Context: an optimization exercise on an open-source flow, tuned for small area and a short achievable clock period. The choices shown serve that exercise and are no tape-out recipe. At most, simulation tests tie the RTL to the original design; equivalence was not proved. The series may have gaps, and a smaller design here may also do less where the tests do not look. Function not checked in runs 3 to 6: the RTL went through the layout flow alone.

**design/flow/design.v**
```verilog
module image_enhance (
    input  logic        clk,
    input  logic        reset,
    input  logic        stall,
    input  logic [80:0] img,
    input  logic [71:0] fil,
    input  logic [8:0]  add_img,
    output logic [29:0] out
);
    logic [80:0] g_r;
    logic [71:0] f_r;
    logic        v1;      
    always_ff @(posedge clk) begin
        if (!stall) begin
            g_r <= img;
            f_r <= fil;
        end
    end
    logic pp1;
    logic pp2;
    logic pp3;
    logic pp4;
    logic pp5;
    logic pp6;
    logic pp7;
    logic pp8;
    logic pp9;
    logic pp10;
    logic pp11;
    logic pp12;
    logic pp13;
    logic pp14;
    logic pp15;
    logic pp16;
    logic pp17;
    logic pp18;
    logic pp19;
    logic pp20;
    logic pp21;
    logic pp22;
    logic pp23;
    logic pp24;
    logic pp25;
    logic pp26;
    logic pp27;
    logic pp28;
    logic pp29;
    logic pp30;
    logic pp31;
    logic pp32;
    logic pp33;
    logic pp34;
    logic pp35;
    logic pp36;
    logic pp37;
    logic pp38;
    logic pp39;
    logic pp40;
    logic pp41;
    logic pp42;
    logic pp43;
    logic pp44;
    logic pp45;
    logic pp46;
    logic pp47;
    logic pp48;
    logic pp49;
    logic pp50;
    logic pp51;
    logic pp52;
    logic pp53;
    logic pp54;
    logic pp55;
    logic pp56;
    logic pp57;
    logic pp58;
    logic pp59;
    logic pp60;
    logic pp61;
    logic pp62;
    logic pp63;
    logic pp64;
    logic pp65;
    logic pp66;
    logic pp67;
    logic pp68;
    logic pp69;
    logic pp70;
    logic pp71;
    logic pp72;
    logic pp73;
    logic pp74;
    logic pp75;
    logic pp76;
    logic pp77;
    logic pp78;
    logic pp79;
    logic pp80;
    logic pp81;
    logic pp82;
    logic pp83;
    logic pp84;
    logic pp85;
    logic pp86;
    logic pp87;
    logic pp88;
    logic pp89;
    logic pp90;
    logic pp91;
    logic pp92;
    logic pp93;
    logic pp94;
    logic pp95;
    logic pp96;
    logic pp97;
    logic pp98;
    logic pp99;
    logic pp100;
    logic pp101;
    logic pp102;
    logic pp103;
    logic pp104;
    logic pp105;
    logic pp106;
    logic pp107;
    logic pp108;
    logic pp109;
    logic pp110;
    logic pp111;
    logic pp112;
    logic pp113;
    logic pp114;
    logic pp115;
    logic pp116;
    logic pp117;
    logic pp118;
    logic pp119;
    logic pp120;
    logic pp121;
    logic pp122;
    logic pp123;
    logic pp124;
    logic pp125;
    logic pp126;
    logic pp127;
    logic pp128;
    logic pp129;
    logic pp130;
    logic pp131;
    logic pp132;
    logic pp133;
    logic pp134;
    logic pp135;
    logic pp136;
    logic pp137;
    logic pp138;
    logic pp139;
    logic pp140;
    logic pp141;
    logic pp142;
    logic pp143;
    logic pp144;
    logic pp145;
    logic pp146;
    logic pp147;
    logic pp148;
    logic pp149;
    logic pp150;
    logic pp151;
    logic pp152;
    logic pp153;
    logic pp154;
    logic pp155;
    logic pp156;
    logic pp157;
    logic pp158;
    logic pp159;
    logic pp160;
    logic pp161;
    logic pp162;
    logic pp163;
    logic pp164;
    logic pp165;
    logic pp166;
    logic pp167;
    logic pp168;
    logic pp169;
    logic pp170;
    logic pp171;
    logic pp172;
    logic pp173;
    logic pp174;
    logic pp175;
    logic pp176;
    logic pp177;
    logic pp178;
    logic pp179;
    logic pp180;
    logic pp181;
    logic pp182;
    logic pp183;
    logic pp184;
    logic pp185;
    logic pp186;
    logic pp187;
    logic pp188;
    logic pp189;
    logic pp190;
    logic pp191;
    logic pp192;
    logic pp193;
    logic pp194;
    logic pp195;
    logic pp196;
    logic pp197;
    logic pp198;
    logic pp199;
    logic pp200;
    logic pp201;
    logic pp202;
    logic pp203;
    logic pp204;
    logic pp205;
    logic pp206;
    logic pp207;
    logic pp208;
    logic pp209;
    logic pp210;
    logic pp211;
    logic pp212;
    logic pp213;
    logic pp214;
    logic pp215;
    logic pp216;
    logic pp217;
    logic pp218;
    logic pp219;
    logic pp220;
    logic pp221;
    logic pp222;
    logic pp223;
    logic pp224;
    logic pp225;
    logic pp226;
    logic pp227;
    logic pp228;
    logic pp229;
    logic pp230;
    logic pp231;
    logic pp232;
    logic pp233;
    logic pp234;
    logic pp235;
    logic pp236;
    logic pp237;
    logic pp238;
    logic pp239;
    logic pp240;
    logic pp241;
    logic pp242;
    logic pp243;
    logic pp244;
    logic pp245;
    logic pp246;
    logic pp247;
    logic pp248;
    logic pp249;
    logic pp250;
    logic pp251;
    logic pp252;
    logic pp253;
    logic pp254;
    logic pp255;
    logic pp256;
    logic pp257;
    logic pp258;
    logic pp259;
    logic pp260;
    logic pp261;
    logic pp262;
    logic pp263;
    logic pp264;
    logic pp265;
    logic pp266;
    logic pp267;
    logic pp268;
    logic pp269;
    logic pp270;
    logic pp271;
    logic pp272;
    logic pp273;
    logic pp274;
    logic pp275;
    logic pp276;
    logic pp277;
    logic pp278;
    logic pp279;
    logic pp280;
    logic pp281;
    logic pp282;
    logic pp283;
    logic pp284;
    logic pp285;
    logic pp286;
    logic pp287;
    logic pp288;
    logic pp289;
    logic pp290;
    logic pp291;
    logic pp292;
    logic pp293;
    logic pp294;
    logic pp295;
    logic pp296;
    logic pp297;
    logic pp298;
    logic pp299;
    logic pp300;
    logic pp301;
    logic pp302;
    logic pp303;
    logic pp304;
    logic pp305;
    logic pp306;
    logic pp307;
    logic pp308;
    logic pp309;
    logic pp310;
    logic pp311;
    logic pp312;
    logic pp313;
    logic pp314;
    logic pp315;
    logic pp316;
    logic pp317;
    logic pp318;
    logic pp319;
    logic pp320;
    logic pp321;
    logic pp322;
    logic pp323;
    logic pp324;
    logic pp325;
    logic pp326;
    logic pp327;
    logic pp328;
    logic pp329;
    logic pp330;
    logic pp331;
    logic pp332;
    logic pp333;
    logic pp334;
    logic pp335;
    logic pp336;
    logic pp337;
    logic pp338;
    logic pp339;
    logic pp340;
    logic pp341;
    logic pp342;
    logic pp343;
    logic pp344;
    logic pp345;
    logic pp346;
    logic pp347;
    logic pp348;
    logic pp349;
    logic pp350;
    logic pp351;
    logic pp352;
    logic pp353;
    logic pp354;
    logic pp355;
    logic pp356;
    logic pp357;
    logic pp358;
    logic pp359;
    logic pp360;
    logic pp361;
    logic pp362;
    logic pp363;
    logic pp364;
    logic pp365;
    logic pp366;
    logic pp367;
    logic pp368;
    logic pp369;
    logic pp370;
    logic pp371;
    logic pp372;
    logic pp373;
    logic pp374;
    logic pp375;
    logic pp376;
    logic pp377;
    logic pp378;
    logic pp379;
    logic pp380;
    logic pp381;
    logic pp382;
    logic pp383;
    logic pp384;
    logic pp385;
    logic pp386;
    logic pp387;
    logic pp388;
    logic pp389;
    logic pp390;
    logic pp391;
    logic pp392;
    logic pp393;
    logic pp394;
    logic pp395;
    logic pp396;
    logic pp397;
    logic pp398;
    logic pp399;
    logic pp400;
    logic pp401;
    logic pp402;
    logic pp403;
    logic pp404;
    logic pp405;
    logic pp406;
    logic pp407;
    logic pp408;
    logic pp409;
    logic pp410;
    logic pp411;
    logic pp412;
    logic pp413;
    logic pp414;
    logic pp415;
    logic pp416;
    logic pp417;
    logic pp418;
    logic pp419;
    logic pp420;
    logic pp421;
    logic pp422;
    logic pp423;
    logic pp424;
    logic pp425;
    logic pp426;
    logic pp427;
    logic pp428;
    logic pp429;
    logic pp430;
    logic pp431;
    logic pp432;
    logic pp433;
    logic pp434;
    logic pp435;
    logic pp436;
    logic pp437;
    logic pp438;
    logic pp439;
    logic pp440;
    logic pp441;
    logic pp442;
    logic pp443;
    logic pp444;
    logic pp445;
    logic pp446;
    logic pp447;
    logic pp448;
    logic pp449;
    logic pp450;
    logic pp451;
    logic pp452;
    logic pp453;
    logic pp454;
    logic pp455;
    logic pp456;
    logic pp457;
    logic pp458;
    logic pp459;
    logic pp460;
    logic pp461;
    logic pp462;
    logic pp463;
    logic pp464;
    logic pp465;
    logic pp466;
    logic pp467;
    logic pp468;
    logic pp469;
    logic pp470;
    logic pp471;
    logic pp472;
    logic pp473;
    logic pp474;
    logic pp475;
    logic pp476;
    logic pp477;
    logic pp478;
    logic pp479;
    logic pp480;
    logic pp481;
    logic pp482;
    logic pp483;
    logic pp484;
    logic pp485;
    logic pp486;
    logic pp487;
    logic pp488;
    logic pp489;
    logic pp490;
    logic pp491;
    logic pp492;
    logic pp493;
    logic pp494;
    logic pp495;
    logic pp496;
    logic pp497;
    logic pp498;
    logic pp499;
    logic pp500;
    logic pp501;
    logic pp502;
    logic pp503;
    logic pp504;
    logic pp505;
    logic pp506;
    logic pp507;
    logic pp508;
    logic pp509;
    logic pp510;
    logic pp511;
    logic pp512;
    logic pp513;
    logic pp514;
    logic pp515;
    logic pp516;
    logic pp517;
    logic pp518;
    logic pp519;
    logic pp520;
    logic pp521;
    logic pp522;
    logic pp523;
    logic pp524;
    logic pp525;
    logic pp526;
    logic pp527;
    logic pp528;
    logic pp529;
    logic pp530;
    logic pp531;
    logic pp532;
    logic pp533;
    logic pp534;
    logic pp535;
    logic pp536;
    logic pp537;
    logic pp538;
    logic pp539;
    logic pp540;
    logic pp541;
    logic pp542;
    logic pp543;
    logic pp544;
    logic pp545;
    logic pp546;
    logic pp547;
    logic pp548;
    logic pp549;
    logic pp550;
    logic pp551;
    logic pp552;
    logic pp553;
    logic pp554;
    logic pp555;
    logic pp556;
    logic pp557;
    logic pp558;
    logic pp559;
    logic pp560;
    logic pp561;
    logic pp562;
    logic pp563;
    logic pp564;
    logic pp565;
    logic pp566;
    logic pp567;
    logic pp568;
    logic pp569;
    logic pp570;
    logic pp571;
    logic pp572;
    logic pp573;
    logic pp574;
    logic pp575;
    logic pp576;
    logic pp577;
    logic pp578;
    logic pp579;
    logic pp580;
    logic pp581;
    logic pp582;
    logic pp583;
    logic pp584;
    logic pp585;
    logic pp586;
    logic pp587;
    logic pp588;
    logic pp589;
    logic pp590;
    logic pp591;
    logic pp592;
    logic pp593;
    logic pp594;
    logic pp595;
    logic pp596;
    logic pp597;
    logic pp598;
    logic pp599;
    logic pp600;
    logic pp601;
    logic pp602;
    logic pp603;
    logic pp604;
    logic pp605;
    logic pp606;
    logic pp607;
    logic pp608;
    logic pp609;
    logic pp610;
    logic pp611;
    logic pp612;
    logic pp613;
    logic pp614;
    logic pp615;
    logic pp616;
    logic pp617;
    logic pp618;
    logic pp619;
    logic pp620;
    logic pp621;
    logic pp622;
    logic pp623;
    logic pp624;
    logic pp625;
    logic pp626;
    logic pp627;
    logic pp628;
    logic pp629;
    logic pp630;
    logic pp631;
    logic pp632;
    logic pp633;
    logic pp634;
    logic pp635;
    logic pp636;
    logic pp637;
    logic pp638;
    logic pp639;
    logic pp640;
    logic pp641;
    logic pp642;
    logic pp643;
    logic pp644;
    logic pp645;
    logic pp646;
    logic pp647;
    logic pp648;
    logic s649;
    logic c650;
    logic s651;
    logic c652;
    logic s653;
    logic c654;
    logic s655;
    logic c656;
    logic s657;
    logic c658;
    logic s659;
    logic c660;
    logic s661;
    logic c662;
    logic s663;
    logic c664;
    logic s665;
    logic c666;
    logic s667;
    logic c668;
    logic s669;
    logic c670;
    logic s671;
    logic c672;
    logic s673;
    logic c674;
    logic s675;
    logic c676;
    logic s677;
    logic c678;
    logic s679;
    logic c680;
    logic s681;
    logic c682;
    logic s683;
    logic c684;
    logic s685;
    logic c686;
    logic s687;
    logic c688;
    logic s689;
    logic c690;
    logic s691;
    logic c692;
    logic s693;
    logic c694;
    logic s695;
    logic c696;
    logic s697;
    logic c698;
    logic s699;
    logic c700;
    logic s701;
    logic c702;
    logic s703;
    logic c704;
    logic s705;
    logic c706;
    logic s707;
    logic c708;
    logic s709;
    logic c710;
    logic s711;
    logic c712;
    logic s713;
    logic c714;
    logic s715;
    logic c716;
    logic s717;
    logic c718;
    logic s719;
    logic c720;
    logic s721;
    logic c722;
    logic s723;
    logic c724;
    logic s725;
    logic c726;
    logic s727;
    logic c728;
    logic s729;
    logic c730;
    logic s731;
    logic c732;
    logic s733;
    logic c734;
    logic s735;
    logic c736;
    logic s737;
    logic c738;
    logic s739;
    logic c740;
    logic s741;
    logic c742;
    logic s743;
    logic c744;
    logic s745;
    logic c746;
    logic s747;
    logic c748;
    logic s749;
    logic c750;
    logic s751;
    logic c752;
    logic s753;
    logic c754;
    logic s755;
    logic c756;
    logic s757;
    logic c758;
    logic s759;
    logic c760;
    logic s761;
    logic c762;
    logic s763;
    logic c764;
    logic s765;
    logic c766;
    logic s767;
    logic c768;
    logic s769;
    logic c770;
    logic s771;
    logic c772;
    logic s773;
    logic c774;
    logic s775;
    logic c776;
    logic s777;
    logic c778;
    logic s779;
    logic c780;
    logic s781;
    logic c782;
    logic s783;
    logic c784;
    logic s785;
    logic c786;
    logic s787;
    logic c788;
    logic s789;
    logic c790;
    logic s791;
    logic c792;
    logic s793;
    logic c794;
    logic s795;
    logic c796;
    logic s797;
    logic c798;
    logic s799;
    logic c800;
    logic s801;
    logic c802;
    logic s803;
    logic c804;
    logic s805;
    logic c806;
    logic s807;
    logic c808;
    logic s809;
    logic c810;
    logic s811;
    logic c812;
    logic s813;
    logic c814;
    logic s815;
    logic c816;
    logic s817;
    logic c818;
    logic s819;
    logic c820;
    logic s821;
    logic c822;
    logic s823;
    logic c824;
    logic s825;
    logic c826;
    logic s827;
    logic c828;
    logic s829;
    logic c830;
    logic s831;
    logic c832;
    logic s833;
    logic c834;
    logic s835;
    logic c836;
    logic s837;
    logic c838;
    logic s839;
    logic c840;
    logic s841;
    logic c842;
    logic s843;
    logic c844;
    logic s845;
    logic c846;
    logic s847;
    logic c848;
    logic s849;
    logic c850;
    logic s851;
    logic c852;
    logic s853;
    logic c854;
    logic s855;
    logic c856;
    logic s857;
    logic c858;
    logic s859;
    logic c860;
    logic s861;
    logic c862;
    logic s863;
    logic c864;
    logic s865;
    logic c866;
    logic s867;
    logic c868;
    logic s869;
    logic c870;
    logic s871;
    logic c872;
    logic s873;
    logic c874;
    logic s875;
    logic c876;
    logic s877;
    logic c878;
    logic s879;
    logic c880;
    logic s881;
    logic c882;
    logic s883;
    logic c884;
    logic s885;
    logic c886;
    logic s887;
    logic c888;
    logic s889;
    logic c890;
    logic s891;
    logic c892;
    logic s893;
    logic c894;
    logic s895;
    logic c896;
    logic s897;
    logic c898;
    logic s899;
    logic c900;
    logic s901;
    logic c902;
    logic s903;
    logic c904;
    logic s905;
    logic c906;
    logic s907;
    logic c908;
    logic s909;
    logic c910;
    logic s911;
    logic c912;
    logic s913;
    logic c914;
    logic s915;
    logic c916;
    logic s917;
    logic c918;
    logic s919;
    logic c920;
    logic s921;
    logic c922;
    logic s923;
    logic c924;
    logic s925;
    logic c926;
    logic s927;
    logic c928;
    logic s929;
    logic c930;
    logic s931;
    logic c932;
    logic s933;
    logic c934;
    logic s935;
    logic c936;
    logic s937;
    logic c938;
    logic s939;
    logic c940;
    logic s941;
    logic c942;
    logic s943;
    logic c944;
    logic s945;
    logic c946;
    logic s947;
    logic c948;
    logic s949;
    logic c950;
    logic s951;
    logic c952;
    logic s953;
    logic c954;
    logic s955;
    logic c956;
    logic s957;
    logic c958;
    logic s959;
    logic c960;
    logic s961;
    logic c962;
    logic s963;
    logic c964;
    logic s965;
    logic c966;
    logic s967;
    logic c968;
    logic s969;
    logic c970;
    logic s971;
    logic c972;
    logic s973;
    logic c974;
    logic s975;
    logic c976;
    logic s977;
    logic c978;
    logic s979;
    logic c980;
    logic s981;
    logic c982;
    logic s983;
    logic c984;
    logic s985;
    logic c986;
    logic s987;
    logic c988;
    logic s989;
    logic c990;
    logic s991;
    logic c992;
    logic s993;
    logic c994;
    logic s995;
    logic c996;
    logic s997;
    logic c998;
    logic s999;
    logic c1000;
    logic s1001;
    logic c1002;
    logic s1003;
    logic c1004;
    logic s1005;
    logic c1006;
    logic s1007;
    logic c1008;
    logic s1009;
    logic c1010;
    logic s1011;
    logic c1012;
    logic s1013;
    logic c1014;
    logic s1015;
    logic c1016;
    logic s1017;
    logic c1018;
    logic s1019;
    logic c1020;
    logic s1021;
    logic c1022;
    logic s1023;
    logic c1024;
    logic s1025;
    logic c1026;
    logic s1027;
    logic c1028;
    logic s1029;
    logic c1030;
    logic s1031;
    logic c1032;
    logic s1033;
    logic c1034;
    logic s1035;
    logic c1036;
    logic s1037;
    logic c1038;
    logic s1039;
    logic c1040;
    logic s1041;
    logic c1042;
    logic s1043;
    logic c1044;
    logic s1045;
    logic c1046;
    logic s1047;
    logic c1048;
    logic s1049;
    logic c1050;
    logic s1051;
    logic c1052;
    logic s1053;
    logic c1054;
    logic s1055;
    logic c1056;
    logic s1057;
    logic c1058;
    logic s1059;
    logic c1060;
    logic s1061;
    logic c1062;
    logic s1063;
    logic c1064;
    logic s1065;
    logic c1066;
    logic s1067;
    logic c1068;
    logic s1069;
    logic c1070;
    logic s1071;
    logic c1072;
    logic s1073;
    logic c1074;
    logic s1075;
    logic c1076;
    logic s1077;
    logic c1078;
    logic s1079;
    logic c1080;
    logic s1081;
    logic c1082;
    logic s1083;
    logic c1084;
    logic s1085;
    logic c1086;
    logic s1087;
    logic c1088;
    logic s1089;
    logic c1090;
    logic s1091;
    logic c1092;
    logic s1093;
    logic c1094;
    logic s1095;
    logic c1096;
    logic s1097;
    logic c1098;
    logic s1099;
    logic c1100;
    logic s1101;
    logic c1102;
    logic s1103;
    logic c1104;
    logic s1105;
    logic c1106;
    logic s1107;
    logic c1108;
    logic s1109;
    logic c1110;
    logic s1111;
    logic c1112;
    logic s1113;
    logic c1114;
    logic s1115;
    logic c1116;
    logic s1117;
    logic c1118;
    logic s1119;
    logic c1120;
    logic s1121;
    logic c1122;
    logic s1123;
    logic c1124;
    logic s1125;
    logic c1126;
    logic s1127;
    logic c1128;
    logic s1129;
    logic c1130;
    logic s1131;
    logic c1132;
    logic s1133;
    logic c1134;
    logic s1135;
    logic c1136;
    logic s1137;
    logic c1138;
    logic s1139;
    logic c1140;
    logic s1141;
    logic c1142;
    logic s1143;
    logic c1144;
    logic s1145;
    logic c1146;
    logic s1147;
    logic c1148;
    logic s1149;
    logic c1150;
    logic s1151;
    logic c1152;
    logic s1153;
    logic c1154;
    logic s1155;
    logic c1156;
    logic s1157;
    logic c1158;
    logic s1159;
    logic c1160;
    logic s1161;
    logic c1162;
    logic s1163;
    logic c1164;
    logic s1165;
    logic c1166;
    logic s1167;
    logic c1168;
    logic s1169;
    logic c1170;
    logic s1171;
    logic c1172;
    logic s1173;
    logic c1174;
    logic s1175;
    logic c1176;
    logic s1177;
    logic c1178;
    logic s1179;
    logic c1180;
    logic s1181;
    logic c1182;
    logic s1183;
    logic c1184;
    logic s1185;
    logic c1186;
    logic s1187;
    logic c1188;
    logic s1189;
    logic c1190;
    logic s1191;
    logic c1192;
    logic s1193;
    logic c1194;
    logic s1195;
    logic c1196;
    logic s1197;
    logic c1198;
    logic s1199;
    logic c1200;
    logic s1201;
    logic c1202;
    logic s1203;
    logic c1204;
    logic s1205;
    logic c1206;
    logic s1207;
    logic c1208;
    logic s1209;
    logic c1210;
    logic s1211;
    logic c1212;
    logic s1213;
    logic c1214;
    logic s1215;
    logic c1216;
    logic s1217;
    logic c1218;
    logic s1219;
    logic c1220;
    logic s1221;
    logic c1222;
    logic s1223;
    logic c1224;
    logic s1225;
    logic c1226;
    logic s1227;
    logic c1228;
    logic s1229;
    logic c1230;
    logic s1231;
    logic c1232;
    logic s1233;
    logic c1234;
    logic s1235;
    logic c1236;
    logic s1237;
    logic c1238;
    logic s1239;
    logic c1240;
    logic s1241;
    logic c1242;
    logic s1243;
    logic c1244;
    logic s1245;
    logic c1246;
    logic s1247;
    logic c1248;
    logic s1249;
    logic c1250;
    logic s1251;
    logic c1252;
    logic s1253;
    logic c1254;
    logic s1255;
    logic c1256;
    logic s1257;
    logic c1258;
    logic s1259;
    logic c1260;
    logic s1261;
    logic c1262;
    logic s1263;
    logic c1264;
    logic s1265;
    logic c1266;
    logic s1267;
    logic c1268;
    logic s1269;
    logic c1270;
    logic s1271;
    logic c1272;
    logic s1273;
    logic c1274;
    logic s1275;
    logic c1276;
    logic s1277;
    logic c1278;
    logic s1279;
    logic c1280;
    logic s1281;
    logic c1282;
    logic s1283;
    logic c1284;
    logic s1285;
    logic c1286;
    logic s1287;
    logic c1288;
    logic s1289;
    logic c1290;
    logic s1291;
    logic c1292;
    logic s1293;
    logic c1294;
    logic s1295;
    logic c1296;
    logic s1297;
    logic c1298;
    logic s1299;
    logic c1300;
    logic s1301;
    logic c1302;
    logic s1303;
    logic c1304;
    logic s1305;
    logic c1306;
    logic s1307;
    logic c1308;
    logic s1309;
    logic c1310;
    logic s1311;
    logic c1312;
    logic s1313;
    logic c1314;
    logic s1315;
    logic c1316;
    logic s1317;
    logic c1318;
    logic s1319;
    logic c1320;
    logic s1321;
    logic c1322;
    logic s1323;
    logic c1324;
    logic s1325;
    logic c1326;
    logic s1327;
    logic c1328;
    logic s1329;
    logic c1330;
    logic s1331;
    logic c1332;
    logic s1333;
    logic c1334;
    logic s1335;
    logic c1336;
    logic s1337;
    logic c1338;
    logic s1339;
    logic c1340;
    logic s1341;
    logic c1342;
    logic s1343;
    logic c1344;
    logic s1345;
    logic c1346;
    logic s1347;
    logic c1348;
    logic s1349;
    logic c1350;
    logic s1351;
    logic c1352;
    logic s1353;
    logic c1354;
    logic s1355;
    logic c1356;
    logic s1357;
    logic c1358;
    logic s1359;
    logic c1360;
    logic s1361;
    logic c1362;
    logic s1363;
    logic c1364;
    logic s1365;
    logic c1366;
    logic s1367;
    logic c1368;
    logic s1369;
    logic c1370;
    logic s1371;
    logic c1372;
    logic s1373;
    logic c1374;
    logic s1375;
    logic c1376;
    logic s1377;
    logic c1378;
    logic s1379;
    logic c1380;
    logic s1381;
    logic c1382;
    logic s1383;
    logic c1384;
    logic s1385;
    logic c1386;
    logic s1387;
    logic c1388;
    logic s1389;
    logic c1390;
    logic s1391;
    logic c1392;
    logic s1393;
    logic c1394;
    logic s1395;
    logic c1396;
    logic s1397;
    logic c1398;
    logic s1399;
    logic c1400;
    logic s1401;
    logic c1402;
    logic s1403;
    logic c1404;
    logic s1405;
    logic c1406;
    logic s1407;
    logic c1408;
    logic s1409;
    logic c1410;
    logic s1411;
    logic c1412;
    logic s1413;
    logic c1414;
    logic s1415;
    logic c1416;
    logic s1417;
    logic c1418;
    logic s1419;
    logic c1420;
    logic s1421;
    logic c1422;
    logic s1423;
    logic c1424;
    logic s1425;
    logic c1426;
    logic s1427;
    logic c1428;
    logic s1429;
    logic c1430;
    logic s1431;
    logic c1432;
    logic s1433;
    logic c1434;
    logic s1435;
    logic c1436;
    logic s1437;
    logic c1438;
    logic s1439;
    logic c1440;
    logic s1441;
    logic c1442;
    logic s1443;
    logic c1444;
    logic s1445;
    logic c1446;
    logic s1447;
    logic c1448;
    logic s1449;
    logic c1450;
    logic s1451;
    logic c1452;
    logic s1453;
    logic c1454;
    logic s1455;
    logic c1456;
    logic s1457;
    logic c1458;
    logic s1459;
    logic c1460;
    logic s1461;
    logic c1462;
    logic s1463;
    logic c1464;
    logic s1465;
    logic c1466;
    logic s1467;
    logic c1468;
    logic s1469;
    logic c1470;
    logic s1471;
    logic c1472;
    logic s1473;
    logic c1474;
    logic s1475;
    logic c1476;
    logic s1477;
    logic c1478;
    logic s1479;
    logic c1480;
    logic s1481;
    logic c1482;
    logic s1483;
    logic c1484;
    logic s1485;
    logic c1486;
    logic s1487;
    logic c1488;
    logic s1489;
    logic c1490;
    logic s1491;
    logic c1492;
    logic s1493;
    logic c1494;
    logic s1495;
    logic c1496;
    logic s1497;
    logic c1498;
    logic s1499;
    logic c1500;
    logic s1501;
    logic c1502;
    logic s1503;
    logic c1504;
    logic s1505;
    logic c1506;
    logic s1507;
    logic c1508;
    logic s1509;
    logic c1510;
    logic s1511;
    logic c1512;
    logic s1513;
    logic c1514;
    logic s1515;
    logic c1516;
    logic s1517;
    logic c1518;
    logic s1519;
    logic c1520;
    logic s1521;
    logic c1522;
    logic s1523;
    logic c1524;
    logic s1525;
    logic c1526;
    logic s1527;
    logic c1528;
    logic s1529;
    logic c1530;
    logic s1531;
    logic c1532;
    logic s1533;
    logic c1534;
    logic s1535;
    logic c1536;
    logic s1537;
    logic c1538;
    logic s1539;
    logic c1540;
    logic s1541;
    logic c1542;
    logic s1543;
    logic c1544;
    logic s1545;
    logic c1546;
    logic s1547;
    logic c1548;
    logic s1549;
    logic c1550;
    logic s1551;
    logic c1552;
    logic s1553;
    logic c1554;
    logic s1555;
    logic c1556;
    logic s1557;
    logic c1558;
    logic s1559;
    logic c1560;
    logic s1561;
    logic c1562;
    logic s1563;
    logic c1564;
    logic s1565;
    logic c1566;
    logic s1567;
    logic c1568;
    logic s1569;
    logic c1570;
    logic s1571;
    logic c1572;
    logic s1573;
    logic c1574;
    logic s1575;
    logic c1576;
    logic s1577;
    logic c1578;
    logic s1579;
    logic c1580;
    logic s1581;
    logic c1582;
    logic s1583;
    logic c1584;
    logic s1585;
    logic c1586;
    logic s1587;
    logic c1588;
    logic s1589;
    logic c1590;
    logic s1591;
    logic c1592;
    logic s1593;
    logic c1594;
    logic s1595;
    logic c1596;
    logic s1597;
    logic c1598;
    logic s1599;
    logic c1600;
    logic s1601;
    logic c1602;
    logic s1603;
    logic c1604;
    logic s1605;
    logic c1606;
    logic s1607;
    logic c1608;
    logic s1609;
    logic c1610;
    logic s1611;
    logic c1612;
    logic s1613;
    logic c1614;
    logic s1615;
    logic c1616;
    logic s1617;
    logic c1618;
    logic s1619;
    logic c1620;
    logic s1621;
    logic c1622;
    logic s1623;
    logic c1624;
    logic s1625;
    logic c1626;
    logic s1627;
    logic c1628;
    logic s1629;
    logic c1630;
    logic s1631;
    logic c1632;
    logic s1633;
    logic c1634;
    logic s1635;
    logic c1636;
    logic s1637;
    logic c1638;
    logic s1639;
    logic c1640;
    logic s1641;
    logic c1642;
    logic s1643;
    logic c1644;
    logic s1645;
    logic c1646;
    logic s1647;
    logic c1648;
    logic s1649;
    logic c1650;
    logic s1651;
    logic c1652;
    logic s1653;
    logic c1654;
    logic s1655;
    logic c1656;
    logic s1657;
    logic c1658;
    logic s1659;
    logic c1660;
    logic s1661;
    logic c1662;
    logic s1663;
    logic c1664;
    logic s1665;
    logic c1666;
    logic s1667;
    logic c1668;
    logic s1669;
    logic c1670;
    logic s1671;
    logic c1672;
    logic s1673;
    logic c1674;
    logic s1675;
    logic c1676;
    logic s1677;
    logic c1678;
    logic s1679;
    logic c1680;
    logic s1681;
    logic c1682;
    logic s1683;
    logic c1684;
    logic s1685;
    logic c1686;
    logic s1687;
    logic c1688;
    logic s1689;
    logic c1690;
    logic s1691;
    logic c1692;
    logic s1693;
    logic c1694;
    logic s1695;
    logic c1696;
    logic s1697;
    logic c1698;
    logic s1699;
    logic c1700;
    logic s1701;
    logic c1702;
    logic s1703;
    logic c1704;
    logic s1705;
    logic c1706;
    logic s1707;
    logic c1708;
    logic s1709;
    logic c1710;
    logic s1711;
    logic c1712;
    logic s1713;
    logic c1714;
    logic s1715;
    logic c1716;
    logic s1717;
    logic c1718;
    logic s1719;
    logic c1720;
    logic s1721;
    logic c1722;
    logic s1723;
    logic c1724;
    logic s1725;
    logic c1726;
    logic s1727;
    logic c1728;
    logic s1729;
    logic c1730;
    logic s1731;
    logic c1732;
    logic s1733;
    logic c1734;
    logic s1735;
    logic c1736;
    logic s1737;
    logic c1738;
    logic s1739;
    logic c1740;
    logic s1741;
    logic c1742;
    logic s1743;
    logic c1744;
    logic s1745;
    logic c1746;
    logic s1747;
    logic c1748;
    logic s1749;
    logic c1750;
    logic s1751;
    logic c1752;
    logic s1753;
    logic c1754;
    logic s1755;
    logic c1756;
    logic s1757;
    logic c1758;
    logic s1759;
    logic c1760;
    logic s1761;
    logic c1762;
    logic s1763;
    logic c1764;
    logic s1765;
    logic c1766;
    logic s1767;
    logic c1768;
    logic s1769;
    logic c1770;
    logic s1771;
    logic c1772;
    logic s1773;
    logic c1774;
    logic s1775;
    logic c1776;
    logic s1777;
    logic c1778;
    logic s1779;
    logic c1780;
    logic s1781;
    logic c1782;
    logic s1783;
    logic c1784;
    logic s1785;
    logic c1786;
    logic s1787;
    logic c1788;
    logic s1789;
    logic c1790;
    logic s1791;
    logic c1792;
    logic s1793;
    logic c1794;
    logic s1795;
    logic c1796;
    logic s1797;
    logic c1798;
    logic s1799;
    logic c1800;
    logic s1801;
    logic c1802;
    logic s1803;
    logic c1804;
    logic s1805;
    logic c1806;
    logic s1807;
    logic c1808;
    logic s1809;
    logic c1810;
    logic s1811;
    logic c1812;
    logic s1813;
    logic c1814;
    logic s1815;
    logic c1816;
    logic s1817;
    logic c1818;
    logic s1819;
    logic c1820;
    logic s1821;
    logic c1822;
    logic s1823;
    logic c1824;
    logic s1825;
    logic c1826;
    logic s1827;
    logic c1828;
    logic s1829;
    logic c1830;
    logic s1831;
    logic c1832;
    logic s1833;
    logic c1834;
    logic s1835;
    logic c1836;
    logic s1837;
    logic c1838;
    logic s1839;
    logic c1840;
    logic s1841;
    logic c1842;
    logic s1843;
    logic c1844;
    logic s1845;
    logic c1846;
    logic s1847;
    logic c1848;
    logic s1849;
    logic c1850;
    logic s1851;
    logic c1852;
    logic s1853;
    logic c1854;
    logic s1855;
    logic c1856;
    logic s1857;
    logic c1858;
    logic s1859;
    logic c1860;
    logic s1861;
    logic c1862;
    logic s1863;
    logic c1864;
    logic s1865;
    logic c1866;
    logic s1867;
    logic c1868;
    logic s1869;
    logic c1870;
    logic s1871;
    logic c1872;
    logic s1873;
    logic c1874;
    logic s1875;
    logic c1876;
    logic s1877;
    logic c1878;
    logic s1879;
    logic c1880;
    logic s1881;
    logic c1882;
    logic s1883;
    logic c1884;
    logic s1885;
    logic c1886;
    logic s1887;
    logic c1888;
    logic s1889;
    logic c1890;
    logic s1891;
    logic c1892;
    logic s1893;
    logic c1894;
    logic s1895;
    logic c1896;
    logic s1897;
    logic c1898;
    logic s1899;
    logic c1900;
    logic s1901;
    logic c1902;
    logic s1903;
    logic c1904;
    logic s1905;
    logic c1906;
    logic s1907;
    logic c1908;
    logic s1909;
    logic c1910;
    logic s1911;
    logic c1912;
    logic s1913;
    logic c1914;
    logic s1915;
    logic c1916;
    logic s1917;
    logic c1918;
    logic s1919;
    logic c1920;
    logic s1921;
    logic c1922;
    logic s1923;
    logic c1924;
    logic s1925;
    logic c1926;
    logic s1927;
    logic c1928;
    logic s1929;
    logic c1930;
    logic s1931;
    logic c1932;
    logic s1933;
    logic c1934;
    logic s1935;
    logic c1936;
    logic s1937;
    logic c1938;
    logic s1939;
    logic c1940;
    logic s1941;
    logic c1942;
    logic s1943;
    logic c1944;
    logic s1945;
    logic c1946;
    logic s1947;
    logic c1948;
    logic s1949;
    logic c1950;
    logic s1951;
    logic c1952;
    logic s1953;
    logic c1954;
    logic s1955;
    logic c1956;
    logic s1957;
    logic c1958;
    logic s1959;
    logic c1960;
    logic s1961;
    logic c1962;
    logic s1963;
    logic c1964;
    logic s1965;
    logic c1966;
    logic s1967;
    logic c1968;
    logic s1969;
    logic c1970;
    logic s1971;
    logic c1972;
    logic s1973;
    logic c1974;
    assign pp1 = f_r[0] & g_r[0];
    assign pp2 = f_r[0] & g_r[1];
    assign pp3 = f_r[0] & g_r[2];
    assign pp4 = f_r[0] & g_r[3];
    assign pp5 = f_r[0] & g_r[4];
    assign pp6 = f_r[0] & g_r[5];
    assign pp7 = f_r[0] & g_r[6];
    assign pp8 = f_r[0] & g_r[7];
    assign pp9 = ~(f_r[0] & g_r[8]);
    assign pp10 = f_r[1] & g_r[0];
    assign pp11 = f_r[1] & g_r[1];
    assign pp12 = f_r[1] & g_r[2];
    assign pp13 = f_r[1] & g_r[3];
    assign pp14 = f_r[1] & g_r[4];
    assign pp15 = f_r[1] & g_r[5];
    assign pp16 = f_r[1] & g_r[6];
    assign pp17 = f_r[1] & g_r[7];
    assign pp18 = ~(f_r[1] & g_r[8]);
    assign pp19 = f_r[2] & g_r[0];
    assign pp20 = f_r[2] & g_r[1];
    assign pp21 = f_r[2] & g_r[2];
    assign pp22 = f_r[2] & g_r[3];
    assign pp23 = f_r[2] & g_r[4];
    assign pp24 = f_r[2] & g_r[5];
    assign pp25 = f_r[2] & g_r[6];
    assign pp26 = f_r[2] & g_r[7];
    assign pp27 = ~(f_r[2] & g_r[8]);
    assign pp28 = f_r[3] & g_r[0];
    assign pp29 = f_r[3] & g_r[1];
    assign pp30 = f_r[3] & g_r[2];
    assign pp31 = f_r[3] & g_r[3];
    assign pp32 = f_r[3] & g_r[4];
    assign pp33 = f_r[3] & g_r[5];
    assign pp34 = f_r[3] & g_r[6];
    assign pp35 = f_r[3] & g_r[7];
    assign pp36 = ~(f_r[3] & g_r[8]);
    assign pp37 = f_r[4] & g_r[0];
    assign pp38 = f_r[4] & g_r[1];
    assign pp39 = f_r[4] & g_r[2];
    assign pp40 = f_r[4] & g_r[3];
    assign pp41 = f_r[4] & g_r[4];
    assign pp42 = f_r[4] & g_r[5];
    assign pp43 = f_r[4] & g_r[6];
    assign pp44 = f_r[4] & g_r[7];
    assign pp45 = ~(f_r[4] & g_r[8]);
    assign pp46 = f_r[5] & g_r[0];
    assign pp47 = f_r[5] & g_r[1];
    assign pp48 = f_r[5] & g_r[2];
    assign pp49 = f_r[5] & g_r[3];
    assign pp50 = f_r[5] & g_r[4];
    assign pp51 = f_r[5] & g_r[5];
    assign pp52 = f_r[5] & g_r[6];
    assign pp53 = f_r[5] & g_r[7];
    assign pp54 = ~(f_r[5] & g_r[8]);
    assign pp55 = f_r[6] & g_r[0];
    assign pp56 = f_r[6] & g_r[1];
    assign pp57 = f_r[6] & g_r[2];
    assign pp58 = f_r[6] & g_r[3];
    assign pp59 = f_r[6] & g_r[4];
    assign pp60 = f_r[6] & g_r[5];
    assign pp61 = f_r[6] & g_r[6];
    assign pp62 = f_r[6] & g_r[7];
    assign pp63 = ~(f_r[6] & g_r[8]);
    assign pp64 = ~(f_r[7] & g_r[0]);
    assign pp65 = ~(f_r[7] & g_r[1]);
    assign pp66 = ~(f_r[7] & g_r[2]);
    assign pp67 = ~(f_r[7] & g_r[3]);
    assign pp68 = ~(f_r[7] & g_r[4]);
    assign pp69 = ~(f_r[7] & g_r[5]);
    assign pp70 = ~(f_r[7] & g_r[6]);
    assign pp71 = ~(f_r[7] & g_r[7]);
    assign pp72 = f_r[7] & g_r[8];
    assign pp73 = f_r[8] & g_r[9];
    assign pp74 = f_r[8] & g_r[10];
    assign pp75 = f_r[8] & g_r[11];
    assign pp76 = f_r[8] & g_r[12];
    assign pp77 = f_r[8] & g_r[13];
    assign pp78 = f_r[8] & g_r[14];
    assign pp79 = f_r[8] & g_r[15];
    assign pp80 = f_r[8] & g_r[16];
    assign pp81 = ~(f_r[8] & g_r[17]);
    assign pp82 = f_r[9] & g_r[9];
    assign pp83 = f_r[9] & g_r[10];
    assign pp84 = f_r[9] & g_r[11];
    assign pp85 = f_r[9] & g_r[12];
    assign pp86 = f_r[9] & g_r[13];
    assign pp87 = f_r[9] & g_r[14];
    assign pp88 = f_r[9] & g_r[15];
    assign pp89 = f_r[9] & g_r[16];
    assign pp90 = ~(f_r[9] & g_r[17]);
    assign pp91 = f_r[10] & g_r[9];
    assign pp92 = f_r[10] & g_r[10];
    assign pp93 = f_r[10] & g_r[11];
    assign pp94 = f_r[10] & g_r[12];
    assign pp95 = f_r[10] & g_r[13];
    assign pp96 = f_r[10] & g_r[14];
    assign pp97 = f_r[10] & g_r[15];
    assign pp98 = f_r[10] & g_r[16];
    assign pp99 = ~(f_r[10] & g_r[17]);
    assign pp100 = f_r[11] & g_r[9];
    assign pp101 = f_r[11] & g_r[10];
    assign pp102 = f_r[11] & g_r[11];
    assign pp103 = f_r[11] & g_r[12];
    assign pp104 = f_r[11] & g_r[13];
    assign pp105 = f_r[11] & g_r[14];
    assign pp106 = f_r[11] & g_r[15];
    assign pp107 = f_r[11] & g_r[16];
    assign pp108 = ~(f_r[11] & g_r[17]);
    assign pp109 = f_r[12] & g_r[9];
    assign pp110 = f_r[12] & g_r[10];
    assign pp111 = f_r[12] & g_r[11];
    assign pp112 = f_r[12] & g_r[12];
    assign pp113 = f_r[12] & g_r[13];
    assign pp114 = f_r[12] & g_r[14];
    assign pp115 = f_r[12] & g_r[15];
    assign pp116 = f_r[12] & g_r[16];
    assign pp117 = ~(f_r[12] & g_r[17]);
    assign pp118 = f_r[13] & g_r[9];
    assign pp119 = f_r[13] & g_r[10];
    assign pp120 = f_r[13] & g_r[11];
    assign pp121 = f_r[13] & g_r[12];
    assign pp122 = f_r[13] & g_r[13];
    assign pp123 = f_r[13] & g_r[14];
    assign pp124 = f_r[13] & g_r[15];
    assign pp125 = f_r[13] & g_r[16];
    assign pp126 = ~(f_r[13] & g_r[17]);
    assign pp127 = f_r[14] & g_r[9];
    assign pp128 = f_r[14] & g_r[10];
    assign pp129 = f_r[14] & g_r[11];
    assign pp130 = f_r[14] & g_r[12];
    assign pp131 = f_r[14] & g_r[13];
    assign pp132 = f_r[14] & g_r[14];
    assign pp133 = f_r[14] & g_r[15];
    assign pp134 = f_r[14] & g_r[16];
    assign pp135 = ~(f_r[14] & g_r[17]);
    assign pp136 = ~(f_r[15] & g_r[9]);
    assign pp137 = ~(f_r[15] & g_r[10]);
    assign pp138 = ~(f_r[15] & g_r[11]);
    assign pp139 = ~(f_r[15] & g_r[12]);
    assign pp140 = ~(f_r[15] & g_r[13]);
    assign pp141 = ~(f_r[15] & g_r[14]);
    assign pp142 = ~(f_r[15] & g_r[15]);
    assign pp143 = ~(f_r[15] & g_r[16]);
    assign pp144 = f_r[15] & g_r[17];
    assign pp145 = f_r[16] & g_r[18];
    assign pp146 = f_r[16] & g_r[19];
    assign pp147 = f_r[16] & g_r[20];
    assign pp148 = f_r[16] & g_r[21];
    assign pp149 = f_r[16] & g_r[22];
    assign pp150 = f_r[16] & g_r[23];
    assign pp151 = f_r[16] & g_r[24];
    assign pp152 = f_r[16] & g_r[25];
    assign pp153 = ~(f_r[16] & g_r[26]);
    assign pp154 = f_r[17] & g_r[18];
    assign pp155 = f_r[17] & g_r[19];
    assign pp156 = f_r[17] & g_r[20];
    assign pp157 = f_r[17] & g_r[21];
    assign pp158 = f_r[17] & g_r[22];
    assign pp159 = f_r[17] & g_r[23];
    assign pp160 = f_r[17] & g_r[24];
    assign pp161 = f_r[17] & g_r[25];
    assign pp162 = ~(f_r[17] & g_r[26]);
    assign pp163 = f_r[18] & g_r[18];
    assign pp164 = f_r[18] & g_r[19];
    assign pp165 = f_r[18] & g_r[20];
    assign pp166 = f_r[18] & g_r[21];
    assign pp167 = f_r[18] & g_r[22];
    assign pp168 = f_r[18] & g_r[23];
    assign pp169 = f_r[18] & g_r[24];
    assign pp170 = f_r[18] & g_r[25];
    assign pp171 = ~(f_r[18] & g_r[26]);
    assign pp172 = f_r[19] & g_r[18];
    assign pp173 = f_r[19] & g_r[19];
    assign pp174 = f_r[19] & g_r[20];
    assign pp175 = f_r[19] & g_r[21];
    assign pp176 = f_r[19] & g_r[22];
    assign pp177 = f_r[19] & g_r[23];
    assign pp178 = f_r[19] & g_r[24];
    assign pp179 = f_r[19] & g_r[25];
    assign pp180 = ~(f_r[19] & g_r[26]);
    assign pp181 = f_r[20] & g_r[18];
    assign pp182 = f_r[20] & g_r[19];
    assign pp183 = f_r[20] & g_r[20];
    assign pp184 = f_r[20] & g_r[21];
    assign pp185 = f_r[20] & g_r[22];
    assign pp186 = f_r[20] & g_r[23];
    assign pp187 = f_r[20] & g_r[24];
    assign pp188 = f_r[20] & g_r[25];
    assign pp189 = ~(f_r[20] & g_r[26]);
    assign pp190 = f_r[21] & g_r[18];
    assign pp191 = f_r[21] & g_r[19];
    assign pp192 = f_r[21] & g_r[20];
    assign pp193 = f_r[21] & g_r[21];
    assign pp194 = f_r[21] & g_r[22];
    assign pp195 = f_r[21] & g_r[23];
    assign pp196 = f_r[21] & g_r[24];
    assign pp197 = f_r[21] & g_r[25];
    assign pp198 = ~(f_r[21] & g_r[26]);
    assign pp199 = f_r[22] & g_r[18];
    assign pp200 = f_r[22] & g_r[19];
    assign pp201 = f_r[22] & g_r[20];
    assign pp202 = f_r[22] & g_r[21];
    assign pp203 = f_r[22] & g_r[22];
    assign pp204 = f_r[22] & g_r[23];
    assign pp205 = f_r[22] & g_r[24];
    assign pp206 = f_r[22] & g_r[25];
    assign pp207 = ~(f_r[22] & g_r[26]);
    assign pp208 = ~(f_r[23] & g_r[18]);
    assign pp209 = ~(f_r[23] & g_r[19]);
    assign pp210 = ~(f_r[23] & g_r[20]);
    assign pp211 = ~(f_r[23] & g_r[21]);
    assign pp212 = ~(f_r[23] & g_r[22]);
    assign pp213 = ~(f_r[23] & g_r[23]);
    assign pp214 = ~(f_r[23] & g_r[24]);
    assign pp215 = ~(f_r[23] & g_r[25]);
    assign pp216 = f_r[23] & g_r[26];
    assign pp217 = f_r[24] & g_r[27];
    assign pp218 = f_r[24] & g_r[28];
    assign pp219 = f_r[24] & g_r[29];
    assign pp220 = f_r[24] & g_r[30];
    assign pp221 = f_r[24] & g_r[31];
    assign pp222 = f_r[24] & g_r[32];
    assign pp223 = f_r[24] & g_r[33];
    assign pp224 = f_r[24] & g_r[34];
    assign pp225 = ~(f_r[24] & g_r[35]);
    assign pp226 = f_r[25] & g_r[27];
    assign pp227 = f_r[25] & g_r[28];
    assign pp228 = f_r[25] & g_r[29];
    assign pp229 = f_r[25] & g_r[30];
    assign pp230 = f_r[25] & g_r[31];
    assign pp231 = f_r[25] & g_r[32];
    assign pp232 = f_r[25] & g_r[33];
    assign pp233 = f_r[25] & g_r[34];
    assign pp234 = ~(f_r[25] & g_r[35]);
    assign pp235 = f_r[26] & g_r[27];
    assign pp236 = f_r[26] & g_r[28];
    assign pp237 = f_r[26] & g_r[29];
    assign pp238 = f_r[26] & g_r[30];
    assign pp239 = f_r[26] & g_r[31];
    assign pp240 = f_r[26] & g_r[32];
    assign pp241 = f_r[26] & g_r[33];
    assign pp242 = f_r[26] & g_r[34];
    assign pp243 = ~(f_r[26] & g_r[35]);
    assign pp244 = f_r[27] & g_r[27];
    assign pp245 = f_r[27] & g_r[28];
    assign pp246 = f_r[27] & g_r[29];
    assign pp247 = f_r[27] & g_r[30];
    assign pp248 = f_r[27] & g_r[31];
    assign pp249 = f_r[27] & g_r[32];
    assign pp250 = f_r[27] & g_r[33];
    assign pp251 = f_r[27] & g_r[34];
    assign pp252 = ~(f_r[27] & g_r[35]);
    assign pp253 = f_r[28] & g_r[27];
    assign pp254 = f_r[28] & g_r[28];
    assign pp255 = f_r[28] & g_r[29];
    assign pp256 = f_r[28] & g_r[30];
    assign pp257 = f_r[28] & g_r[31];
    assign pp258 = f_r[28] & g_r[32];
    assign pp259 = f_r[28] & g_r[33];
    assign pp260 = f_r[28] & g_r[34];
    assign pp261 = ~(f_r[28] & g_r[35]);
    assign pp262 = f_r[29] & g_r[27];
    assign pp263 = f_r[29] & g_r[28];
    assign pp264 = f_r[29] & g_r[29];
    assign pp265 = f_r[29] & g_r[30];
    assign pp266 = f_r[29] & g_r[31];
    assign pp267 = f_r[29] & g_r[32];
    assign pp268 = f_r[29] & g_r[33];
    assign pp269 = f_r[29] & g_r[34];
    assign pp270 = ~(f_r[29] & g_r[35]);
    assign pp271 = f_r[30] & g_r[27];
    assign pp272 = f_r[30] & g_r[28];
    assign pp273 = f_r[30] & g_r[29];
    assign pp274 = f_r[30] & g_r[30];
    assign pp275 = f_r[30] & g_r[31];
    assign pp276 = f_r[30] & g_r[32];
    assign pp277 = f_r[30] & g_r[33];
    assign pp278 = f_r[30] & g_r[34];
    assign pp279 = ~(f_r[30] & g_r[35]);
    assign pp280 = ~(f_r[31] & g_r[27]);
    assign pp281 = ~(f_r[31] & g_r[28]);
    assign pp282 = ~(f_r[31] & g_r[29]);
    assign pp283 = ~(f_r[31] & g_r[30]);
    assign pp284 = ~(f_r[31] & g_r[31]);
    assign pp285 = ~(f_r[31] & g_r[32]);
    assign pp286 = ~(f_r[31] & g_r[33]);
    assign pp287 = ~(f_r[31] & g_r[34]);
    assign pp288 = f_r[31] & g_r[35];
    assign pp289 = f_r[32] & g_r[36];
    assign pp290 = f_r[32] & g_r[37];
    assign pp291 = f_r[32] & g_r[38];
    assign pp292 = f_r[32] & g_r[39];
    assign pp293 = f_r[32] & g_r[40];
    assign pp294 = f_r[32] & g_r[41];
    assign pp295 = f_r[32] & g_r[42];
    assign pp296 = f_r[32] & g_r[43];
    assign pp297 = ~(f_r[32] & g_r[44]);
    assign pp298 = f_r[33] & g_r[36];
    assign pp299 = f_r[33] & g_r[37];
    assign pp300 = f_r[33] & g_r[38];
    assign pp301 = f_r[33] & g_r[39];
    assign pp302 = f_r[33] & g_r[40];
    assign pp303 = f_r[33] & g_r[41];
    assign pp304 = f_r[33] & g_r[42];
    assign pp305 = f_r[33] & g_r[43];
    assign pp306 = ~(f_r[33] & g_r[44]);
    assign pp307 = f_r[34] & g_r[36];
    assign pp308 = f_r[34] & g_r[37];
    assign pp309 = f_r[34] & g_r[38];
    assign pp310 = f_r[34] & g_r[39];
    assign pp311 = f_r[34] & g_r[40];
    assign pp312 = f_r[34] & g_r[41];
    assign pp313 = f_r[34] & g_r[42];
    assign pp314 = f_r[34] & g_r[43];
    assign pp315 = ~(f_r[34] & g_r[44]);
    assign pp316 = f_r[35] & g_r[36];
    assign pp317 = f_r[35] & g_r[37];
    assign pp318 = f_r[35] & g_r[38];
    assign pp319 = f_r[35] & g_r[39];
    assign pp320 = f_r[35] & g_r[40];
    assign pp321 = f_r[35] & g_r[41];
    assign pp322 = f_r[35] & g_r[42];
    assign pp323 = f_r[35] & g_r[43];
    assign pp324 = ~(f_r[35] & g_r[44]);
    assign pp325 = f_r[36] & g_r[36];
    assign pp326 = f_r[36] & g_r[37];
    assign pp327 = f_r[36] & g_r[38];
    assign pp328 = f_r[36] & g_r[39];
    assign pp329 = f_r[36] & g_r[40];
    assign pp330 = f_r[36] & g_r[41];
    assign pp331 = f_r[36] & g_r[42];
    assign pp332 = f_r[36] & g_r[43];
    assign pp333 = ~(f_r[36] & g_r[44]);
    assign pp334 = f_r[37] & g_r[36];
    assign pp335 = f_r[37] & g_r[37];
    assign pp336 = f_r[37] & g_r[38];
    assign pp337 = f_r[37] & g_r[39];
    assign pp338 = f_r[37] & g_r[40];
    assign pp339 = f_r[37] & g_r[41];
    assign pp340 = f_r[37] & g_r[42];
    assign pp341 = f_r[37] & g_r[43];
    assign pp342 = ~(f_r[37] & g_r[44]);
    assign pp343 = f_r[38] & g_r[36];
    assign pp344 = f_r[38] & g_r[37];
    assign pp345 = f_r[38] & g_r[38];
    assign pp346 = f_r[38] & g_r[39];
    assign pp347 = f_r[38] & g_r[40];
    assign pp348 = f_r[38] & g_r[41];
    assign pp349 = f_r[38] & g_r[42];
    assign pp350 = f_r[38] & g_r[43];
    assign pp351 = ~(f_r[38] & g_r[44]);
    assign pp352 = ~(f_r[39] & g_r[36]);
    assign pp353 = ~(f_r[39] & g_r[37]);
    assign pp354 = ~(f_r[39] & g_r[38]);
    assign pp355 = ~(f_r[39] & g_r[39]);
    assign pp356 = ~(f_r[39] & g_r[40]);
    assign pp357 = ~(f_r[39] & g_r[41]);
    assign pp358 = ~(f_r[39] & g_r[42]);
    assign pp359 = ~(f_r[39] & g_r[43]);
    assign pp360 = f_r[39] & g_r[44];
    assign pp361 = f_r[40] & g_r[45];
    assign pp362 = f_r[40] & g_r[46];
    assign pp363 = f_r[40] & g_r[47];
    assign pp364 = f_r[40] & g_r[48];
    assign pp365 = f_r[40] & g_r[49];
    assign pp366 = f_r[40] & g_r[50];
    assign pp367 = f_r[40] & g_r[51];
    assign pp368 = f_r[40] & g_r[52];
    assign pp369 = ~(f_r[40] & g_r[53]);
    assign pp370 = f_r[41] & g_r[45];
    assign pp371 = f_r[41] & g_r[46];
    assign pp372 = f_r[41] & g_r[47];
    assign pp373 = f_r[41] & g_r[48];
    assign pp374 = f_r[41] & g_r[49];
    assign pp375 = f_r[41] & g_r[50];
    assign pp376 = f_r[41] & g_r[51];
    assign pp377 = f_r[41] & g_r[52];
    assign pp378 = ~(f_r[41] & g_r[53]);
    assign pp379 = f_r[42] & g_r[45];
    assign pp380 = f_r[42] & g_r[46];
    assign pp381 = f_r[42] & g_r[47];
    assign pp382 = f_r[42] & g_r[48];
    assign pp383 = f_r[42] & g_r[49];
    assign pp384 = f_r[42] & g_r[50];
    assign pp385 = f_r[42] & g_r[51];
    assign pp386 = f_r[42] & g_r[52];
    assign pp387 = ~(f_r[42] & g_r[53]);
    assign pp388 = f_r[43] & g_r[45];
    assign pp389 = f_r[43] & g_r[46];
    assign pp390 = f_r[43] & g_r[47];
    assign pp391 = f_r[43] & g_r[48];
    assign pp392 = f_r[43] & g_r[49];
    assign pp393 = f_r[43] & g_r[50];
    assign pp394 = f_r[43] & g_r[51];
    assign pp395 = f_r[43] & g_r[52];
    assign pp396 = ~(f_r[43] & g_r[53]);
    assign pp397 = f_r[44] & g_r[45];
    assign pp398 = f_r[44] & g_r[46];
    assign pp399 = f_r[44] & g_r[47];
    assign pp400 = f_r[44] & g_r[48];
    assign pp401 = f_r[44] & g_r[49];
    assign pp402 = f_r[44] & g_r[50];
    assign pp403 = f_r[44] & g_r[51];
    assign pp404 = f_r[44] & g_r[52];
    assign pp405 = ~(f_r[44] & g_r[53]);
    assign pp406 = f_r[45] & g_r[45];
    assign pp407 = f_r[45] & g_r[46];
    assign pp408 = f_r[45] & g_r[47];
    assign pp409 = f_r[45] & g_r[48];
    assign pp410 = f_r[45] & g_r[49];
    assign pp411 = f_r[45] & g_r[50];
    assign pp412 = f_r[45] & g_r[51];
    assign pp413 = f_r[45] & g_r[52];
    assign pp414 = ~(f_r[45] & g_r[53]);
    assign pp415 = f_r[46] & g_r[45];
    assign pp416 = f_r[46] & g_r[46];
    assign pp417 = f_r[46] & g_r[47];
    assign pp418 = f_r[46] & g_r[48];
    assign pp419 = f_r[46] & g_r[49];
    assign pp420 = f_r[46] & g_r[50];
    assign pp421 = f_r[46] & g_r[51];
    assign pp422 = f_r[46] & g_r[52];
    assign pp423 = ~(f_r[46] & g_r[53]);
    assign pp424 = ~(f_r[47] & g_r[45]);
    assign pp425 = ~(f_r[47] & g_r[46]);
    assign pp426 = ~(f_r[47] & g_r[47]);
    assign pp427 = ~(f_r[47] & g_r[48]);
    assign pp428 = ~(f_r[47] & g_r[49]);
    assign pp429 = ~(f_r[47] & g_r[50]);
    assign pp430 = ~(f_r[47] & g_r[51]);
    assign pp431 = ~(f_r[47] & g_r[52]);
    assign pp432 = f_r[47] & g_r[53];
    assign pp433 = f_r[48] & g_r[54];
    assign pp434 = f_r[48] & g_r[55];
    assign pp435 = f_r[48] & g_r[56];
    assign pp436 = f_r[48] & g_r[57];
    assign pp437 = f_r[48] & g_r[58];
    assign pp438 = f_r[48] & g_r[59];
    assign pp439 = f_r[48] & g_r[60];
    assign pp440 = f_r[48] & g_r[61];
    assign pp441 = ~(f_r[48] & g_r[62]);
    assign pp442 = f_r[49] & g_r[54];
    assign pp443 = f_r[49] & g_r[55];
    assign pp444 = f_r[49] & g_r[56];
    assign pp445 = f_r[49] & g_r[57];
    assign pp446 = f_r[49] & g_r[58];
    assign pp447 = f_r[49] & g_r[59];
    assign pp448 = f_r[49] & g_r[60];
    assign pp449 = f_r[49] & g_r[61];
    assign pp450 = ~(f_r[49] & g_r[62]);
    assign pp451 = f_r[50] & g_r[54];
    assign pp452 = f_r[50] & g_r[55];
    assign pp453 = f_r[50] & g_r[56];
    assign pp454 = f_r[50] & g_r[57];
    assign pp455 = f_r[50] & g_r[58];
    assign pp456 = f_r[50] & g_r[59];
    assign pp457 = f_r[50] & g_r[60];
    assign pp458 = f_r[50] & g_r[61];
    assign pp459 = ~(f_r[50] & g_r[62]);
    assign pp460 = f_r[51] & g_r[54];
    assign pp461 = f_r[51] & g_r[55];
    assign pp462 = f_r[51] & g_r[56];
    assign pp463 = f_r[51] & g_r[57];
    assign pp464 = f_r[51] & g_r[58];
    assign pp465 = f_r[51] & g_r[59];
    assign pp466 = f_r[51] & g_r[60];
    assign pp467 = f_r[51] & g_r[61];
    assign pp468 = ~(f_r[51] & g_r[62]);
    assign pp469 = f_r[52] & g_r[54];
    assign pp470 = f_r[52] & g_r[55];
    assign pp471 = f_r[52] & g_r[56];
    assign pp472 = f_r[52] & g_r[57];
    assign pp473 = f_r[52] & g_r[58];
    assign pp474 = f_r[52] & g_r[59];
    assign pp475 = f_r[52] & g_r[60];
    assign pp476 = f_r[52] & g_r[61];
    assign pp477 = ~(f_r[52] & g_r[62]);
    assign pp478 = f_r[53] & g_r[54];
    assign pp479 = f_r[53] & g_r[55];
    assign pp480 = f_r[53] & g_r[56];
    assign pp481 = f_r[53] & g_r[57];
    assign pp482 = f_r[53] & g_r[58];
    assign pp483 = f_r[53] & g_r[59];
    assign pp484 = f_r[53] & g_r[60];
    assign pp485 = f_r[53] & g_r[61];
    assign pp486 = ~(f_r[53] & g_r[62]);
    assign pp487 = f_r[54] & g_r[54];
    assign pp488 = f_r[54] & g_r[55];
    assign pp489 = f_r[54] & g_r[56];
    assign pp490 = f_r[54] & g_r[57];
    assign pp491 = f_r[54] & g_r[58];
    assign pp492 = f_r[54] & g_r[59];
    assign pp493 = f_r[54] & g_r[60];
    assign pp494 = f_r[54] & g_r[61];
    assign pp495 = ~(f_r[54] & g_r[62]);
    assign pp496 = ~(f_r[55] & g_r[54]);
    assign pp497 = ~(f_r[55] & g_r[55]);
    assign pp498 = ~(f_r[55] & g_r[56]);
    assign pp499 = ~(f_r[55] & g_r[57]);
    assign pp500 = ~(f_r[55] & g_r[58]);
    assign pp501 = ~(f_r[55] & g_r[59]);
    assign pp502 = ~(f_r[55] & g_r[60]);
    assign pp503 = ~(f_r[55] & g_r[61]);
    assign pp504 = f_r[55] & g_r[62];
    assign pp505 = f_r[56] & g_r[63];
    assign pp506 = f_r[56] & g_r[64];
    assign pp507 = f_r[56] & g_r[65];
    assign pp508 = f_r[56] & g_r[66];
    assign pp509 = f_r[56] & g_r[67];
    assign pp510 = f_r[56] & g_r[68];
    assign pp511 = f_r[56] & g_r[69];
    assign pp512 = f_r[56] & g_r[70];
    assign pp513 = ~(f_r[56] & g_r[71]);
    assign pp514 = f_r[57] & g_r[63];
    assign pp515 = f_r[57] & g_r[64];
    assign pp516 = f_r[57] & g_r[65];
    assign pp517 = f_r[57] & g_r[66];
    assign pp518 = f_r[57] & g_r[67];
    assign pp519 = f_r[57] & g_r[68];
    assign pp520 = f_r[57] & g_r[69];
    assign pp521 = f_r[57] & g_r[70];
    assign pp522 = ~(f_r[57] & g_r[71]);
    assign pp523 = f_r[58] & g_r[63];
    assign pp524 = f_r[58] & g_r[64];
    assign pp525 = f_r[58] & g_r[65];
    assign pp526 = f_r[58] & g_r[66];
    assign pp527 = f_r[58] & g_r[67];
    assign pp528 = f_r[58] & g_r[68];
    assign pp529 = f_r[58] & g_r[69];
    assign pp530 = f_r[58] & g_r[70];
    assign pp531 = ~(f_r[58] & g_r[71]);
    assign pp532 = f_r[59] & g_r[63];
    assign pp533 = f_r[59] & g_r[64];
    assign pp534 = f_r[59] & g_r[65];
    assign pp535 = f_r[59] & g_r[66];
    assign pp536 = f_r[59] & g_r[67];
    assign pp537 = f_r[59] & g_r[68];
    assign pp538 = f_r[59] & g_r[69];
    assign pp539 = f_r[59] & g_r[70];
    assign pp540 = ~(f_r[59] & g_r[71]);
    assign pp541 = f_r[60] & g_r[63];
    assign pp542 = f_r[60] & g_r[64];
    assign pp543 = f_r[60] & g_r[65];
    assign pp544 = f_r[60] & g_r[66];
    assign pp545 = f_r[60] & g_r[67];
    assign pp546 = f_r[60] & g_r[68];
    assign pp547 = f_r[60] & g_r[69];
    assign pp548 = f_r[60] & g_r[70];
    assign pp549 = ~(f_r[60] & g_r[71]);
    assign pp550 = f_r[61] & g_r[63];
    assign pp551 = f_r[61] & g_r[64];
    assign pp552 = f_r[61] & g_r[65];
    assign pp553 = f_r[61] & g_r[66];
    assign pp554 = f_r[61] & g_r[67];
    assign pp555 = f_r[61] & g_r[68];
    assign pp556 = f_r[61] & g_r[69];
    assign pp557 = f_r[61] & g_r[70];
    assign pp558 = ~(f_r[61] & g_r[71]);
    assign pp559 = f_r[62] & g_r[63];
    assign pp560 = f_r[62] & g_r[64];
    assign pp561 = f_r[62] & g_r[65];
    assign pp562 = f_r[62] & g_r[66];
    assign pp563 = f_r[62] & g_r[67];
    assign pp564 = f_r[62] & g_r[68];
    assign pp565 = f_r[62] & g_r[69];
    assign pp566 = f_r[62] & g_r[70];
    assign pp567 = ~(f_r[62] & g_r[71]);
    assign pp568 = ~(f_r[63] & g_r[63]);
    assign pp569 = ~(f_r[63] & g_r[64]);
    assign pp570 = ~(f_r[63] & g_r[65]);
    assign pp571 = ~(f_r[63] & g_r[66]);
    assign pp572 = ~(f_r[63] & g_r[67]);
    assign pp573 = ~(f_r[63] & g_r[68]);
    assign pp574 = ~(f_r[63] & g_r[69]);
    assign pp575 = ~(f_r[63] & g_r[70]);
    assign pp576 = f_r[63] & g_r[71];
    assign pp577 = f_r[64] & g_r[72];
    assign pp578 = f_r[64] & g_r[73];
    assign pp579 = f_r[64] & g_r[74];
    assign pp580 = f_r[64] & g_r[75];
    assign pp581 = f_r[64] & g_r[76];
    assign pp582 = f_r[64] & g_r[77];
    assign pp583 = f_r[64] & g_r[78];
    assign pp584 = f_r[64] & g_r[79];
    assign pp585 = ~(f_r[64] & g_r[80]);
    assign pp586 = f_r[65] & g_r[72];
    assign pp587 = f_r[65] & g_r[73];
    assign pp588 = f_r[65] & g_r[74];
    assign pp589 = f_r[65] & g_r[75];
    assign pp590 = f_r[65] & g_r[76];
    assign pp591 = f_r[65] & g_r[77];
    assign pp592 = f_r[65] & g_r[78];
    assign pp593 = f_r[65] & g_r[79];
    assign pp594 = ~(f_r[65] & g_r[80]);
    assign pp595 = f_r[66] & g_r[72];
    assign pp596 = f_r[66] & g_r[73];
    assign pp597 = f_r[66] & g_r[74];
    assign pp598 = f_r[66] & g_r[75];
    assign pp599 = f_r[66] & g_r[76];
    assign pp600 = f_r[66] & g_r[77];
    assign pp601 = f_r[66] & g_r[78];
    assign pp602 = f_r[66] & g_r[79];
    assign pp603 = ~(f_r[66] & g_r[80]);
    assign pp604 = f_r[67] & g_r[72];
    assign pp605 = f_r[67] & g_r[73];
    assign pp606 = f_r[67] & g_r[74];
    assign pp607 = f_r[67] & g_r[75];
    assign pp608 = f_r[67] & g_r[76];
    assign pp609 = f_r[67] & g_r[77];
    assign pp610 = f_r[67] & g_r[78];
    assign pp611 = f_r[67] & g_r[79];
    assign pp612 = ~(f_r[67] & g_r[80]);
    assign pp613 = f_r[68] & g_r[72];
    assign pp614 = f_r[68] & g_r[73];
    assign pp615 = f_r[68] & g_r[74];
    assign pp616 = f_r[68] & g_r[75];
    assign pp617 = f_r[68] & g_r[76];
    assign pp618 = f_r[68] & g_r[77];
    assign pp619 = f_r[68] & g_r[78];
    assign pp620 = f_r[68] & g_r[79];
    assign pp621 = ~(f_r[68] & g_r[80]);
    assign pp622 = f_r[69] & g_r[72];
    assign pp623 = f_r[69] & g_r[73];
    assign pp624 = f_r[69] & g_r[74];
    assign pp625 = f_r[69] & g_r[75];
    assign pp626 = f_r[69] & g_r[76];
    assign pp627 = f_r[69] & g_r[77];
    assign pp628 = f_r[69] & g_r[78];
    assign pp629 = f_r[69] & g_r[79];
    assign pp630 = ~(f_r[69] & g_r[80]);
    assign pp631 = f_r[70] & g_r[72];
    assign pp632 = f_r[70] & g_r[73];
    assign pp633 = f_r[70] & g_r[74];
    assign pp634 = f_r[70] & g_r[75];
    assign pp635 = f_r[70] & g_r[76];
    assign pp636 = f_r[70] & g_r[77];
    assign pp637 = f_r[70] & g_r[78];
    assign pp638 = f_r[70] & g_r[79];
    assign pp639 = ~(f_r[70] & g_r[80]);
    assign pp640 = ~(f_r[71] & g_r[72]);
    assign pp641 = ~(f_r[71] & g_r[73]);
    assign pp642 = ~(f_r[71] & g_r[74]);
    assign pp643 = ~(f_r[71] & g_r[75]);
    assign pp644 = ~(f_r[71] & g_r[76]);
    assign pp645 = ~(f_r[71] & g_r[77]);
    assign pp646 = ~(f_r[71] & g_r[78]);
    assign pp647 = ~(f_r[71] & g_r[79]);
    assign pp648 = f_r[71] & g_r[80];
    assign s649 = 1'b1 ^ pp7;
    assign c650 = 1'b1 & pp7;
    assign s651 = pp8 ^ pp16 ^ pp24;
    assign c652 = (pp8 & pp16) | (pp24 & (pp8 ^ pp16));
    assign s653 = pp32 ^ pp40 ^ pp48;
    assign c654 = (pp32 & pp40) | (pp48 & (pp32 ^ pp40));
    assign s655 = pp56 ^ pp64 ^ pp80;
    assign c656 = (pp56 & pp64) | (pp80 & (pp56 ^ pp64));
    assign s657 = pp88 ^ pp96 ^ pp104;
    assign c658 = (pp88 & pp96) | (pp104 & (pp88 ^ pp96));
    assign s659 = pp112 ^ pp120 ^ pp128;
    assign c660 = (pp112 & pp120) | (pp128 & (pp112 ^ pp120));
    assign s661 = 1'b1 ^ pp9 ^ pp17;
    assign c662 = (1'b1 & pp9) | (pp17 & (1'b1 ^ pp9));
    assign s663 = pp25 ^ pp33 ^ pp41;
    assign c664 = (pp25 & pp33) | (pp41 & (pp25 ^ pp33));
    assign s665 = pp49 ^ pp57 ^ pp65;
    assign c666 = (pp49 & pp57) | (pp65 & (pp49 ^ pp57));
    assign s667 = pp81 ^ pp89 ^ pp97;
    assign c668 = (pp81 & pp89) | (pp97 & (pp81 ^ pp89));
    assign s669 = pp105 ^ pp113 ^ pp121;
    assign c670 = (pp105 & pp113) | (pp121 & (pp105 ^ pp113));
    assign s671 = pp129 ^ pp137 ^ pp153;
    assign c672 = (pp129 & pp137) | (pp153 & (pp129 ^ pp137));
    assign s673 = pp161 ^ pp169 ^ pp177;
    assign c674 = (pp161 & pp169) | (pp177 & (pp161 ^ pp169));
    assign s675 = pp185 ^ pp193;
    assign c676 = pp185 & pp193;
    assign s677 = 1'b1 ^ pp18 ^ pp26;
    assign c678 = (1'b1 & pp18) | (pp26 & (1'b1 ^ pp18));
    assign s679 = pp34 ^ pp42 ^ pp50;
    assign c680 = (pp34 & pp42) | (pp50 & (pp34 ^ pp42));
    assign s681 = pp58 ^ pp66 ^ pp90;
    assign c682 = (pp58 & pp66) | (pp90 & (pp58 ^ pp66));
    assign s683 = pp98 ^ pp106 ^ pp114;
    assign c684 = (pp98 & pp106) | (pp114 & (pp98 ^ pp106));
    assign s685 = pp122 ^ pp130;
    assign c686 = pp122 & pp130;
    assign s687 = 1'b1 ^ pp5 ^ pp13;
    assign c688 = (1'b1 & pp5) | (pp13 & (1'b1 ^ pp5));
    assign s689 = pp21 ^ pp29 ^ pp37;
    assign c690 = (pp21 & pp29) | (pp37 & (pp21 ^ pp29));
    assign s691 = 1'b1 ^ pp6 ^ pp14;
    assign c692 = (1'b1 & pp6) | (pp14 & (1'b1 ^ pp6));
    assign s693 = pp22 ^ pp30 ^ pp38;
    assign c694 = (pp22 & pp30) | (pp38 & (pp22 ^ pp30));
    assign s695 = pp46 ^ pp78 ^ pp86;
    assign c696 = (pp46 & pp78) | (pp86 & (pp46 ^ pp78));
    assign s697 = pp94 ^ pp102 ^ pp110;
    assign c698 = (pp94 & pp102) | (pp110 & (pp94 ^ pp102));
    assign s699 = pp118 ^ pp150 ^ pp158;
    assign c700 = (pp118 & pp150) | (pp158 & (pp118 ^ pp150));
    assign s701 = pp166 ^ pp174 ^ pp182;
    assign c702 = (pp166 & pp174) | (pp182 & (pp166 ^ pp174));
    assign s703 = pp190 ^ pp222 ^ pp230;
    assign c704 = (pp190 & pp222) | (pp230 & (pp190 ^ pp222));
    assign s705 = pp238 ^ pp246;
    assign c706 = pp238 & pp246;
    assign s707 = pp15 ^ pp23 ^ pp31;
    assign c708 = (pp15 & pp23) | (pp31 & (pp15 ^ pp23));
    assign s709 = pp39 ^ pp47 ^ pp55;
    assign c710 = (pp39 & pp47) | (pp55 & (pp39 ^ pp47));
    assign s711 = pp79 ^ pp87 ^ pp95;
    assign c712 = (pp79 & pp87) | (pp95 & (pp79 ^ pp87));
    assign s713 = pp103 ^ pp111 ^ pp119;
    assign c714 = (pp103 & pp111) | (pp119 & (pp103 ^ pp111));
    assign s715 = pp127 ^ pp151 ^ pp159;
    assign c716 = (pp127 & pp151) | (pp159 & (pp127 ^ pp151));
    assign s717 = pp167 ^ pp175 ^ pp183;
    assign c718 = (pp167 & pp175) | (pp183 & (pp167 ^ pp175));
    assign s719 = pp191 ^ pp199 ^ pp223;
    assign c720 = (pp191 & pp199) | (pp223 & (pp191 ^ pp199));
    assign s721 = pp231 ^ pp239 ^ pp247;
    assign c722 = (pp231 & pp239) | (pp247 & (pp231 ^ pp239));
    assign s723 = pp255 ^ pp263 ^ pp271;
    assign c724 = (pp255 & pp263) | (pp271 & (pp255 ^ pp263));
    assign s725 = pp295 ^ pp303 ^ pp311;
    assign c726 = (pp295 & pp303) | (pp311 & (pp295 ^ pp303));
    assign s727 = pp319 ^ pp327 ^ pp335;
    assign c728 = (pp319 & pp327) | (pp335 & (pp319 ^ pp327));
    assign s729 = pp343 ^ pp367 ^ pp375;
    assign c730 = (pp343 & pp367) | (pp375 & (pp343 ^ pp367));
    assign s731 = pp383 ^ pp391 ^ pp399;
    assign c732 = (pp383 & pp391) | (pp399 & (pp383 ^ pp391));
    assign s733 = pp407 ^ pp415 ^ pp439;
    assign c734 = (pp407 & pp415) | (pp439 & (pp407 ^ pp415));
    assign s735 = pp447 ^ pp455;
    assign c736 = pp447 & pp455;
    assign s737 = pp136 ^ pp152 ^ pp160;
    assign c738 = (pp136 & pp152) | (pp160 & (pp136 ^ pp152));
    assign s739 = pp168 ^ pp176 ^ pp184;
    assign c740 = (pp168 & pp176) | (pp184 & (pp168 ^ pp176));
    assign s741 = pp192 ^ pp200 ^ pp208;
    assign c742 = (pp192 & pp200) | (pp208 & (pp192 ^ pp200));
    assign s743 = pp224 ^ pp232 ^ pp240;
    assign c744 = (pp224 & pp232) | (pp240 & (pp224 ^ pp232));
    assign s745 = pp248 ^ pp256 ^ pp264;
    assign c746 = (pp248 & pp256) | (pp264 & (pp248 ^ pp256));
    assign s747 = pp272 ^ pp280 ^ pp296;
    assign c748 = (pp272 & pp280) | (pp296 & (pp272 ^ pp280));
    assign s749 = pp304 ^ pp312 ^ pp320;
    assign c750 = (pp304 & pp312) | (pp320 & (pp304 ^ pp312));
    assign s751 = pp328 ^ pp336 ^ pp344;
    assign c752 = (pp328 & pp336) | (pp344 & (pp328 ^ pp336));
    assign s753 = pp352 ^ pp368 ^ pp376;
    assign c754 = (pp352 & pp368) | (pp376 & (pp352 ^ pp368));
    assign s755 = pp384 ^ pp392 ^ pp400;
    assign c756 = (pp384 & pp392) | (pp400 & (pp384 ^ pp392));
    assign s757 = pp408 ^ pp416 ^ pp424;
    assign c758 = (pp408 & pp416) | (pp424 & (pp408 ^ pp416));
    assign s759 = pp440 ^ pp448 ^ pp456;
    assign c760 = (pp440 & pp448) | (pp456 & (pp440 ^ pp448));
    assign s761 = pp464 ^ pp472 ^ pp480;
    assign c762 = (pp464 & pp472) | (pp480 & (pp464 ^ pp472));
    assign s763 = pp488 ^ pp496 ^ pp512;
    assign c764 = (pp488 & pp496) | (pp512 & (pp488 ^ pp496));
    assign s765 = pp520 ^ pp528 ^ pp536;
    assign c766 = (pp520 & pp528) | (pp536 & (pp520 ^ pp528));
    assign s767 = pp544 ^ pp552 ^ pp560;
    assign c768 = (pp544 & pp552) | (pp560 & (pp544 ^ pp552));
    assign s769 = pp568 ^ pp584 ^ pp592;
    assign c770 = (pp568 & pp584) | (pp592 & (pp568 ^ pp584));
    assign s771 = pp600 ^ pp608 ^ pp616;
    assign c772 = (pp600 & pp608) | (pp616 & (pp600 ^ pp608));
    assign s773 = pp201 ^ pp209 ^ pp225;
    assign c774 = (pp201 & pp209) | (pp225 & (pp201 ^ pp209));
    assign s775 = pp233 ^ pp241 ^ pp249;
    assign c776 = (pp233 & pp241) | (pp249 & (pp233 ^ pp241));
    assign s777 = pp257 ^ pp265 ^ pp273;
    assign c778 = (pp257 & pp265) | (pp273 & (pp257 ^ pp265));
    assign s779 = pp281 ^ pp297 ^ pp305;
    assign c780 = (pp281 & pp297) | (pp305 & (pp281 ^ pp297));
    assign s781 = pp313 ^ pp321 ^ pp329;
    assign c782 = (pp313 & pp321) | (pp329 & (pp313 ^ pp321));
    assign s783 = pp337 ^ pp345 ^ pp353;
    assign c784 = (pp337 & pp345) | (pp353 & (pp337 ^ pp345));
    assign s785 = pp369 ^ pp377 ^ pp385;
    assign c786 = (pp369 & pp377) | (pp385 & (pp369 ^ pp377));
    assign s787 = pp393 ^ pp401 ^ pp409;
    assign c788 = (pp393 & pp401) | (pp409 & (pp393 ^ pp401));
    assign s789 = pp417 ^ pp425 ^ pp441;
    assign c790 = (pp417 & pp425) | (pp441 & (pp417 ^ pp425));
    assign s791 = pp449 ^ pp457 ^ pp465;
    assign c792 = (pp449 & pp457) | (pp465 & (pp449 ^ pp457));
    assign s793 = pp473 ^ pp481 ^ pp489;
    assign c794 = (pp473 & pp481) | (pp489 & (pp473 ^ pp481));
    assign s795 = pp497 ^ pp513 ^ pp521;
    assign c796 = (pp497 & pp513) | (pp521 & (pp497 ^ pp513));
    assign s797 = pp529 ^ pp537 ^ pp545;
    assign c798 = (pp529 & pp537) | (pp545 & (pp529 ^ pp537));
    assign s799 = pp553 ^ pp561 ^ pp569;
    assign c800 = (pp553 & pp561) | (pp569 & (pp553 ^ pp561));
    assign s801 = pp585 ^ pp593 ^ pp601;
    assign c802 = (pp585 & pp593) | (pp601 & (pp585 ^ pp593));
    assign s803 = pp609 ^ pp617 ^ pp625;
    assign c804 = (pp609 & pp617) | (pp625 & (pp609 ^ pp617));
    assign s805 = pp633 ^ pp641 ^ c652;
    assign c806 = (pp633 & pp641) | (c652 & (pp633 ^ pp641));
    assign s807 = c654 ^ c656 ^ c658;
    assign c808 = (c654 & c656) | (c658 & (c654 ^ c656));
    assign s809 = c660 ^ s661 ^ s663;
    assign c810 = (c660 & s661) | (s663 & (c660 ^ s661));
    assign s811 = s665 ^ s667;
    assign c812 = s665 & s667;
    assign s813 = pp138 ^ pp162 ^ pp170;
    assign c814 = (pp138 & pp162) | (pp170 & (pp138 ^ pp162));
    assign s815 = pp178 ^ pp186 ^ pp194;
    assign c816 = (pp178 & pp186) | (pp194 & (pp178 ^ pp186));
    assign s817 = pp202 ^ pp210 ^ pp234;
    assign c818 = (pp202 & pp210) | (pp234 & (pp202 ^ pp210));
    assign s819 = pp242 ^ pp250 ^ pp258;
    assign c820 = (pp242 & pp250) | (pp258 & (pp242 ^ pp250));
    assign s821 = pp266 ^ pp274 ^ pp282;
    assign c822 = (pp266 & pp274) | (pp282 & (pp266 ^ pp274));
    assign s823 = pp306 ^ pp314 ^ pp322;
    assign c824 = (pp306 & pp314) | (pp322 & (pp306 ^ pp314));
    assign s825 = pp330 ^ pp338 ^ pp346;
    assign c826 = (pp330 & pp338) | (pp346 & (pp330 ^ pp338));
    assign s827 = pp354 ^ pp378 ^ pp386;
    assign c828 = (pp354 & pp378) | (pp386 & (pp354 ^ pp378));
    assign s829 = pp394 ^ pp402 ^ pp410;
    assign c830 = (pp394 & pp402) | (pp410 & (pp394 ^ pp402));
    assign s831 = pp418 ^ pp426 ^ pp450;
    assign c832 = (pp418 & pp426) | (pp450 & (pp418 ^ pp426));
    assign s833 = pp458 ^ pp466 ^ pp474;
    assign c834 = (pp458 & pp466) | (pp474 & (pp458 ^ pp466));
    assign s835 = pp482 ^ pp490 ^ pp498;
    assign c836 = (pp482 & pp490) | (pp498 & (pp482 ^ pp490));
    assign s837 = pp522 ^ pp530 ^ pp538;
    assign c838 = (pp522 & pp530) | (pp538 & (pp522 ^ pp530));
    assign s839 = pp546 ^ pp554 ^ pp562;
    assign c840 = (pp546 & pp554) | (pp562 & (pp546 ^ pp554));
    assign s841 = pp570 ^ pp594 ^ pp602;
    assign c842 = (pp570 & pp594) | (pp602 & (pp570 ^ pp594));
    assign s843 = pp610 ^ pp618 ^ pp626;
    assign c844 = (pp610 & pp618) | (pp626 & (pp610 ^ pp618));
    assign s845 = pp634 ^ pp642 ^ c662;
    assign c846 = (pp634 & pp642) | (c662 & (pp634 ^ pp642));
    assign s847 = c664 ^ c666 ^ c668;
    assign c848 = (c664 & c666) | (c668 & (c664 ^ c666));
    assign s849 = c670 ^ c672 ^ c674;
    assign c850 = (c670 & c672) | (c674 & (c670 ^ c672));
    assign s851 = c676 ^ s677 ^ s679;
    assign c852 = (c676 & s677) | (s679 & (c676 ^ s677));
    assign s853 = s681 ^ s683;
    assign c854 = s681 & s683;
    assign s855 = 1'b1 ^ pp27 ^ pp35;
    assign c856 = (1'b1 & pp27) | (pp35 & (1'b1 ^ pp27));
    assign s857 = pp43 ^ pp51 ^ pp59;
    assign c858 = (pp43 & pp51) | (pp59 & (pp43 ^ pp51));
    assign s859 = pp67 ^ pp99 ^ pp107;
    assign c860 = (pp67 & pp99) | (pp107 & (pp67 ^ pp99));
    assign s861 = pp115 ^ pp123 ^ pp131;
    assign c862 = (pp115 & pp123) | (pp131 & (pp115 ^ pp123));
    assign s863 = pp139 ^ pp171 ^ pp179;
    assign c864 = (pp139 & pp171) | (pp179 & (pp139 ^ pp171));
    assign s865 = pp187 ^ pp195 ^ pp203;
    assign c866 = (pp187 & pp195) | (pp203 & (pp187 ^ pp195));
    assign s867 = pp211 ^ pp243 ^ pp251;
    assign c868 = (pp211 & pp243) | (pp251 & (pp211 ^ pp243));
    assign s869 = pp259 ^ pp267 ^ pp275;
    assign c870 = (pp259 & pp267) | (pp275 & (pp259 ^ pp267));
    assign s871 = pp283 ^ pp315 ^ pp323;
    assign c872 = (pp283 & pp315) | (pp323 & (pp283 ^ pp315));
    assign s873 = pp331 ^ pp339 ^ pp347;
    assign c874 = (pp331 & pp339) | (pp347 & (pp331 ^ pp339));
    assign s875 = pp355 ^ pp387 ^ pp395;
    assign c876 = (pp355 & pp387) | (pp395 & (pp355 ^ pp387));
    assign s877 = pp403 ^ pp411 ^ pp419;
    assign c878 = (pp403 & pp411) | (pp419 & (pp403 ^ pp411));
    assign s879 = pp427 ^ pp459 ^ pp467;
    assign c880 = (pp427 & pp459) | (pp467 & (pp427 ^ pp459));
    assign s881 = pp475 ^ pp483 ^ pp491;
    assign c882 = (pp475 & pp483) | (pp491 & (pp475 ^ pp483));
    assign s883 = pp499 ^ pp531 ^ pp539;
    assign c884 = (pp499 & pp531) | (pp539 & (pp499 ^ pp531));
    assign s885 = pp547 ^ pp555 ^ pp563;
    assign c886 = (pp547 & pp555) | (pp563 & (pp547 ^ pp555));
    assign s887 = pp571 ^ pp603 ^ pp611;
    assign c888 = (pp571 & pp603) | (pp611 & (pp571 ^ pp603));
    assign s889 = pp619 ^ pp627 ^ pp635;
    assign c890 = (pp619 & pp627) | (pp635 & (pp619 ^ pp627));
    assign s891 = pp643 ^ c678 ^ c680;
    assign c892 = (pp643 & c678) | (c680 & (pp643 ^ c678));
    assign s893 = c682 ^ c684;
    assign c894 = c682 & c684;
    assign s895 = 1'b1 ^ pp36 ^ pp44;
    assign c896 = (1'b1 & pp36) | (pp44 & (1'b1 ^ pp36));
    assign s897 = pp52 ^ pp60 ^ pp68;
    assign c898 = (pp52 & pp60) | (pp68 & (pp52 ^ pp60));
    assign s899 = pp108 ^ pp116 ^ pp124;
    assign c900 = (pp108 & pp116) | (pp124 & (pp108 ^ pp116));
    assign s901 = pp132 ^ pp140 ^ pp180;
    assign c902 = (pp132 & pp140) | (pp180 & (pp132 ^ pp140));
    assign s903 = pp188 ^ pp196 ^ pp204;
    assign c904 = (pp188 & pp196) | (pp204 & (pp188 ^ pp196));
    assign s905 = pp212 ^ pp252 ^ pp260;
    assign c906 = (pp212 & pp252) | (pp260 & (pp212 ^ pp252));
    assign s907 = pp268 ^ pp276 ^ pp284;
    assign c908 = (pp268 & pp276) | (pp284 & (pp268 ^ pp276));
    assign s909 = pp324 ^ pp332 ^ pp340;
    assign c910 = (pp324 & pp332) | (pp340 & (pp324 ^ pp332));
    assign s911 = pp348 ^ pp356 ^ pp396;
    assign c912 = (pp348 & pp356) | (pp396 & (pp348 ^ pp356));
    assign s913 = pp404 ^ pp412 ^ pp420;
    assign c914 = (pp404 & pp412) | (pp420 & (pp404 ^ pp412));
    assign s915 = pp428 ^ pp468 ^ pp476;
    assign c916 = (pp428 & pp468) | (pp476 & (pp428 ^ pp468));
    assign s917 = pp484 ^ pp492 ^ pp500;
    assign c918 = (pp484 & pp492) | (pp500 & (pp484 ^ pp492));
    assign s919 = pp45 ^ pp53 ^ pp61;
    assign c920 = (pp45 & pp53) | (pp61 & (pp45 ^ pp53));
    assign s921 = pp69 ^ pp117 ^ pp125;
    assign c922 = (pp69 & pp117) | (pp125 & (pp69 ^ pp117));
    assign s923 = pp133 ^ pp141 ^ pp189;
    assign c924 = (pp133 & pp141) | (pp189 & (pp133 ^ pp141));
    assign s925 = 1'b1 ^ pp4 ^ pp12;
    assign c926 = (1'b1 & pp4) | (pp12 & (1'b1 ^ pp4));
    assign s927 = pp20 ^ pp28 ^ pp76;
    assign c928 = (pp20 & pp28) | (pp76 & (pp20 ^ pp28));
    assign s929 = pp84 ^ pp92 ^ pp100;
    assign c930 = (pp84 & pp92) | (pp100 & (pp84 ^ pp92));
    assign s931 = pp148 ^ pp156 ^ pp164;
    assign c932 = (pp148 & pp156) | (pp164 & (pp148 ^ pp156));
    assign s933 = pp172 ^ pp220;
    assign c934 = pp172 & pp220;
    assign s935 = pp77 ^ pp85 ^ pp93;
    assign c936 = (pp77 & pp85) | (pp93 & (pp77 ^ pp85));
    assign s937 = pp101 ^ pp109 ^ pp149;
    assign c938 = (pp101 & pp109) | (pp149 & (pp101 ^ pp109));
    assign s939 = pp157 ^ pp165 ^ pp173;
    assign c940 = (pp157 & pp165) | (pp173 & (pp157 ^ pp165));
    assign s941 = pp181 ^ pp221 ^ pp229;
    assign c942 = (pp181 & pp221) | (pp229 & (pp181 ^ pp221));
    assign s943 = pp237 ^ pp245 ^ pp253;
    assign c944 = (pp237 & pp245) | (pp253 & (pp237 ^ pp245));
    assign s945 = pp293 ^ pp301 ^ pp309;
    assign c946 = (pp293 & pp301) | (pp309 & (pp293 ^ pp301));
    assign s947 = pp317 ^ pp325 ^ pp365;
    assign c948 = (pp317 & pp325) | (pp365 & (pp317 ^ pp325));
    assign s949 = pp373 ^ pp381 ^ pp389;
    assign c950 = (pp373 & pp381) | (pp389 & (pp373 ^ pp381));
    assign s951 = pp397 ^ pp437 ^ pp445;
    assign c952 = (pp397 & pp437) | (pp445 & (pp397 ^ pp437));
    assign s953 = pp453 ^ pp461;
    assign c954 = pp453 & pp461;
    assign s955 = pp254 ^ pp262 ^ pp294;
    assign c956 = (pp254 & pp262) | (pp294 & (pp254 ^ pp262));
    assign s957 = pp302 ^ pp310 ^ pp318;
    assign c958 = (pp302 & pp310) | (pp318 & (pp302 ^ pp310));
    assign s959 = pp326 ^ pp334 ^ pp366;
    assign c960 = (pp326 & pp334) | (pp366 & (pp326 ^ pp334));
    assign s961 = pp374 ^ pp382 ^ pp390;
    assign c962 = (pp374 & pp382) | (pp390 & (pp374 ^ pp382));
    assign s963 = pp398 ^ pp406 ^ pp438;
    assign c964 = (pp398 & pp406) | (pp438 & (pp398 ^ pp406));
    assign s965 = pp446 ^ pp454 ^ pp462;
    assign c966 = (pp446 & pp454) | (pp462 & (pp446 ^ pp454));
    assign s967 = pp470 ^ pp478 ^ pp510;
    assign c968 = (pp470 & pp478) | (pp510 & (pp470 ^ pp478));
    assign s969 = pp518 ^ pp526 ^ pp534;
    assign c970 = (pp518 & pp526) | (pp534 & (pp518 ^ pp526));
    assign s971 = pp542 ^ pp550 ^ pp582;
    assign c972 = (pp542 & pp550) | (pp582 & (pp542 ^ pp550));
    assign s973 = pp590 ^ pp598 ^ pp606;
    assign c974 = (pp590 & pp598) | (pp606 & (pp590 ^ pp598));
    assign s975 = pp614 ^ pp622 ^ c688;
    assign c976 = (pp614 & pp622) | (c688 & (pp614 ^ pp622));
    assign s977 = c690 ^ s691 ^ s693;
    assign c978 = (c690 & s691) | (s693 & (c690 ^ s691));
    assign s979 = pp463 ^ pp471 ^ pp479;
    assign c980 = (pp463 & pp471) | (pp479 & (pp463 ^ pp471));
    assign s981 = pp487 ^ pp511 ^ pp519;
    assign c982 = (pp487 & pp511) | (pp519 & (pp487 ^ pp511));
    assign s983 = pp527 ^ pp535 ^ pp543;
    assign c984 = (pp527 & pp535) | (pp543 & (pp527 ^ pp535));
    assign s985 = pp551 ^ pp559 ^ pp583;
    assign c986 = (pp551 & pp559) | (pp583 & (pp551 ^ pp559));
    assign s987 = pp591 ^ pp599 ^ pp607;
    assign c988 = (pp591 & pp599) | (pp607 & (pp591 ^ pp599));
    assign s989 = pp615 ^ pp623 ^ pp631;
    assign c990 = (pp615 & pp623) | (pp631 & (pp615 ^ pp623));
    assign s991 = s649 ^ c692 ^ c694;
    assign c992 = (s649 & c692) | (c694 & (s649 ^ c692));
    assign s993 = c696 ^ c698 ^ c700;
    assign c994 = (c696 & c698) | (c700 & (c696 ^ c698));
    assign s995 = c702 ^ c704 ^ c706;
    assign c996 = (c702 & c704) | (c706 & (c702 ^ c704));
    assign s997 = s707 ^ s709 ^ s711;
    assign c998 = (s707 & s709) | (s711 & (s707 ^ s709));
    assign s999 = s713 ^ s715 ^ s717;
    assign c1000 = (s713 & s715) | (s717 & (s713 ^ s715));
    assign s1001 = s719 ^ s721 ^ s723;
    assign c1002 = (s719 & s721) | (s723 & (s719 ^ s721));
    assign s1003 = s725 ^ s727 ^ s729;
    assign c1004 = (s725 & s727) | (s729 & (s725 ^ s727));
    assign s1005 = pp624 ^ pp632 ^ pp640;
    assign c1006 = (pp624 & pp632) | (pp640 & (pp624 ^ pp632));
    assign s1007 = c650 ^ s651 ^ s653;
    assign c1008 = (c650 & s651) | (s653 & (c650 ^ s651));
    assign s1009 = s655 ^ s657 ^ s659;
    assign c1010 = (s655 & s657) | (s659 & (s655 ^ s657));
    assign s1011 = c708 ^ c710 ^ c712;
    assign c1012 = (c708 & c710) | (c712 & (c708 ^ c710));
    assign s1013 = c714 ^ c716 ^ c718;
    assign c1014 = (c714 & c716) | (c718 & (c714 ^ c716));
    assign s1015 = c720 ^ c722 ^ c724;
    assign c1016 = (c720 & c722) | (c724 & (c720 ^ c722));
    assign s1017 = c726 ^ c728 ^ c730;
    assign c1018 = (c726 & c728) | (c730 & (c726 ^ c728));
    assign s1019 = c732 ^ c734 ^ c736;
    assign c1020 = (c732 & c734) | (c736 & (c732 ^ c734));
    assign s1021 = s737 ^ s739 ^ s741;
    assign c1022 = (s737 & s739) | (s741 & (s737 ^ s739));
    assign s1023 = s743 ^ s745 ^ s747;
    assign c1024 = (s743 & s745) | (s747 & (s743 ^ s745));
    assign s1025 = s749 ^ s751 ^ s753;
    assign c1026 = (s749 & s751) | (s753 & (s749 ^ s751));
    assign s1027 = s755 ^ s757 ^ s759;
    assign c1028 = (s755 & s757) | (s759 & (s755 ^ s757));
    assign s1029 = s761 ^ s763 ^ s765;
    assign c1030 = (s761 & s763) | (s765 & (s761 ^ s763));
    assign s1031 = s767 ^ s769;
    assign c1032 = s767 & s769;
    assign s1033 = s669 ^ s671 ^ s673;
    assign c1034 = (s669 & s671) | (s673 & (s669 ^ s671));
    assign s1035 = s675 ^ c738 ^ c740;
    assign c1036 = (s675 & c738) | (c740 & (s675 ^ c738));
    assign s1037 = c742 ^ c744 ^ c746;
    assign c1038 = (c742 & c744) | (c746 & (c742 ^ c744));
    assign s1039 = c748 ^ c750 ^ c752;
    assign c1040 = (c748 & c750) | (c752 & (c748 ^ c750));
    assign s1041 = c754 ^ c756 ^ c758;
    assign c1042 = (c754 & c756) | (c758 & (c754 ^ c756));
    assign s1043 = c760 ^ c762 ^ c764;
    assign c1044 = (c760 & c762) | (c764 & (c760 ^ c762));
    assign s1045 = c766 ^ c768 ^ c770;
    assign c1046 = (c766 & c768) | (c770 & (c766 ^ c768));
    assign s1047 = c772 ^ s773 ^ s775;
    assign c1048 = (c772 & s773) | (s775 & (c772 ^ s773));
    assign s1049 = s777 ^ s779 ^ s781;
    assign c1050 = (s777 & s779) | (s781 & (s777 ^ s779));
    assign s1051 = s783 ^ s785 ^ s787;
    assign c1052 = (s783 & s785) | (s787 & (s783 ^ s785));
    assign s1053 = s789 ^ s791 ^ s793;
    assign c1054 = (s789 & s791) | (s793 & (s789 ^ s791));
    assign s1055 = s795 ^ s797 ^ s799;
    assign c1056 = (s795 & s797) | (s799 & (s795 ^ s797));
    assign s1057 = s801 ^ s803 ^ s805;
    assign c1058 = (s801 & s803) | (s805 & (s801 ^ s803));
    assign s1059 = s807 ^ s809 ^ s811;
    assign c1060 = (s807 & s809) | (s811 & (s807 ^ s809));
    assign s1061 = s685 ^ c774 ^ c776;
    assign c1062 = (s685 & c774) | (c776 & (s685 ^ c774));
    assign s1063 = c778 ^ c780 ^ c782;
    assign c1064 = (c778 & c780) | (c782 & (c778 ^ c780));
    assign s1065 = c784 ^ c786 ^ c788;
    assign c1066 = (c784 & c786) | (c788 & (c784 ^ c786));
    assign s1067 = c790 ^ c792 ^ c794;
    assign c1068 = (c790 & c792) | (c794 & (c790 ^ c792));
    assign s1069 = c796 ^ c798 ^ c800;
    assign c1070 = (c796 & c798) | (c800 & (c796 ^ c798));
    assign s1071 = c802 ^ c804 ^ c806;
    assign c1072 = (c802 & c804) | (c806 & (c802 ^ c804));
    assign s1073 = c808 ^ c810 ^ c812;
    assign c1074 = (c808 & c810) | (c812 & (c808 ^ c810));
    assign s1075 = s813 ^ s815 ^ s817;
    assign c1076 = (s813 & s815) | (s817 & (s813 ^ s815));
    assign s1077 = s819 ^ s821 ^ s823;
    assign c1078 = (s819 & s821) | (s823 & (s819 ^ s821));
    assign s1079 = s825 ^ s827 ^ s829;
    assign c1080 = (s825 & s827) | (s829 & (s825 ^ s827));
    assign s1081 = s831 ^ s833 ^ s835;
    assign c1082 = (s831 & s833) | (s835 & (s831 ^ s833));
    assign s1083 = s837 ^ s839 ^ s841;
    assign c1084 = (s837 & s839) | (s841 & (s837 ^ s839));
    assign s1085 = s843 ^ s845 ^ s847;
    assign c1086 = (s843 & s845) | (s847 & (s843 ^ s845));
    assign s1087 = s849 ^ s851 ^ s853;
    assign c1088 = (s849 & s851) | (s853 & (s849 ^ s851));
    assign s1089 = c686 ^ c814 ^ c816;
    assign c1090 = (c686 & c814) | (c816 & (c686 ^ c814));
    assign s1091 = c818 ^ c820 ^ c822;
    assign c1092 = (c818 & c820) | (c822 & (c818 ^ c820));
    assign s1093 = c824 ^ c826 ^ c828;
    assign c1094 = (c824 & c826) | (c828 & (c824 ^ c826));
    assign s1095 = c830 ^ c832 ^ c834;
    assign c1096 = (c830 & c832) | (c834 & (c830 ^ c832));
    assign s1097 = c836 ^ c838 ^ c840;
    assign c1098 = (c836 & c838) | (c840 & (c836 ^ c838));
    assign s1099 = c842 ^ c844 ^ c846;
    assign c1100 = (c842 & c844) | (c846 & (c842 ^ c844));
    assign s1101 = c848 ^ c850 ^ c852;
    assign c1102 = (c848 & c850) | (c852 & (c848 ^ c850));
    assign s1103 = c854 ^ s855 ^ s857;
    assign c1104 = (c854 & s855) | (s857 & (c854 ^ s855));
    assign s1105 = s859 ^ s861 ^ s863;
    assign c1106 = (s859 & s861) | (s863 & (s859 ^ s861));
    assign s1107 = s865 ^ s867 ^ s869;
    assign c1108 = (s865 & s867) | (s869 & (s865 ^ s867));
    assign s1109 = s871 ^ s873 ^ s875;
    assign c1110 = (s871 & s873) | (s875 & (s871 ^ s873));
    assign s1111 = s877 ^ s879 ^ s881;
    assign c1112 = (s877 & s879) | (s881 & (s877 ^ s879));
    assign s1113 = s883 ^ s885 ^ s887;
    assign c1114 = (s883 & s885) | (s887 & (s883 ^ s885));
    assign s1115 = s889 ^ s891 ^ s893;
    assign c1116 = (s889 & s891) | (s893 & (s889 ^ s891));
    assign s1117 = pp540 ^ pp548 ^ pp556;
    assign c1118 = (pp540 & pp548) | (pp556 & (pp540 ^ pp548));
    assign s1119 = pp564 ^ pp572 ^ pp612;
    assign c1120 = (pp564 & pp572) | (pp612 & (pp564 ^ pp572));
    assign s1121 = pp620 ^ pp628 ^ pp636;
    assign c1122 = (pp620 & pp628) | (pp636 & (pp620 ^ pp628));
    assign s1123 = pp644 ^ c856 ^ c858;
    assign c1124 = (pp644 & c856) | (c858 & (pp644 ^ c856));
    assign s1125 = c860 ^ c862 ^ c864;
    assign c1126 = (c860 & c862) | (c864 & (c860 ^ c862));
    assign s1127 = c866 ^ c868 ^ c870;
    assign c1128 = (c866 & c868) | (c870 & (c866 ^ c868));
    assign s1129 = c872 ^ c874 ^ c876;
    assign c1130 = (c872 & c874) | (c876 & (c872 ^ c874));
    assign s1131 = c878 ^ c880 ^ c882;
    assign c1132 = (c878 & c880) | (c882 & (c878 ^ c880));
    assign s1133 = c884 ^ c886 ^ c888;
    assign c1134 = (c884 & c886) | (c888 & (c884 ^ c886));
    assign s1135 = c890 ^ c892 ^ c894;
    assign c1136 = (c890 & c892) | (c894 & (c890 ^ c892));
    assign s1137 = s895 ^ s897 ^ s899;
    assign c1138 = (s895 & s897) | (s899 & (s895 ^ s897));
    assign s1139 = s901 ^ s903 ^ s905;
    assign c1140 = (s901 & s903) | (s905 & (s901 ^ s903));
    assign s1141 = s907 ^ s909 ^ s911;
    assign c1142 = (s907 & s909) | (s911 & (s907 ^ s909));
    assign s1143 = s913 ^ s915 ^ s917;
    assign c1144 = (s913 & s915) | (s917 & (s913 ^ s915));
    assign s1145 = pp197 ^ pp205 ^ pp213;
    assign c1146 = (pp197 & pp205) | (pp213 & (pp197 ^ pp205));
    assign s1147 = pp261 ^ pp269 ^ pp277;
    assign c1148 = (pp261 & pp269) | (pp277 & (pp261 ^ pp269));
    assign s1149 = pp285 ^ pp333 ^ pp341;
    assign c1150 = (pp285 & pp333) | (pp341 & (pp285 ^ pp333));
    assign s1151 = pp349 ^ pp357 ^ pp405;
    assign c1152 = (pp349 & pp357) | (pp405 & (pp349 ^ pp357));
    assign s1153 = pp413 ^ pp421 ^ pp429;
    assign c1154 = (pp413 & pp421) | (pp429 & (pp413 ^ pp421));
    assign s1155 = pp477 ^ pp485 ^ pp493;
    assign c1156 = (pp477 & pp485) | (pp493 & (pp477 ^ pp485));
    assign s1157 = pp501 ^ pp549 ^ pp557;
    assign c1158 = (pp501 & pp549) | (pp557 & (pp501 ^ pp549));
    assign s1159 = pp565 ^ pp573 ^ pp621;
    assign c1160 = (pp565 & pp573) | (pp621 & (pp565 ^ pp573));
    assign s1161 = pp629 ^ pp637 ^ pp645;
    assign c1162 = (pp629 & pp637) | (pp645 & (pp629 ^ pp637));
    assign s1163 = c896 ^ c898 ^ c900;
    assign c1164 = (c896 & c898) | (c900 & (c896 ^ c898));
    assign s1165 = c902 ^ c904 ^ c906;
    assign c1166 = (c902 & c904) | (c906 & (c902 ^ c904));
    assign s1167 = c908 ^ c910 ^ c912;
    assign c1168 = (c908 & c910) | (c912 & (c908 ^ c910));
    assign s1169 = c914 ^ c916 ^ c918;
    assign c1170 = (c914 & c916) | (c918 & (c914 ^ c916));
    assign s1171 = s919 ^ s921 ^ s923;
    assign c1172 = (s919 & s921) | (s923 & (s919 ^ s921));
    assign s1173 = pp54 ^ pp62 ^ pp70;
    assign c1174 = (pp54 & pp62) | (pp70 & (pp54 ^ pp62));
    assign s1175 = pp126 ^ pp134 ^ pp142;
    assign c1176 = (pp126 & pp134) | (pp142 & (pp126 ^ pp134));
    assign s1177 = pp198 ^ pp206 ^ pp214;
    assign c1178 = (pp198 & pp206) | (pp214 & (pp198 ^ pp206));
    assign s1179 = pp270 ^ pp278 ^ pp286;
    assign c1180 = (pp270 & pp278) | (pp286 & (pp270 ^ pp278));
    assign s1181 = pp342 ^ pp350 ^ pp358;
    assign c1182 = (pp342 & pp350) | (pp358 & (pp342 ^ pp350));
    assign s1183 = pp414 ^ pp422 ^ pp430;
    assign c1184 = (pp414 & pp422) | (pp430 & (pp414 ^ pp422));
    assign s1185 = pp486 ^ pp494 ^ pp502;
    assign c1186 = (pp486 & pp494) | (pp502 & (pp486 ^ pp494));
    assign s1187 = pp558 ^ pp566 ^ pp574;
    assign c1188 = (pp558 & pp566) | (pp574 & (pp558 ^ pp566));
    assign s1189 = 1'b1 ^ pp3 ^ pp11;
    assign c1190 = (1'b1 & pp3) | (pp11 & (1'b1 ^ pp3));
    assign s1191 = pp19 ^ pp75 ^ pp83;
    assign c1192 = (pp19 & pp75) | (pp83 & (pp19 ^ pp75));
    assign s1193 = pp91 ^ pp147 ^ pp155;
    assign c1194 = (pp91 & pp147) | (pp155 & (pp91 ^ pp147));
    assign s1195 = pp163 ^ pp219 ^ pp227;
    assign c1196 = (pp163 & pp219) | (pp227 & (pp163 ^ pp219));
    assign s1197 = pp235 ^ pp291;
    assign c1198 = pp235 & pp291;
    assign s1199 = pp228 ^ pp236 ^ pp244;
    assign c1200 = (pp228 & pp236) | (pp244 & (pp228 ^ pp236));
    assign s1201 = pp292 ^ pp300 ^ pp308;
    assign c1202 = (pp292 & pp300) | (pp308 & (pp292 ^ pp300));
    assign s1203 = pp316 ^ pp364 ^ pp372;
    assign c1204 = (pp316 & pp364) | (pp372 & (pp316 ^ pp364));
    assign s1205 = pp380 ^ pp388 ^ pp436;
    assign c1206 = (pp380 & pp388) | (pp436 & (pp380 ^ pp388));
    assign s1207 = pp444 ^ pp452 ^ pp460;
    assign c1208 = (pp444 & pp452) | (pp460 & (pp444 ^ pp452));
    assign s1209 = pp508 ^ pp516 ^ pp524;
    assign c1210 = (pp508 & pp516) | (pp524 & (pp508 ^ pp516));
    assign s1211 = pp532 ^ pp580 ^ pp588;
    assign c1212 = (pp532 & pp580) | (pp588 & (pp532 ^ pp580));
    assign s1213 = pp469 ^ pp509 ^ pp517;
    assign c1214 = (pp469 & pp509) | (pp517 & (pp469 ^ pp509));
    assign s1215 = pp525 ^ pp533 ^ pp541;
    assign c1216 = (pp525 & pp533) | (pp541 & (pp525 ^ pp533));
    assign s1217 = pp581 ^ pp589 ^ pp597;
    assign c1218 = (pp581 & pp589) | (pp597 & (pp581 ^ pp589));
    assign s1219 = pp605 ^ pp613 ^ s687;
    assign c1220 = (pp605 & pp613) | (s687 & (pp605 ^ pp613));
    assign s1221 = s689 ^ c926 ^ c928;
    assign c1222 = (s689 & c926) | (c928 & (s689 ^ c926));
    assign s1223 = c930 ^ c932 ^ c934;
    assign c1224 = (c930 & c932) | (c934 & (c930 ^ c932));
    assign s1225 = s935 ^ s937 ^ s939;
    assign c1226 = (s935 & s937) | (s939 & (s935 ^ s937));
    assign s1227 = s941 ^ s943 ^ s945;
    assign c1228 = (s941 & s943) | (s945 & (s941 ^ s943));
    assign s1229 = s695 ^ s697 ^ s699;
    assign c1230 = (s695 & s697) | (s699 & (s695 ^ s697));
    assign s1231 = s701 ^ s703 ^ s705;
    assign c1232 = (s701 & s703) | (s705 & (s701 ^ s703));
    assign s1233 = c936 ^ c938 ^ c940;
    assign c1234 = (c936 & c938) | (c940 & (c936 ^ c938));
    assign s1235 = c942 ^ c944 ^ c946;
    assign c1236 = (c942 & c944) | (c946 & (c942 ^ c944));
    assign s1237 = c948 ^ c950 ^ c952;
    assign c1238 = (c948 & c950) | (c952 & (c948 ^ c950));
    assign s1239 = c954 ^ s955 ^ s957;
    assign c1240 = (c954 & s955) | (s957 & (c954 ^ s955));
    assign s1241 = s959 ^ s961 ^ s963;
    assign c1242 = (s959 & s961) | (s963 & (s959 ^ s961));
    assign s1243 = s965 ^ s967 ^ s969;
    assign c1244 = (s965 & s967) | (s969 & (s965 ^ s967));
    assign s1245 = s971 ^ s973;
    assign c1246 = s971 & s973;
    assign s1247 = s731 ^ s733 ^ s735;
    assign c1248 = (s731 & s733) | (s735 & (s731 ^ s733));
    assign s1249 = c956 ^ c958 ^ c960;
    assign c1250 = (c956 & c958) | (c960 & (c956 ^ c958));
    assign s1251 = c962 ^ c964 ^ c966;
    assign c1252 = (c962 & c964) | (c966 & (c962 ^ c964));
    assign s1253 = c968 ^ c970 ^ c972;
    assign c1254 = (c968 & c970) | (c972 & (c968 ^ c970));
    assign s1255 = c974 ^ c976 ^ c978;
    assign c1256 = (c974 & c976) | (c978 & (c974 ^ c976));
    assign s1257 = s979 ^ s981 ^ s983;
    assign c1258 = (s979 & s981) | (s983 & (s979 ^ s981));
    assign s1259 = s985 ^ s987 ^ s989;
    assign c1260 = (s985 & s987) | (s989 & (s985 ^ s987));
    assign s1261 = s991 ^ s993 ^ s995;
    assign c1262 = (s991 & s993) | (s995 & (s991 ^ s993));
    assign s1263 = s997 ^ s999 ^ s1001;
    assign c1264 = (s997 & s999) | (s1001 & (s997 ^ s999));
    assign s1265 = s771 ^ c980 ^ c982;
    assign c1266 = (s771 & c980) | (c982 & (s771 ^ c980));
    assign s1267 = c984 ^ c986 ^ c988;
    assign c1268 = (c984 & c986) | (c988 & (c984 ^ c986));
    assign s1269 = c990 ^ c992 ^ c994;
    assign c1270 = (c990 & c992) | (c994 & (c990 ^ c992));
    assign s1271 = c996 ^ c998 ^ c1000;
    assign c1272 = (c996 & c998) | (c1000 & (c996 ^ c998));
    assign s1273 = c1002 ^ c1004 ^ s1005;
    assign c1274 = (c1002 & c1004) | (s1005 & (c1002 ^ c1004));
    assign s1275 = s1007 ^ s1009 ^ s1011;
    assign c1276 = (s1007 & s1009) | (s1011 & (s1007 ^ s1009));
    assign s1277 = s1013 ^ s1015 ^ s1017;
    assign c1278 = (s1013 & s1015) | (s1017 & (s1013 ^ s1015));
    assign s1279 = s1019 ^ s1021 ^ s1023;
    assign c1280 = (s1019 & s1021) | (s1023 & (s1019 ^ s1021));
    assign s1281 = s1025 ^ s1027 ^ s1029;
    assign c1282 = (s1025 & s1027) | (s1029 & (s1025 ^ s1027));
    assign s1283 = c1006 ^ c1008 ^ c1010;
    assign c1284 = (c1006 & c1008) | (c1010 & (c1006 ^ c1008));
    assign s1285 = c1012 ^ c1014 ^ c1016;
    assign c1286 = (c1012 & c1014) | (c1016 & (c1012 ^ c1014));
    assign s1287 = c1018 ^ c1020 ^ c1022;
    assign c1288 = (c1018 & c1020) | (c1022 & (c1018 ^ c1020));
    assign s1289 = c1024 ^ c1026 ^ c1028;
    assign c1290 = (c1024 & c1026) | (c1028 & (c1024 ^ c1026));
    assign s1291 = c1030 ^ c1032 ^ s1033;
    assign c1292 = (c1030 & c1032) | (s1033 & (c1030 ^ c1032));
    assign s1293 = s1035 ^ s1037 ^ s1039;
    assign c1294 = (s1035 & s1037) | (s1039 & (s1035 ^ s1037));
    assign s1295 = s1041 ^ s1043 ^ s1045;
    assign c1296 = (s1041 & s1043) | (s1045 & (s1041 ^ s1043));
    assign s1297 = s1047 ^ s1049 ^ s1051;
    assign c1298 = (s1047 & s1049) | (s1051 & (s1047 ^ s1049));
    assign s1299 = s1053 ^ s1055 ^ s1057;
    assign c1300 = (s1053 & s1055) | (s1057 & (s1053 ^ s1055));
    assign s1301 = c1034 ^ c1036 ^ c1038;
    assign c1302 = (c1034 & c1036) | (c1038 & (c1034 ^ c1036));
    assign s1303 = c1040 ^ c1042 ^ c1044;
    assign c1304 = (c1040 & c1042) | (c1044 & (c1040 ^ c1042));
    assign s1305 = c1046 ^ c1048 ^ c1050;
    assign c1306 = (c1046 & c1048) | (c1050 & (c1046 ^ c1048));
    assign s1307 = c1052 ^ c1054 ^ c1056;
    assign c1308 = (c1052 & c1054) | (c1056 & (c1052 ^ c1054));
    assign s1309 = c1058 ^ c1060 ^ s1061;
    assign c1310 = (c1058 & c1060) | (s1061 & (c1058 ^ c1060));
    assign s1311 = s1063 ^ s1065 ^ s1067;
    assign c1312 = (s1063 & s1065) | (s1067 & (s1063 ^ s1065));
    assign s1313 = s1069 ^ s1071 ^ s1073;
    assign c1314 = (s1069 & s1071) | (s1073 & (s1069 ^ s1071));
    assign s1315 = s1075 ^ s1077 ^ s1079;
    assign c1316 = (s1075 & s1077) | (s1079 & (s1075 ^ s1077));
    assign s1317 = s1081 ^ s1083 ^ s1085;
    assign c1318 = (s1081 & s1083) | (s1085 & (s1081 ^ s1083));
    assign s1319 = c1062 ^ c1064 ^ c1066;
    assign c1320 = (c1062 & c1064) | (c1066 & (c1062 ^ c1064));
    assign s1321 = c1068 ^ c1070 ^ c1072;
    assign c1322 = (c1068 & c1070) | (c1072 & (c1068 ^ c1070));
    assign s1323 = c1074 ^ c1076 ^ c1078;
    assign c1324 = (c1074 & c1076) | (c1078 & (c1074 ^ c1076));
    assign s1325 = c1080 ^ c1082 ^ c1084;
    assign c1326 = (c1080 & c1082) | (c1084 & (c1080 ^ c1082));
    assign s1327 = c1086 ^ c1088 ^ s1089;
    assign c1328 = (c1086 & c1088) | (s1089 & (c1086 ^ c1088));
    assign s1329 = s1091 ^ s1093 ^ s1095;
    assign c1330 = (s1091 & s1093) | (s1095 & (s1091 ^ s1093));
    assign s1331 = s1097 ^ s1099 ^ s1101;
    assign c1332 = (s1097 & s1099) | (s1101 & (s1097 ^ s1099));
    assign s1333 = s1103 ^ s1105 ^ s1107;
    assign c1334 = (s1103 & s1105) | (s1107 & (s1103 ^ s1105));
    assign s1335 = s1109 ^ s1111 ^ s1113;
    assign c1336 = (s1109 & s1111) | (s1113 & (s1109 ^ s1111));
    assign s1337 = c1090 ^ c1092 ^ c1094;
    assign c1338 = (c1090 & c1092) | (c1094 & (c1090 ^ c1092));
    assign s1339 = c1096 ^ c1098 ^ c1100;
    assign c1340 = (c1096 & c1098) | (c1100 & (c1096 ^ c1098));
    assign s1341 = c1102 ^ c1104 ^ c1106;
    assign c1342 = (c1102 & c1104) | (c1106 & (c1102 ^ c1104));
    assign s1343 = c1108 ^ c1110 ^ c1112;
    assign c1344 = (c1108 & c1110) | (c1112 & (c1108 ^ c1110));
    assign s1345 = c1114 ^ c1116 ^ s1117;
    assign c1346 = (c1114 & c1116) | (s1117 & (c1114 ^ c1116));
    assign s1347 = s1119 ^ s1121 ^ s1123;
    assign c1348 = (s1119 & s1121) | (s1123 & (s1119 ^ s1121));
    assign s1349 = s1125 ^ s1127 ^ s1129;
    assign c1350 = (s1125 & s1127) | (s1129 & (s1125 ^ s1127));
    assign s1351 = s1131 ^ s1133 ^ s1135;
    assign c1352 = (s1131 & s1133) | (s1135 & (s1131 ^ s1133));
    assign s1353 = s1137 ^ s1139 ^ s1141;
    assign c1354 = (s1137 & s1139) | (s1141 & (s1137 ^ s1139));
    assign s1355 = c1118 ^ c1120 ^ c1122;
    assign c1356 = (c1118 & c1120) | (c1122 & (c1118 ^ c1120));
    assign s1357 = c1124 ^ c1126 ^ c1128;
    assign c1358 = (c1124 & c1126) | (c1128 & (c1124 ^ c1126));
    assign s1359 = c1130 ^ c1132 ^ c1134;
    assign c1360 = (c1130 & c1132) | (c1134 & (c1130 ^ c1132));
    assign s1361 = c1136 ^ c1138 ^ c1140;
    assign c1362 = (c1136 & c1138) | (c1140 & (c1136 ^ c1138));
    assign s1363 = c1142 ^ c1144 ^ s1145;
    assign c1364 = (c1142 & c1144) | (s1145 & (c1142 ^ c1144));
    assign s1365 = s1147 ^ s1149 ^ s1151;
    assign c1366 = (s1147 & s1149) | (s1151 & (s1147 ^ s1149));
    assign s1367 = s1153 ^ s1155 ^ s1157;
    assign c1368 = (s1153 & s1155) | (s1157 & (s1153 ^ s1155));
    assign s1369 = s1159 ^ s1161 ^ s1163;
    assign c1370 = (s1159 & s1161) | (s1163 & (s1159 ^ s1161));
    assign s1371 = s1165 ^ s1167 ^ s1169;
    assign c1372 = (s1165 & s1167) | (s1169 & (s1165 ^ s1167));
    assign s1373 = pp630 ^ pp638 ^ pp646;
    assign c1374 = (pp630 & pp638) | (pp646 & (pp630 ^ pp638));
    assign s1375 = c920 ^ c922 ^ c924;
    assign c1376 = (c920 & c922) | (c924 & (c920 ^ c922));
    assign s1377 = c1146 ^ c1148 ^ c1150;
    assign c1378 = (c1146 & c1148) | (c1150 & (c1146 ^ c1148));
    assign s1379 = c1152 ^ c1154 ^ c1156;
    assign c1380 = (c1152 & c1154) | (c1156 & (c1152 ^ c1154));
    assign s1381 = c1158 ^ c1160 ^ c1162;
    assign c1382 = (c1158 & c1160) | (c1162 & (c1158 ^ c1160));
    assign s1383 = c1164 ^ c1166 ^ c1168;
    assign c1384 = (c1164 & c1166) | (c1168 & (c1164 ^ c1166));
    assign s1385 = c1170 ^ c1172 ^ s1173;
    assign c1386 = (c1170 & c1172) | (s1173 & (c1170 ^ c1172));
    assign s1387 = s1175 ^ s1177 ^ s1179;
    assign c1388 = (s1175 & s1177) | (s1179 & (s1175 ^ s1177));
    assign s1389 = s1181 ^ s1183 ^ s1185;
    assign c1390 = (s1181 & s1183) | (s1185 & (s1181 ^ s1183));
    assign s1391 = pp63 ^ pp71 ^ pp135;
    assign c1392 = (pp63 & pp71) | (pp135 & (pp63 ^ pp71));
    assign s1393 = pp143 ^ pp207 ^ pp215;
    assign c1394 = (pp143 & pp207) | (pp215 & (pp143 ^ pp207));
    assign s1395 = pp279 ^ pp287 ^ pp351;
    assign c1396 = (pp279 & pp287) | (pp351 & (pp279 ^ pp287));
    assign s1397 = pp359 ^ pp423 ^ pp431;
    assign c1398 = (pp359 & pp423) | (pp431 & (pp359 ^ pp423));
    assign s1399 = pp495 ^ pp503 ^ pp567;
    assign c1400 = (pp495 & pp503) | (pp567 & (pp495 ^ pp503));
    assign s1401 = pp575 ^ pp639 ^ pp647;
    assign c1402 = (pp575 & pp639) | (pp647 & (pp575 ^ pp639));
    assign s1403 = c1174 ^ c1176 ^ c1178;
    assign c1404 = (c1174 & c1176) | (c1178 & (c1174 ^ c1176));
    assign s1405 = c1180 ^ c1182 ^ c1184;
    assign c1406 = (c1180 & c1182) | (c1184 & (c1180 ^ c1182));
    assign s1407 = 1'b1 ^ pp2 ^ pp10;
    assign c1408 = (1'b1 & pp2) | (pp10 & (1'b1 ^ pp2));
    assign s1409 = pp74 ^ pp82 ^ pp146;
    assign c1410 = (pp74 & pp82) | (pp146 & (pp74 ^ pp82));
    assign s1411 = pp154 ^ pp218 ^ pp226;
    assign c1412 = (pp154 & pp218) | (pp226 & (pp154 ^ pp218));
    assign s1413 = pp299 ^ pp307 ^ pp363;
    assign c1414 = (pp299 & pp307) | (pp363 & (pp299 ^ pp307));
    assign s1415 = pp371 ^ pp379 ^ pp435;
    assign c1416 = (pp371 & pp379) | (pp435 & (pp371 ^ pp379));
    assign s1417 = pp443 ^ pp451 ^ pp507;
    assign c1418 = (pp443 & pp451) | (pp507 & (pp443 ^ pp451));
    assign s1419 = pp515 ^ pp523 ^ pp579;
    assign c1420 = (pp515 & pp523) | (pp579 & (pp515 ^ pp523));
    assign s1421 = pp587 ^ pp595;
    assign c1422 = pp587 & pp595;
    assign s1423 = pp596 ^ pp604 ^ s925;
    assign c1424 = (pp596 & pp604) | (s925 & (pp596 ^ pp604));
    assign s1425 = s927 ^ s929 ^ s931;
    assign c1426 = (s927 & s929) | (s931 & (s927 ^ s929));
    assign s1427 = s933 ^ c1190 ^ c1192;
    assign c1428 = (s933 & c1190) | (c1192 & (s933 ^ c1190));
    assign s1429 = c1194 ^ c1196 ^ c1198;
    assign c1430 = (c1194 & c1196) | (c1198 & (c1194 ^ c1196));
    assign s1431 = s1199 ^ s1201 ^ s1203;
    assign c1432 = (s1199 & s1201) | (s1203 & (s1199 ^ s1201));
    assign s1433 = s1205 ^ s1207;
    assign c1434 = s1205 & s1207;
    assign s1435 = s947 ^ s949 ^ s951;
    assign c1436 = (s947 & s949) | (s951 & (s947 ^ s949));
    assign s1437 = s953 ^ c1200 ^ c1202;
    assign c1438 = (s953 & c1200) | (c1202 & (s953 ^ c1200));
    assign s1439 = c1204 ^ c1206 ^ c1208;
    assign c1440 = (c1204 & c1206) | (c1208 & (c1204 ^ c1206));
    assign s1441 = c1210 ^ c1212 ^ s1213;
    assign c1442 = (c1210 & c1212) | (s1213 & (c1210 ^ c1212));
    assign s1443 = s1215 ^ s1217 ^ s1219;
    assign c1444 = (s1215 & s1217) | (s1219 & (s1215 ^ s1217));
    assign s1445 = s1221 ^ s1223 ^ s1225;
    assign c1446 = (s1221 & s1223) | (s1225 & (s1221 ^ s1223));
    assign s1447 = s975 ^ s977 ^ c1214;
    assign c1448 = (s975 & s977) | (c1214 & (s975 ^ s977));
    assign s1449 = c1216 ^ c1218 ^ c1220;
    assign c1450 = (c1216 & c1218) | (c1220 & (c1216 ^ c1218));
    assign s1451 = c1222 ^ c1224 ^ c1226;
    assign c1452 = (c1222 & c1224) | (c1226 & (c1222 ^ c1224));
    assign s1453 = c1228 ^ s1229 ^ s1231;
    assign c1454 = (c1228 & s1229) | (s1231 & (c1228 ^ s1229));
    assign s1455 = s1233 ^ s1235 ^ s1237;
    assign c1456 = (s1233 & s1235) | (s1237 & (s1233 ^ s1235));
    assign s1457 = s1239 ^ s1241 ^ s1243;
    assign c1458 = (s1239 & s1241) | (s1243 & (s1239 ^ s1241));
    assign s1459 = s1003 ^ c1230 ^ c1232;
    assign c1460 = (s1003 & c1230) | (c1232 & (s1003 ^ c1230));
    assign s1461 = c1234 ^ c1236 ^ c1238;
    assign c1462 = (c1234 & c1236) | (c1238 & (c1234 ^ c1236));
    assign s1463 = c1240 ^ c1242 ^ c1244;
    assign c1464 = (c1240 & c1242) | (c1244 & (c1240 ^ c1242));
    assign s1465 = c1246 ^ s1247 ^ s1249;
    assign c1466 = (c1246 & s1247) | (s1249 & (c1246 ^ s1247));
    assign s1467 = s1251 ^ s1253 ^ s1255;
    assign c1468 = (s1251 & s1253) | (s1255 & (s1251 ^ s1253));
    assign s1469 = s1257 ^ s1259 ^ s1261;
    assign c1470 = (s1257 & s1259) | (s1261 & (s1257 ^ s1259));
    assign s1471 = s1031 ^ c1248 ^ c1250;
    assign c1472 = (s1031 & c1248) | (c1250 & (s1031 ^ c1248));
    assign s1473 = c1252 ^ c1254 ^ c1256;
    assign c1474 = (c1252 & c1254) | (c1256 & (c1252 ^ c1254));
    assign s1475 = c1258 ^ c1260 ^ c1262;
    assign c1476 = (c1258 & c1260) | (c1262 & (c1258 ^ c1260));
    assign s1477 = c1264 ^ s1265 ^ s1267;
    assign c1478 = (c1264 & s1265) | (s1267 & (c1264 ^ s1265));
    assign s1479 = s1269 ^ s1271 ^ s1273;
    assign c1480 = (s1269 & s1271) | (s1273 & (s1269 ^ s1271));
    assign s1481 = s1275 ^ s1277 ^ s1279;
    assign c1482 = (s1275 & s1277) | (s1279 & (s1275 ^ s1277));
    assign s1483 = s1059 ^ c1266 ^ c1268;
    assign c1484 = (s1059 & c1266) | (c1268 & (s1059 ^ c1266));
    assign s1485 = c1270 ^ c1272 ^ c1274;
    assign c1486 = (c1270 & c1272) | (c1274 & (c1270 ^ c1272));
    assign s1487 = c1276 ^ c1278 ^ c1280;
    assign c1488 = (c1276 & c1278) | (c1280 & (c1276 ^ c1278));
    assign s1489 = c1282 ^ s1283 ^ s1285;
    assign c1490 = (c1282 & s1283) | (s1285 & (c1282 ^ s1283));
    assign s1491 = s1287 ^ s1289 ^ s1291;
    assign c1492 = (s1287 & s1289) | (s1291 & (s1287 ^ s1289));
    assign s1493 = s1293 ^ s1295 ^ s1297;
    assign c1494 = (s1293 & s1295) | (s1297 & (s1293 ^ s1295));
    assign s1495 = s1087 ^ c1284 ^ c1286;
    assign c1496 = (s1087 & c1284) | (c1286 & (s1087 ^ c1284));
    assign s1497 = c1288 ^ c1290 ^ c1292;
    assign c1498 = (c1288 & c1290) | (c1292 & (c1288 ^ c1290));
    assign s1499 = c1294 ^ c1296 ^ c1298;
    assign c1500 = (c1294 & c1296) | (c1298 & (c1294 ^ c1296));
    assign s1501 = c1300 ^ s1301 ^ s1303;
    assign c1502 = (c1300 & s1301) | (s1303 & (c1300 ^ s1301));
    assign s1503 = s1305 ^ s1307 ^ s1309;
    assign c1504 = (s1305 & s1307) | (s1309 & (s1305 ^ s1307));
    assign s1505 = s1311 ^ s1313 ^ s1315;
    assign c1506 = (s1311 & s1313) | (s1315 & (s1311 ^ s1313));
    assign s1507 = s1115 ^ c1302 ^ c1304;
    assign c1508 = (s1115 & c1302) | (c1304 & (s1115 ^ c1302));
    assign s1509 = c1306 ^ c1308 ^ c1310;
    assign c1510 = (c1306 & c1308) | (c1310 & (c1306 ^ c1308));
    assign s1511 = c1312 ^ c1314 ^ c1316;
    assign c1512 = (c1312 & c1314) | (c1316 & (c1312 ^ c1314));
    assign s1513 = c1318 ^ s1319 ^ s1321;
    assign c1514 = (c1318 & s1319) | (s1321 & (c1318 ^ s1319));
    assign s1515 = s1323 ^ s1325 ^ s1327;
    assign c1516 = (s1323 & s1325) | (s1327 & (s1323 ^ s1325));
    assign s1517 = s1329 ^ s1331 ^ s1333;
    assign c1518 = (s1329 & s1331) | (s1333 & (s1329 ^ s1331));
    assign s1519 = s1143 ^ c1320 ^ c1322;
    assign c1520 = (s1143 & c1320) | (c1322 & (s1143 ^ c1320));
    assign s1521 = c1324 ^ c1326 ^ c1328;
    assign c1522 = (c1324 & c1326) | (c1328 & (c1324 ^ c1326));
    assign s1523 = c1330 ^ c1332 ^ c1334;
    assign c1524 = (c1330 & c1332) | (c1334 & (c1330 ^ c1332));
    assign s1525 = c1336 ^ s1337 ^ s1339;
    assign c1526 = (c1336 & s1337) | (s1339 & (c1336 ^ s1337));
    assign s1527 = s1341 ^ s1343 ^ s1345;
    assign c1528 = (s1341 & s1343) | (s1345 & (s1341 ^ s1343));
    assign s1529 = s1347 ^ s1349 ^ s1351;
    assign c1530 = (s1347 & s1349) | (s1351 & (s1347 ^ s1349));
    assign s1531 = s1171 ^ c1338 ^ c1340;
    assign c1532 = (s1171 & c1338) | (c1340 & (s1171 ^ c1338));
    assign s1533 = c1342 ^ c1344 ^ c1346;
    assign c1534 = (c1342 & c1344) | (c1346 & (c1342 ^ c1344));
    assign s1535 = c1348 ^ c1350 ^ c1352;
    assign c1536 = (c1348 & c1350) | (c1352 & (c1348 ^ c1350));
    assign s1537 = c1354 ^ s1355 ^ s1357;
    assign c1538 = (c1354 & s1355) | (s1357 & (c1354 ^ s1355));
    assign s1539 = s1359 ^ s1361 ^ s1363;
    assign c1540 = (s1359 & s1361) | (s1363 & (s1359 ^ s1361));
    assign s1541 = s1365 ^ s1367 ^ s1369;
    assign c1542 = (s1365 & s1367) | (s1369 & (s1365 ^ s1367));
    assign s1543 = s1187 ^ c1356 ^ c1358;
    assign c1544 = (s1187 & c1356) | (c1358 & (s1187 ^ c1356));
    assign s1545 = c1360 ^ c1362 ^ c1364;
    assign c1546 = (c1360 & c1362) | (c1364 & (c1360 ^ c1362));
    assign s1547 = c1366 ^ c1368 ^ c1370;
    assign c1548 = (c1366 & c1368) | (c1370 & (c1366 ^ c1368));
    assign s1549 = c1372 ^ s1373 ^ s1375;
    assign c1550 = (c1372 & s1373) | (s1375 & (c1372 ^ s1373));
    assign s1551 = s1377 ^ s1379 ^ s1381;
    assign c1552 = (s1377 & s1379) | (s1381 & (s1377 ^ s1379));
    assign s1553 = s1383 ^ s1385 ^ s1387;
    assign c1554 = (s1383 & s1385) | (s1387 & (s1383 ^ s1385));
    assign s1555 = c1186 ^ c1188 ^ c1374;
    assign c1556 = (c1186 & c1188) | (c1374 & (c1186 ^ c1188));
    assign s1557 = c1376 ^ c1378 ^ c1380;
    assign c1558 = (c1376 & c1378) | (c1380 & (c1376 ^ c1378));
    assign s1559 = c1382 ^ c1384 ^ c1386;
    assign c1560 = (c1382 & c1384) | (c1386 & (c1382 ^ c1384));
    assign s1561 = c1388 ^ c1390 ^ s1391;
    assign c1562 = (c1388 & c1390) | (s1391 & (c1388 ^ c1390));
    assign s1563 = s1393 ^ s1395 ^ s1397;
    assign c1564 = (s1393 & s1395) | (s1397 & (s1393 ^ s1395));
    assign s1565 = s1399 ^ s1401 ^ s1403;
    assign c1566 = (s1399 & s1401) | (s1403 & (s1399 ^ s1401));
    assign s1567 = pp72 ^ pp144 ^ pp216;
    assign c1568 = (pp72 & pp144) | (pp216 & (pp72 ^ pp144));
    assign s1569 = pp288 ^ pp360 ^ pp432;
    assign c1570 = (pp288 & pp360) | (pp432 & (pp288 ^ pp360));
    assign s1571 = pp504 ^ pp576 ^ pp648;
    assign c1572 = (pp504 & pp576) | (pp648 & (pp504 ^ pp576));
    assign s1573 = c1392 ^ c1394 ^ c1396;
    assign c1574 = (c1392 & c1394) | (c1396 & (c1392 ^ c1394));
    assign s1575 = c1398 ^ c1400 ^ c1402;
    assign c1576 = (c1398 & c1400) | (c1402 & (c1398 ^ c1400));
    assign s1577 = pp290 ^ pp298 ^ pp362;
    assign c1578 = (pp290 & pp298) | (pp362 & (pp290 ^ pp298));
    assign s1579 = pp370 ^ pp434 ^ pp442;
    assign c1580 = (pp370 & pp434) | (pp442 & (pp370 ^ pp434));
    assign s1581 = s1189 ^ s1191 ^ s1193;
    assign c1582 = (s1189 & s1191) | (s1193 & (s1189 ^ s1191));
    assign s1583 = s1195 ^ s1197 ^ c1408;
    assign c1584 = (s1195 & s1197) | (c1408 & (s1195 ^ s1197));
    assign s1585 = c1410 ^ c1412 ^ s1413;
    assign c1586 = (c1410 & c1412) | (s1413 & (c1410 ^ c1412));
    assign s1587 = s1209 ^ s1211 ^ c1414;
    assign c1588 = (s1209 & s1211) | (c1414 & (s1209 ^ s1211));
    assign s1589 = c1416 ^ c1418 ^ c1420;
    assign c1590 = (c1416 & c1418) | (c1420 & (c1416 ^ c1418));
    assign s1591 = c1422 ^ s1423 ^ s1425;
    assign c1592 = (c1422 & s1423) | (s1425 & (c1422 ^ s1423));
    assign s1593 = s1427 ^ s1429;
    assign c1594 = s1427 & s1429;
    assign s1595 = s1227 ^ c1424 ^ c1426;
    assign c1596 = (s1227 & c1424) | (c1426 & (s1227 ^ c1424));
    assign s1597 = c1428 ^ c1430 ^ c1432;
    assign c1598 = (c1428 & c1430) | (c1432 & (c1428 ^ c1430));
    assign s1599 = c1434 ^ s1435 ^ s1437;
    assign c1600 = (c1434 & s1435) | (s1437 & (c1434 ^ s1435));
    assign s1601 = s1439 ^ s1441 ^ s1443;
    assign c1602 = (s1439 & s1441) | (s1443 & (s1439 ^ s1441));
    assign s1603 = s1245 ^ c1436 ^ c1438;
    assign c1604 = (s1245 & c1436) | (c1438 & (s1245 ^ c1436));
    assign s1605 = c1440 ^ c1442 ^ c1444;
    assign c1606 = (c1440 & c1442) | (c1444 & (c1440 ^ c1442));
    assign s1607 = c1446 ^ s1447 ^ s1449;
    assign c1608 = (c1446 & s1447) | (s1449 & (c1446 ^ s1447));
    assign s1609 = s1451 ^ s1453 ^ s1455;
    assign c1610 = (s1451 & s1453) | (s1455 & (s1451 ^ s1453));
    assign s1611 = s1263 ^ c1448 ^ c1450;
    assign c1612 = (s1263 & c1448) | (c1450 & (s1263 ^ c1448));
    assign s1613 = c1452 ^ c1454 ^ c1456;
    assign c1614 = (c1452 & c1454) | (c1456 & (c1452 ^ c1454));
    assign s1615 = c1458 ^ s1459 ^ s1461;
    assign c1616 = (c1458 & s1459) | (s1461 & (c1458 ^ s1459));
    assign s1617 = s1463 ^ s1465 ^ s1467;
    assign c1618 = (s1463 & s1465) | (s1467 & (s1463 ^ s1465));
    assign s1619 = s1281 ^ c1460 ^ c1462;
    assign c1620 = (s1281 & c1460) | (c1462 & (s1281 ^ c1460));
    assign s1621 = c1464 ^ c1466 ^ c1468;
    assign c1622 = (c1464 & c1466) | (c1468 & (c1464 ^ c1466));
    assign s1623 = c1470 ^ s1471 ^ s1473;
    assign c1624 = (c1470 & s1471) | (s1473 & (c1470 ^ s1471));
    assign s1625 = s1475 ^ s1477 ^ s1479;
    assign c1626 = (s1475 & s1477) | (s1479 & (s1475 ^ s1477));
    assign s1627 = s1299 ^ c1472 ^ c1474;
    assign c1628 = (s1299 & c1472) | (c1474 & (s1299 ^ c1472));
    assign s1629 = c1476 ^ c1478 ^ c1480;
    assign c1630 = (c1476 & c1478) | (c1480 & (c1476 ^ c1478));
    assign s1631 = c1482 ^ s1483 ^ s1485;
    assign c1632 = (c1482 & s1483) | (s1485 & (c1482 ^ s1483));
    assign s1633 = s1487 ^ s1489 ^ s1491;
    assign c1634 = (s1487 & s1489) | (s1491 & (s1487 ^ s1489));
    assign s1635 = s1317 ^ c1484 ^ c1486;
    assign c1636 = (s1317 & c1484) | (c1486 & (s1317 ^ c1484));
    assign s1637 = c1488 ^ c1490 ^ c1492;
    assign c1638 = (c1488 & c1490) | (c1492 & (c1488 ^ c1490));
    assign s1639 = c1494 ^ s1495 ^ s1497;
    assign c1640 = (c1494 & s1495) | (s1497 & (c1494 ^ s1495));
    assign s1641 = s1499 ^ s1501 ^ s1503;
    assign c1642 = (s1499 & s1501) | (s1503 & (s1499 ^ s1501));
    assign s1643 = s1335 ^ c1496 ^ c1498;
    assign c1644 = (s1335 & c1496) | (c1498 & (s1335 ^ c1496));
    assign s1645 = c1500 ^ c1502 ^ c1504;
    assign c1646 = (c1500 & c1502) | (c1504 & (c1500 ^ c1502));
    assign s1647 = c1506 ^ s1507 ^ s1509;
    assign c1648 = (c1506 & s1507) | (s1509 & (c1506 ^ s1507));
    assign s1649 = s1511 ^ s1513 ^ s1515;
    assign c1650 = (s1511 & s1513) | (s1515 & (s1511 ^ s1513));
    assign s1651 = s1353 ^ c1508 ^ c1510;
    assign c1652 = (s1353 & c1508) | (c1510 & (s1353 ^ c1508));
    assign s1653 = c1512 ^ c1514 ^ c1516;
    assign c1654 = (c1512 & c1514) | (c1516 & (c1512 ^ c1514));
    assign s1655 = c1518 ^ s1519 ^ s1521;
    assign c1656 = (c1518 & s1519) | (s1521 & (c1518 ^ s1519));
    assign s1657 = s1523 ^ s1525 ^ s1527;
    assign c1658 = (s1523 & s1525) | (s1527 & (s1523 ^ s1525));
    assign s1659 = s1371 ^ c1520 ^ c1522;
    assign c1660 = (s1371 & c1520) | (c1522 & (s1371 ^ c1520));
    assign s1661 = c1524 ^ c1526 ^ c1528;
    assign c1662 = (c1524 & c1526) | (c1528 & (c1524 ^ c1526));
    assign s1663 = c1530 ^ s1531 ^ s1533;
    assign c1664 = (c1530 & s1531) | (s1533 & (c1530 ^ s1531));
    assign s1665 = s1535 ^ s1537 ^ s1539;
    assign c1666 = (s1535 & s1537) | (s1539 & (s1535 ^ s1537));
    assign s1667 = s1389 ^ c1532 ^ c1534;
    assign c1668 = (s1389 & c1532) | (c1534 & (s1389 ^ c1532));
    assign s1669 = c1536 ^ c1538 ^ c1540;
    assign c1670 = (c1536 & c1538) | (c1540 & (c1536 ^ c1538));
    assign s1671 = c1542 ^ s1543 ^ s1545;
    assign c1672 = (c1542 & s1543) | (s1545 & (c1542 ^ s1543));
    assign s1673 = s1547 ^ s1549 ^ s1551;
    assign c1674 = (s1547 & s1549) | (s1551 & (s1547 ^ s1549));
    assign s1675 = s1405 ^ c1544 ^ c1546;
    assign c1676 = (s1405 & c1544) | (c1546 & (s1405 ^ c1544));
    assign s1677 = c1548 ^ c1550 ^ c1552;
    assign c1678 = (c1548 & c1550) | (c1552 & (c1548 ^ c1550));
    assign s1679 = c1554 ^ s1555 ^ s1557;
    assign c1680 = (c1554 & s1555) | (s1557 & (c1554 ^ s1555));
    assign s1681 = s1559 ^ s1561 ^ s1563;
    assign c1682 = (s1559 & s1561) | (s1563 & (s1559 ^ s1561));
    assign s1683 = c1404 ^ c1406 ^ c1556;
    assign c1684 = (c1404 & c1406) | (c1556 & (c1404 ^ c1406));
    assign s1685 = c1558 ^ c1560 ^ c1562;
    assign c1686 = (c1558 & c1560) | (c1562 & (c1558 ^ c1560));
    assign s1687 = c1564 ^ c1566 ^ s1567;
    assign c1688 = (c1564 & c1566) | (s1567 & (c1564 ^ c1566));
    assign s1689 = s1569 ^ s1571 ^ s1573;
    assign c1690 = (s1569 & s1571) | (s1573 & (s1569 ^ s1571));
    assign s1691 = 1'b1 ^ c1568;
    assign c1692 = 1'b1 & c1568;
    assign s1693 = pp1 ^ pp73 ^ pp145;
    assign c1694 = (pp1 & pp73) | (pp145 & (pp1 ^ pp73));
    assign s1695 = pp217 ^ pp289;
    assign c1696 = pp217 & pp289;
    assign s1697 = pp506 ^ pp514 ^ pp578;
    assign c1698 = (pp506 & pp514) | (pp578 & (pp506 ^ pp514));
    assign s1699 = pp586 ^ s1407 ^ s1409;
    assign c1700 = (pp586 & s1407) | (s1409 & (pp586 ^ s1407));
    assign s1701 = s1411 ^ s1577;
    assign c1702 = s1411 & s1577;
    assign s1703 = s1415 ^ s1417 ^ s1419;
    assign c1704 = (s1415 & s1417) | (s1419 & (s1415 ^ s1417));
    assign s1705 = s1421 ^ c1578 ^ c1580;
    assign c1706 = (s1421 & c1578) | (c1580 & (s1421 ^ c1578));
    assign s1707 = s1581 ^ s1583 ^ s1585;
    assign c1708 = (s1581 & s1583) | (s1585 & (s1581 ^ s1583));
    assign s1709 = s1431 ^ s1433 ^ c1582;
    assign c1710 = (s1431 & s1433) | (c1582 & (s1431 ^ s1433));
    assign s1711 = c1584 ^ c1586 ^ s1587;
    assign c1712 = (c1584 & c1586) | (s1587 & (c1584 ^ c1586));
    assign s1713 = s1589 ^ s1591 ^ s1593;
    assign c1714 = (s1589 & s1591) | (s1593 & (s1589 ^ s1591));
    assign s1715 = s1445 ^ c1588 ^ c1590;
    assign c1716 = (s1445 & c1588) | (c1590 & (s1445 ^ c1588));
    assign s1717 = c1592 ^ c1594 ^ s1595;
    assign c1718 = (c1592 & c1594) | (s1595 & (c1592 ^ c1594));
    assign s1719 = s1597 ^ s1599 ^ s1601;
    assign c1720 = (s1597 & s1599) | (s1601 & (s1597 ^ s1599));
    assign s1721 = s1457 ^ c1596 ^ c1598;
    assign c1722 = (s1457 & c1596) | (c1598 & (s1457 ^ c1596));
    assign s1723 = c1600 ^ c1602 ^ s1603;
    assign c1724 = (c1600 & c1602) | (s1603 & (c1600 ^ c1602));
    assign s1725 = s1605 ^ s1607 ^ s1609;
    assign c1726 = (s1605 & s1607) | (s1609 & (s1605 ^ s1607));
    assign s1727 = s1469 ^ c1604 ^ c1606;
    assign c1728 = (s1469 & c1604) | (c1606 & (s1469 ^ c1604));
    assign s1729 = c1608 ^ c1610 ^ s1611;
    assign c1730 = (c1608 & c1610) | (s1611 & (c1608 ^ c1610));
    assign s1731 = s1613 ^ s1615 ^ s1617;
    assign c1732 = (s1613 & s1615) | (s1617 & (s1613 ^ s1615));
    assign s1733 = s1481 ^ c1612 ^ c1614;
    assign c1734 = (s1481 & c1612) | (c1614 & (s1481 ^ c1612));
    assign s1735 = c1616 ^ c1618 ^ s1619;
    assign c1736 = (c1616 & c1618) | (s1619 & (c1616 ^ c1618));
    assign s1737 = s1621 ^ s1623 ^ s1625;
    assign c1738 = (s1621 & s1623) | (s1625 & (s1621 ^ s1623));
    assign s1739 = s1493 ^ c1620 ^ c1622;
    assign c1740 = (s1493 & c1620) | (c1622 & (s1493 ^ c1620));
    assign s1741 = c1624 ^ c1626 ^ s1627;
    assign c1742 = (c1624 & c1626) | (s1627 & (c1624 ^ c1626));
    assign s1743 = s1629 ^ s1631 ^ s1633;
    assign c1744 = (s1629 & s1631) | (s1633 & (s1629 ^ s1631));
    assign s1745 = s1505 ^ c1628 ^ c1630;
    assign c1746 = (s1505 & c1628) | (c1630 & (s1505 ^ c1628));
    assign s1747 = c1632 ^ c1634 ^ s1635;
    assign c1748 = (c1632 & c1634) | (s1635 & (c1632 ^ c1634));
    assign s1749 = s1637 ^ s1639 ^ s1641;
    assign c1750 = (s1637 & s1639) | (s1641 & (s1637 ^ s1639));
    assign s1751 = s1517 ^ c1636 ^ c1638;
    assign c1752 = (s1517 & c1636) | (c1638 & (s1517 ^ c1636));
    assign s1753 = c1640 ^ c1642 ^ s1643;
    assign c1754 = (c1640 & c1642) | (s1643 & (c1640 ^ c1642));
    assign s1755 = s1645 ^ s1647 ^ s1649;
    assign c1756 = (s1645 & s1647) | (s1649 & (s1645 ^ s1647));
    assign s1757 = s1529 ^ c1644 ^ c1646;
    assign c1758 = (s1529 & c1644) | (c1646 & (s1529 ^ c1644));
    assign s1759 = c1648 ^ c1650 ^ s1651;
    assign c1760 = (c1648 & c1650) | (s1651 & (c1648 ^ c1650));
    assign s1761 = s1653 ^ s1655 ^ s1657;
    assign c1762 = (s1653 & s1655) | (s1657 & (s1653 ^ s1655));
    assign s1763 = s1541 ^ c1652 ^ c1654;
    assign c1764 = (s1541 & c1652) | (c1654 & (s1541 ^ c1652));
    assign s1765 = c1656 ^ c1658 ^ s1659;
    assign c1766 = (c1656 & c1658) | (s1659 & (c1656 ^ c1658));
    assign s1767 = s1661 ^ s1663 ^ s1665;
    assign c1768 = (s1661 & s1663) | (s1665 & (s1661 ^ s1663));
    assign s1769 = s1553 ^ c1660 ^ c1662;
    assign c1770 = (s1553 & c1660) | (c1662 & (s1553 ^ c1660));
    assign s1771 = c1664 ^ c1666 ^ s1667;
    assign c1772 = (c1664 & c1666) | (s1667 & (c1664 ^ c1666));
    assign s1773 = s1669 ^ s1671 ^ s1673;
    assign c1774 = (s1669 & s1671) | (s1673 & (s1669 ^ s1671));
    assign s1775 = s1565 ^ c1668 ^ c1670;
    assign c1776 = (s1565 & c1668) | (c1670 & (s1565 ^ c1668));
    assign s1777 = c1672 ^ c1674 ^ s1675;
    assign c1778 = (c1672 & c1674) | (s1675 & (c1672 ^ c1674));
    assign s1779 = s1677 ^ s1679 ^ s1681;
    assign c1780 = (s1677 & s1679) | (s1681 & (s1677 ^ s1679));
    assign s1781 = s1575 ^ c1676 ^ c1678;
    assign c1782 = (s1575 & c1676) | (c1678 & (s1575 ^ c1676));
    assign s1783 = c1680 ^ c1682 ^ s1683;
    assign c1784 = (c1680 & c1682) | (s1683 & (c1680 ^ c1682));
    assign s1785 = s1685 ^ s1687 ^ s1689;
    assign c1786 = (s1685 & s1687) | (s1689 & (s1685 ^ s1687));
    assign s1787 = c1570 ^ c1572 ^ c1574;
    assign c1788 = (c1570 & c1572) | (c1574 & (c1570 ^ c1572));
    assign s1789 = c1576 ^ c1684 ^ c1686;
    assign c1790 = (c1576 & c1684) | (c1686 & (c1576 ^ c1684));
    assign s1791 = c1688 ^ c1690 ^ s1691;
    assign c1792 = (c1688 & c1690) | (s1691 & (c1688 ^ c1690));
    assign s1793 = pp361 ^ pp433 ^ pp505;
    assign c1794 = (pp361 & pp433) | (pp505 & (pp361 ^ pp433));
    assign s1795 = s1579 ^ c1694 ^ c1696;
    assign c1796 = (s1579 & c1694) | (c1696 & (s1579 ^ c1694));
    assign s1797 = s1697 ^ s1699;
    assign c1798 = s1697 & s1699;
    assign s1799 = c1698 ^ c1700 ^ c1702;
    assign c1800 = (c1698 & c1700) | (c1702 & (c1698 ^ c1700));
    assign s1801 = s1703 ^ s1705 ^ s1707;
    assign c1802 = (s1703 & s1705) | (s1707 & (s1703 ^ s1705));
    assign s1803 = c1704 ^ c1706 ^ c1708;
    assign c1804 = (c1704 & c1706) | (c1708 & (c1704 ^ c1706));
    assign s1805 = s1709 ^ s1711 ^ s1713;
    assign c1806 = (s1709 & s1711) | (s1713 & (s1709 ^ s1711));
    assign s1807 = c1710 ^ c1712 ^ c1714;
    assign c1808 = (c1710 & c1712) | (c1714 & (c1710 ^ c1712));
    assign s1809 = s1715 ^ s1717 ^ s1719;
    assign c1810 = (s1715 & s1717) | (s1719 & (s1715 ^ s1717));
    assign s1811 = c1716 ^ c1718 ^ c1720;
    assign c1812 = (c1716 & c1718) | (c1720 & (c1716 ^ c1718));
    assign s1813 = s1721 ^ s1723 ^ s1725;
    assign c1814 = (s1721 & s1723) | (s1725 & (s1721 ^ s1723));
    assign s1815 = c1722 ^ c1724 ^ c1726;
    assign c1816 = (c1722 & c1724) | (c1726 & (c1722 ^ c1724));
    assign s1817 = s1727 ^ s1729 ^ s1731;
    assign c1818 = (s1727 & s1729) | (s1731 & (s1727 ^ s1729));
    assign s1819 = c1728 ^ c1730 ^ c1732;
    assign c1820 = (c1728 & c1730) | (c1732 & (c1728 ^ c1730));
    assign s1821 = s1733 ^ s1735 ^ s1737;
    assign c1822 = (s1733 & s1735) | (s1737 & (s1733 ^ s1735));
    assign s1823 = c1734 ^ c1736 ^ c1738;
    assign c1824 = (c1734 & c1736) | (c1738 & (c1734 ^ c1736));
    assign s1825 = s1739 ^ s1741 ^ s1743;
    assign c1826 = (s1739 & s1741) | (s1743 & (s1739 ^ s1741));
    assign s1827 = c1740 ^ c1742 ^ c1744;
    assign c1828 = (c1740 & c1742) | (c1744 & (c1740 ^ c1742));
    assign s1829 = s1745 ^ s1747 ^ s1749;
    assign c1830 = (s1745 & s1747) | (s1749 & (s1745 ^ s1747));
    assign s1831 = c1746 ^ c1748 ^ c1750;
    assign c1832 = (c1746 & c1748) | (c1750 & (c1746 ^ c1748));
    assign s1833 = s1751 ^ s1753 ^ s1755;
    assign c1834 = (s1751 & s1753) | (s1755 & (s1751 ^ s1753));
    assign s1835 = c1752 ^ c1754 ^ c1756;
    assign c1836 = (c1752 & c1754) | (c1756 & (c1752 ^ c1754));
    assign s1837 = s1757 ^ s1759 ^ s1761;
    assign c1838 = (s1757 & s1759) | (s1761 & (s1757 ^ s1759));
    assign s1839 = c1758 ^ c1760 ^ c1762;
    assign c1840 = (c1758 & c1760) | (c1762 & (c1758 ^ c1760));
    assign s1841 = s1763 ^ s1765 ^ s1767;
    assign c1842 = (s1763 & s1765) | (s1767 & (s1763 ^ s1765));
    assign s1843 = c1764 ^ c1766 ^ c1768;
    assign c1844 = (c1764 & c1766) | (c1768 & (c1764 ^ c1766));
    assign s1845 = s1769 ^ s1771 ^ s1773;
    assign c1846 = (s1769 & s1771) | (s1773 & (s1769 ^ s1771));
    assign s1847 = c1770 ^ c1772 ^ c1774;
    assign c1848 = (c1770 & c1772) | (c1774 & (c1770 ^ c1772));
    assign s1849 = s1775 ^ s1777 ^ s1779;
    assign c1850 = (s1775 & s1777) | (s1779 & (s1775 ^ s1777));
    assign s1851 = c1776 ^ c1778 ^ c1780;
    assign c1852 = (c1776 & c1778) | (c1780 & (c1776 ^ c1778));
    assign s1853 = s1781 ^ s1783 ^ s1785;
    assign c1854 = (s1781 & s1783) | (s1785 & (s1781 ^ s1783));
    assign s1855 = c1782 ^ c1784 ^ c1786;
    assign c1856 = (c1782 & c1784) | (c1786 & (c1782 ^ c1784));
    assign s1857 = s1787 ^ s1789 ^ s1791;
    assign c1858 = (s1787 & s1789) | (s1791 & (s1787 ^ s1789));
    assign s1859 = 1'b1 ^ c1692 ^ c1788;
    assign c1860 = (1'b1 & c1692) | (c1788 & (1'b1 ^ c1692));
    assign s1861 = c1790 ^ c1792;
    assign c1862 = c1790 & c1792;
    logic [74:0] cs_r;
    logic [8:0] a_r;
    logic       s2;       
    logic       d2;       
    always_ff @(posedge clk) begin
        if (!stall) begin
            cs_r <= {1'b1, c1862, c1860, s1861, s1859, c1858, c1856, s1857, s1855, c1854, c1852, s1853, s1851, c1850, c1848, s1849, s1847, c1846, c1844, s1845, s1843, c1842, c1840, s1841, s1839, c1838, c1836, s1837, s1835, c1834, c1832, s1833, s1831, c1830, c1828, s1829, s1827, c1826, c1824, s1825, s1823, c1822, c1820, s1821, s1819, c1818, c1816, s1817, s1815, c1814, c1812, s1813, s1811, c1810, c1808, s1809, s1807, c1806, c1804, s1805, s1803, c1802, c1800, s1801, s1799, c1798, c1796, s1701, s1797, s1795, c1794, s1695, s1693, pp577, s1793};
            a_r <= add_img;
        end
    end
    assign s1863 = cs_r[0] ^ cs_r[1];
    assign c1864 = cs_r[0] & cs_r[1];
    assign s1865 = cs_r[4] ^ cs_r[5] ^ cs_r[6];
    assign c1866 = (cs_r[4] & cs_r[5]) | (cs_r[6] & (cs_r[4] ^ cs_r[5]));
    assign s1867 = cs_r[8] ^ cs_r[9] ^ cs_r[10];
    assign c1868 = (cs_r[8] & cs_r[9]) | (cs_r[10] & (cs_r[8] ^ cs_r[9]));
    assign s1869 = cs_r[12] ^ cs_r[13] ^ cs_r[14];
    assign c1870 = (cs_r[12] & cs_r[13]) | (cs_r[14] & (cs_r[12] ^ cs_r[13]));
    assign s1871 = cs_r[16] ^ cs_r[17] ^ cs_r[18];
    assign c1872 = (cs_r[16] & cs_r[17]) | (cs_r[18] & (cs_r[16] ^ cs_r[17]));
    assign s1873 = cs_r[20] ^ cs_r[21] ^ cs_r[22];
    assign c1874 = (cs_r[20] & cs_r[21]) | (cs_r[22] & (cs_r[20] ^ cs_r[21]));
    assign s1875 = cs_r[24] ^ cs_r[25] ^ cs_r[26];
    assign c1876 = (cs_r[24] & cs_r[25]) | (cs_r[26] & (cs_r[24] ^ cs_r[25]));
    assign s1877 = cs_r[28] ^ cs_r[29] ^ cs_r[30];
    assign c1878 = (cs_r[28] & cs_r[29]) | (cs_r[30] & (cs_r[28] ^ cs_r[29]));
    assign s1879 = cs_r[32] ^ cs_r[33] ^ cs_r[34];
    assign c1880 = (cs_r[32] & cs_r[33]) | (cs_r[34] & (cs_r[32] ^ cs_r[33]));
    assign s1881 = cs_r[36] ^ cs_r[37];
    assign c1882 = cs_r[36] & cs_r[37];
    assign s1883 = cs_r[40] ^ cs_r[41];
    assign c1884 = cs_r[40] & cs_r[41];
    assign s1885 = cs_r[44] ^ cs_r[45];
    assign c1886 = cs_r[44] & cs_r[45];
    assign s1887 = cs_r[48] ^ cs_r[49];
    assign c1888 = cs_r[48] & cs_r[49];
    assign s1889 = cs_r[52] ^ cs_r[53];
    assign c1890 = cs_r[52] & cs_r[53];
    assign s1891 = cs_r[56] ^ cs_r[57];
    assign c1892 = cs_r[56] & cs_r[57];
    assign s1893 = cs_r[60] ^ cs_r[61];
    assign c1894 = cs_r[60] & cs_r[61];
    assign s1895 = cs_r[64] ^ cs_r[65];
    assign c1896 = cs_r[64] & cs_r[65];
    assign s1897 = cs_r[68] ^ cs_r[69];
    assign c1898 = cs_r[68] & cs_r[69];
    assign s1899 = cs_r[2] ^ cs_r[3];
    assign c1900 = cs_r[2] & cs_r[3];
    assign s1901 = cs_r[7] ^ a_r[1] ^ c1864;
    assign c1902 = (cs_r[7] & a_r[1]) | (c1864 & (cs_r[7] ^ a_r[1]));
    assign s1903 = cs_r[11] ^ a_r[2] ^ c1866;
    assign c1904 = (cs_r[11] & a_r[2]) | (c1866 & (cs_r[11] ^ a_r[2]));
    assign s1905 = cs_r[15] ^ a_r[3] ^ c1868;
    assign c1906 = (cs_r[15] & a_r[3]) | (c1868 & (cs_r[15] ^ a_r[3]));
    assign s1907 = cs_r[19] ^ a_r[4] ^ c1870;
    assign c1908 = (cs_r[19] & a_r[4]) | (c1870 & (cs_r[19] ^ a_r[4]));
    assign s1909 = cs_r[23] ^ a_r[5] ^ c1872;
    assign c1910 = (cs_r[23] & a_r[5]) | (c1872 & (cs_r[23] ^ a_r[5]));
    assign s1911 = cs_r[27] ^ a_r[6] ^ c1874;
    assign c1912 = (cs_r[27] & a_r[6]) | (c1874 & (cs_r[27] ^ a_r[6]));
    assign s1913 = cs_r[31] ^ a_r[7] ^ c1876;
    assign c1914 = (cs_r[31] & a_r[7]) | (c1876 & (cs_r[31] ^ a_r[7]));
    assign s1915 = cs_r[35] ^ a_r[8] ^ c1878;
    assign c1916 = (cs_r[35] & a_r[8]) | (c1878 & (cs_r[35] ^ a_r[8]));
    assign s1917 = cs_r[38] ^ cs_r[39] ^ c1880;
    assign c1918 = (cs_r[38] & cs_r[39]) | (c1880 & (cs_r[38] ^ cs_r[39]));
    assign s1919 = cs_r[42] ^ cs_r[43] ^ c1882;
    assign c1920 = (cs_r[42] & cs_r[43]) | (c1882 & (cs_r[42] ^ cs_r[43]));
    assign s1921 = cs_r[46] ^ cs_r[47] ^ c1884;
    assign c1922 = (cs_r[46] & cs_r[47]) | (c1884 & (cs_r[46] ^ cs_r[47]));
    assign s1923 = cs_r[50] ^ cs_r[51] ^ c1886;
    assign c1924 = (cs_r[50] & cs_r[51]) | (c1886 & (cs_r[50] ^ cs_r[51]));
    assign s1925 = cs_r[54] ^ cs_r[55] ^ c1888;
    assign c1926 = (cs_r[54] & cs_r[55]) | (c1888 & (cs_r[54] ^ cs_r[55]));
    assign s1927 = cs_r[58] ^ cs_r[59] ^ c1890;
    assign c1928 = (cs_r[58] & cs_r[59]) | (c1890 & (cs_r[58] ^ cs_r[59]));
    assign s1929 = cs_r[62] ^ cs_r[63] ^ c1892;
    assign c1930 = (cs_r[62] & cs_r[63]) | (c1892 & (cs_r[62] ^ cs_r[63]));
    assign s1931 = cs_r[66] ^ cs_r[67] ^ c1894;
    assign c1932 = (cs_r[66] & cs_r[67]) | (c1894 & (cs_r[66] ^ cs_r[67]));
    assign s1933 = cs_r[70] ^ cs_r[71] ^ c1896;
    assign c1934 = (cs_r[70] & cs_r[71]) | (c1896 & (cs_r[70] ^ cs_r[71]));
    assign s1935 = cs_r[72] ^ cs_r[73] ^ cs_r[74];
    assign c1936 = (cs_r[72] & cs_r[73]) | (cs_r[74] & (cs_r[72] ^ cs_r[73]));
    assign s1937 = a_r[0] ^ s1863;
    assign c1938 = a_r[0] & s1863;
    assign s1939 = s1865 ^ c1900 ^ s1901;
    assign c1940 = (s1865 & c1900) | (s1901 & (s1865 ^ c1900));
    assign s1941 = s1867 ^ c1902 ^ s1903;
    assign c1942 = (s1867 & c1902) | (s1903 & (s1867 ^ c1902));
    assign s1943 = s1869 ^ c1904 ^ s1905;
    assign c1944 = (s1869 & c1904) | (s1905 & (s1869 ^ c1904));
    assign s1945 = s1871 ^ c1906 ^ s1907;
    assign c1946 = (s1871 & c1906) | (s1907 & (s1871 ^ c1906));
    assign s1947 = s1873 ^ c1908 ^ s1909;
    assign c1948 = (s1873 & c1908) | (s1909 & (s1873 ^ c1908));
    assign s1949 = s1875 ^ c1910 ^ s1911;
    assign c1950 = (s1875 & c1910) | (s1911 & (s1875 ^ c1910));
    assign s1951 = s1877 ^ c1912 ^ s1913;
    assign c1952 = (s1877 & c1912) | (s1913 & (s1877 ^ c1912));
    assign s1953 = s1879 ^ c1914 ^ s1915;
    assign c1954 = (s1879 & c1914) | (s1915 & (s1879 ^ c1914));
    assign s1955 = s1881 ^ c1916 ^ s1917;
    assign c1956 = (s1881 & c1916) | (s1917 & (s1881 ^ c1916));
    assign s1957 = s1883 ^ c1918 ^ s1919;
    assign c1958 = (s1883 & c1918) | (s1919 & (s1883 ^ c1918));
    assign s1959 = s1885 ^ c1920 ^ s1921;
    assign c1960 = (s1885 & c1920) | (s1921 & (s1885 ^ c1920));
    assign s1961 = s1887 ^ c1922 ^ s1923;
    assign c1962 = (s1887 & c1922) | (s1923 & (s1887 ^ c1922));
    assign s1963 = s1889 ^ c1924 ^ s1925;
    assign c1964 = (s1889 & c1924) | (s1925 & (s1889 ^ c1924));
    assign s1965 = s1891 ^ c1926 ^ s1927;
    assign c1966 = (s1891 & c1926) | (s1927 & (s1891 ^ c1926));
    assign s1967 = s1893 ^ c1928 ^ s1929;
    assign c1968 = (s1893 & c1928) | (s1929 & (s1893 ^ c1928));
    assign s1969 = s1895 ^ c1930 ^ s1931;
    assign c1970 = (s1895 & c1930) | (s1931 & (s1895 ^ c1930));
    assign s1971 = s1897 ^ c1932 ^ s1933;
    assign c1972 = (s1897 & c1932) | (s1933 & (s1897 ^ c1932));
    assign s1973 = c1898 ^ c1934 ^ s1935;
    assign c1974 = (c1898 & c1934) | (s1935 & (c1898 ^ c1934));
    logic [19:0] x1, x0, x;
    assign x1 = {c1974, c1972, c1970, c1968, c1966, c1964, c1962, c1960, c1958, c1956, c1954, c1952, c1950, c1948, c1946, c1944, c1942, c1940, c1938, s1937} + {c1936, s1973, s1971, s1969, s1967, s1965, s1963, s1961, s1959, s1957, s1955, s1953, s1951, s1949, s1947, s1945, s1943, s1941, s1939, s1899};
    assign x0 = 20'd510 + 20'(d2 ? a_r : 9'd0);
    assign x = (s2 & d2) ? x1 : x0;
    logic [16:0] xh_r;
    logic        xn_r;
    logic        d3;      
    always_ff @(posedge clk) begin
        if (!stall) begin
            xh_r <= x[19:3];
            xn_r <= x[19] & (|x[2:0]);
        end
    end
    logic signed [16:0] o_r;
    always_ff @(posedge clk) begin
        if (reset) o_r <= 17'd0;
        else if (!stall) o_r <= d3 ? xh_r + {16'd0, xn_r} : 17'd0;
    end
    assign out = {{13{o_r[16]}}, o_r};
    always_ff @(posedge clk) begin
        if (reset) begin
            v1 <= 1'b0;
            s2 <= 1'b0;
            d2 <= 1'b0;
            d3 <= 1'b0;
        end else if (!stall) begin
            v1 <= 1'b1;
            s2 <= v1;
            d2 <= 1'b1;
            d3 <= 1'b1;
        end
    end
endmodule
```
**design/flow/flow/run.sh**
```bash
#!/bin/bash
# Layout flow: the standard synthesis, then a netlist pass that removes
# inverters around the full-adder cells (flow/invopt.py), then the standard
# ORFS flow from floorplan to finish with the settings in flow/settings.txt.
set -euo pipefail
R=orfs/results/sky130hd/image_enhance/base
bash standard.sh synth > synth.log 2>&1
python3 flow/invopt.py $R/1_2_yosys.v $R/1_2_yosys_invopt.v > invopt.log 2>&1
cp $R/1_2_yosys.v $R/1_2_yosys_orig.v
cp $R/1_2_yosys_invopt.v $R/1_2_yosys.v
rm -f $R/1_synth.odb $R/1_synth.sdc
mapfile -t EXTRA < flow/settings.txt
bash standard.sh "${EXTRA[@]}" finish > finish.log 2>&1
```
**design/flow/flow/invopt.py**
```python
#!/usr/bin/env python3
"""Remove inverters around full-adder cells in a mapped sky130hd netlist.

A full adder is self-dual: FA(~a,~b,~c) = (~sum, ~cout).  Each fa cell may
therefore be "flipped" (fed the complements of its inputs, giving the
complements of its outputs) without changing the function.  This picks a
flip for every fa cell, greedily, to minimise the inverters needed, then
rebuilds the inverters: at most one per driven signal.

Usage: invopt.py IN.v OUT.v
"""
import re, sys
from collections import defaultdict

src = open(sys.argv[1]).read()
OUTP = {"X", "Y", "Q", "Q_N", "SUM", "COUT", "HI", "LO", "GCLK"}
inst_re = re.compile(r'^(\s*)(sky130_fd_sc_hd__\w+)\s+(\S+)\s*\((.*?)\);\n', re.S | re.M)
pin_re = re.compile(r'\.(\w+)\(\s*((?:\\\S+\s)|[^()\s]+(?:\[\d+\])?)\s*\)')

cells = []
pieces = []
last = 0
for m in inst_re.finditer(src):
    pieces.append(src[last:m.start()])
    pins = [(p, n.strip()) for p, n in pin_re.findall(m.group(4))]
    cells.append({"type": m.group(2), "name": m.group(3), "pins": pins, "ind": m.group(1)})
    pieces.append(len(cells) - 1)
    last = m.end()
pieces.append(src[last:])

# special nets: ports and anything in assign statements stay as they are
header_text = "".join(p for p in pieces if isinstance(p, str))
special = set()
for m in re.finditer(r'^\s*(input|output|inout)\s+(\[[^\]]*\]\s*)?(\S+?)\s*;', header_text, re.M):
    special.add(m.group(3))
for m in re.finditer(r'^\s*assign\s+(.*?);', header_text, re.M | re.S):
    for t in re.findall(r'\\\S+|[A-Za-z_][\w$]*', m.group(1)):
        special.add(t)

def base(n):
    n = n.strip()
    if n.startswith("\\"):
        return n
    return re.sub(r'\[\d+\]$', '', n)

def is_special(n):
    return n in special or base(n) in special

driver = {}
loads = defaultdict(list)
for i, c in enumerate(cells):
    for p, n in c["pins"]:
        if p in OUTP:
            driver[n] = (i, p)
        else:
            loads[n].append((i, p))

def is_inv(c):
    return re.match(r'sky130_fd_sc_hd__(clk)?inv_\d+$', c["type"]) is not None

def is_fa(c):
    return re.match(r'sky130_fd_sc_hd__fa_\d+$', c["type"]) is not None

# root of each net through inverter chains
def root_of(n):
    par = 0
    seen = 0
    while n in driver and is_inv(cells[driver[n][0]]) and seen < 100:
        ci = driver[n][0]
        n = dict(cells[ci]["pins"])["A"]
        par ^= 1
        seen += 1
    return n, par

# build trees: root -> list of (cell, pin, parity), frozen flag
trees = {}
inv_cells = set()
for i, c in enumerate(cells):
    if is_inv(c):
        inv_cells.add(i)
netroot = {}
allnets = set(driver) | set(loads)
for n in allnets:
    netroot[n] = root_of(n)
for n, (r, par) in netroot.items():
    t = trees.setdefault(r, {"loads": [], "frozen": False, "nets": []})
    t["nets"].append((n, par))
    if is_special(n) and (n != r):
        t["frozen"] = True
    for (ci, p) in loads[n]:
        if ci in inv_cells:
            continue
        t["loads"].append((ci, p, par))
# a special root net itself is fine (it keeps its value if its driver is fixed)
for r, t in trees.items():
    if is_special(r):
        t["special_root"] = True

flip = defaultdict(int)
fixed = set()
for r, t in trees.items():
    if t["frozen"] or t.get("special_root"):
        if r in driver:
            fixed.add(driver[r][0])
        if t["frozen"]:
            for (ci, p, par) in t["loads"]:
                fixed.add(ci)
# output-inverting swaps for simple gates: type -> (other type, old pin, new pin, area delta)
AREA = {"and2_1": 6.256, "nand2_1": 3.7536, "or2_1": 6.256, "nor2_1": 3.7536,
        "xor2_1": 8.7584, "xnor2_1": 8.7584, "and3_1": 6.256, "nand3_1": 5.0048,
        "or3_1": 6.256, "nor3_1": 5.0048, "a21oi_1": 5.0048, "a21o_1": 7.5072,
        "o21ai_0": 5.0048, "o21a_1": 7.5072, "and4_1": 8.7584, "nand4_1": 6.256,
        "a22oi_1": 7.5072, "a22o_1": 8.7584, "o22ai_1": 6.256, "o22a_1": 8.7584,
        "a31oi_1": 6.256, "a31o_1": 8.7584}
PAIRS = [("and2_1", "nand2_1"), ("or2_1", "nor2_1"), ("xor2_1", "xnor2_1"),
         ("and3_1", "nand3_1"), ("or3_1", "nor3_1"), ("a21o_1", "a21oi_1"),
         ("o21a_1", "o21ai_0"), ("and4_1", "nand4_1"), ("a22o_1", "a22oi_1"),
         ("o22a_1", "o22ai_1"), ("a31o_1", "a31oi_1")]
SWAP = {}
for a, b in PAIRS:
    SWAP["sky130_fd_sc_hd__" + a] = "sky130_fd_sc_hd__" + b
    SWAP["sky130_fd_sc_hd__" + b] = "sky130_fd_sc_hd__" + a
def outpin(t):
    n = t[len("sky130_fd_sc_hd__"):]
    return "X" if n.split("_")[0] in ("and2", "or2", "and3", "or3", "a21o", "o21a", "and4", "a22o", "o22a", "a31o") else "Y"
def swap_delta(c):
    a = AREA[c["type"][len("sky130_fd_sc_hd__"):]]
    b = AREA[SWAP[c["type"]][len("sky130_fd_sc_hd__"):]]
    return b - a
flippable = [i for i, c in enumerate(cells) if (is_fa(c) or c["type"] in SWAP) and i not in fixed]
flipset = set(flippable)
isfa = {i: is_fa(cells[i]) for i in flippable}
INV = 3.7536

def drv_cell(r):
    return driver[r][0] if r in driver else None

def tree_cost(r):
    t = trees[r]
    if t["frozen"]:
        return 0
    dc = drv_cell(r)
    pd = flip[dc] if dc is not None else 0
    need = False
    for (ci, p, par) in t["loads"]:
        if par ^ pd ^ (flip[ci] if (ci in flipset and isfa[ci]) else 0):
            need = True
            break
    return INV if need else 0

def own(ci):
    return 0 if isfa[ci] or not flip[ci] else swap_delta(cells[ci])

cell_roots = defaultdict(set)
for r, t in trees.items():
    dc = drv_cell(r)
    if dc is not None:
        cell_roots[dc].add(r)
    for (ci, p, par) in t["loads"]:
        cell_roots[ci].add(r)

import random, math
random.seed(1)
def total():
    return sum(tree_cost(r) for r in trees) + sum(own(c) for c in flippable)
def delta_flip(ci):
    rs = cell_roots[ci]
    c0 = sum(tree_cost(r) for r in rs) + own(ci)
    flip[ci] ^= 1
    c1 = sum(tree_cost(r) for r in rs) + own(ci)
    flip[ci] ^= 1
    return c1 - c0
before = total()
best = before
bestflip = dict(flip)
T = 4.0
steps = 200 * len(flippable)
for s_ in range(steps):
    ci = random.choice(flippable)
    dl = delta_flip(ci)
    if dl < 0 or (T > 0.01 and random.random() < math.exp(-dl / T)):
        flip[ci] ^= 1
    T = 4.0 * (1 - s_ / steps)
changed = True
passes = 0
while changed and passes < 50:
    changed = False
    passes += 1
    for ci in flippable:
        if delta_flip(ci) < 0:
            flip[ci] ^= 1
            changed = True
after = total()
print(f"inverters: {len(inv_cells)} cells; cost {before:.1f} -> {after:.1f}; "
      f"flipped {sum(flip[c] for c in flippable)} of {len(flippable)} cells, {passes} passes",
      file=sys.stderr)

# rebuild
remove = set()
for r, t in trees.items():
    if t["frozen"]:
        continue
    for (n, par) in t["nets"]:
        if n in driver and driver[n][0] in inv_cells:
            remove.add(driver[n][0])
new_cells = []
new_wires = []
k = 0
for r, t in trees.items():
    if t["frozen"]:
        continue
    dc = drv_cell(r)
    pd = flip[dc] if dc is not None else 0
    invnet = None
    for (ci, p, par) in t["loads"]:
        needinv = par ^ pd ^ (flip[ci] if (ci in flipset and isfa[ci]) else 0)
        target = r
        if needinv:
            if invnet is None:
                k += 1
                invnet = f"_invopt_n{k}_"
                new_wires.append(invnet)
                new_cells.append({"type": "sky130_fd_sc_hd__inv_1", "name": f"_invopt_{k}_",
                                  "pins": [("A", r), ("Y", invnet)], "ind": "  "})
            target = invnet
        c = cells[ci]
        c["pins"] = [(pp, target if pp == p else nn) for (pp, nn) in c["pins"]]

for ci in flippable:
    if flip[ci] and not isfa[ci]:
        c = cells[ci]
        op, nt = outpin(c["type"]), SWAP[c["type"]]
        np_ = outpin(nt)
        c["type"] = nt
        c["pins"] = [((np_ if pp == op else pp), nn) for (pp, nn) in c["pins"]]

def fmt_net(n):
    return n + " " if n.startswith("\\") else n

def fmt(c):
    pins = ",\n".join(f"    .{p}({fmt_net(n)})" for p, n in c["pins"])
    return f"{c['ind']}{c['type']} {c['name']} (\n{pins}\n  );\n"

used = set()
for i, c in enumerate(cells):
    if i in remove:
        continue
    for p, n in c["pins"]:
        used.add(n)
for c in new_cells:
    for p, n in c["pins"]:
        used.add(n)

out = []
for p in pieces:
    if isinstance(p, str):
        # drop declarations of wires that are no longer used
        def keep(m):
            n = m.group(1)
            if n in used or is_special(n) or n.startswith("["):
                return m.group(0)
            return ""
        p = re.sub(r'^\s*wire\s+(\\\S+|[\w$]+)\s*;\n', keep, p, flags=re.M)
        out.append(p)
    elif p not in remove:
        out.append(fmt(cells[p]))
text = "".join(out)
decl = "".join(f"  wire {w};\n" for w in new_wires)
newc = "".join(fmt(c) for c in new_cells)
i = text.rfind("endmodule")
text = text[:i] + newc + text[i:]
m = re.search(r'^\s*wire\s', text, re.M)
text = text[:m.start()] + "\n" + decl + text[m.start():]
open(sys.argv[2], "w").write(text)
print(f"removed {len(remove)} inverters, added {len(new_cells)}", file=sys.stderr)
```
**design/flow/flow/settings.txt**
```
SETUP_SLACK_MARGIN=15.3
BUFFER_PORTS_ARGS=-buffer_cell sky130_fd_sc_hd__buf_1
```
**design/flow/standard.sh**
```bash
#!/bin/bash
# synth_recipe.tcl (not shown) runs the flow's synth.tcl, then flattens the netlist and writes it again
# the make line also repeats each setting of config.mk as NAME=value (left out here)
make -C /OpenROAD-flow-scripts/flow DESIGN_CONFIG=/design/flow/config.mk WORK_HOME=/design/flow/orfs CLKGATE_MAP_FILE= SYNTH_SCRIPT=/design/flow/synth_recipe.tcl "${@:-finish}"
```
**design/flow/config.mk**
```make
export PLATFORM = sky130hd
export DESIGN_NAME = image_enhance
export DESIGN_NICKNAME = image_enhance
export VERILOG_FILES = /design/flow/design.v
export SDC_FILE = /design/flow/constraint.sdc
export NUM_CORES = 4
export LEC_CHECK = 0
export CAP_MARGIN = 20
export CORE_MARGIN = 2
export CORE_UTILIZATION = 30
export SLEW_MARGIN = 20
```
**design/flow/constraint.sdc**
```tcl
create_clock -name core_clock -period 20.0 [get_ports {clk}]
set_input_delay 4.0000 -clock core_clock [delete_from_list [all_inputs] [get_ports {clk}]]
set_output_delay 4.0000 -clock core_clock [all_outputs]
set_load 0.01 [all_outputs]
```
==> metrics.yaml, run 1 <==
critical_path:
  arrival_ns: 1.14
  crit_required_ns: 16.00
  r2r-start: "f_r[5]"
  crit_family: "flip-flops"
  critical_path_class: "reg -> out"
  slowest_stage: "dfxtp_4"
  crit_path_start: "o_r[16]"
  cp.depth: 1
  path_cells: "buf_2"
  worst-path-buf-inv: 1
  endpoint: "out[23]"
  cp-start-kind: "flip-flop"
  r2r.worst_path.cells: 10
  endpoint_kind: "output pin"
  worstReg2RegEnd: "cs_r[43]"
  slowest_delay_ns: 0.41
  r2r_slack_ns: 15.15
cells_and_area:
  nonClkBufAreaFrac_pct: 7.74
  top_regs: "g_r: 81 flops, cs_r: 74 flops, f_r: 72 flops"
  post-route-util_pct: 36.1
  nNonClkInverters: 130
  clockNetworkAreaShare_pct: 3.79
  regMostFlops: "g_r"
  stdcell_count: 3556
  fill_cells: 8475
  antenna_cells: 0
  final_common_cell: "fa_1"
  drive_gt1_share_pct: 16.0
  nets: 3226
  num-nonclk-buffers: 363
  nFlopsAndLatches: 273
  largest_reg_flops: 81
  multi_input_area_um2: 17800
  regArea_um2: 8030
  seq_share_pct: 25.6
  clkbuf_count: 40
  area_growth_pct: 19.4
  dominant_cells: "multi-input gates"
  multi_input_gates: 1575
  layout_common_cells: "fa_1, nand2_1, edfxtp_1, buf_1, and2_1"
  multi_input_area_share_pct: 56.7
global_routing:
  grt_pass1_wl_mm: 128
  global_route.overflow_total: 0
  busiest_layer: "met2"
  antenna_found_initial: 7
  grt_max_degree: 82
  grt_pass1_vias: 18700
  track_usage_pct: 19.7
drt:
  wl_met2_mm: 40.6
  drt_iter0_markers: 1952
  post_drt_wl_per_cell_um: 24.7
  routed_via_density: 4.91
  top_layer: "met5"
  antenna_left: 0
  first_pass_iters: 6
  drc: 0
  met1Wirelength_mm: 34.3
  met3_length_mm: 8.00
place:
  hpwl_mm: 69.6
  io_buffers: 194
  place_area_um2: 28200
  post-place-ws_ns: 12.93
  gp_congestion: 0.967
  dp.cells: 3330
clock_network:
  cts_resized: 139
  cts.path.max_buffers: 3
  clk_pin_slew_ns: 0.06
  cts_tree: "yes"
  clk_latency_ns: 0.59
  cts_setup_buffers: 128
  cts_buffers: 34
  hold_buffers: 0
  clockRootBuffer: "clkbuf_16"
  htree_levels: 2
  cts.sinks: 273
synth:
  syn-mean-instance-area_um2: 12.9
  ys_warn_count: 1
  synthesis.area_um2: 26200
  syn-num-nets: 2886
sta:
  tns_ns: 0
  clock-skew-final_ns: 0.0416
  rsz0062_at_grt: "yes"
  slew_violations: 0
  maxSlewHeadroom_pct: 42.5
  hold_viol_final: 0
  max_freq_mhz: 195
  fin_ws_ns: 14.86
  period_share_pct: 25.7
  setup_viol: 0
  holdWs_ns: 0.485
  worst_slew_pin_slew_ns: 0.862
hold_path:
  whs_endpoint: "o_r[14]"
  min_path_type: "reg -> reg"
  hp-start: "o_r[14]"
  holdPathStages: 2
die:
  start_util_pct: 30.3
  dieHeight_um: 300
  core_area_um2: 86800
  die_w_um: 300
  fp-row-count: 108
  io_pins: 195
  dieArea_um2: 89900
  n_tap_cell: 1155
flow_run:
  maxCapViolations: 0
outcome:
  status: "timing/DRC/antenna clean"
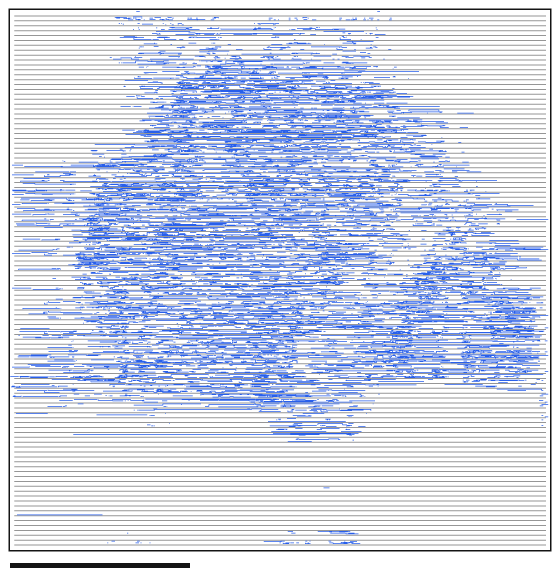
Fig. 1. Metal 1 (run 1).
Scale bar: 100 um. Supply wires on this layer in grey.
share of all routed wire	39%
longest straight run	137 um
wire length on this layer	34.3 mm
main direction	horizontal
vias: 17.5k
GRT met1 Usage: 25.7%

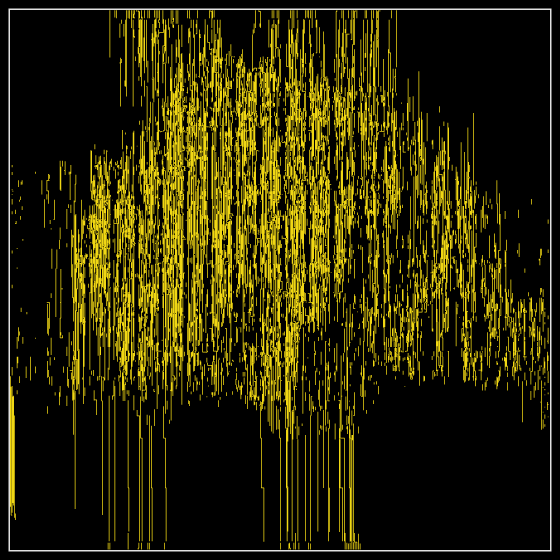
Fig. 2. M2 wires (run 1).
longest straight run	117 um
wire length on this layer	40.6 mm
main direction	vertical
share of all routed wire	46%
nets with wire on the layer	2871
met2 GRT Util: 31.2%
routed wire length: 87.9 mm

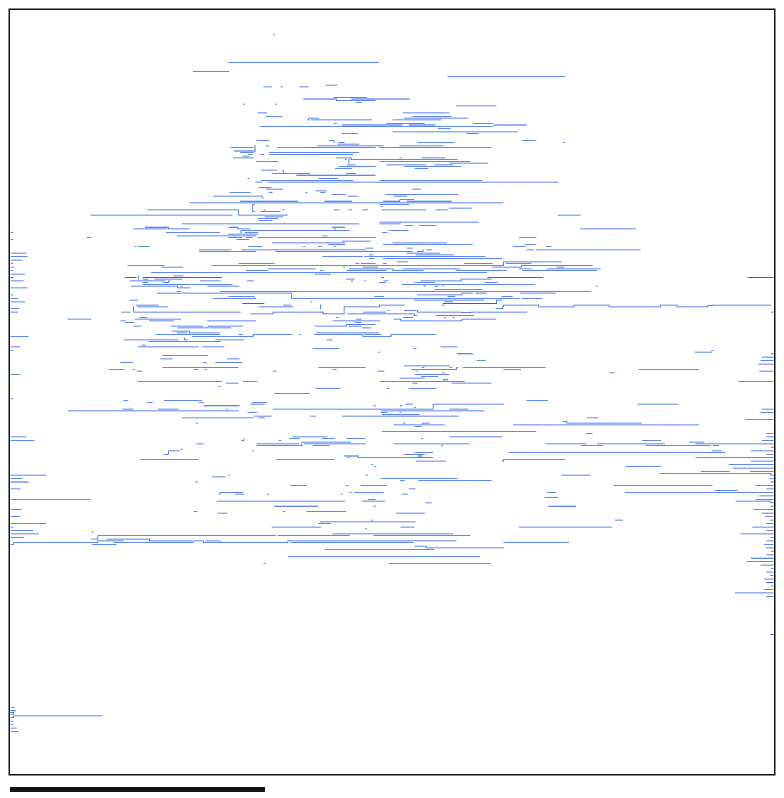
Fig. 3. The metal 3 layer (run 1).
Scale bar: 100 um.
share of all routed wire	9.1%
nets with wire on the layer	417
main direction	horizontal
M3 GR Usage: 4.44%

==> inputs of run 2 (changes only) <==
==> design/flow/flow/settings.txt (replaced) <==
SETUP_SLACK_MARGIN=15.0
BUFFER_PORTS_ARGS=-buffer_cell sky130_fd_sc_hd__buf_1
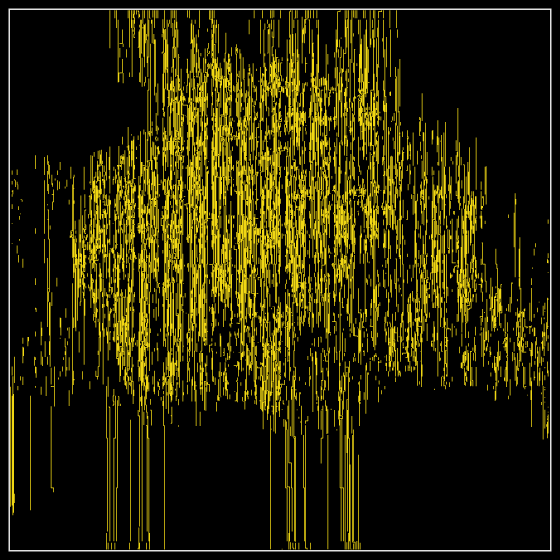
Fig. 4. M2 wires (run 2).
share of all routed wire	46%
wire length on this layer	39.1 mm
met2 GRT Util: 30.2%
routed wire length: 84.9 mm
vias: 16.8k

==> metrics.yaml, run 2 <==
cells_and_area:
  dominant_cells: "multi-input gates"
  regMostFlops: "g_r"
  multi_input_gates: 1575
  drive_gt1_share_pct: 9.53
  antenna_cells: 2
  layout_common_cells: "fa_1, nand2_1, edfxtp_1, buf_1, and2_1"
  num-nonclk-buffers: 292
  largest_reg_flops: 81
  multi_input_area_share_pct: 57.9
  stdcell_count: 3486
  nFlopsAndLatches: 273
  top_regs: "g_r: 81 flops, cs_r: 74 flops, f_r: 72 flops"
  nNonClkInverters: 131
  regArea_um2: 8030
  multi_input_area_um2: 17500
global_routing:
  antenna_found_initial: 2
  grt_pass1_wl_mm: 124
  grt_max_degree: 75
  grt_pass1_vias: 18300
  use_met1_pct: 24.1
clock_network:
  cts.path.max_buffers: 3
  cts_tree: "yes"
  cts.sinks: 273
  clk_pin_slew_ns: 0.06
  clk_latency_ns: 0.65
  clockRootBuffer: "clkbuf_16"
  cts_buffers: 31
die:
  start_util_pct: 30.3
  dieArea_um2: 89900
  fp-row-count: 108
  n_tap_cell: 1155
  io_pins: 195
critical_path:
  arrival_ns: 1.15
  slowest_stage: "dfxtp_4"
  worstReg2RegEnd: "cs_r[47]"
  path_cells: "buf_2"
  critical_path_class: "reg -> out"
  r2r_slack_ns: 15.04
  cp.depth: 1
  slowest_delay_ns: 0.40
  crit_path_start: "o_r[16]"
drt:
  first_pass_iters: 7
  routed_via_density: 4.83
  antenna_left: 0
  post_drt_wl_per_cell_um: 24.4
  wl_met2_mm: 39.1
  met1Wirelength_mm: 32.4
sta:
  maxSlewHeadroom_pct: 43.5
  setup_viol: 0
  clock-skew-final_ns: 0.0494
  tns_ns: 0
  fin_ws_ns: 14.85
  slew_violations: 0
hold_path:
  holdPathStages: 2
  hp-start: "o_r[13]"
outcome:
  status: "timing/DRC/antenna clean"
place:
  gp_congestion: 0.993
  post-place-ws_ns: 12.77
  hpwl_mm: 69.4
  place_area_um2: 28200
  io_buffers: 194
synth:
  ys_warn_count: 1
  synthesis.area_um2: 26200
  syn-mean-instance-area_um2: 12.9
  syn-num-nets: 2886
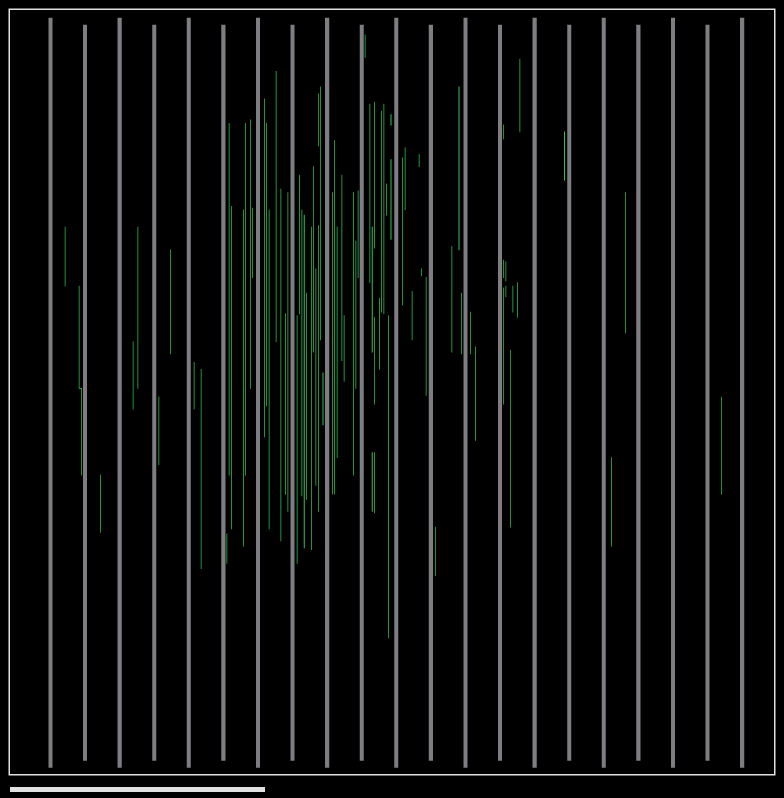
Fig. 5. The metal 4 layer (run 2).
Scale bar: 100 um. Supply wires on this layer in grey.
nets with wire on the layer	67
wire length on this layer	4850 um

Fig. 6: run 2, the metal 3 layer
Scale bar: 100 um.
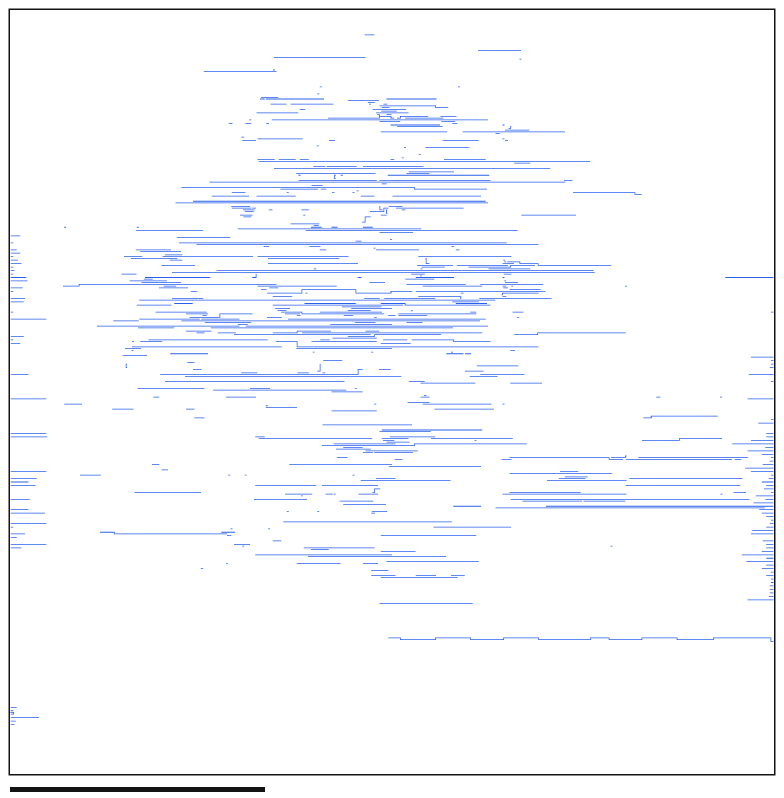

==> inputs of run 3 (changes only) <==
--- a/design/flow/design.v
+++ b/design/flow/design.v
@@ -3990,7 +3990,13 @@
     logic signed [16:0] o_r;
+    logic               o_s;
     always_ff @(posedge clk) begin
-        if (reset) o_r <= 17'd0;
-        else if (!stall) o_r <= d3 ? xh_r + {16'd0, xn_r} : 17'd0;
+        if (reset) begin
+            o_r <= 17'd0;
+            o_s <= 1'b0;
+        end else if (!stall) begin
+            o_r <= d3 ? xh_r + {16'd0, xn_r} : 17'd0;
+            o_s <= d3 & xh_r[16] & ~(xn_r & (&xh_r[15:0]));
+        end
     end
-    assign out = {{13{o_r[16]}}, o_r};
+    assign out = {{7{o_s}}, {7{o_r[16]}}, o_r[15:0]};
     always_ff @(posedge clk) begin
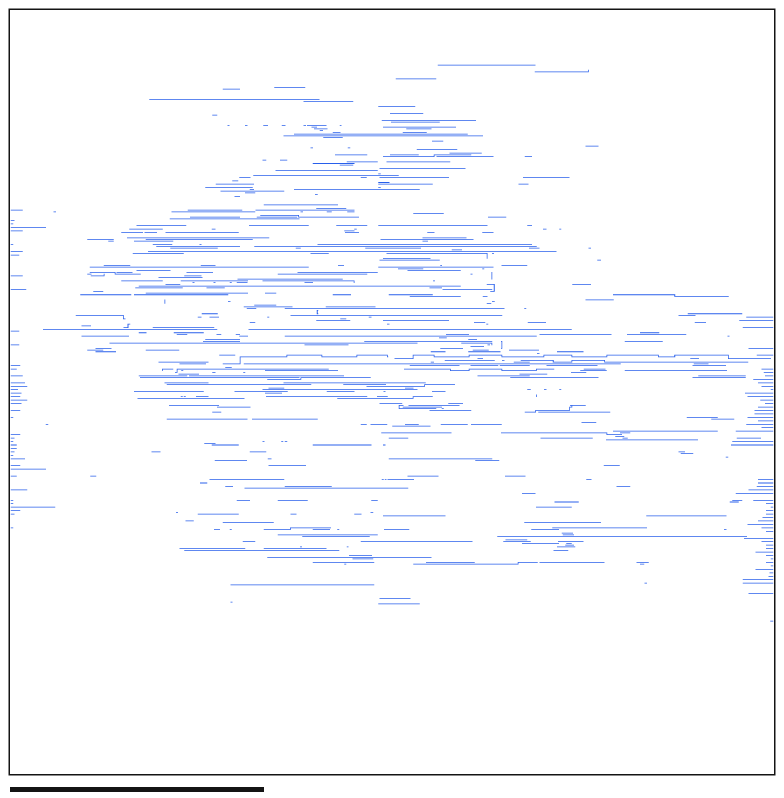
Fig. 7. The metal 3 layer (run 3).
Scale bar: 100 um.
routed wire length: 88.6 mm
vias: 17.2k

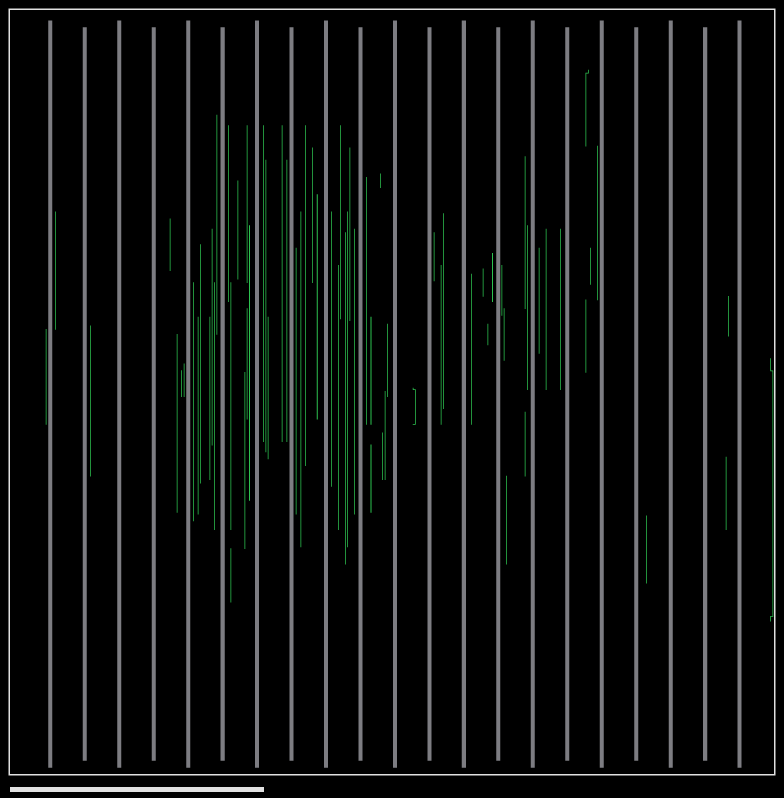
Fig. 8. The metal 4 layer (run 3).
Scale bar: 100 um. Supply wires on this layer in grey.
share of all routed wire	4.9%
longest straight run	134 um
main direction	vertical
nets with wire on the layer	59
wire length on this layer	4360 um

==> metrics.yaml, run 3 <==
clock_network:
  clockRootBuffer: "clkbuf_16"
  clk_latency_ns: 0.64
  cts_resized: 88
  hold_buffers: 0
  cts_setup_buffers: 52
sta:
  rsz0062_at_grt: "yes"
  clock-skew-final_ns: 0.0322
  holdWs_ns: 0.458
  max_freq_mhz: 194
  tns_ns: 0
  setup_viol: 0
  fin_ws_ns: 14.84
  period_share_pct: 25.8
cells_and_area:
  nNonClkInverters: 139
  dominant_cells: "multi-input gates"
  clockNetworkAreaShare_pct: 3.44
  num-nonclk-buffers: 292
  nonClkBufAreaFrac_pct: 5.80
  regArea_um2: 8060
  top_regs: "g_r: 81 flops, cs_r: 74 flops, f_r: 72 flops"
  layout_common_cells: "fa_1, nand2_1, edfxtp_1, buf_1, and2_1"
  final_common_cell: "fa_1"
  clkbuf_count: 34
  post-route-util_pct: 35.0
  nFlopsAndLatches: 274
  stdcell_count: 3511
  multi_input_gates: 1592
  seq_share_pct: 26.4
  nets: 3179
  drive_gt1_share_pct: 9.81
global_routing:
  track_usage_pct: 19.8
  busiest_layer: "met2"
  grtUsageMet3_pct: 4.47
  global_route.overflow_total: 0
  use_met1_pct: 27.2
  grtUsageMet2_pct: 30.2
  grt_pass1_wl_mm: 128
drt:
  drt_iter0_markers: 1663
  routed_via_density: 4.90
  antenna_left: 0
  wl_met2_mm: 40.1
  top_layer: "met4"
  post_drt_wl_per_cell_um: 25.2
  met1Wirelength_mm: 36.1
critical_path:
  critical_path_class: "reg -> out"
  worst-path-buf-inv: 1
  endpoint: "out[28]"
  crit_required_ns: 16.00
  r2r-start: "f_r[34]"
  worstReg2RegEnd: "cs_r[35]"
  slowest_stage: "dfxtp_4"
  slowest_delay_ns: 0.42
  cp-start-kind: "flip-flop"
  endpoint_kind: "output pin"
  cp.depth: 1
synth:
  syn-mean-instance-area_um2: 12.8
  syn-num-nets: 2909
  ys_warn_count: 1
place:
  place_area_um2: 28400
  hpwl_mm: 72.7
  gp_congestion: 0.951
  dp.cells: 3355
  io_buffers: 194
hold_path:
  hp-start: "o_r[13]"
  min_path_type: "reg -> reg"
die:
  dieHeight_um: 301
  dieArea_um2: 90500
  fp-row-count: 108
  start_util_pct: 30.4
  core_area_um2: 87000
  die_w_um: 301
flow_run:
  maxCapViolations: 0
outcome:
  status: "timing/DRC/antenna clean"
==> inputs of run 4 (changes only) <==
--- a/design/flow/config.mk
+++ b/design/flow/config.mk
@@ -9,3 +9,4 @@
 export CORE_MARGIN = 2
-export CORE_UTILIZATION = 30
+export CORE_UTILIZATION = 50
+export CTS_BUF_LIST = sky130_fd_sc_hd__clkbuf_8 sky130_fd_sc_hd__clkbuf_4
 export SLEW_MARGIN = 20
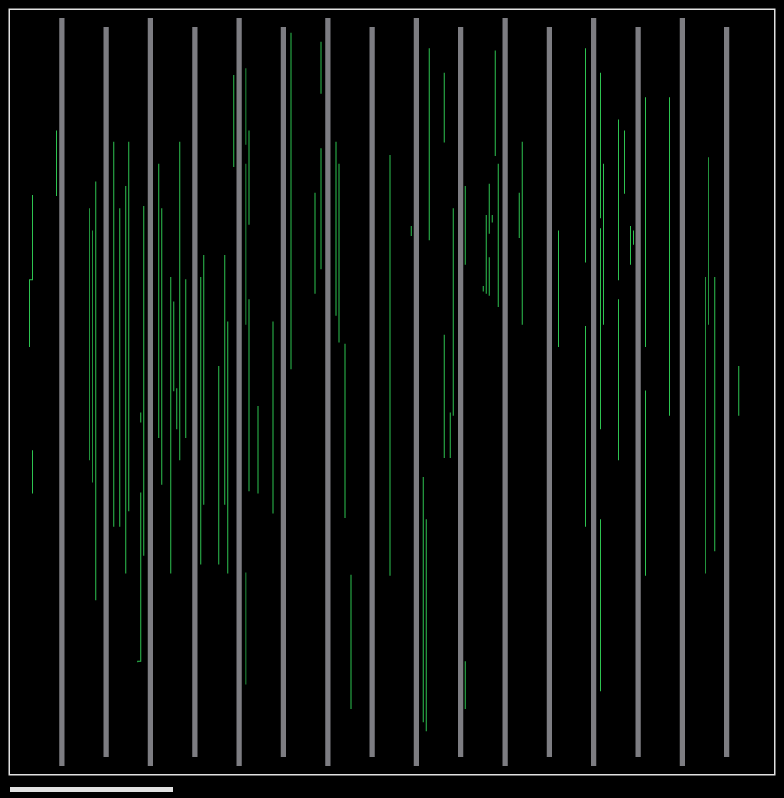
Fig. 9. The metal 4 layer (run 4).
Scale bar: 50 um. Supply wires on this layer in grey.
wire length on this layer	4160 um
main direction	vertical
longest straight run	129 um
vias: 17.2k
routed wire length: 80.4 mm

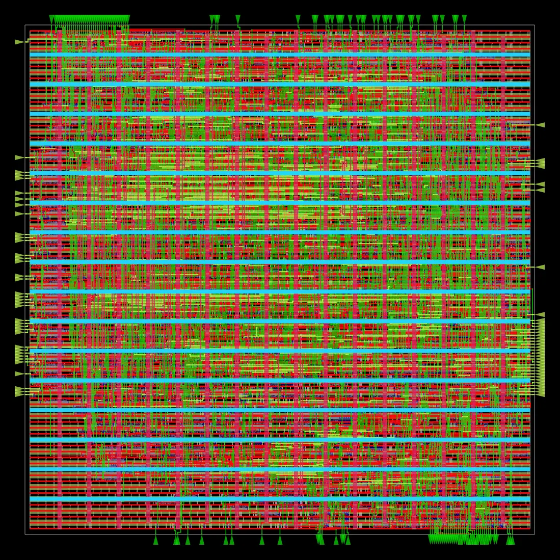
Fig. 10. The whole layout, all layers (run 4).
die extent in y: 234 um
Non-Filler Instances: 3041
die span in x: 234 um

==> metrics.yaml, run 4 <==
cells_and_area:
  dominant_cells: "multi-input gates"
  multi_input_area_share_pct: 59.4
  fill_cells: 4425
  clockNetworkAreaShare_pct: 3.87
  layout_common_cells: "fa_1, nand2_1, edfxtp_1, buf_1, and2_1"
  multi_input_area_um2: 17600
  nNonClkInverters: 138
  regArea_um2: 8060
  seq_share_pct: 27.1
  final_common_cell: "fa_1"
  regMostFlops: "g_r"
  antenna_cells: 1
  drive_gt1_share_pct: 9.74
  top_regs: "g_r: 81 flops, cs_r: 74 flops, f_r: 72 flops"
  multi_input_gates: 1592
  area_growth_pct: 12.4
  nets: 3162
  num-nonclk-buffers: 259
  largest_reg_flops: 81
drt:
  antenna_left: 0
  post_drt_wl_per_cell_um: 26.4
  drt_iter0_markers: 1497
  first_pass_iters: 6
  wl_met2_mm: 37.9
  routed_via_density: 5.65
  top_layer: "met4"
  met3_length_mm: 7.93
place:
  post-place-ws_ns: 12.80
  gp_congestion: 0.979
  io_buffers: 194
  place_area_um2: 27800
sta:
  worst_slew_pin_slew_ns: 0.731
  rsz0062_at_grt: "yes"
  slew_violations: 0
  holdWs_ns: 0.463
  maxSlewHeadroom_pct: 51.3
  setup_viol: 0
  fin_ws_ns: 14.80
  hold_viol_final: 0
  max_freq_mhz: 192
critical_path:
  crit_family: "flip-flops"
  worst-path-buf-inv: 1
  crit_path_start: "o_s"
  slowest_stage: "dfxtp_4"
  worstReg2RegEnd: "cs_r[31]"
  endpoint: "out[23]"
  arrival_ns: 1.20
  r2r.worst_path.cells: 9
  slowest_delay_ns: 0.39
synth:
  synthesis.area_um2: 26400
  ys_warn_count: 1
  syn-mean-instance-area_um2: 12.8
die:
  dieArea_um2: 54700
  start_util_pct: 50.4
  core_area_um2: 52400
  fp-row-count: 84
hold_path:
  holdPathStages: 2
  hp-start: "o_r[13]"
outcome:
  status: "timing/DRC/antenna clean"
global_routing:
  grt_pass1_wl_mm: 117
  grt_pass1_vias: 18600
  busiest_layer: "met2"
  grtUsageMet3_pct: 8.07
  grtUsageMet2_pct: 47.7
  track_usage_pct: 30.6
  antenna_found_initial: 1
  global_route.overflow_total: 0
clock_network:
  cts_setup_buffers: 19
  hold_buffers: 0
  cts_buffers: 48
  cts.path.max_buffers: 3
  clockRootBuffer: "clkbuf_8"
  cts.sinks: 274
  clk_pin_slew_ns: 0.07
  cts_resized: 80
  clk_latency_ns: 0.67
## Run 5: large edit since run 4, in outline
design/flow/design.v: 4015 -> 4005 lines; modules unchanged: 0
  image_enhance: edited, 4015 -> 4005 lines
==> design/flow/run.sh (new file) <==
#!/bin/bash
# synth_recipe.tcl (not shown) runs the flow's synth.tcl, then flattens the netlist and writes it again
# the make line also repeats each setting of config.mk as NAME=value (left out here)
make -C /OpenROAD-flow-scripts/flow DESIGN_CONFIG=/design/flow/config.mk WORK_HOME=/design/flow/orfs CLKGATE_MAP_FILE= SYNTH_SCRIPT=/design/flow/synth_recipe.tcl finish
--- a/design/flow/config.mk
+++ b/design/flow/config.mk
@@ -8,5 +8,4 @@
 export CAP_MARGIN = 20
 export CORE_MARGIN = 2
-export CORE_UTILIZATION = 50
-export CTS_BUF_LIST = sky130_fd_sc_hd__clkbuf_8 sky130_fd_sc_hd__clkbuf_4
+export CORE_UTILIZATION = 30
 export SLEW_MARGIN = 20
removed: design/flow/flow/run.sh
removed: design/flow/flow/invopt.py
removed: design/flow/flow/settings.txt
removed: design/flow/standard.sh
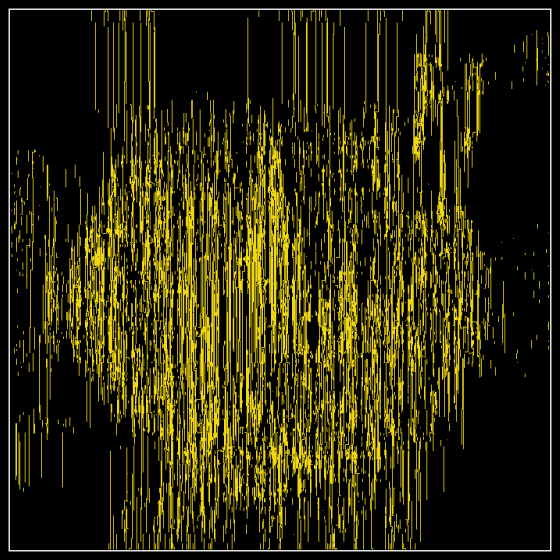
Fig. 11. M2 wires (run 5).
main direction	vertical
wire length on this layer	44.6 mm
nets with wire on the layer	3042
met2 GRT Util: 31.6%
vias: 18.0k
routed wire length: 93.8 mm

==> metrics.yaml, run 5 <==
drt:
  drt_iter0_markers: 1300
  met3_length_mm: 7.27
  drc: 0
  met1Wirelength_mm: 37.3
  routed_via_density: 4.48
  top_layer: "met4"
  wl_met2_mm: 44.6
cells_and_area:
  post-route-util_pct: 34.9
  nonClkBufAreaFrac_pct: 5.77
  multi_input_gates: 1552
  nFlopsAndLatches: 305
  regMostFlops: "cs_r"
  final_common_cell: "fa_1"
  top_regs: "cs_r: 106 flops, g_r: 81 flops, f_r: 72 flops"
  multi_input_area_share_pct: 53.0
  area_growth_pct: 15.5
  nets: 3557
  num-nonclk-buffers: 198
  drive_gt1_share_pct: 2.05
  nNonClkInverters: 617
  stdcell_count: 4018
clock_network:
  clockRootBuffer: "clkbuf_16"
  clk_pin_slew_ns: 0.06
  clk_latency_ns: 0.57
  cts_resized: 0
  cts_tree: "yes"
  cts.path.max_buffers: 3
  cts.sinks: 305
critical_path:
  arrival_ns: 6.76
  r2r.worst_path.cells: 10
  slowest_delay_ns: 0.82
  slowest_stage: "buf_4"
  cp.depth: 5
  r2r_slack_ns: 15.23
  crit_required_ns: 20.19
  crit_path_start: "stall"
sta:
  fin_ws_ns: 13.43
  clock-skew-final_ns: 0.0177
  holdWs_ns: 0.465
  tns_ns: 0
  hold_viol_final: 0
  max_freq_mhz: 152
  rsz0062_at_grt: "no"
global_routing:
  grt_pass1_vias: 20100
  grtUsageMet3_pct: 4.27
  track_usage_pct: 19.2
  grt_max_degree: 74
  busiest_layer: "met2"
  grt_pass1_wl_mm: 138
place:
  io_buffers: 194
  dp.cells: 3959
  place_area_um2: 33000
  post-place-ws_ns: 12.79
hold_path:
  holdPathStages: 2
  min_path_type: "reg -> reg"
die:
  dieHeight_um: 318
  fp-row-count: 115
  die_w_um: 318
  dieArea_um2: 101000
flow_run:
  maxCapViolations: 0
outcome:
  status: "timing/DRC/antenna clean"
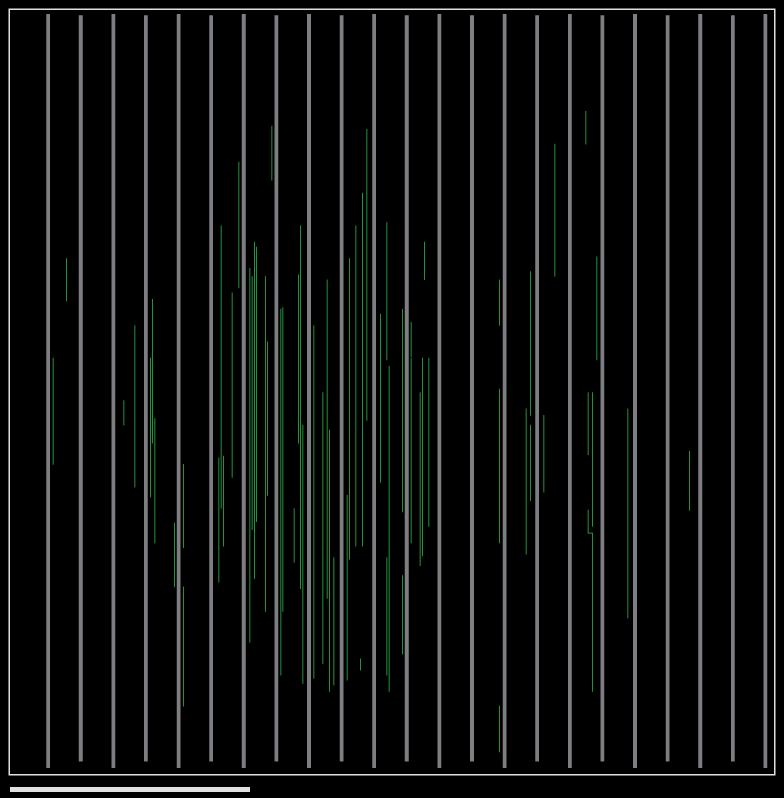
Fig. 12. The metal 4 layer (run 5).
Scale bar: 100 um. Supply wires on this layer in grey.
nets with wire on the layer	50
longest straight run	156 um
wire length on this layer	4720 um

Fig. 13: run 5, metal 1
Scale bar: 100 um. Supply wires on this layer in grey.
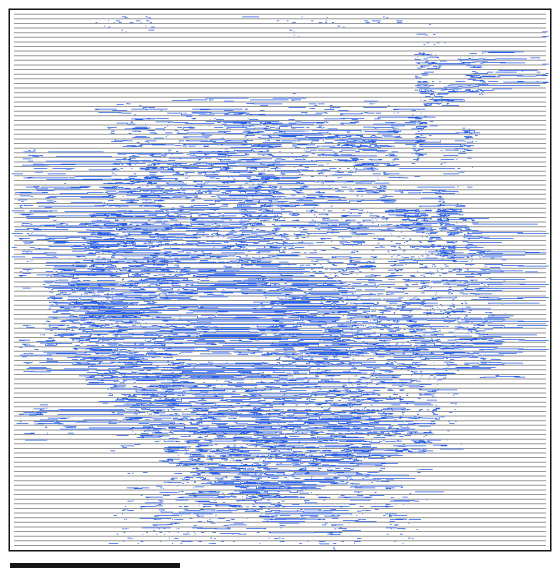

--- run 6: outline of the changes from run 5 ---
design/flow/design.v: 4005 -> 3923 lines; modules unchanged: 0
  image_enhance: edited, 4005 -> 3923 lines
==> design/flow/flow/run.sh (new file) <==
#!/bin/bash
# Layout flow: the standard synthesis, then a netlist pass that removes
# inverters around the full-adder cells (flow/invopt.py: cell polarities chosen so fewer inverters are needed), then the standard
# ORFS flow from floorplan to finish with the settings in flow/settings.txt.
set -euo pipefail
R=orfs/results/sky130hd/image_enhance/base
bash standard.sh synth > synth.log 2>&1
python3 flow/invopt.py $R/1_2_yosys.v $R/1_2_yosys_invopt.v > invopt.log 2>&1
cp $R/1_2_yosys.v $R/1_2_yosys_orig.v
cp $R/1_2_yosys_invopt.v $R/1_2_yosys.v
rm -f $R/1_synth.odb $R/1_synth.sdc
mapfile -t EXTRA < flow/settings.txt
bash standard.sh "${EXTRA[@]}" finish > finish.log 2>&1
==> design/flow/flow/invopt.py (new file) <==
#!/usr/bin/env python3
"""Remove inverters around adder cells in a mapped sky130hd netlist.

The netlist's logic is kept; only the polarity in which signals are carried
changes:
  * fa cells are self-dual, FA(~a,~b,~c) = (~sum, ~cout), so each may work
    on complemented inputs and give complemented outputs;
  * 2-input AND/OR-type gates (and2, nand2, or2, nor2 and their b-variants)
    and xor2/xnor2 take their inputs in either polarity and give their output
    in either polarity, by choice of cell;
  * ha cells are split into an xor gate and an AND-type gate when that helps.
Every other cell, and every port, keeps the polarity it has.  The choice is
made by simulated annealing on total cell area, then every inverter is
rebuilt: at most one per driven signal.

Usage: invopt2.py IN.v OUT.v
"""
import re, sys, random, math, os
from collections import defaultdict

src = open(sys.argv[1]).read()
OUTP = {"X", "Y", "Q", "Q_N", "SUM", "COUT", "HI", "LO", "GCLK"}
PFX = "sky130_fd_sc_hd__"
inst_re = re.compile(r'^(\s*)(sky130_fd_sc_hd__\w+)\s+(\S+)\s*\((.*?)\);\n', re.S | re.M)
pin_re = re.compile(r'\.(\w+)\(\s*((?:\\\S+\s)|[^()\s]+)\s*\)')

cells, pieces, last = [], [], 0
for m in inst_re.finditer(src):
    pieces.append(src[last:m.start()])
    pins = [(p, n.strip()) for p, n in pin_re.findall(m.group(4))]
    cells.append({"type": m.group(2), "name": m.group(3), "pins": pins, "ind": m.group(1)})
    pieces.append(len(cells) - 1)
    last = m.end()
pieces.append(src[last:])

header_text = "".join(p for p in pieces if isinstance(p, str))
special = set()
for m in re.finditer(r'^\s*(input|output|inout)\s+(\[[^\]]*\]\s*)?(\S+?)\s*;', header_text, re.M):
    special.add(m.group(3))
for m in re.finditer(r'^\s*assign\s+(.*?);', header_text, re.M | re.S):
    for t in re.findall(r'\\\S+|[A-Za-z_][\w$]*', m.group(1)):
        special.add(t)

def base(n):
    return n if n.startswith("\\") else re.sub(r'\[\d+\]$', '', n)

def is_special(n):
    return n in special or base(n) in special or "'" in n

driver, loads = {}, defaultdict(list)
for i, c in enumerate(cells):
    for p, n in c["pins"]:
        if p in OUTP:
            driver[n] = (i, p)
        else:
            loads[n].append((i, p))

def kind_of(t):
    if not t.startswith(PFX):
        return None
    return t[len(PFX):]

INVRE = re.compile(r'(clk)?inv_\d+$')
inv_cells = {i for i, c in enumerate(cells) if INVRE.match(kind_of(c["type"]))}

# AND-type cells: name -> (pinA, pinB, out, ia, ib, io): out = AND(A^ia, B^ib) ^ io
ANDT = {
    "and2_1": ("A", "B", "X", 0, 0, 0), "and2_0": ("A", "B", "X", 0, 0, 0),
    "nand2_1": ("A", "B", "Y", 0, 0, 1),
    "or2_1": ("A", "B", "X", 1, 1, 1), "or2_0": ("A", "B", "X", 1, 1, 1),
    "nor2_1": ("A", "B", "Y", 1, 1, 0),
    "and2b_1": ("A_N", "B", "X", 1, 0, 0),
    "nand2b_1": ("A_N", "B", "Y", 1, 0, 1),
    "or2b_1": ("A", "B_N", "X", 1, 0, 1),
    "nor2b_1": ("A", "B_N", "Y", 1, 0, 0),
}
XORT = {"xor2_1": ("A", "B", "X", 0), "xnor2_1": ("A", "B", "Y", 1)}
A = {"and2": 6.256, "nand2": 3.7536, "nor2": 3.7536, "or2": 6.256,
     "nor2b": 6.256, "nand2b": 6.256, "xor2": 8.7584, "ha": 12.512}
INV = 3.7536

def root_of(n):
    par, k = 0, 0
    while n in driver and driver[n][0] in inv_cells and k < 100:
        n = dict(cells[driver[n][0]]["pins"])["A"]
        par ^= 1
        k += 1
    return n, par

netroot = {n: root_of(n) for n in set(driver) | set(loads)}
trees = {}
for n, (r, par) in netroot.items():
    t = trees.setdefault(r, {"nets": [], "loads": [], "frozen": False})
    t["nets"].append((n, par))
    if is_special(n) and n != r:
        t["frozen"] = True
    for (ci, p) in loads[n]:
        if ci not in inv_cells:
            t["loads"].append((ci, p, par))

# node kinds
kind = {}
for i, c in enumerate(cells):
    k = kind_of(c["type"])
    if i in inv_cells:
        kind[i] = "inv"
    elif re.match(r'fa_1$', k):
        kind[i] = "fa"
    elif k == "ha_1":
        kind[i] = "ha"
    elif k in ANDT:
        kind[i] = "and"
    elif k in XORT:
        kind[i] = "xor"
    else:
        kind[i] = "fixed"

# cells touching frozen trees or driving special roots are fixed
for r, t in trees.items():
    if t["frozen"] or is_special(r):
        if r in driver:
            kind[driver[r][0]] = "fixed" if kind[driver[r][0]] != "inv" else "inv"
        if t["frozen"]:
            for (ci, p, par) in t["loads"]:
                kind[ci] = "fixed"

# per node: input literals (root, lp) and output roots
pinmap = {i: dict(c["pins"]) for i, c in enumerate(cells)}
node_in = {}
for i, c in enumerate(cells):
    k = kind[i]
    if k in ("and", "xor", "ha"):
        pm = pinmap[i]
        if k == "and":
            pa, pb, po, ia, ib, io = ANDT[kind_of(c["type"])]
        elif k == "xor":
            pa, pb, po, io = XORT[kind_of(c["type"])]
            ia = ib = 0
        else:
            pa, pb, ia, ib, io = "A", "B", 0, 0, 0
        ra, par_a = netroot[pm[pa]]
        rb, par_b = netroot[pm[pb]]
        node_in[i] = (ra, par_a ^ ia, rb, par_b ^ ib, io)

# variables: fa -> [f]; and/xor -> [o]; ha -> [o_s, o_c]
pol = defaultdict(int)       # (cell, outpin) -> output polarity
def outpol(r):
    if r not in driver:
        return 0
    ci, p = driver[r]
    return pol[(ci, p)]

def and_cell(pa, pb, oo):
    if pa == pb:
        return {(0, 0): "and2", (0, 1): "nand2", (1, 0): "nor2", (1, 1): "or2"}[(pa, oo)]
    return "nand2b" if oo else "nor2b"

def node_cost(i):
    k = kind[i]
    if k not in ("and", "xor", "ha"):
        return 0.0
    ra, la, rb, lb, io = node_in[i]
    pa, pb = la ^ outpol(ra), lb ^ outpol(rb)
    if k == "and":
        oo = io ^ pol[(i, ANDT[kind_of(cells[i]["type"])][2])]
        return A[and_cell(pa, pb, oo)]
    if k == "xor":
        return A["xor2"]
    os_, oc = pol[(i, "SUM")], pol[(i, "COUT")]
    if pa == 0 and pb == 0 and os_ == 0 and oc == 0:
        return A["ha"]
    return A["xor2"] + A[and_cell(pa, pb, oc)]

def load_need(ci, p, par, pd):
    """1 if this load pin needs the complement of the root net."""
    k = kind[ci]
    if k in ("and", "xor", "ha"):
        return 0
    if k == "fa":
        return par ^ pd ^ pol[(ci, "SUM")]
    return par ^ pd

def root_cost(r):
    t = trees[r]
    if t["frozen"]:
        return 0.0
    pd = outpol(r)
    for (ci, p, par) in t["loads"]:
        if load_need(ci, p, par, pd):
            return INV
    return 0.0

# variables
var_cells = [i for i in range(len(cells)) if kind[i] in ("fa", "and", "xor", "ha")]
out_roots = defaultdict(set)
in_roots = defaultdict(set)
for r, t in trees.items():
    if r in driver:
        out_roots[driver[r][0]].add(r)
    for (ci, p, par) in t["loads"]:
        in_roots[ci].add(r)
abs_loads = defaultdict(set)     # root -> absorbing nodes loading it
for r, t in trees.items():
    for (ci, p, par) in t["loads"]:
        if kind[ci] in ("and", "xor", "ha"):
            abs_loads[r].add(ci)

def flip_var(i, which):
    k = kind[i]
    if k == "fa":
        pol[(i, "SUM")] ^= 1
        pol[(i, "COUT")] ^= 1
    elif k in ("and", "xor"):
        o = ANDT[kind_of(cells[i]["type"])][2] if k == "and" else XORT[kind_of(cells[i]["type"])][2]
        pol[(i, o)] ^= 1
    else:
        pol[(i, "SUM" if which == 0 else "COUT")] ^= 1

def affected(i):
    rs = set(out_roots[i]) | set(in_roots[i])
    ns = {i}
    for r in out_roots[i]:
        ns |= abs_loads[r]
    return rs, ns

aff_cache = {i: affected(i) for i in var_cells}

def local(i):
    rs, ns = aff_cache[i]
    return sum(root_cost(r) for r in rs) + sum(node_cost(n) for n in ns)

def total():
    return sum(root_cost(r) for r in trees) + sum(node_cost(n) for n in range(len(cells)))

moves = [(i, 0) for i in var_cells] + [(i, 1) for i in var_cells if kind[i] == "ha"]
random.seed(1)
before = total() + INV * 0
inv_before = len(inv_cells) * INV
T0 = float(os.environ.get("T0", "4.0"))
steps = int(os.environ.get("SA", "300")) * len(moves)
for s_ in range(steps):
    i, w = moves[random.randrange(len(moves))]
    c0 = local(i)
    flip_var(i, w)
    dl = local(i) - c0
    T = T0 * (1 - s_ / steps)
    if not (dl < 0 or (T > 0.01 and random.random() < math.exp(-dl / T))):
        flip_var(i, w)
changed, passes = True, 0
while changed and passes < 50:
    changed, passes = False, passes + 1
    for (i, w) in moves:
        c0 = local(i)
        flip_var(i, w)
        if local(i) - c0 < -1e-9:
            changed = True
        else:
            flip_var(i, w)
after = total()
print(f"cost (gate area of the flexible cells + inverters): {before:.1f} -> {after:.1f}", file=sys.stderr)

# ---- rebuild ----
remove = set()
for r, t in trees.items():
    if not t["frozen"]:
        for (n, par) in t["nets"]:
            if n in driver and driver[n][0] in inv_cells:
                remove.add(driver[n][0])
new_cells, new_wires = [], []
cnt = [0]
invnet = {}
def get_inv(r):
    if r not in invnet:
        cnt[0] += 1
        n = f"_invopt_n{cnt[0]}_"
        new_wires.append(n)
        new_cells.append({"type": PFX + "inv_1", "name": f"_invopt_{cnt[0]}_",
                          "pins": [("A", r), ("Y", n)], "ind": "  "})
        invnet[r] = n
    return invnet[r]

# reconnect fixed and fa loads
for r, t in trees.items():
    if t["frozen"]:
        continue
    pd = outpol(r)
    for (ci, p, par) in t["loads"]:
        if kind[ci] in ("and", "xor", "ha"):
            continue
        tgt = get_inv(r) if load_need(ci, p, par, pd) else r
        cells[ci]["pins"] = [(pp, tgt if pp == p else nn) for (pp, nn) in cells[ci]["pins"]]

AND_PINS = {"and2": ("A", "B", "X"), "nand2": ("A", "B", "Y"), "nor2": ("A", "B", "Y"),
            "or2": ("A", "B", "X")}
def make_and(pa, pb, oo, ra, rb, outnet):
    t = and_cell(pa, pb, oo)
    if t in AND_PINS:
        a, b, o = AND_PINS[t]
        return PFX + t + "_1", [(a, ra), (b, rb), (o, outnet)]
    # mixed: inverted-literal input goes to A_N (nand2b) / A (nor2b)
    inv_in, true_in = (ra, rb) if pa else (rb, ra)
    if t == "nand2b":
        return PFX + "nand2b_1", [("A_N", inv_in), ("B", true_in), ("Y", outnet)]
    return PFX + "nor2b_1", [("A", inv_in), ("B_N", true_in), ("Y", outnet)]

def make_xor(pa, pb, want_func_inv, ra, rb, outnet):
    # pins see a^pa, b^pb; output must be a^b^want_func_inv
    if pa ^ pb ^ want_func_inv:
        return PFX + "xnor2_1", [("A", ra), ("B", rb), ("Y", outnet)]
    return PFX + "xor2_1", [("A", ra), ("B", rb), ("X", outnet)]

hx = [0]
for i in var_cells:
    k = kind[i]
    if k not in ("and", "xor", "ha"):
        continue
    c = cells[i]
    ra, la, rb, lb, io = node_in[i]
    pa, pb = la ^ outpol(ra), lb ^ outpol(rb)
    pm = pinmap[i]
    if k == "and":
        o = ANDT[kind_of(c["type"])][2]
        c["type"], c["pins"] = make_and(pa, pb, io ^ pol[(i, o)], ra, rb, pm[o])
    elif k == "xor":
        o = XORT[kind_of(c["type"])][2]
        c["type"], c["pins"] = make_xor(pa, pb, io ^ pol[(i, o)], ra, rb, pm[o])
    else:
        os_, oc = pol[(i, "SUM")], pol[(i, "COUT")]
        if pa == 0 and pb == 0 and os_ == 0 and oc == 0:
            c["pins"] = [("A", ra), ("B", rb), ("COUT", pm["COUT"]), ("SUM", pm["SUM"])]
        else:
            hx[0] += 1
            t1, p1 = make_xor(pa, pb, os_, ra, rb, pm["SUM"])
            new_cells.append({"type": t1, "name": f"_haxor_{hx[0]}_", "pins": p1, "ind": "  "})
            c["type"], c["pins"] = make_and(pa, pb, oc, ra, rb, pm["COUT"])

def fmt_net(n):
    return n + " " if n.startswith("\\") else n

def fmt(c):
    pins = ",\n".join(f"    .{p}({fmt_net(n)})" for p, n in c["pins"])
    return f"{c['ind']}{c['type']} {c['name']} (\n{pins}\n  );\n"

used = set()
for i, c in enumerate(cells):
    if i not in remove:
        used.update(n for p, n in c["pins"])
for c in new_cells:
    used.update(n for p, n in c["pins"])

out = []
for p in pieces:
    if isinstance(p, str):
        def keep(m):
            n = m.group(1)
            return m.group(0) if (n in used or is_special(n)) else ""
        out.append(re.sub(r'^\s*wire\s+(\\\S+|[\w$]+)\s*;\n', keep, p, flags=re.M))
    elif p not in remove:
        out.append(fmt(cells[p]))
text = "".join(out)
i = text.rfind("endmodule")
text = text[:i] + "".join(fmt(c) for c in new_cells) + text[i:]
m = re.search(r'^\s*wire\s', text, re.M)
text = text[:m.start()] + "\n" + "".join(f"  wire {w};\n" for w in new_wires) + text[m.start():]
open(sys.argv[2], "w").write(text)
from collections import Counter
print(f"removed {len(remove)} inverters, added {sum(1 for c in new_cells if 'inv_1' in c['type'])}, "
      f"split {hx[0]} half adders", file=sys.stderr)
==> design/flow/flow/settings.txt (new file) <==
SETUP_SLACK_MARGIN=15.0
BUFFER_PORTS_ARGS=-buffer_cell sky130_fd_sc_hd__buf_1
==> design/flow/standard.sh (new file) <==
#!/bin/bash
# synth_recipe.tcl (not shown) runs the flow's synth.tcl, then flattens the netlist and writes it again
# the make line also repeats each setting of config.mk as NAME=value (left out here)
make -C /OpenROAD-flow-scripts/flow DESIGN_CONFIG=/design/flow/config.mk WORK_HOME=/design/flow/orfs CLKGATE_MAP_FILE= SYNTH_SCRIPT=/design/flow/synth_recipe.tcl "${@:-finish}"
removed: design/flow/run.sh
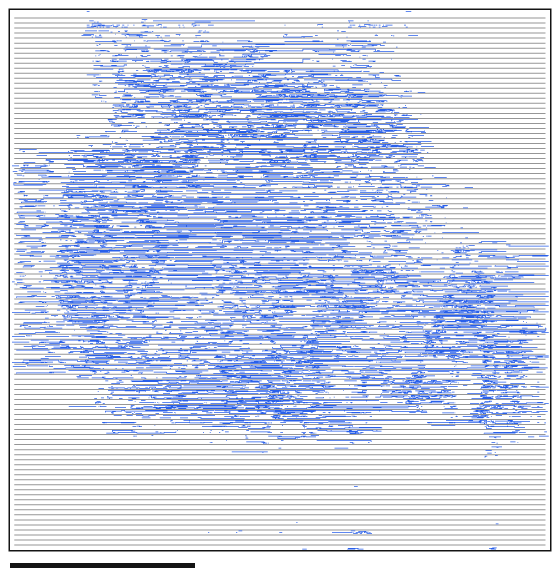
Fig. 14. Metal 1 (run 6).
Scale bar: 100 um. Supply wires on this layer in grey.
main direction	horizontal
longest straight run	150 um
nets with wire on the layer	2799
share of all routed wire	40%
vias: 17.1k
GRT met1 Usage: 27.4%
routed wire length: 87.2 mm

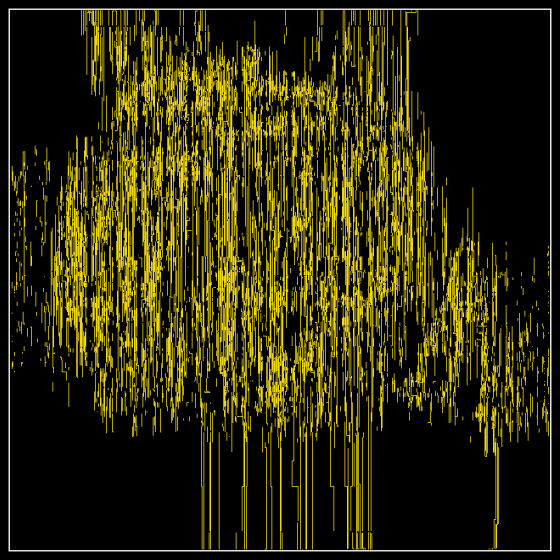
Fig. 15. M2 wires (run 6).
wire length on this layer	41.3 mm
main direction	vertical
longest straight run	86.9 um
met2 GRT Util: 33.6%

==> metrics.yaml, run 6 <==
drt:
  drc: 0
  met1Wirelength_mm: 34.5
  top_layer: "met5"
  antenna_left: 0
  drt_iter0_markers: 1886
  first_pass_iters: 5
  routed_via_density: 4.91
  post_drt_wl_per_cell_um: 25.0
  met3_length_mm: 6.62
  wl_met2_mm: 41.3
clock_network:
  hold_buffers: 0
  cts_buffers: 28
  clockRootBuffer: "clkbuf_16"
  cts_resized: 185
  cts.sinks: 247
  htree_levels: 1
  clk_pin_slew_ns: 0.06
  cts_tree: "yes"
  cts.path.max_buffers: 3
  clk_latency_ns: 0.59
  cts_setup_buffers: 268
cells_and_area:
  largest_reg_flops: 81
  area_growth_pct: 23.8
  post-route-util_pct: 37.6
  multi_input_area_um2: 17500
  multi_input_gates: 1531
  nets: 3204
  nonClkBufAreaFrac_pct: 12.0
  antenna_cells: 0
  fill_cells: 7943
  clkbuf_count: 33
  multi_input_area_share_pct: 56.5
  regArea_um2: 7240
  drive_gt1_share_pct: 24.4
  layout_common_cells: "nand2_1, fa_1, buf_4, edfxtp_1, buf_1"
  stdcell_count: 3480
  top_regs: "g_r: 81 flops, f_r: 72 flops, cs_r: 45 flops"
  regMostFlops: "g_r"
  nFlopsAndLatches: 247
  num-nonclk-buffers: 512
  seq_share_pct: 23.4
  fin_area_um2: 30900
  final_common_cell: "nand2_1"
  nNonClkInverters: 68
  dominant_cells: "multi-input gates"
  clockNetworkAreaShare_pct: 3.00
place:
  gp_congestion: 0.951
  io_buffers: 194
  place_area_um2: 26600
  hpwl_mm: 69.6
  dp.cells: 3113
  post-place-ws_ns: 13.39
die:
  start_util_pct: 30.4
  fp-row-count: 105
  die_w_um: 293
  io_pins: 195
  dieArea_um2: 85700
  core_area_um2: 82200
  n_tap_cell: 1070
  dieHeight_um: 293
sta:
  worst_slew_pin_slew_ns: 0.846
  maxSlewHeadroom_pct: 43.6
  clock-skew-final_ns: 0.0235
  holdWs_ns: 0.520
  period_share_pct: 25.5
  slew_violations: 0
  post-route-min-period_ns: 5.10
  rsz0062_at_grt: "yes"
  setup_viol: 0
  hold_viol_final: 0
  tns_ns: 0
  max_freq_mhz: 196
  fin_ws_ns: 14.90
critical_path:
  slowest_delay_ns: 0.38
  r2r_slack_ns: 14.99
  crit_family: "flip-flops"
  path_cells: "buf_2"
  worst-path-buf-inv: 1
  r2r-start: "g_r[63]"
  cp-start-kind: "flip-flop"
  arrival_ns: 1.10
  cp.depth: 1
  worstReg2RegEnd: "cs_r[24]"
  endpoint: "out[23]"
  crit_path_start: "o_s"
  critical_path_class: "reg -> out"
  endpoint_kind: "output pin"
  r2r.worst_path.cells: 10
  crit_required_ns: 16.00
  crit_fanout: 6
  slowest_stage: "dfxtp_4"
flow_run:
  maxCapViolations: 0
hold_path:
  hp-start: "o_r[1]"
  whs_endpoint: "o_r[1]"
  min_path_type: "reg -> reg"
  holdPathStages: 2
global_routing:
  track_usage_pct: 20.6
  grt_max_degree: 73
  grtUsageMet3_pct: 3.04
  busiest_layer: "met2"
  grt_pass1_wl_mm: 126
  global_route.overflow_total: 0
  grt_pass1_vias: 18800
  antenna_found_initial: 3
synth:
  syn-num-nets: 2776
  synthesis.area_um2: 25000
  syn-mean-instance-area_um2: 12.8
  ys_warn_count: 1
  syn_inst: 1960
outcome:
  status: "timing/DRC/antenna clean"
Fig. 16: run 6, the metal 4 layer
Scale bar: 100 um. Supply wires on this layer in grey.
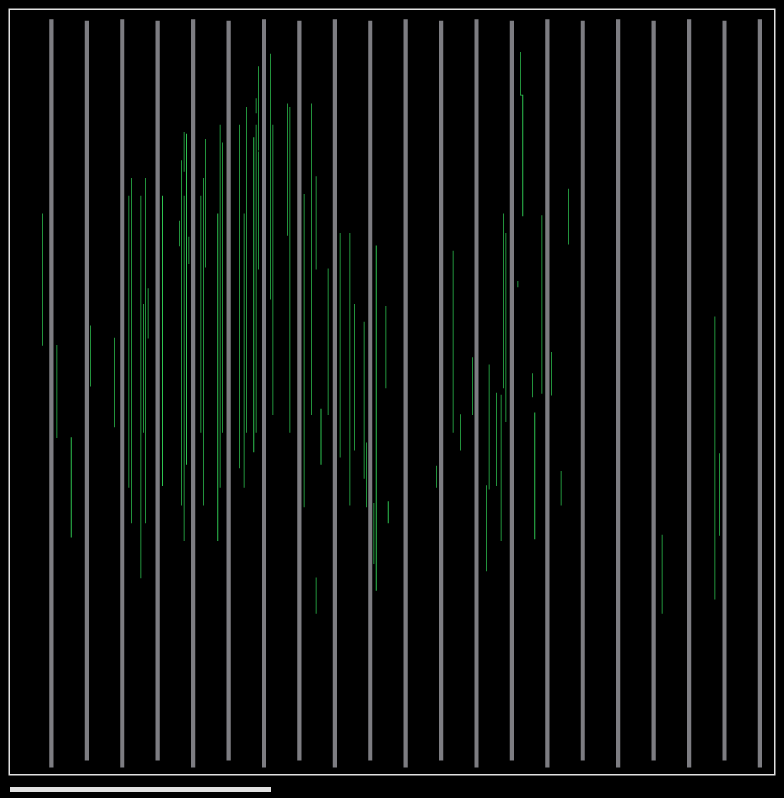

--- run 7: outline of the changes from run 6 ---
design/flow/design.v: 3923 -> 3923 lines; modules unchanged: 0
  image_enhance: edited, 3923 -> 3923 lines
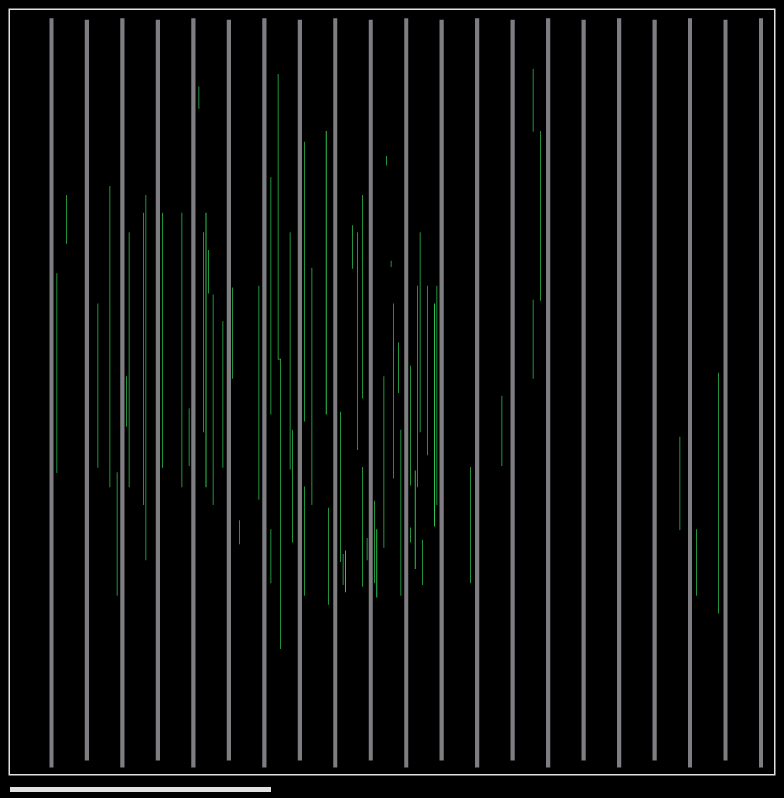
Fig. 17. The metal 4 layer (run 7).
Scale bar: 100 um. Supply wires on this layer in grey.
routed wire length: 82.7 mm
vias: 15.9k

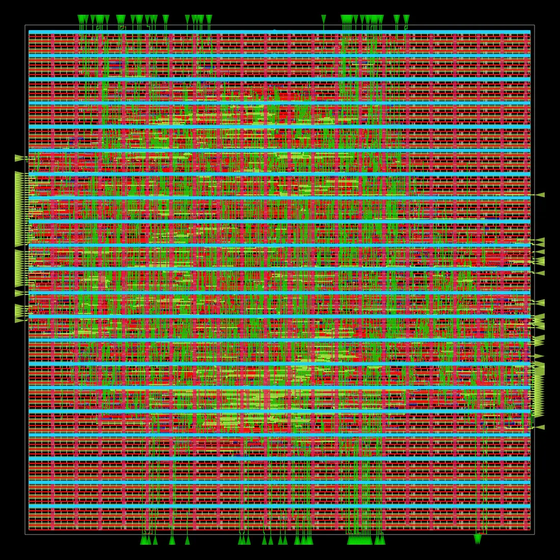
Fig. 18. The whole layout, all layers (run 7).
Rows: 105
Util after Layout: 34.4%

==> metrics.yaml, run 7 <==
synth:
  ys_warn_count: 1
  syn-num-nets: 2701
  synthesis.area_um2: 24900
  syn-mean-instance-area_um2: 13.2
global_routing:
  antenna_found_initial: 0
  grtUsageMet2_pct: 33.6
  use_met1_pct: 25.3
  grt_max_degree: 75
  busiest_layer: "met2"
  grt_pass1_wl_mm: 122
  track_usage_pct: 19.7
  grt_pass1_vias: 17900
  global_route.overflow_total: 0
drt:
  drc: 0
  first_pass_iters: 5
  top_layer: "met4"
  antenna_left: 0
  post_drt_wl_per_cell_um: 25.9
  routed_via_density: 4.98
  met3_length_mm: 6.07
  wl_met2_mm: 41.3
critical_path:
  crit_fanout: 6
  crit_required_ns: 16.00
  r2r.worst_path.cells: 9
  endpoint: "out[24]"
  slowest_stage: "dfxtp_4"
  r2r_slack_ns: 15.10
  cp-start-kind: "flip-flop"
  worst-path-buf-inv: 1
  path_cells: "buf_6"
  slowest_delay_ns: 0.40
  cp.depth: 1
  arrival_ns: 1.10
  worstReg2RegEnd: "cs_r[10]"
  r2r-start: "f_r[66]"
hold_path:
  holdPathStages: 2
  hp-start: "o_r[2]"
  min_path_type: "reg -> reg"
die:
  dieHeight_um: 292
  die_w_um: 292
  dieArea_um2: 85400
  core_area_um2: 82100
  start_util_pct: 30.4
clock_network:
  cts_resized: 92
  cts_setup_buffers: 10
  hold_buffers: 0
  clk_pin_slew_ns: 0.07
  cts_buffers: 30
  clockRootBuffer: "clkbuf_16"
  cts_tree: "yes"
  cts.sinks: 259
  cts.path.max_buffers: 3
cells_and_area:
  clkbuf_count: 30
  top_regs: "g_r: 81 flops, f_r: 72 flops, cs_r: 57 flops"
  multi_input_gates: 1520
  seq_share_pct: 26.9
  layout_common_cells: "fa_1, nand2_1, edfxtp_1, buf_1, and2_1"
  num-nonclk-buffers: 212
  final_common_cell: "fa_1"
  regArea_um2: 7600
  antenna_cells: 0
  multi_input_area_share_pct: 59.8
  nonClkBufAreaFrac_pct: 4.02
  nNonClkInverters: 76
  regMostFlops: "g_r"
  fin_area_um2: 28300
  dominant_cells: "multi-input gates"
  largest_reg_flops: 81
  area_growth_pct: 13.4
  stdcell_count: 3193
sta:
  tns_ns: 0
  post-route-min-period_ns: 5.10
  maxSlewHeadroom_pct: 34.3
  max_freq_mhz: 196
  period_share_pct: 25.5
  rsz0062_at_grt: "yes"
  holdWs_ns: 0.528
  slew_violations: 0
  worst_slew_pin_slew_ns: 0.979
place:
  hpwl_mm: 69.5
  dp.cells: 3122
  io_buffers: 194
  place_area_um2: 26900
  post-place-ws_ns: 13.06
outcome:
  status: "timing/DRC/antenna clean"

==> notes/layouts.md <==
Pictures saved along the way, in no particular order.

The metal 3 layer.
(a)
Scale bar: 100 um.
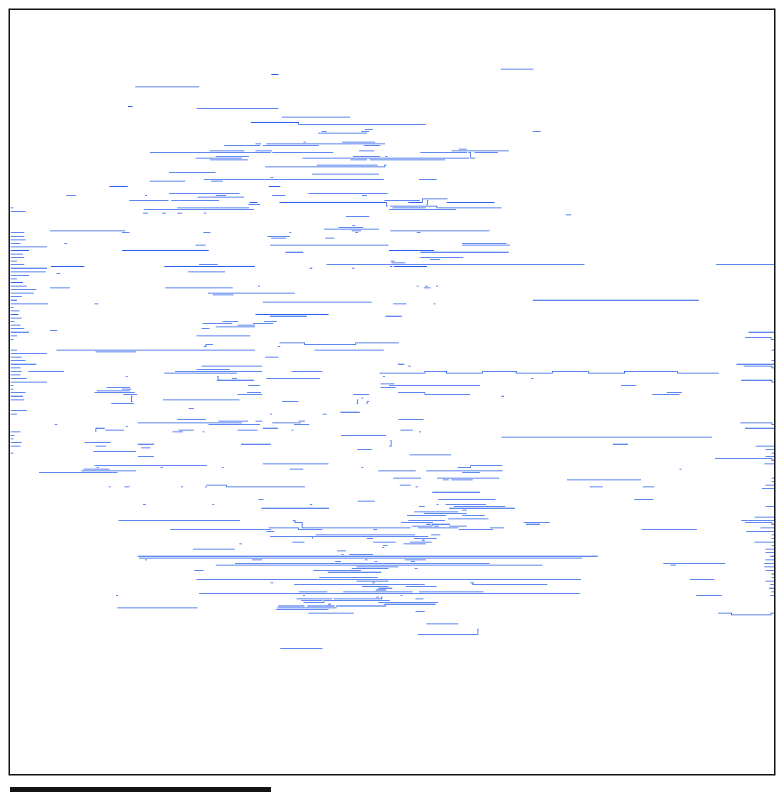
(b)
Scale bar: 100 um.
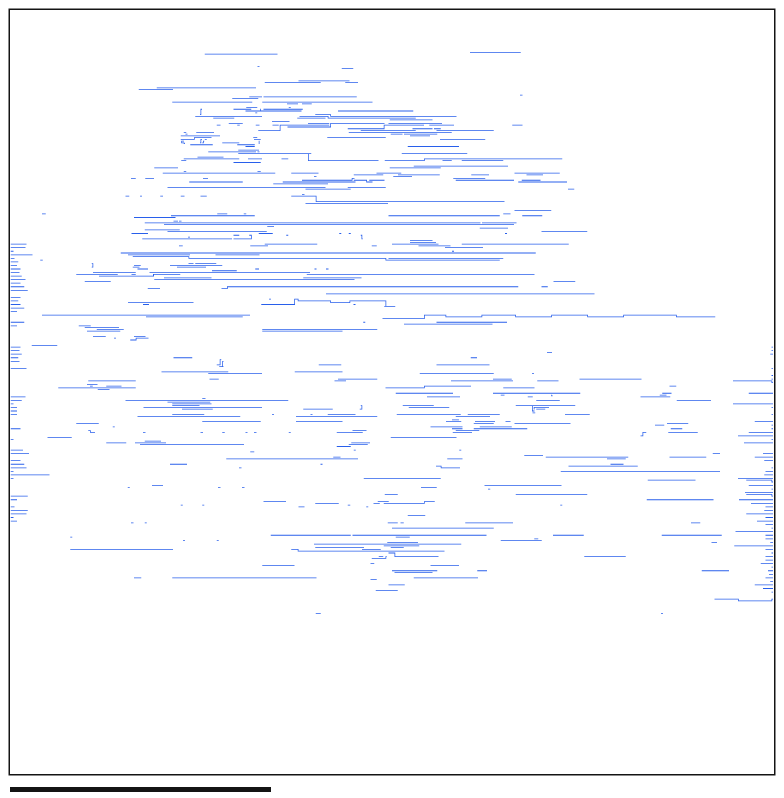
(c)
Scale bar: 100 um.
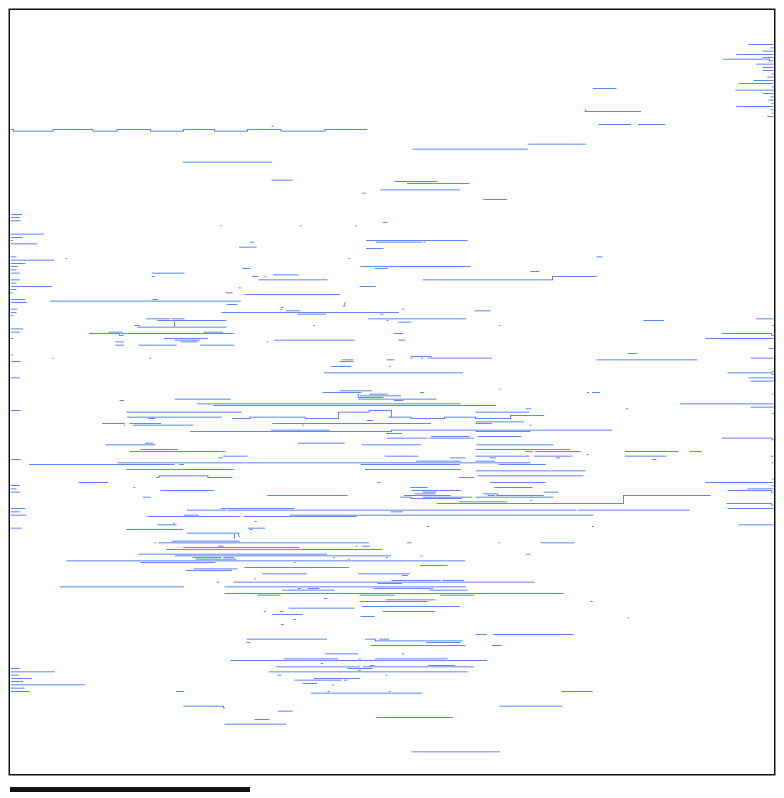
(d)
Scale bar: 50 um.
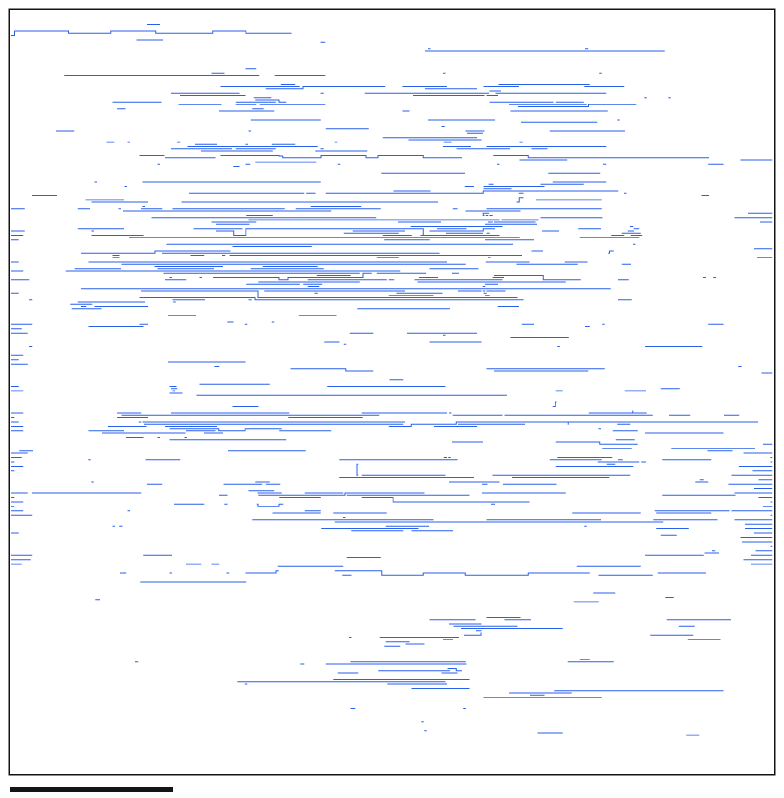
(c): run 5
(b): run 6
(d): run 4
(a): run 7

Key to (c):
nets with wire on the layer	292
main direction	horizontal
longest straight run	172 um
wire length on this layer	7270 um
share of all routed wire	7.8%


==> notes/layouts.md <==
Pictures saved along the way, in no particular order.

The whole layout, all layers.
panel A
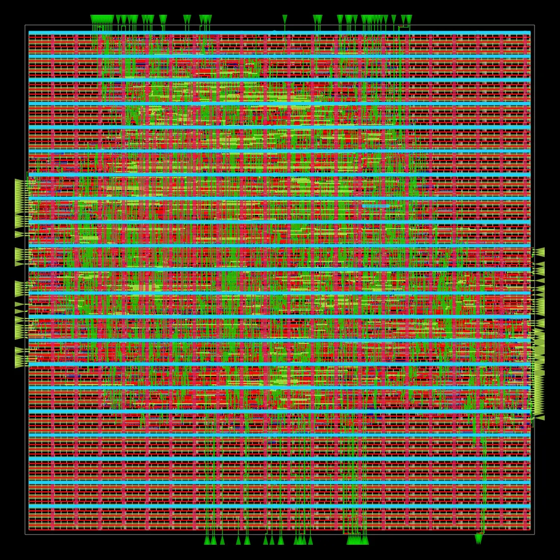
panel B
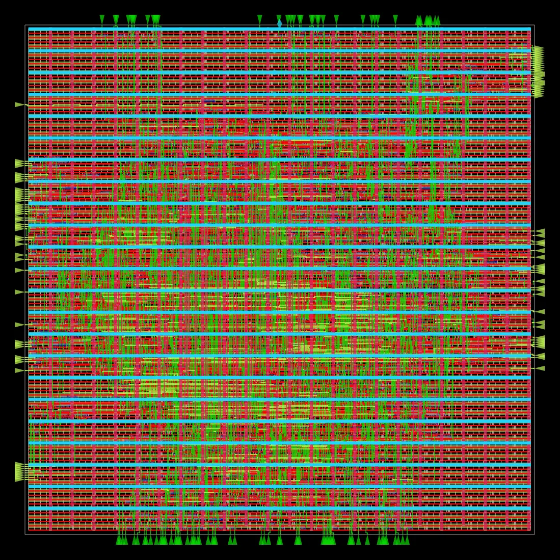
panel C
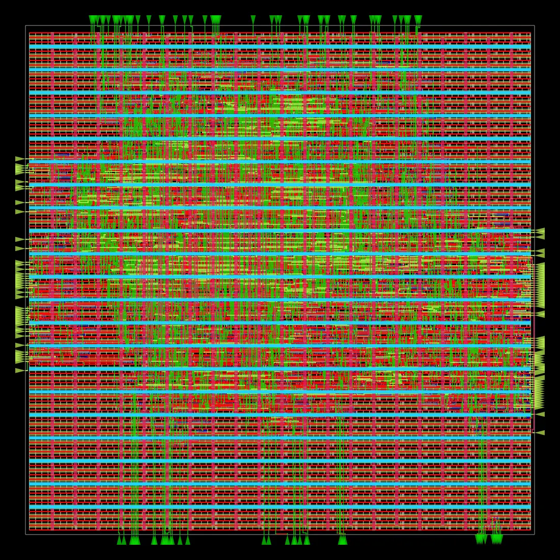
run 5 -> panel B
run 3 -> panel C
run 6 -> panel A

## separate check: timing with driven ports
The flow's constraints put no driver on any port. The routed layouts listed below were extracted and timed again, unchanged, in two steps.
Step 1 sets driving cells, clkbuf_16 on the clock port and buf_2 on the other inputs (assumed; they add their load-dependent delay and slew).
Step 2, shift: input delay + t, output delay - t, t = (earliest + latest rising clock arrival at the registers) / 2. This alone moves slack from input paths to output paths.
Slacks: no drivers / after step 1 / after step 2; pairs: no drivers / after step 1.
run	t (ns)	slack for setup (ns)	worst setup path at the end	worst data-port slew with drivers (ns)	cell pins on the clock port's net
run 1	0.631	14.865 / 14.799 / 14.738	input to register	0.09	1
run 2	0.685	14.847 / 14.783 / 14.404	input to register	0.13	1
run 3	0.686	14.842 / 14.776 / 14.398	input to register	0.08	1
run 4	0.702	14.798 / 14.738 / 14.366	input to register	0.05	1
run 5	0.626	13.429 / 13.460 / 12.834	input to register	0.06	1
run 6	0.645	14.905 / 14.839 / 14.475	input to register	0.07	1
run 7	0.653	14.902 / 14.838 / 14.368	input to register	0.07	1
After both steps setup and hold are still met in every run listed. The setup slack of run 5, which loses most, moves by +0.031 ns with the drivers and by -0.595 ns with both steps.
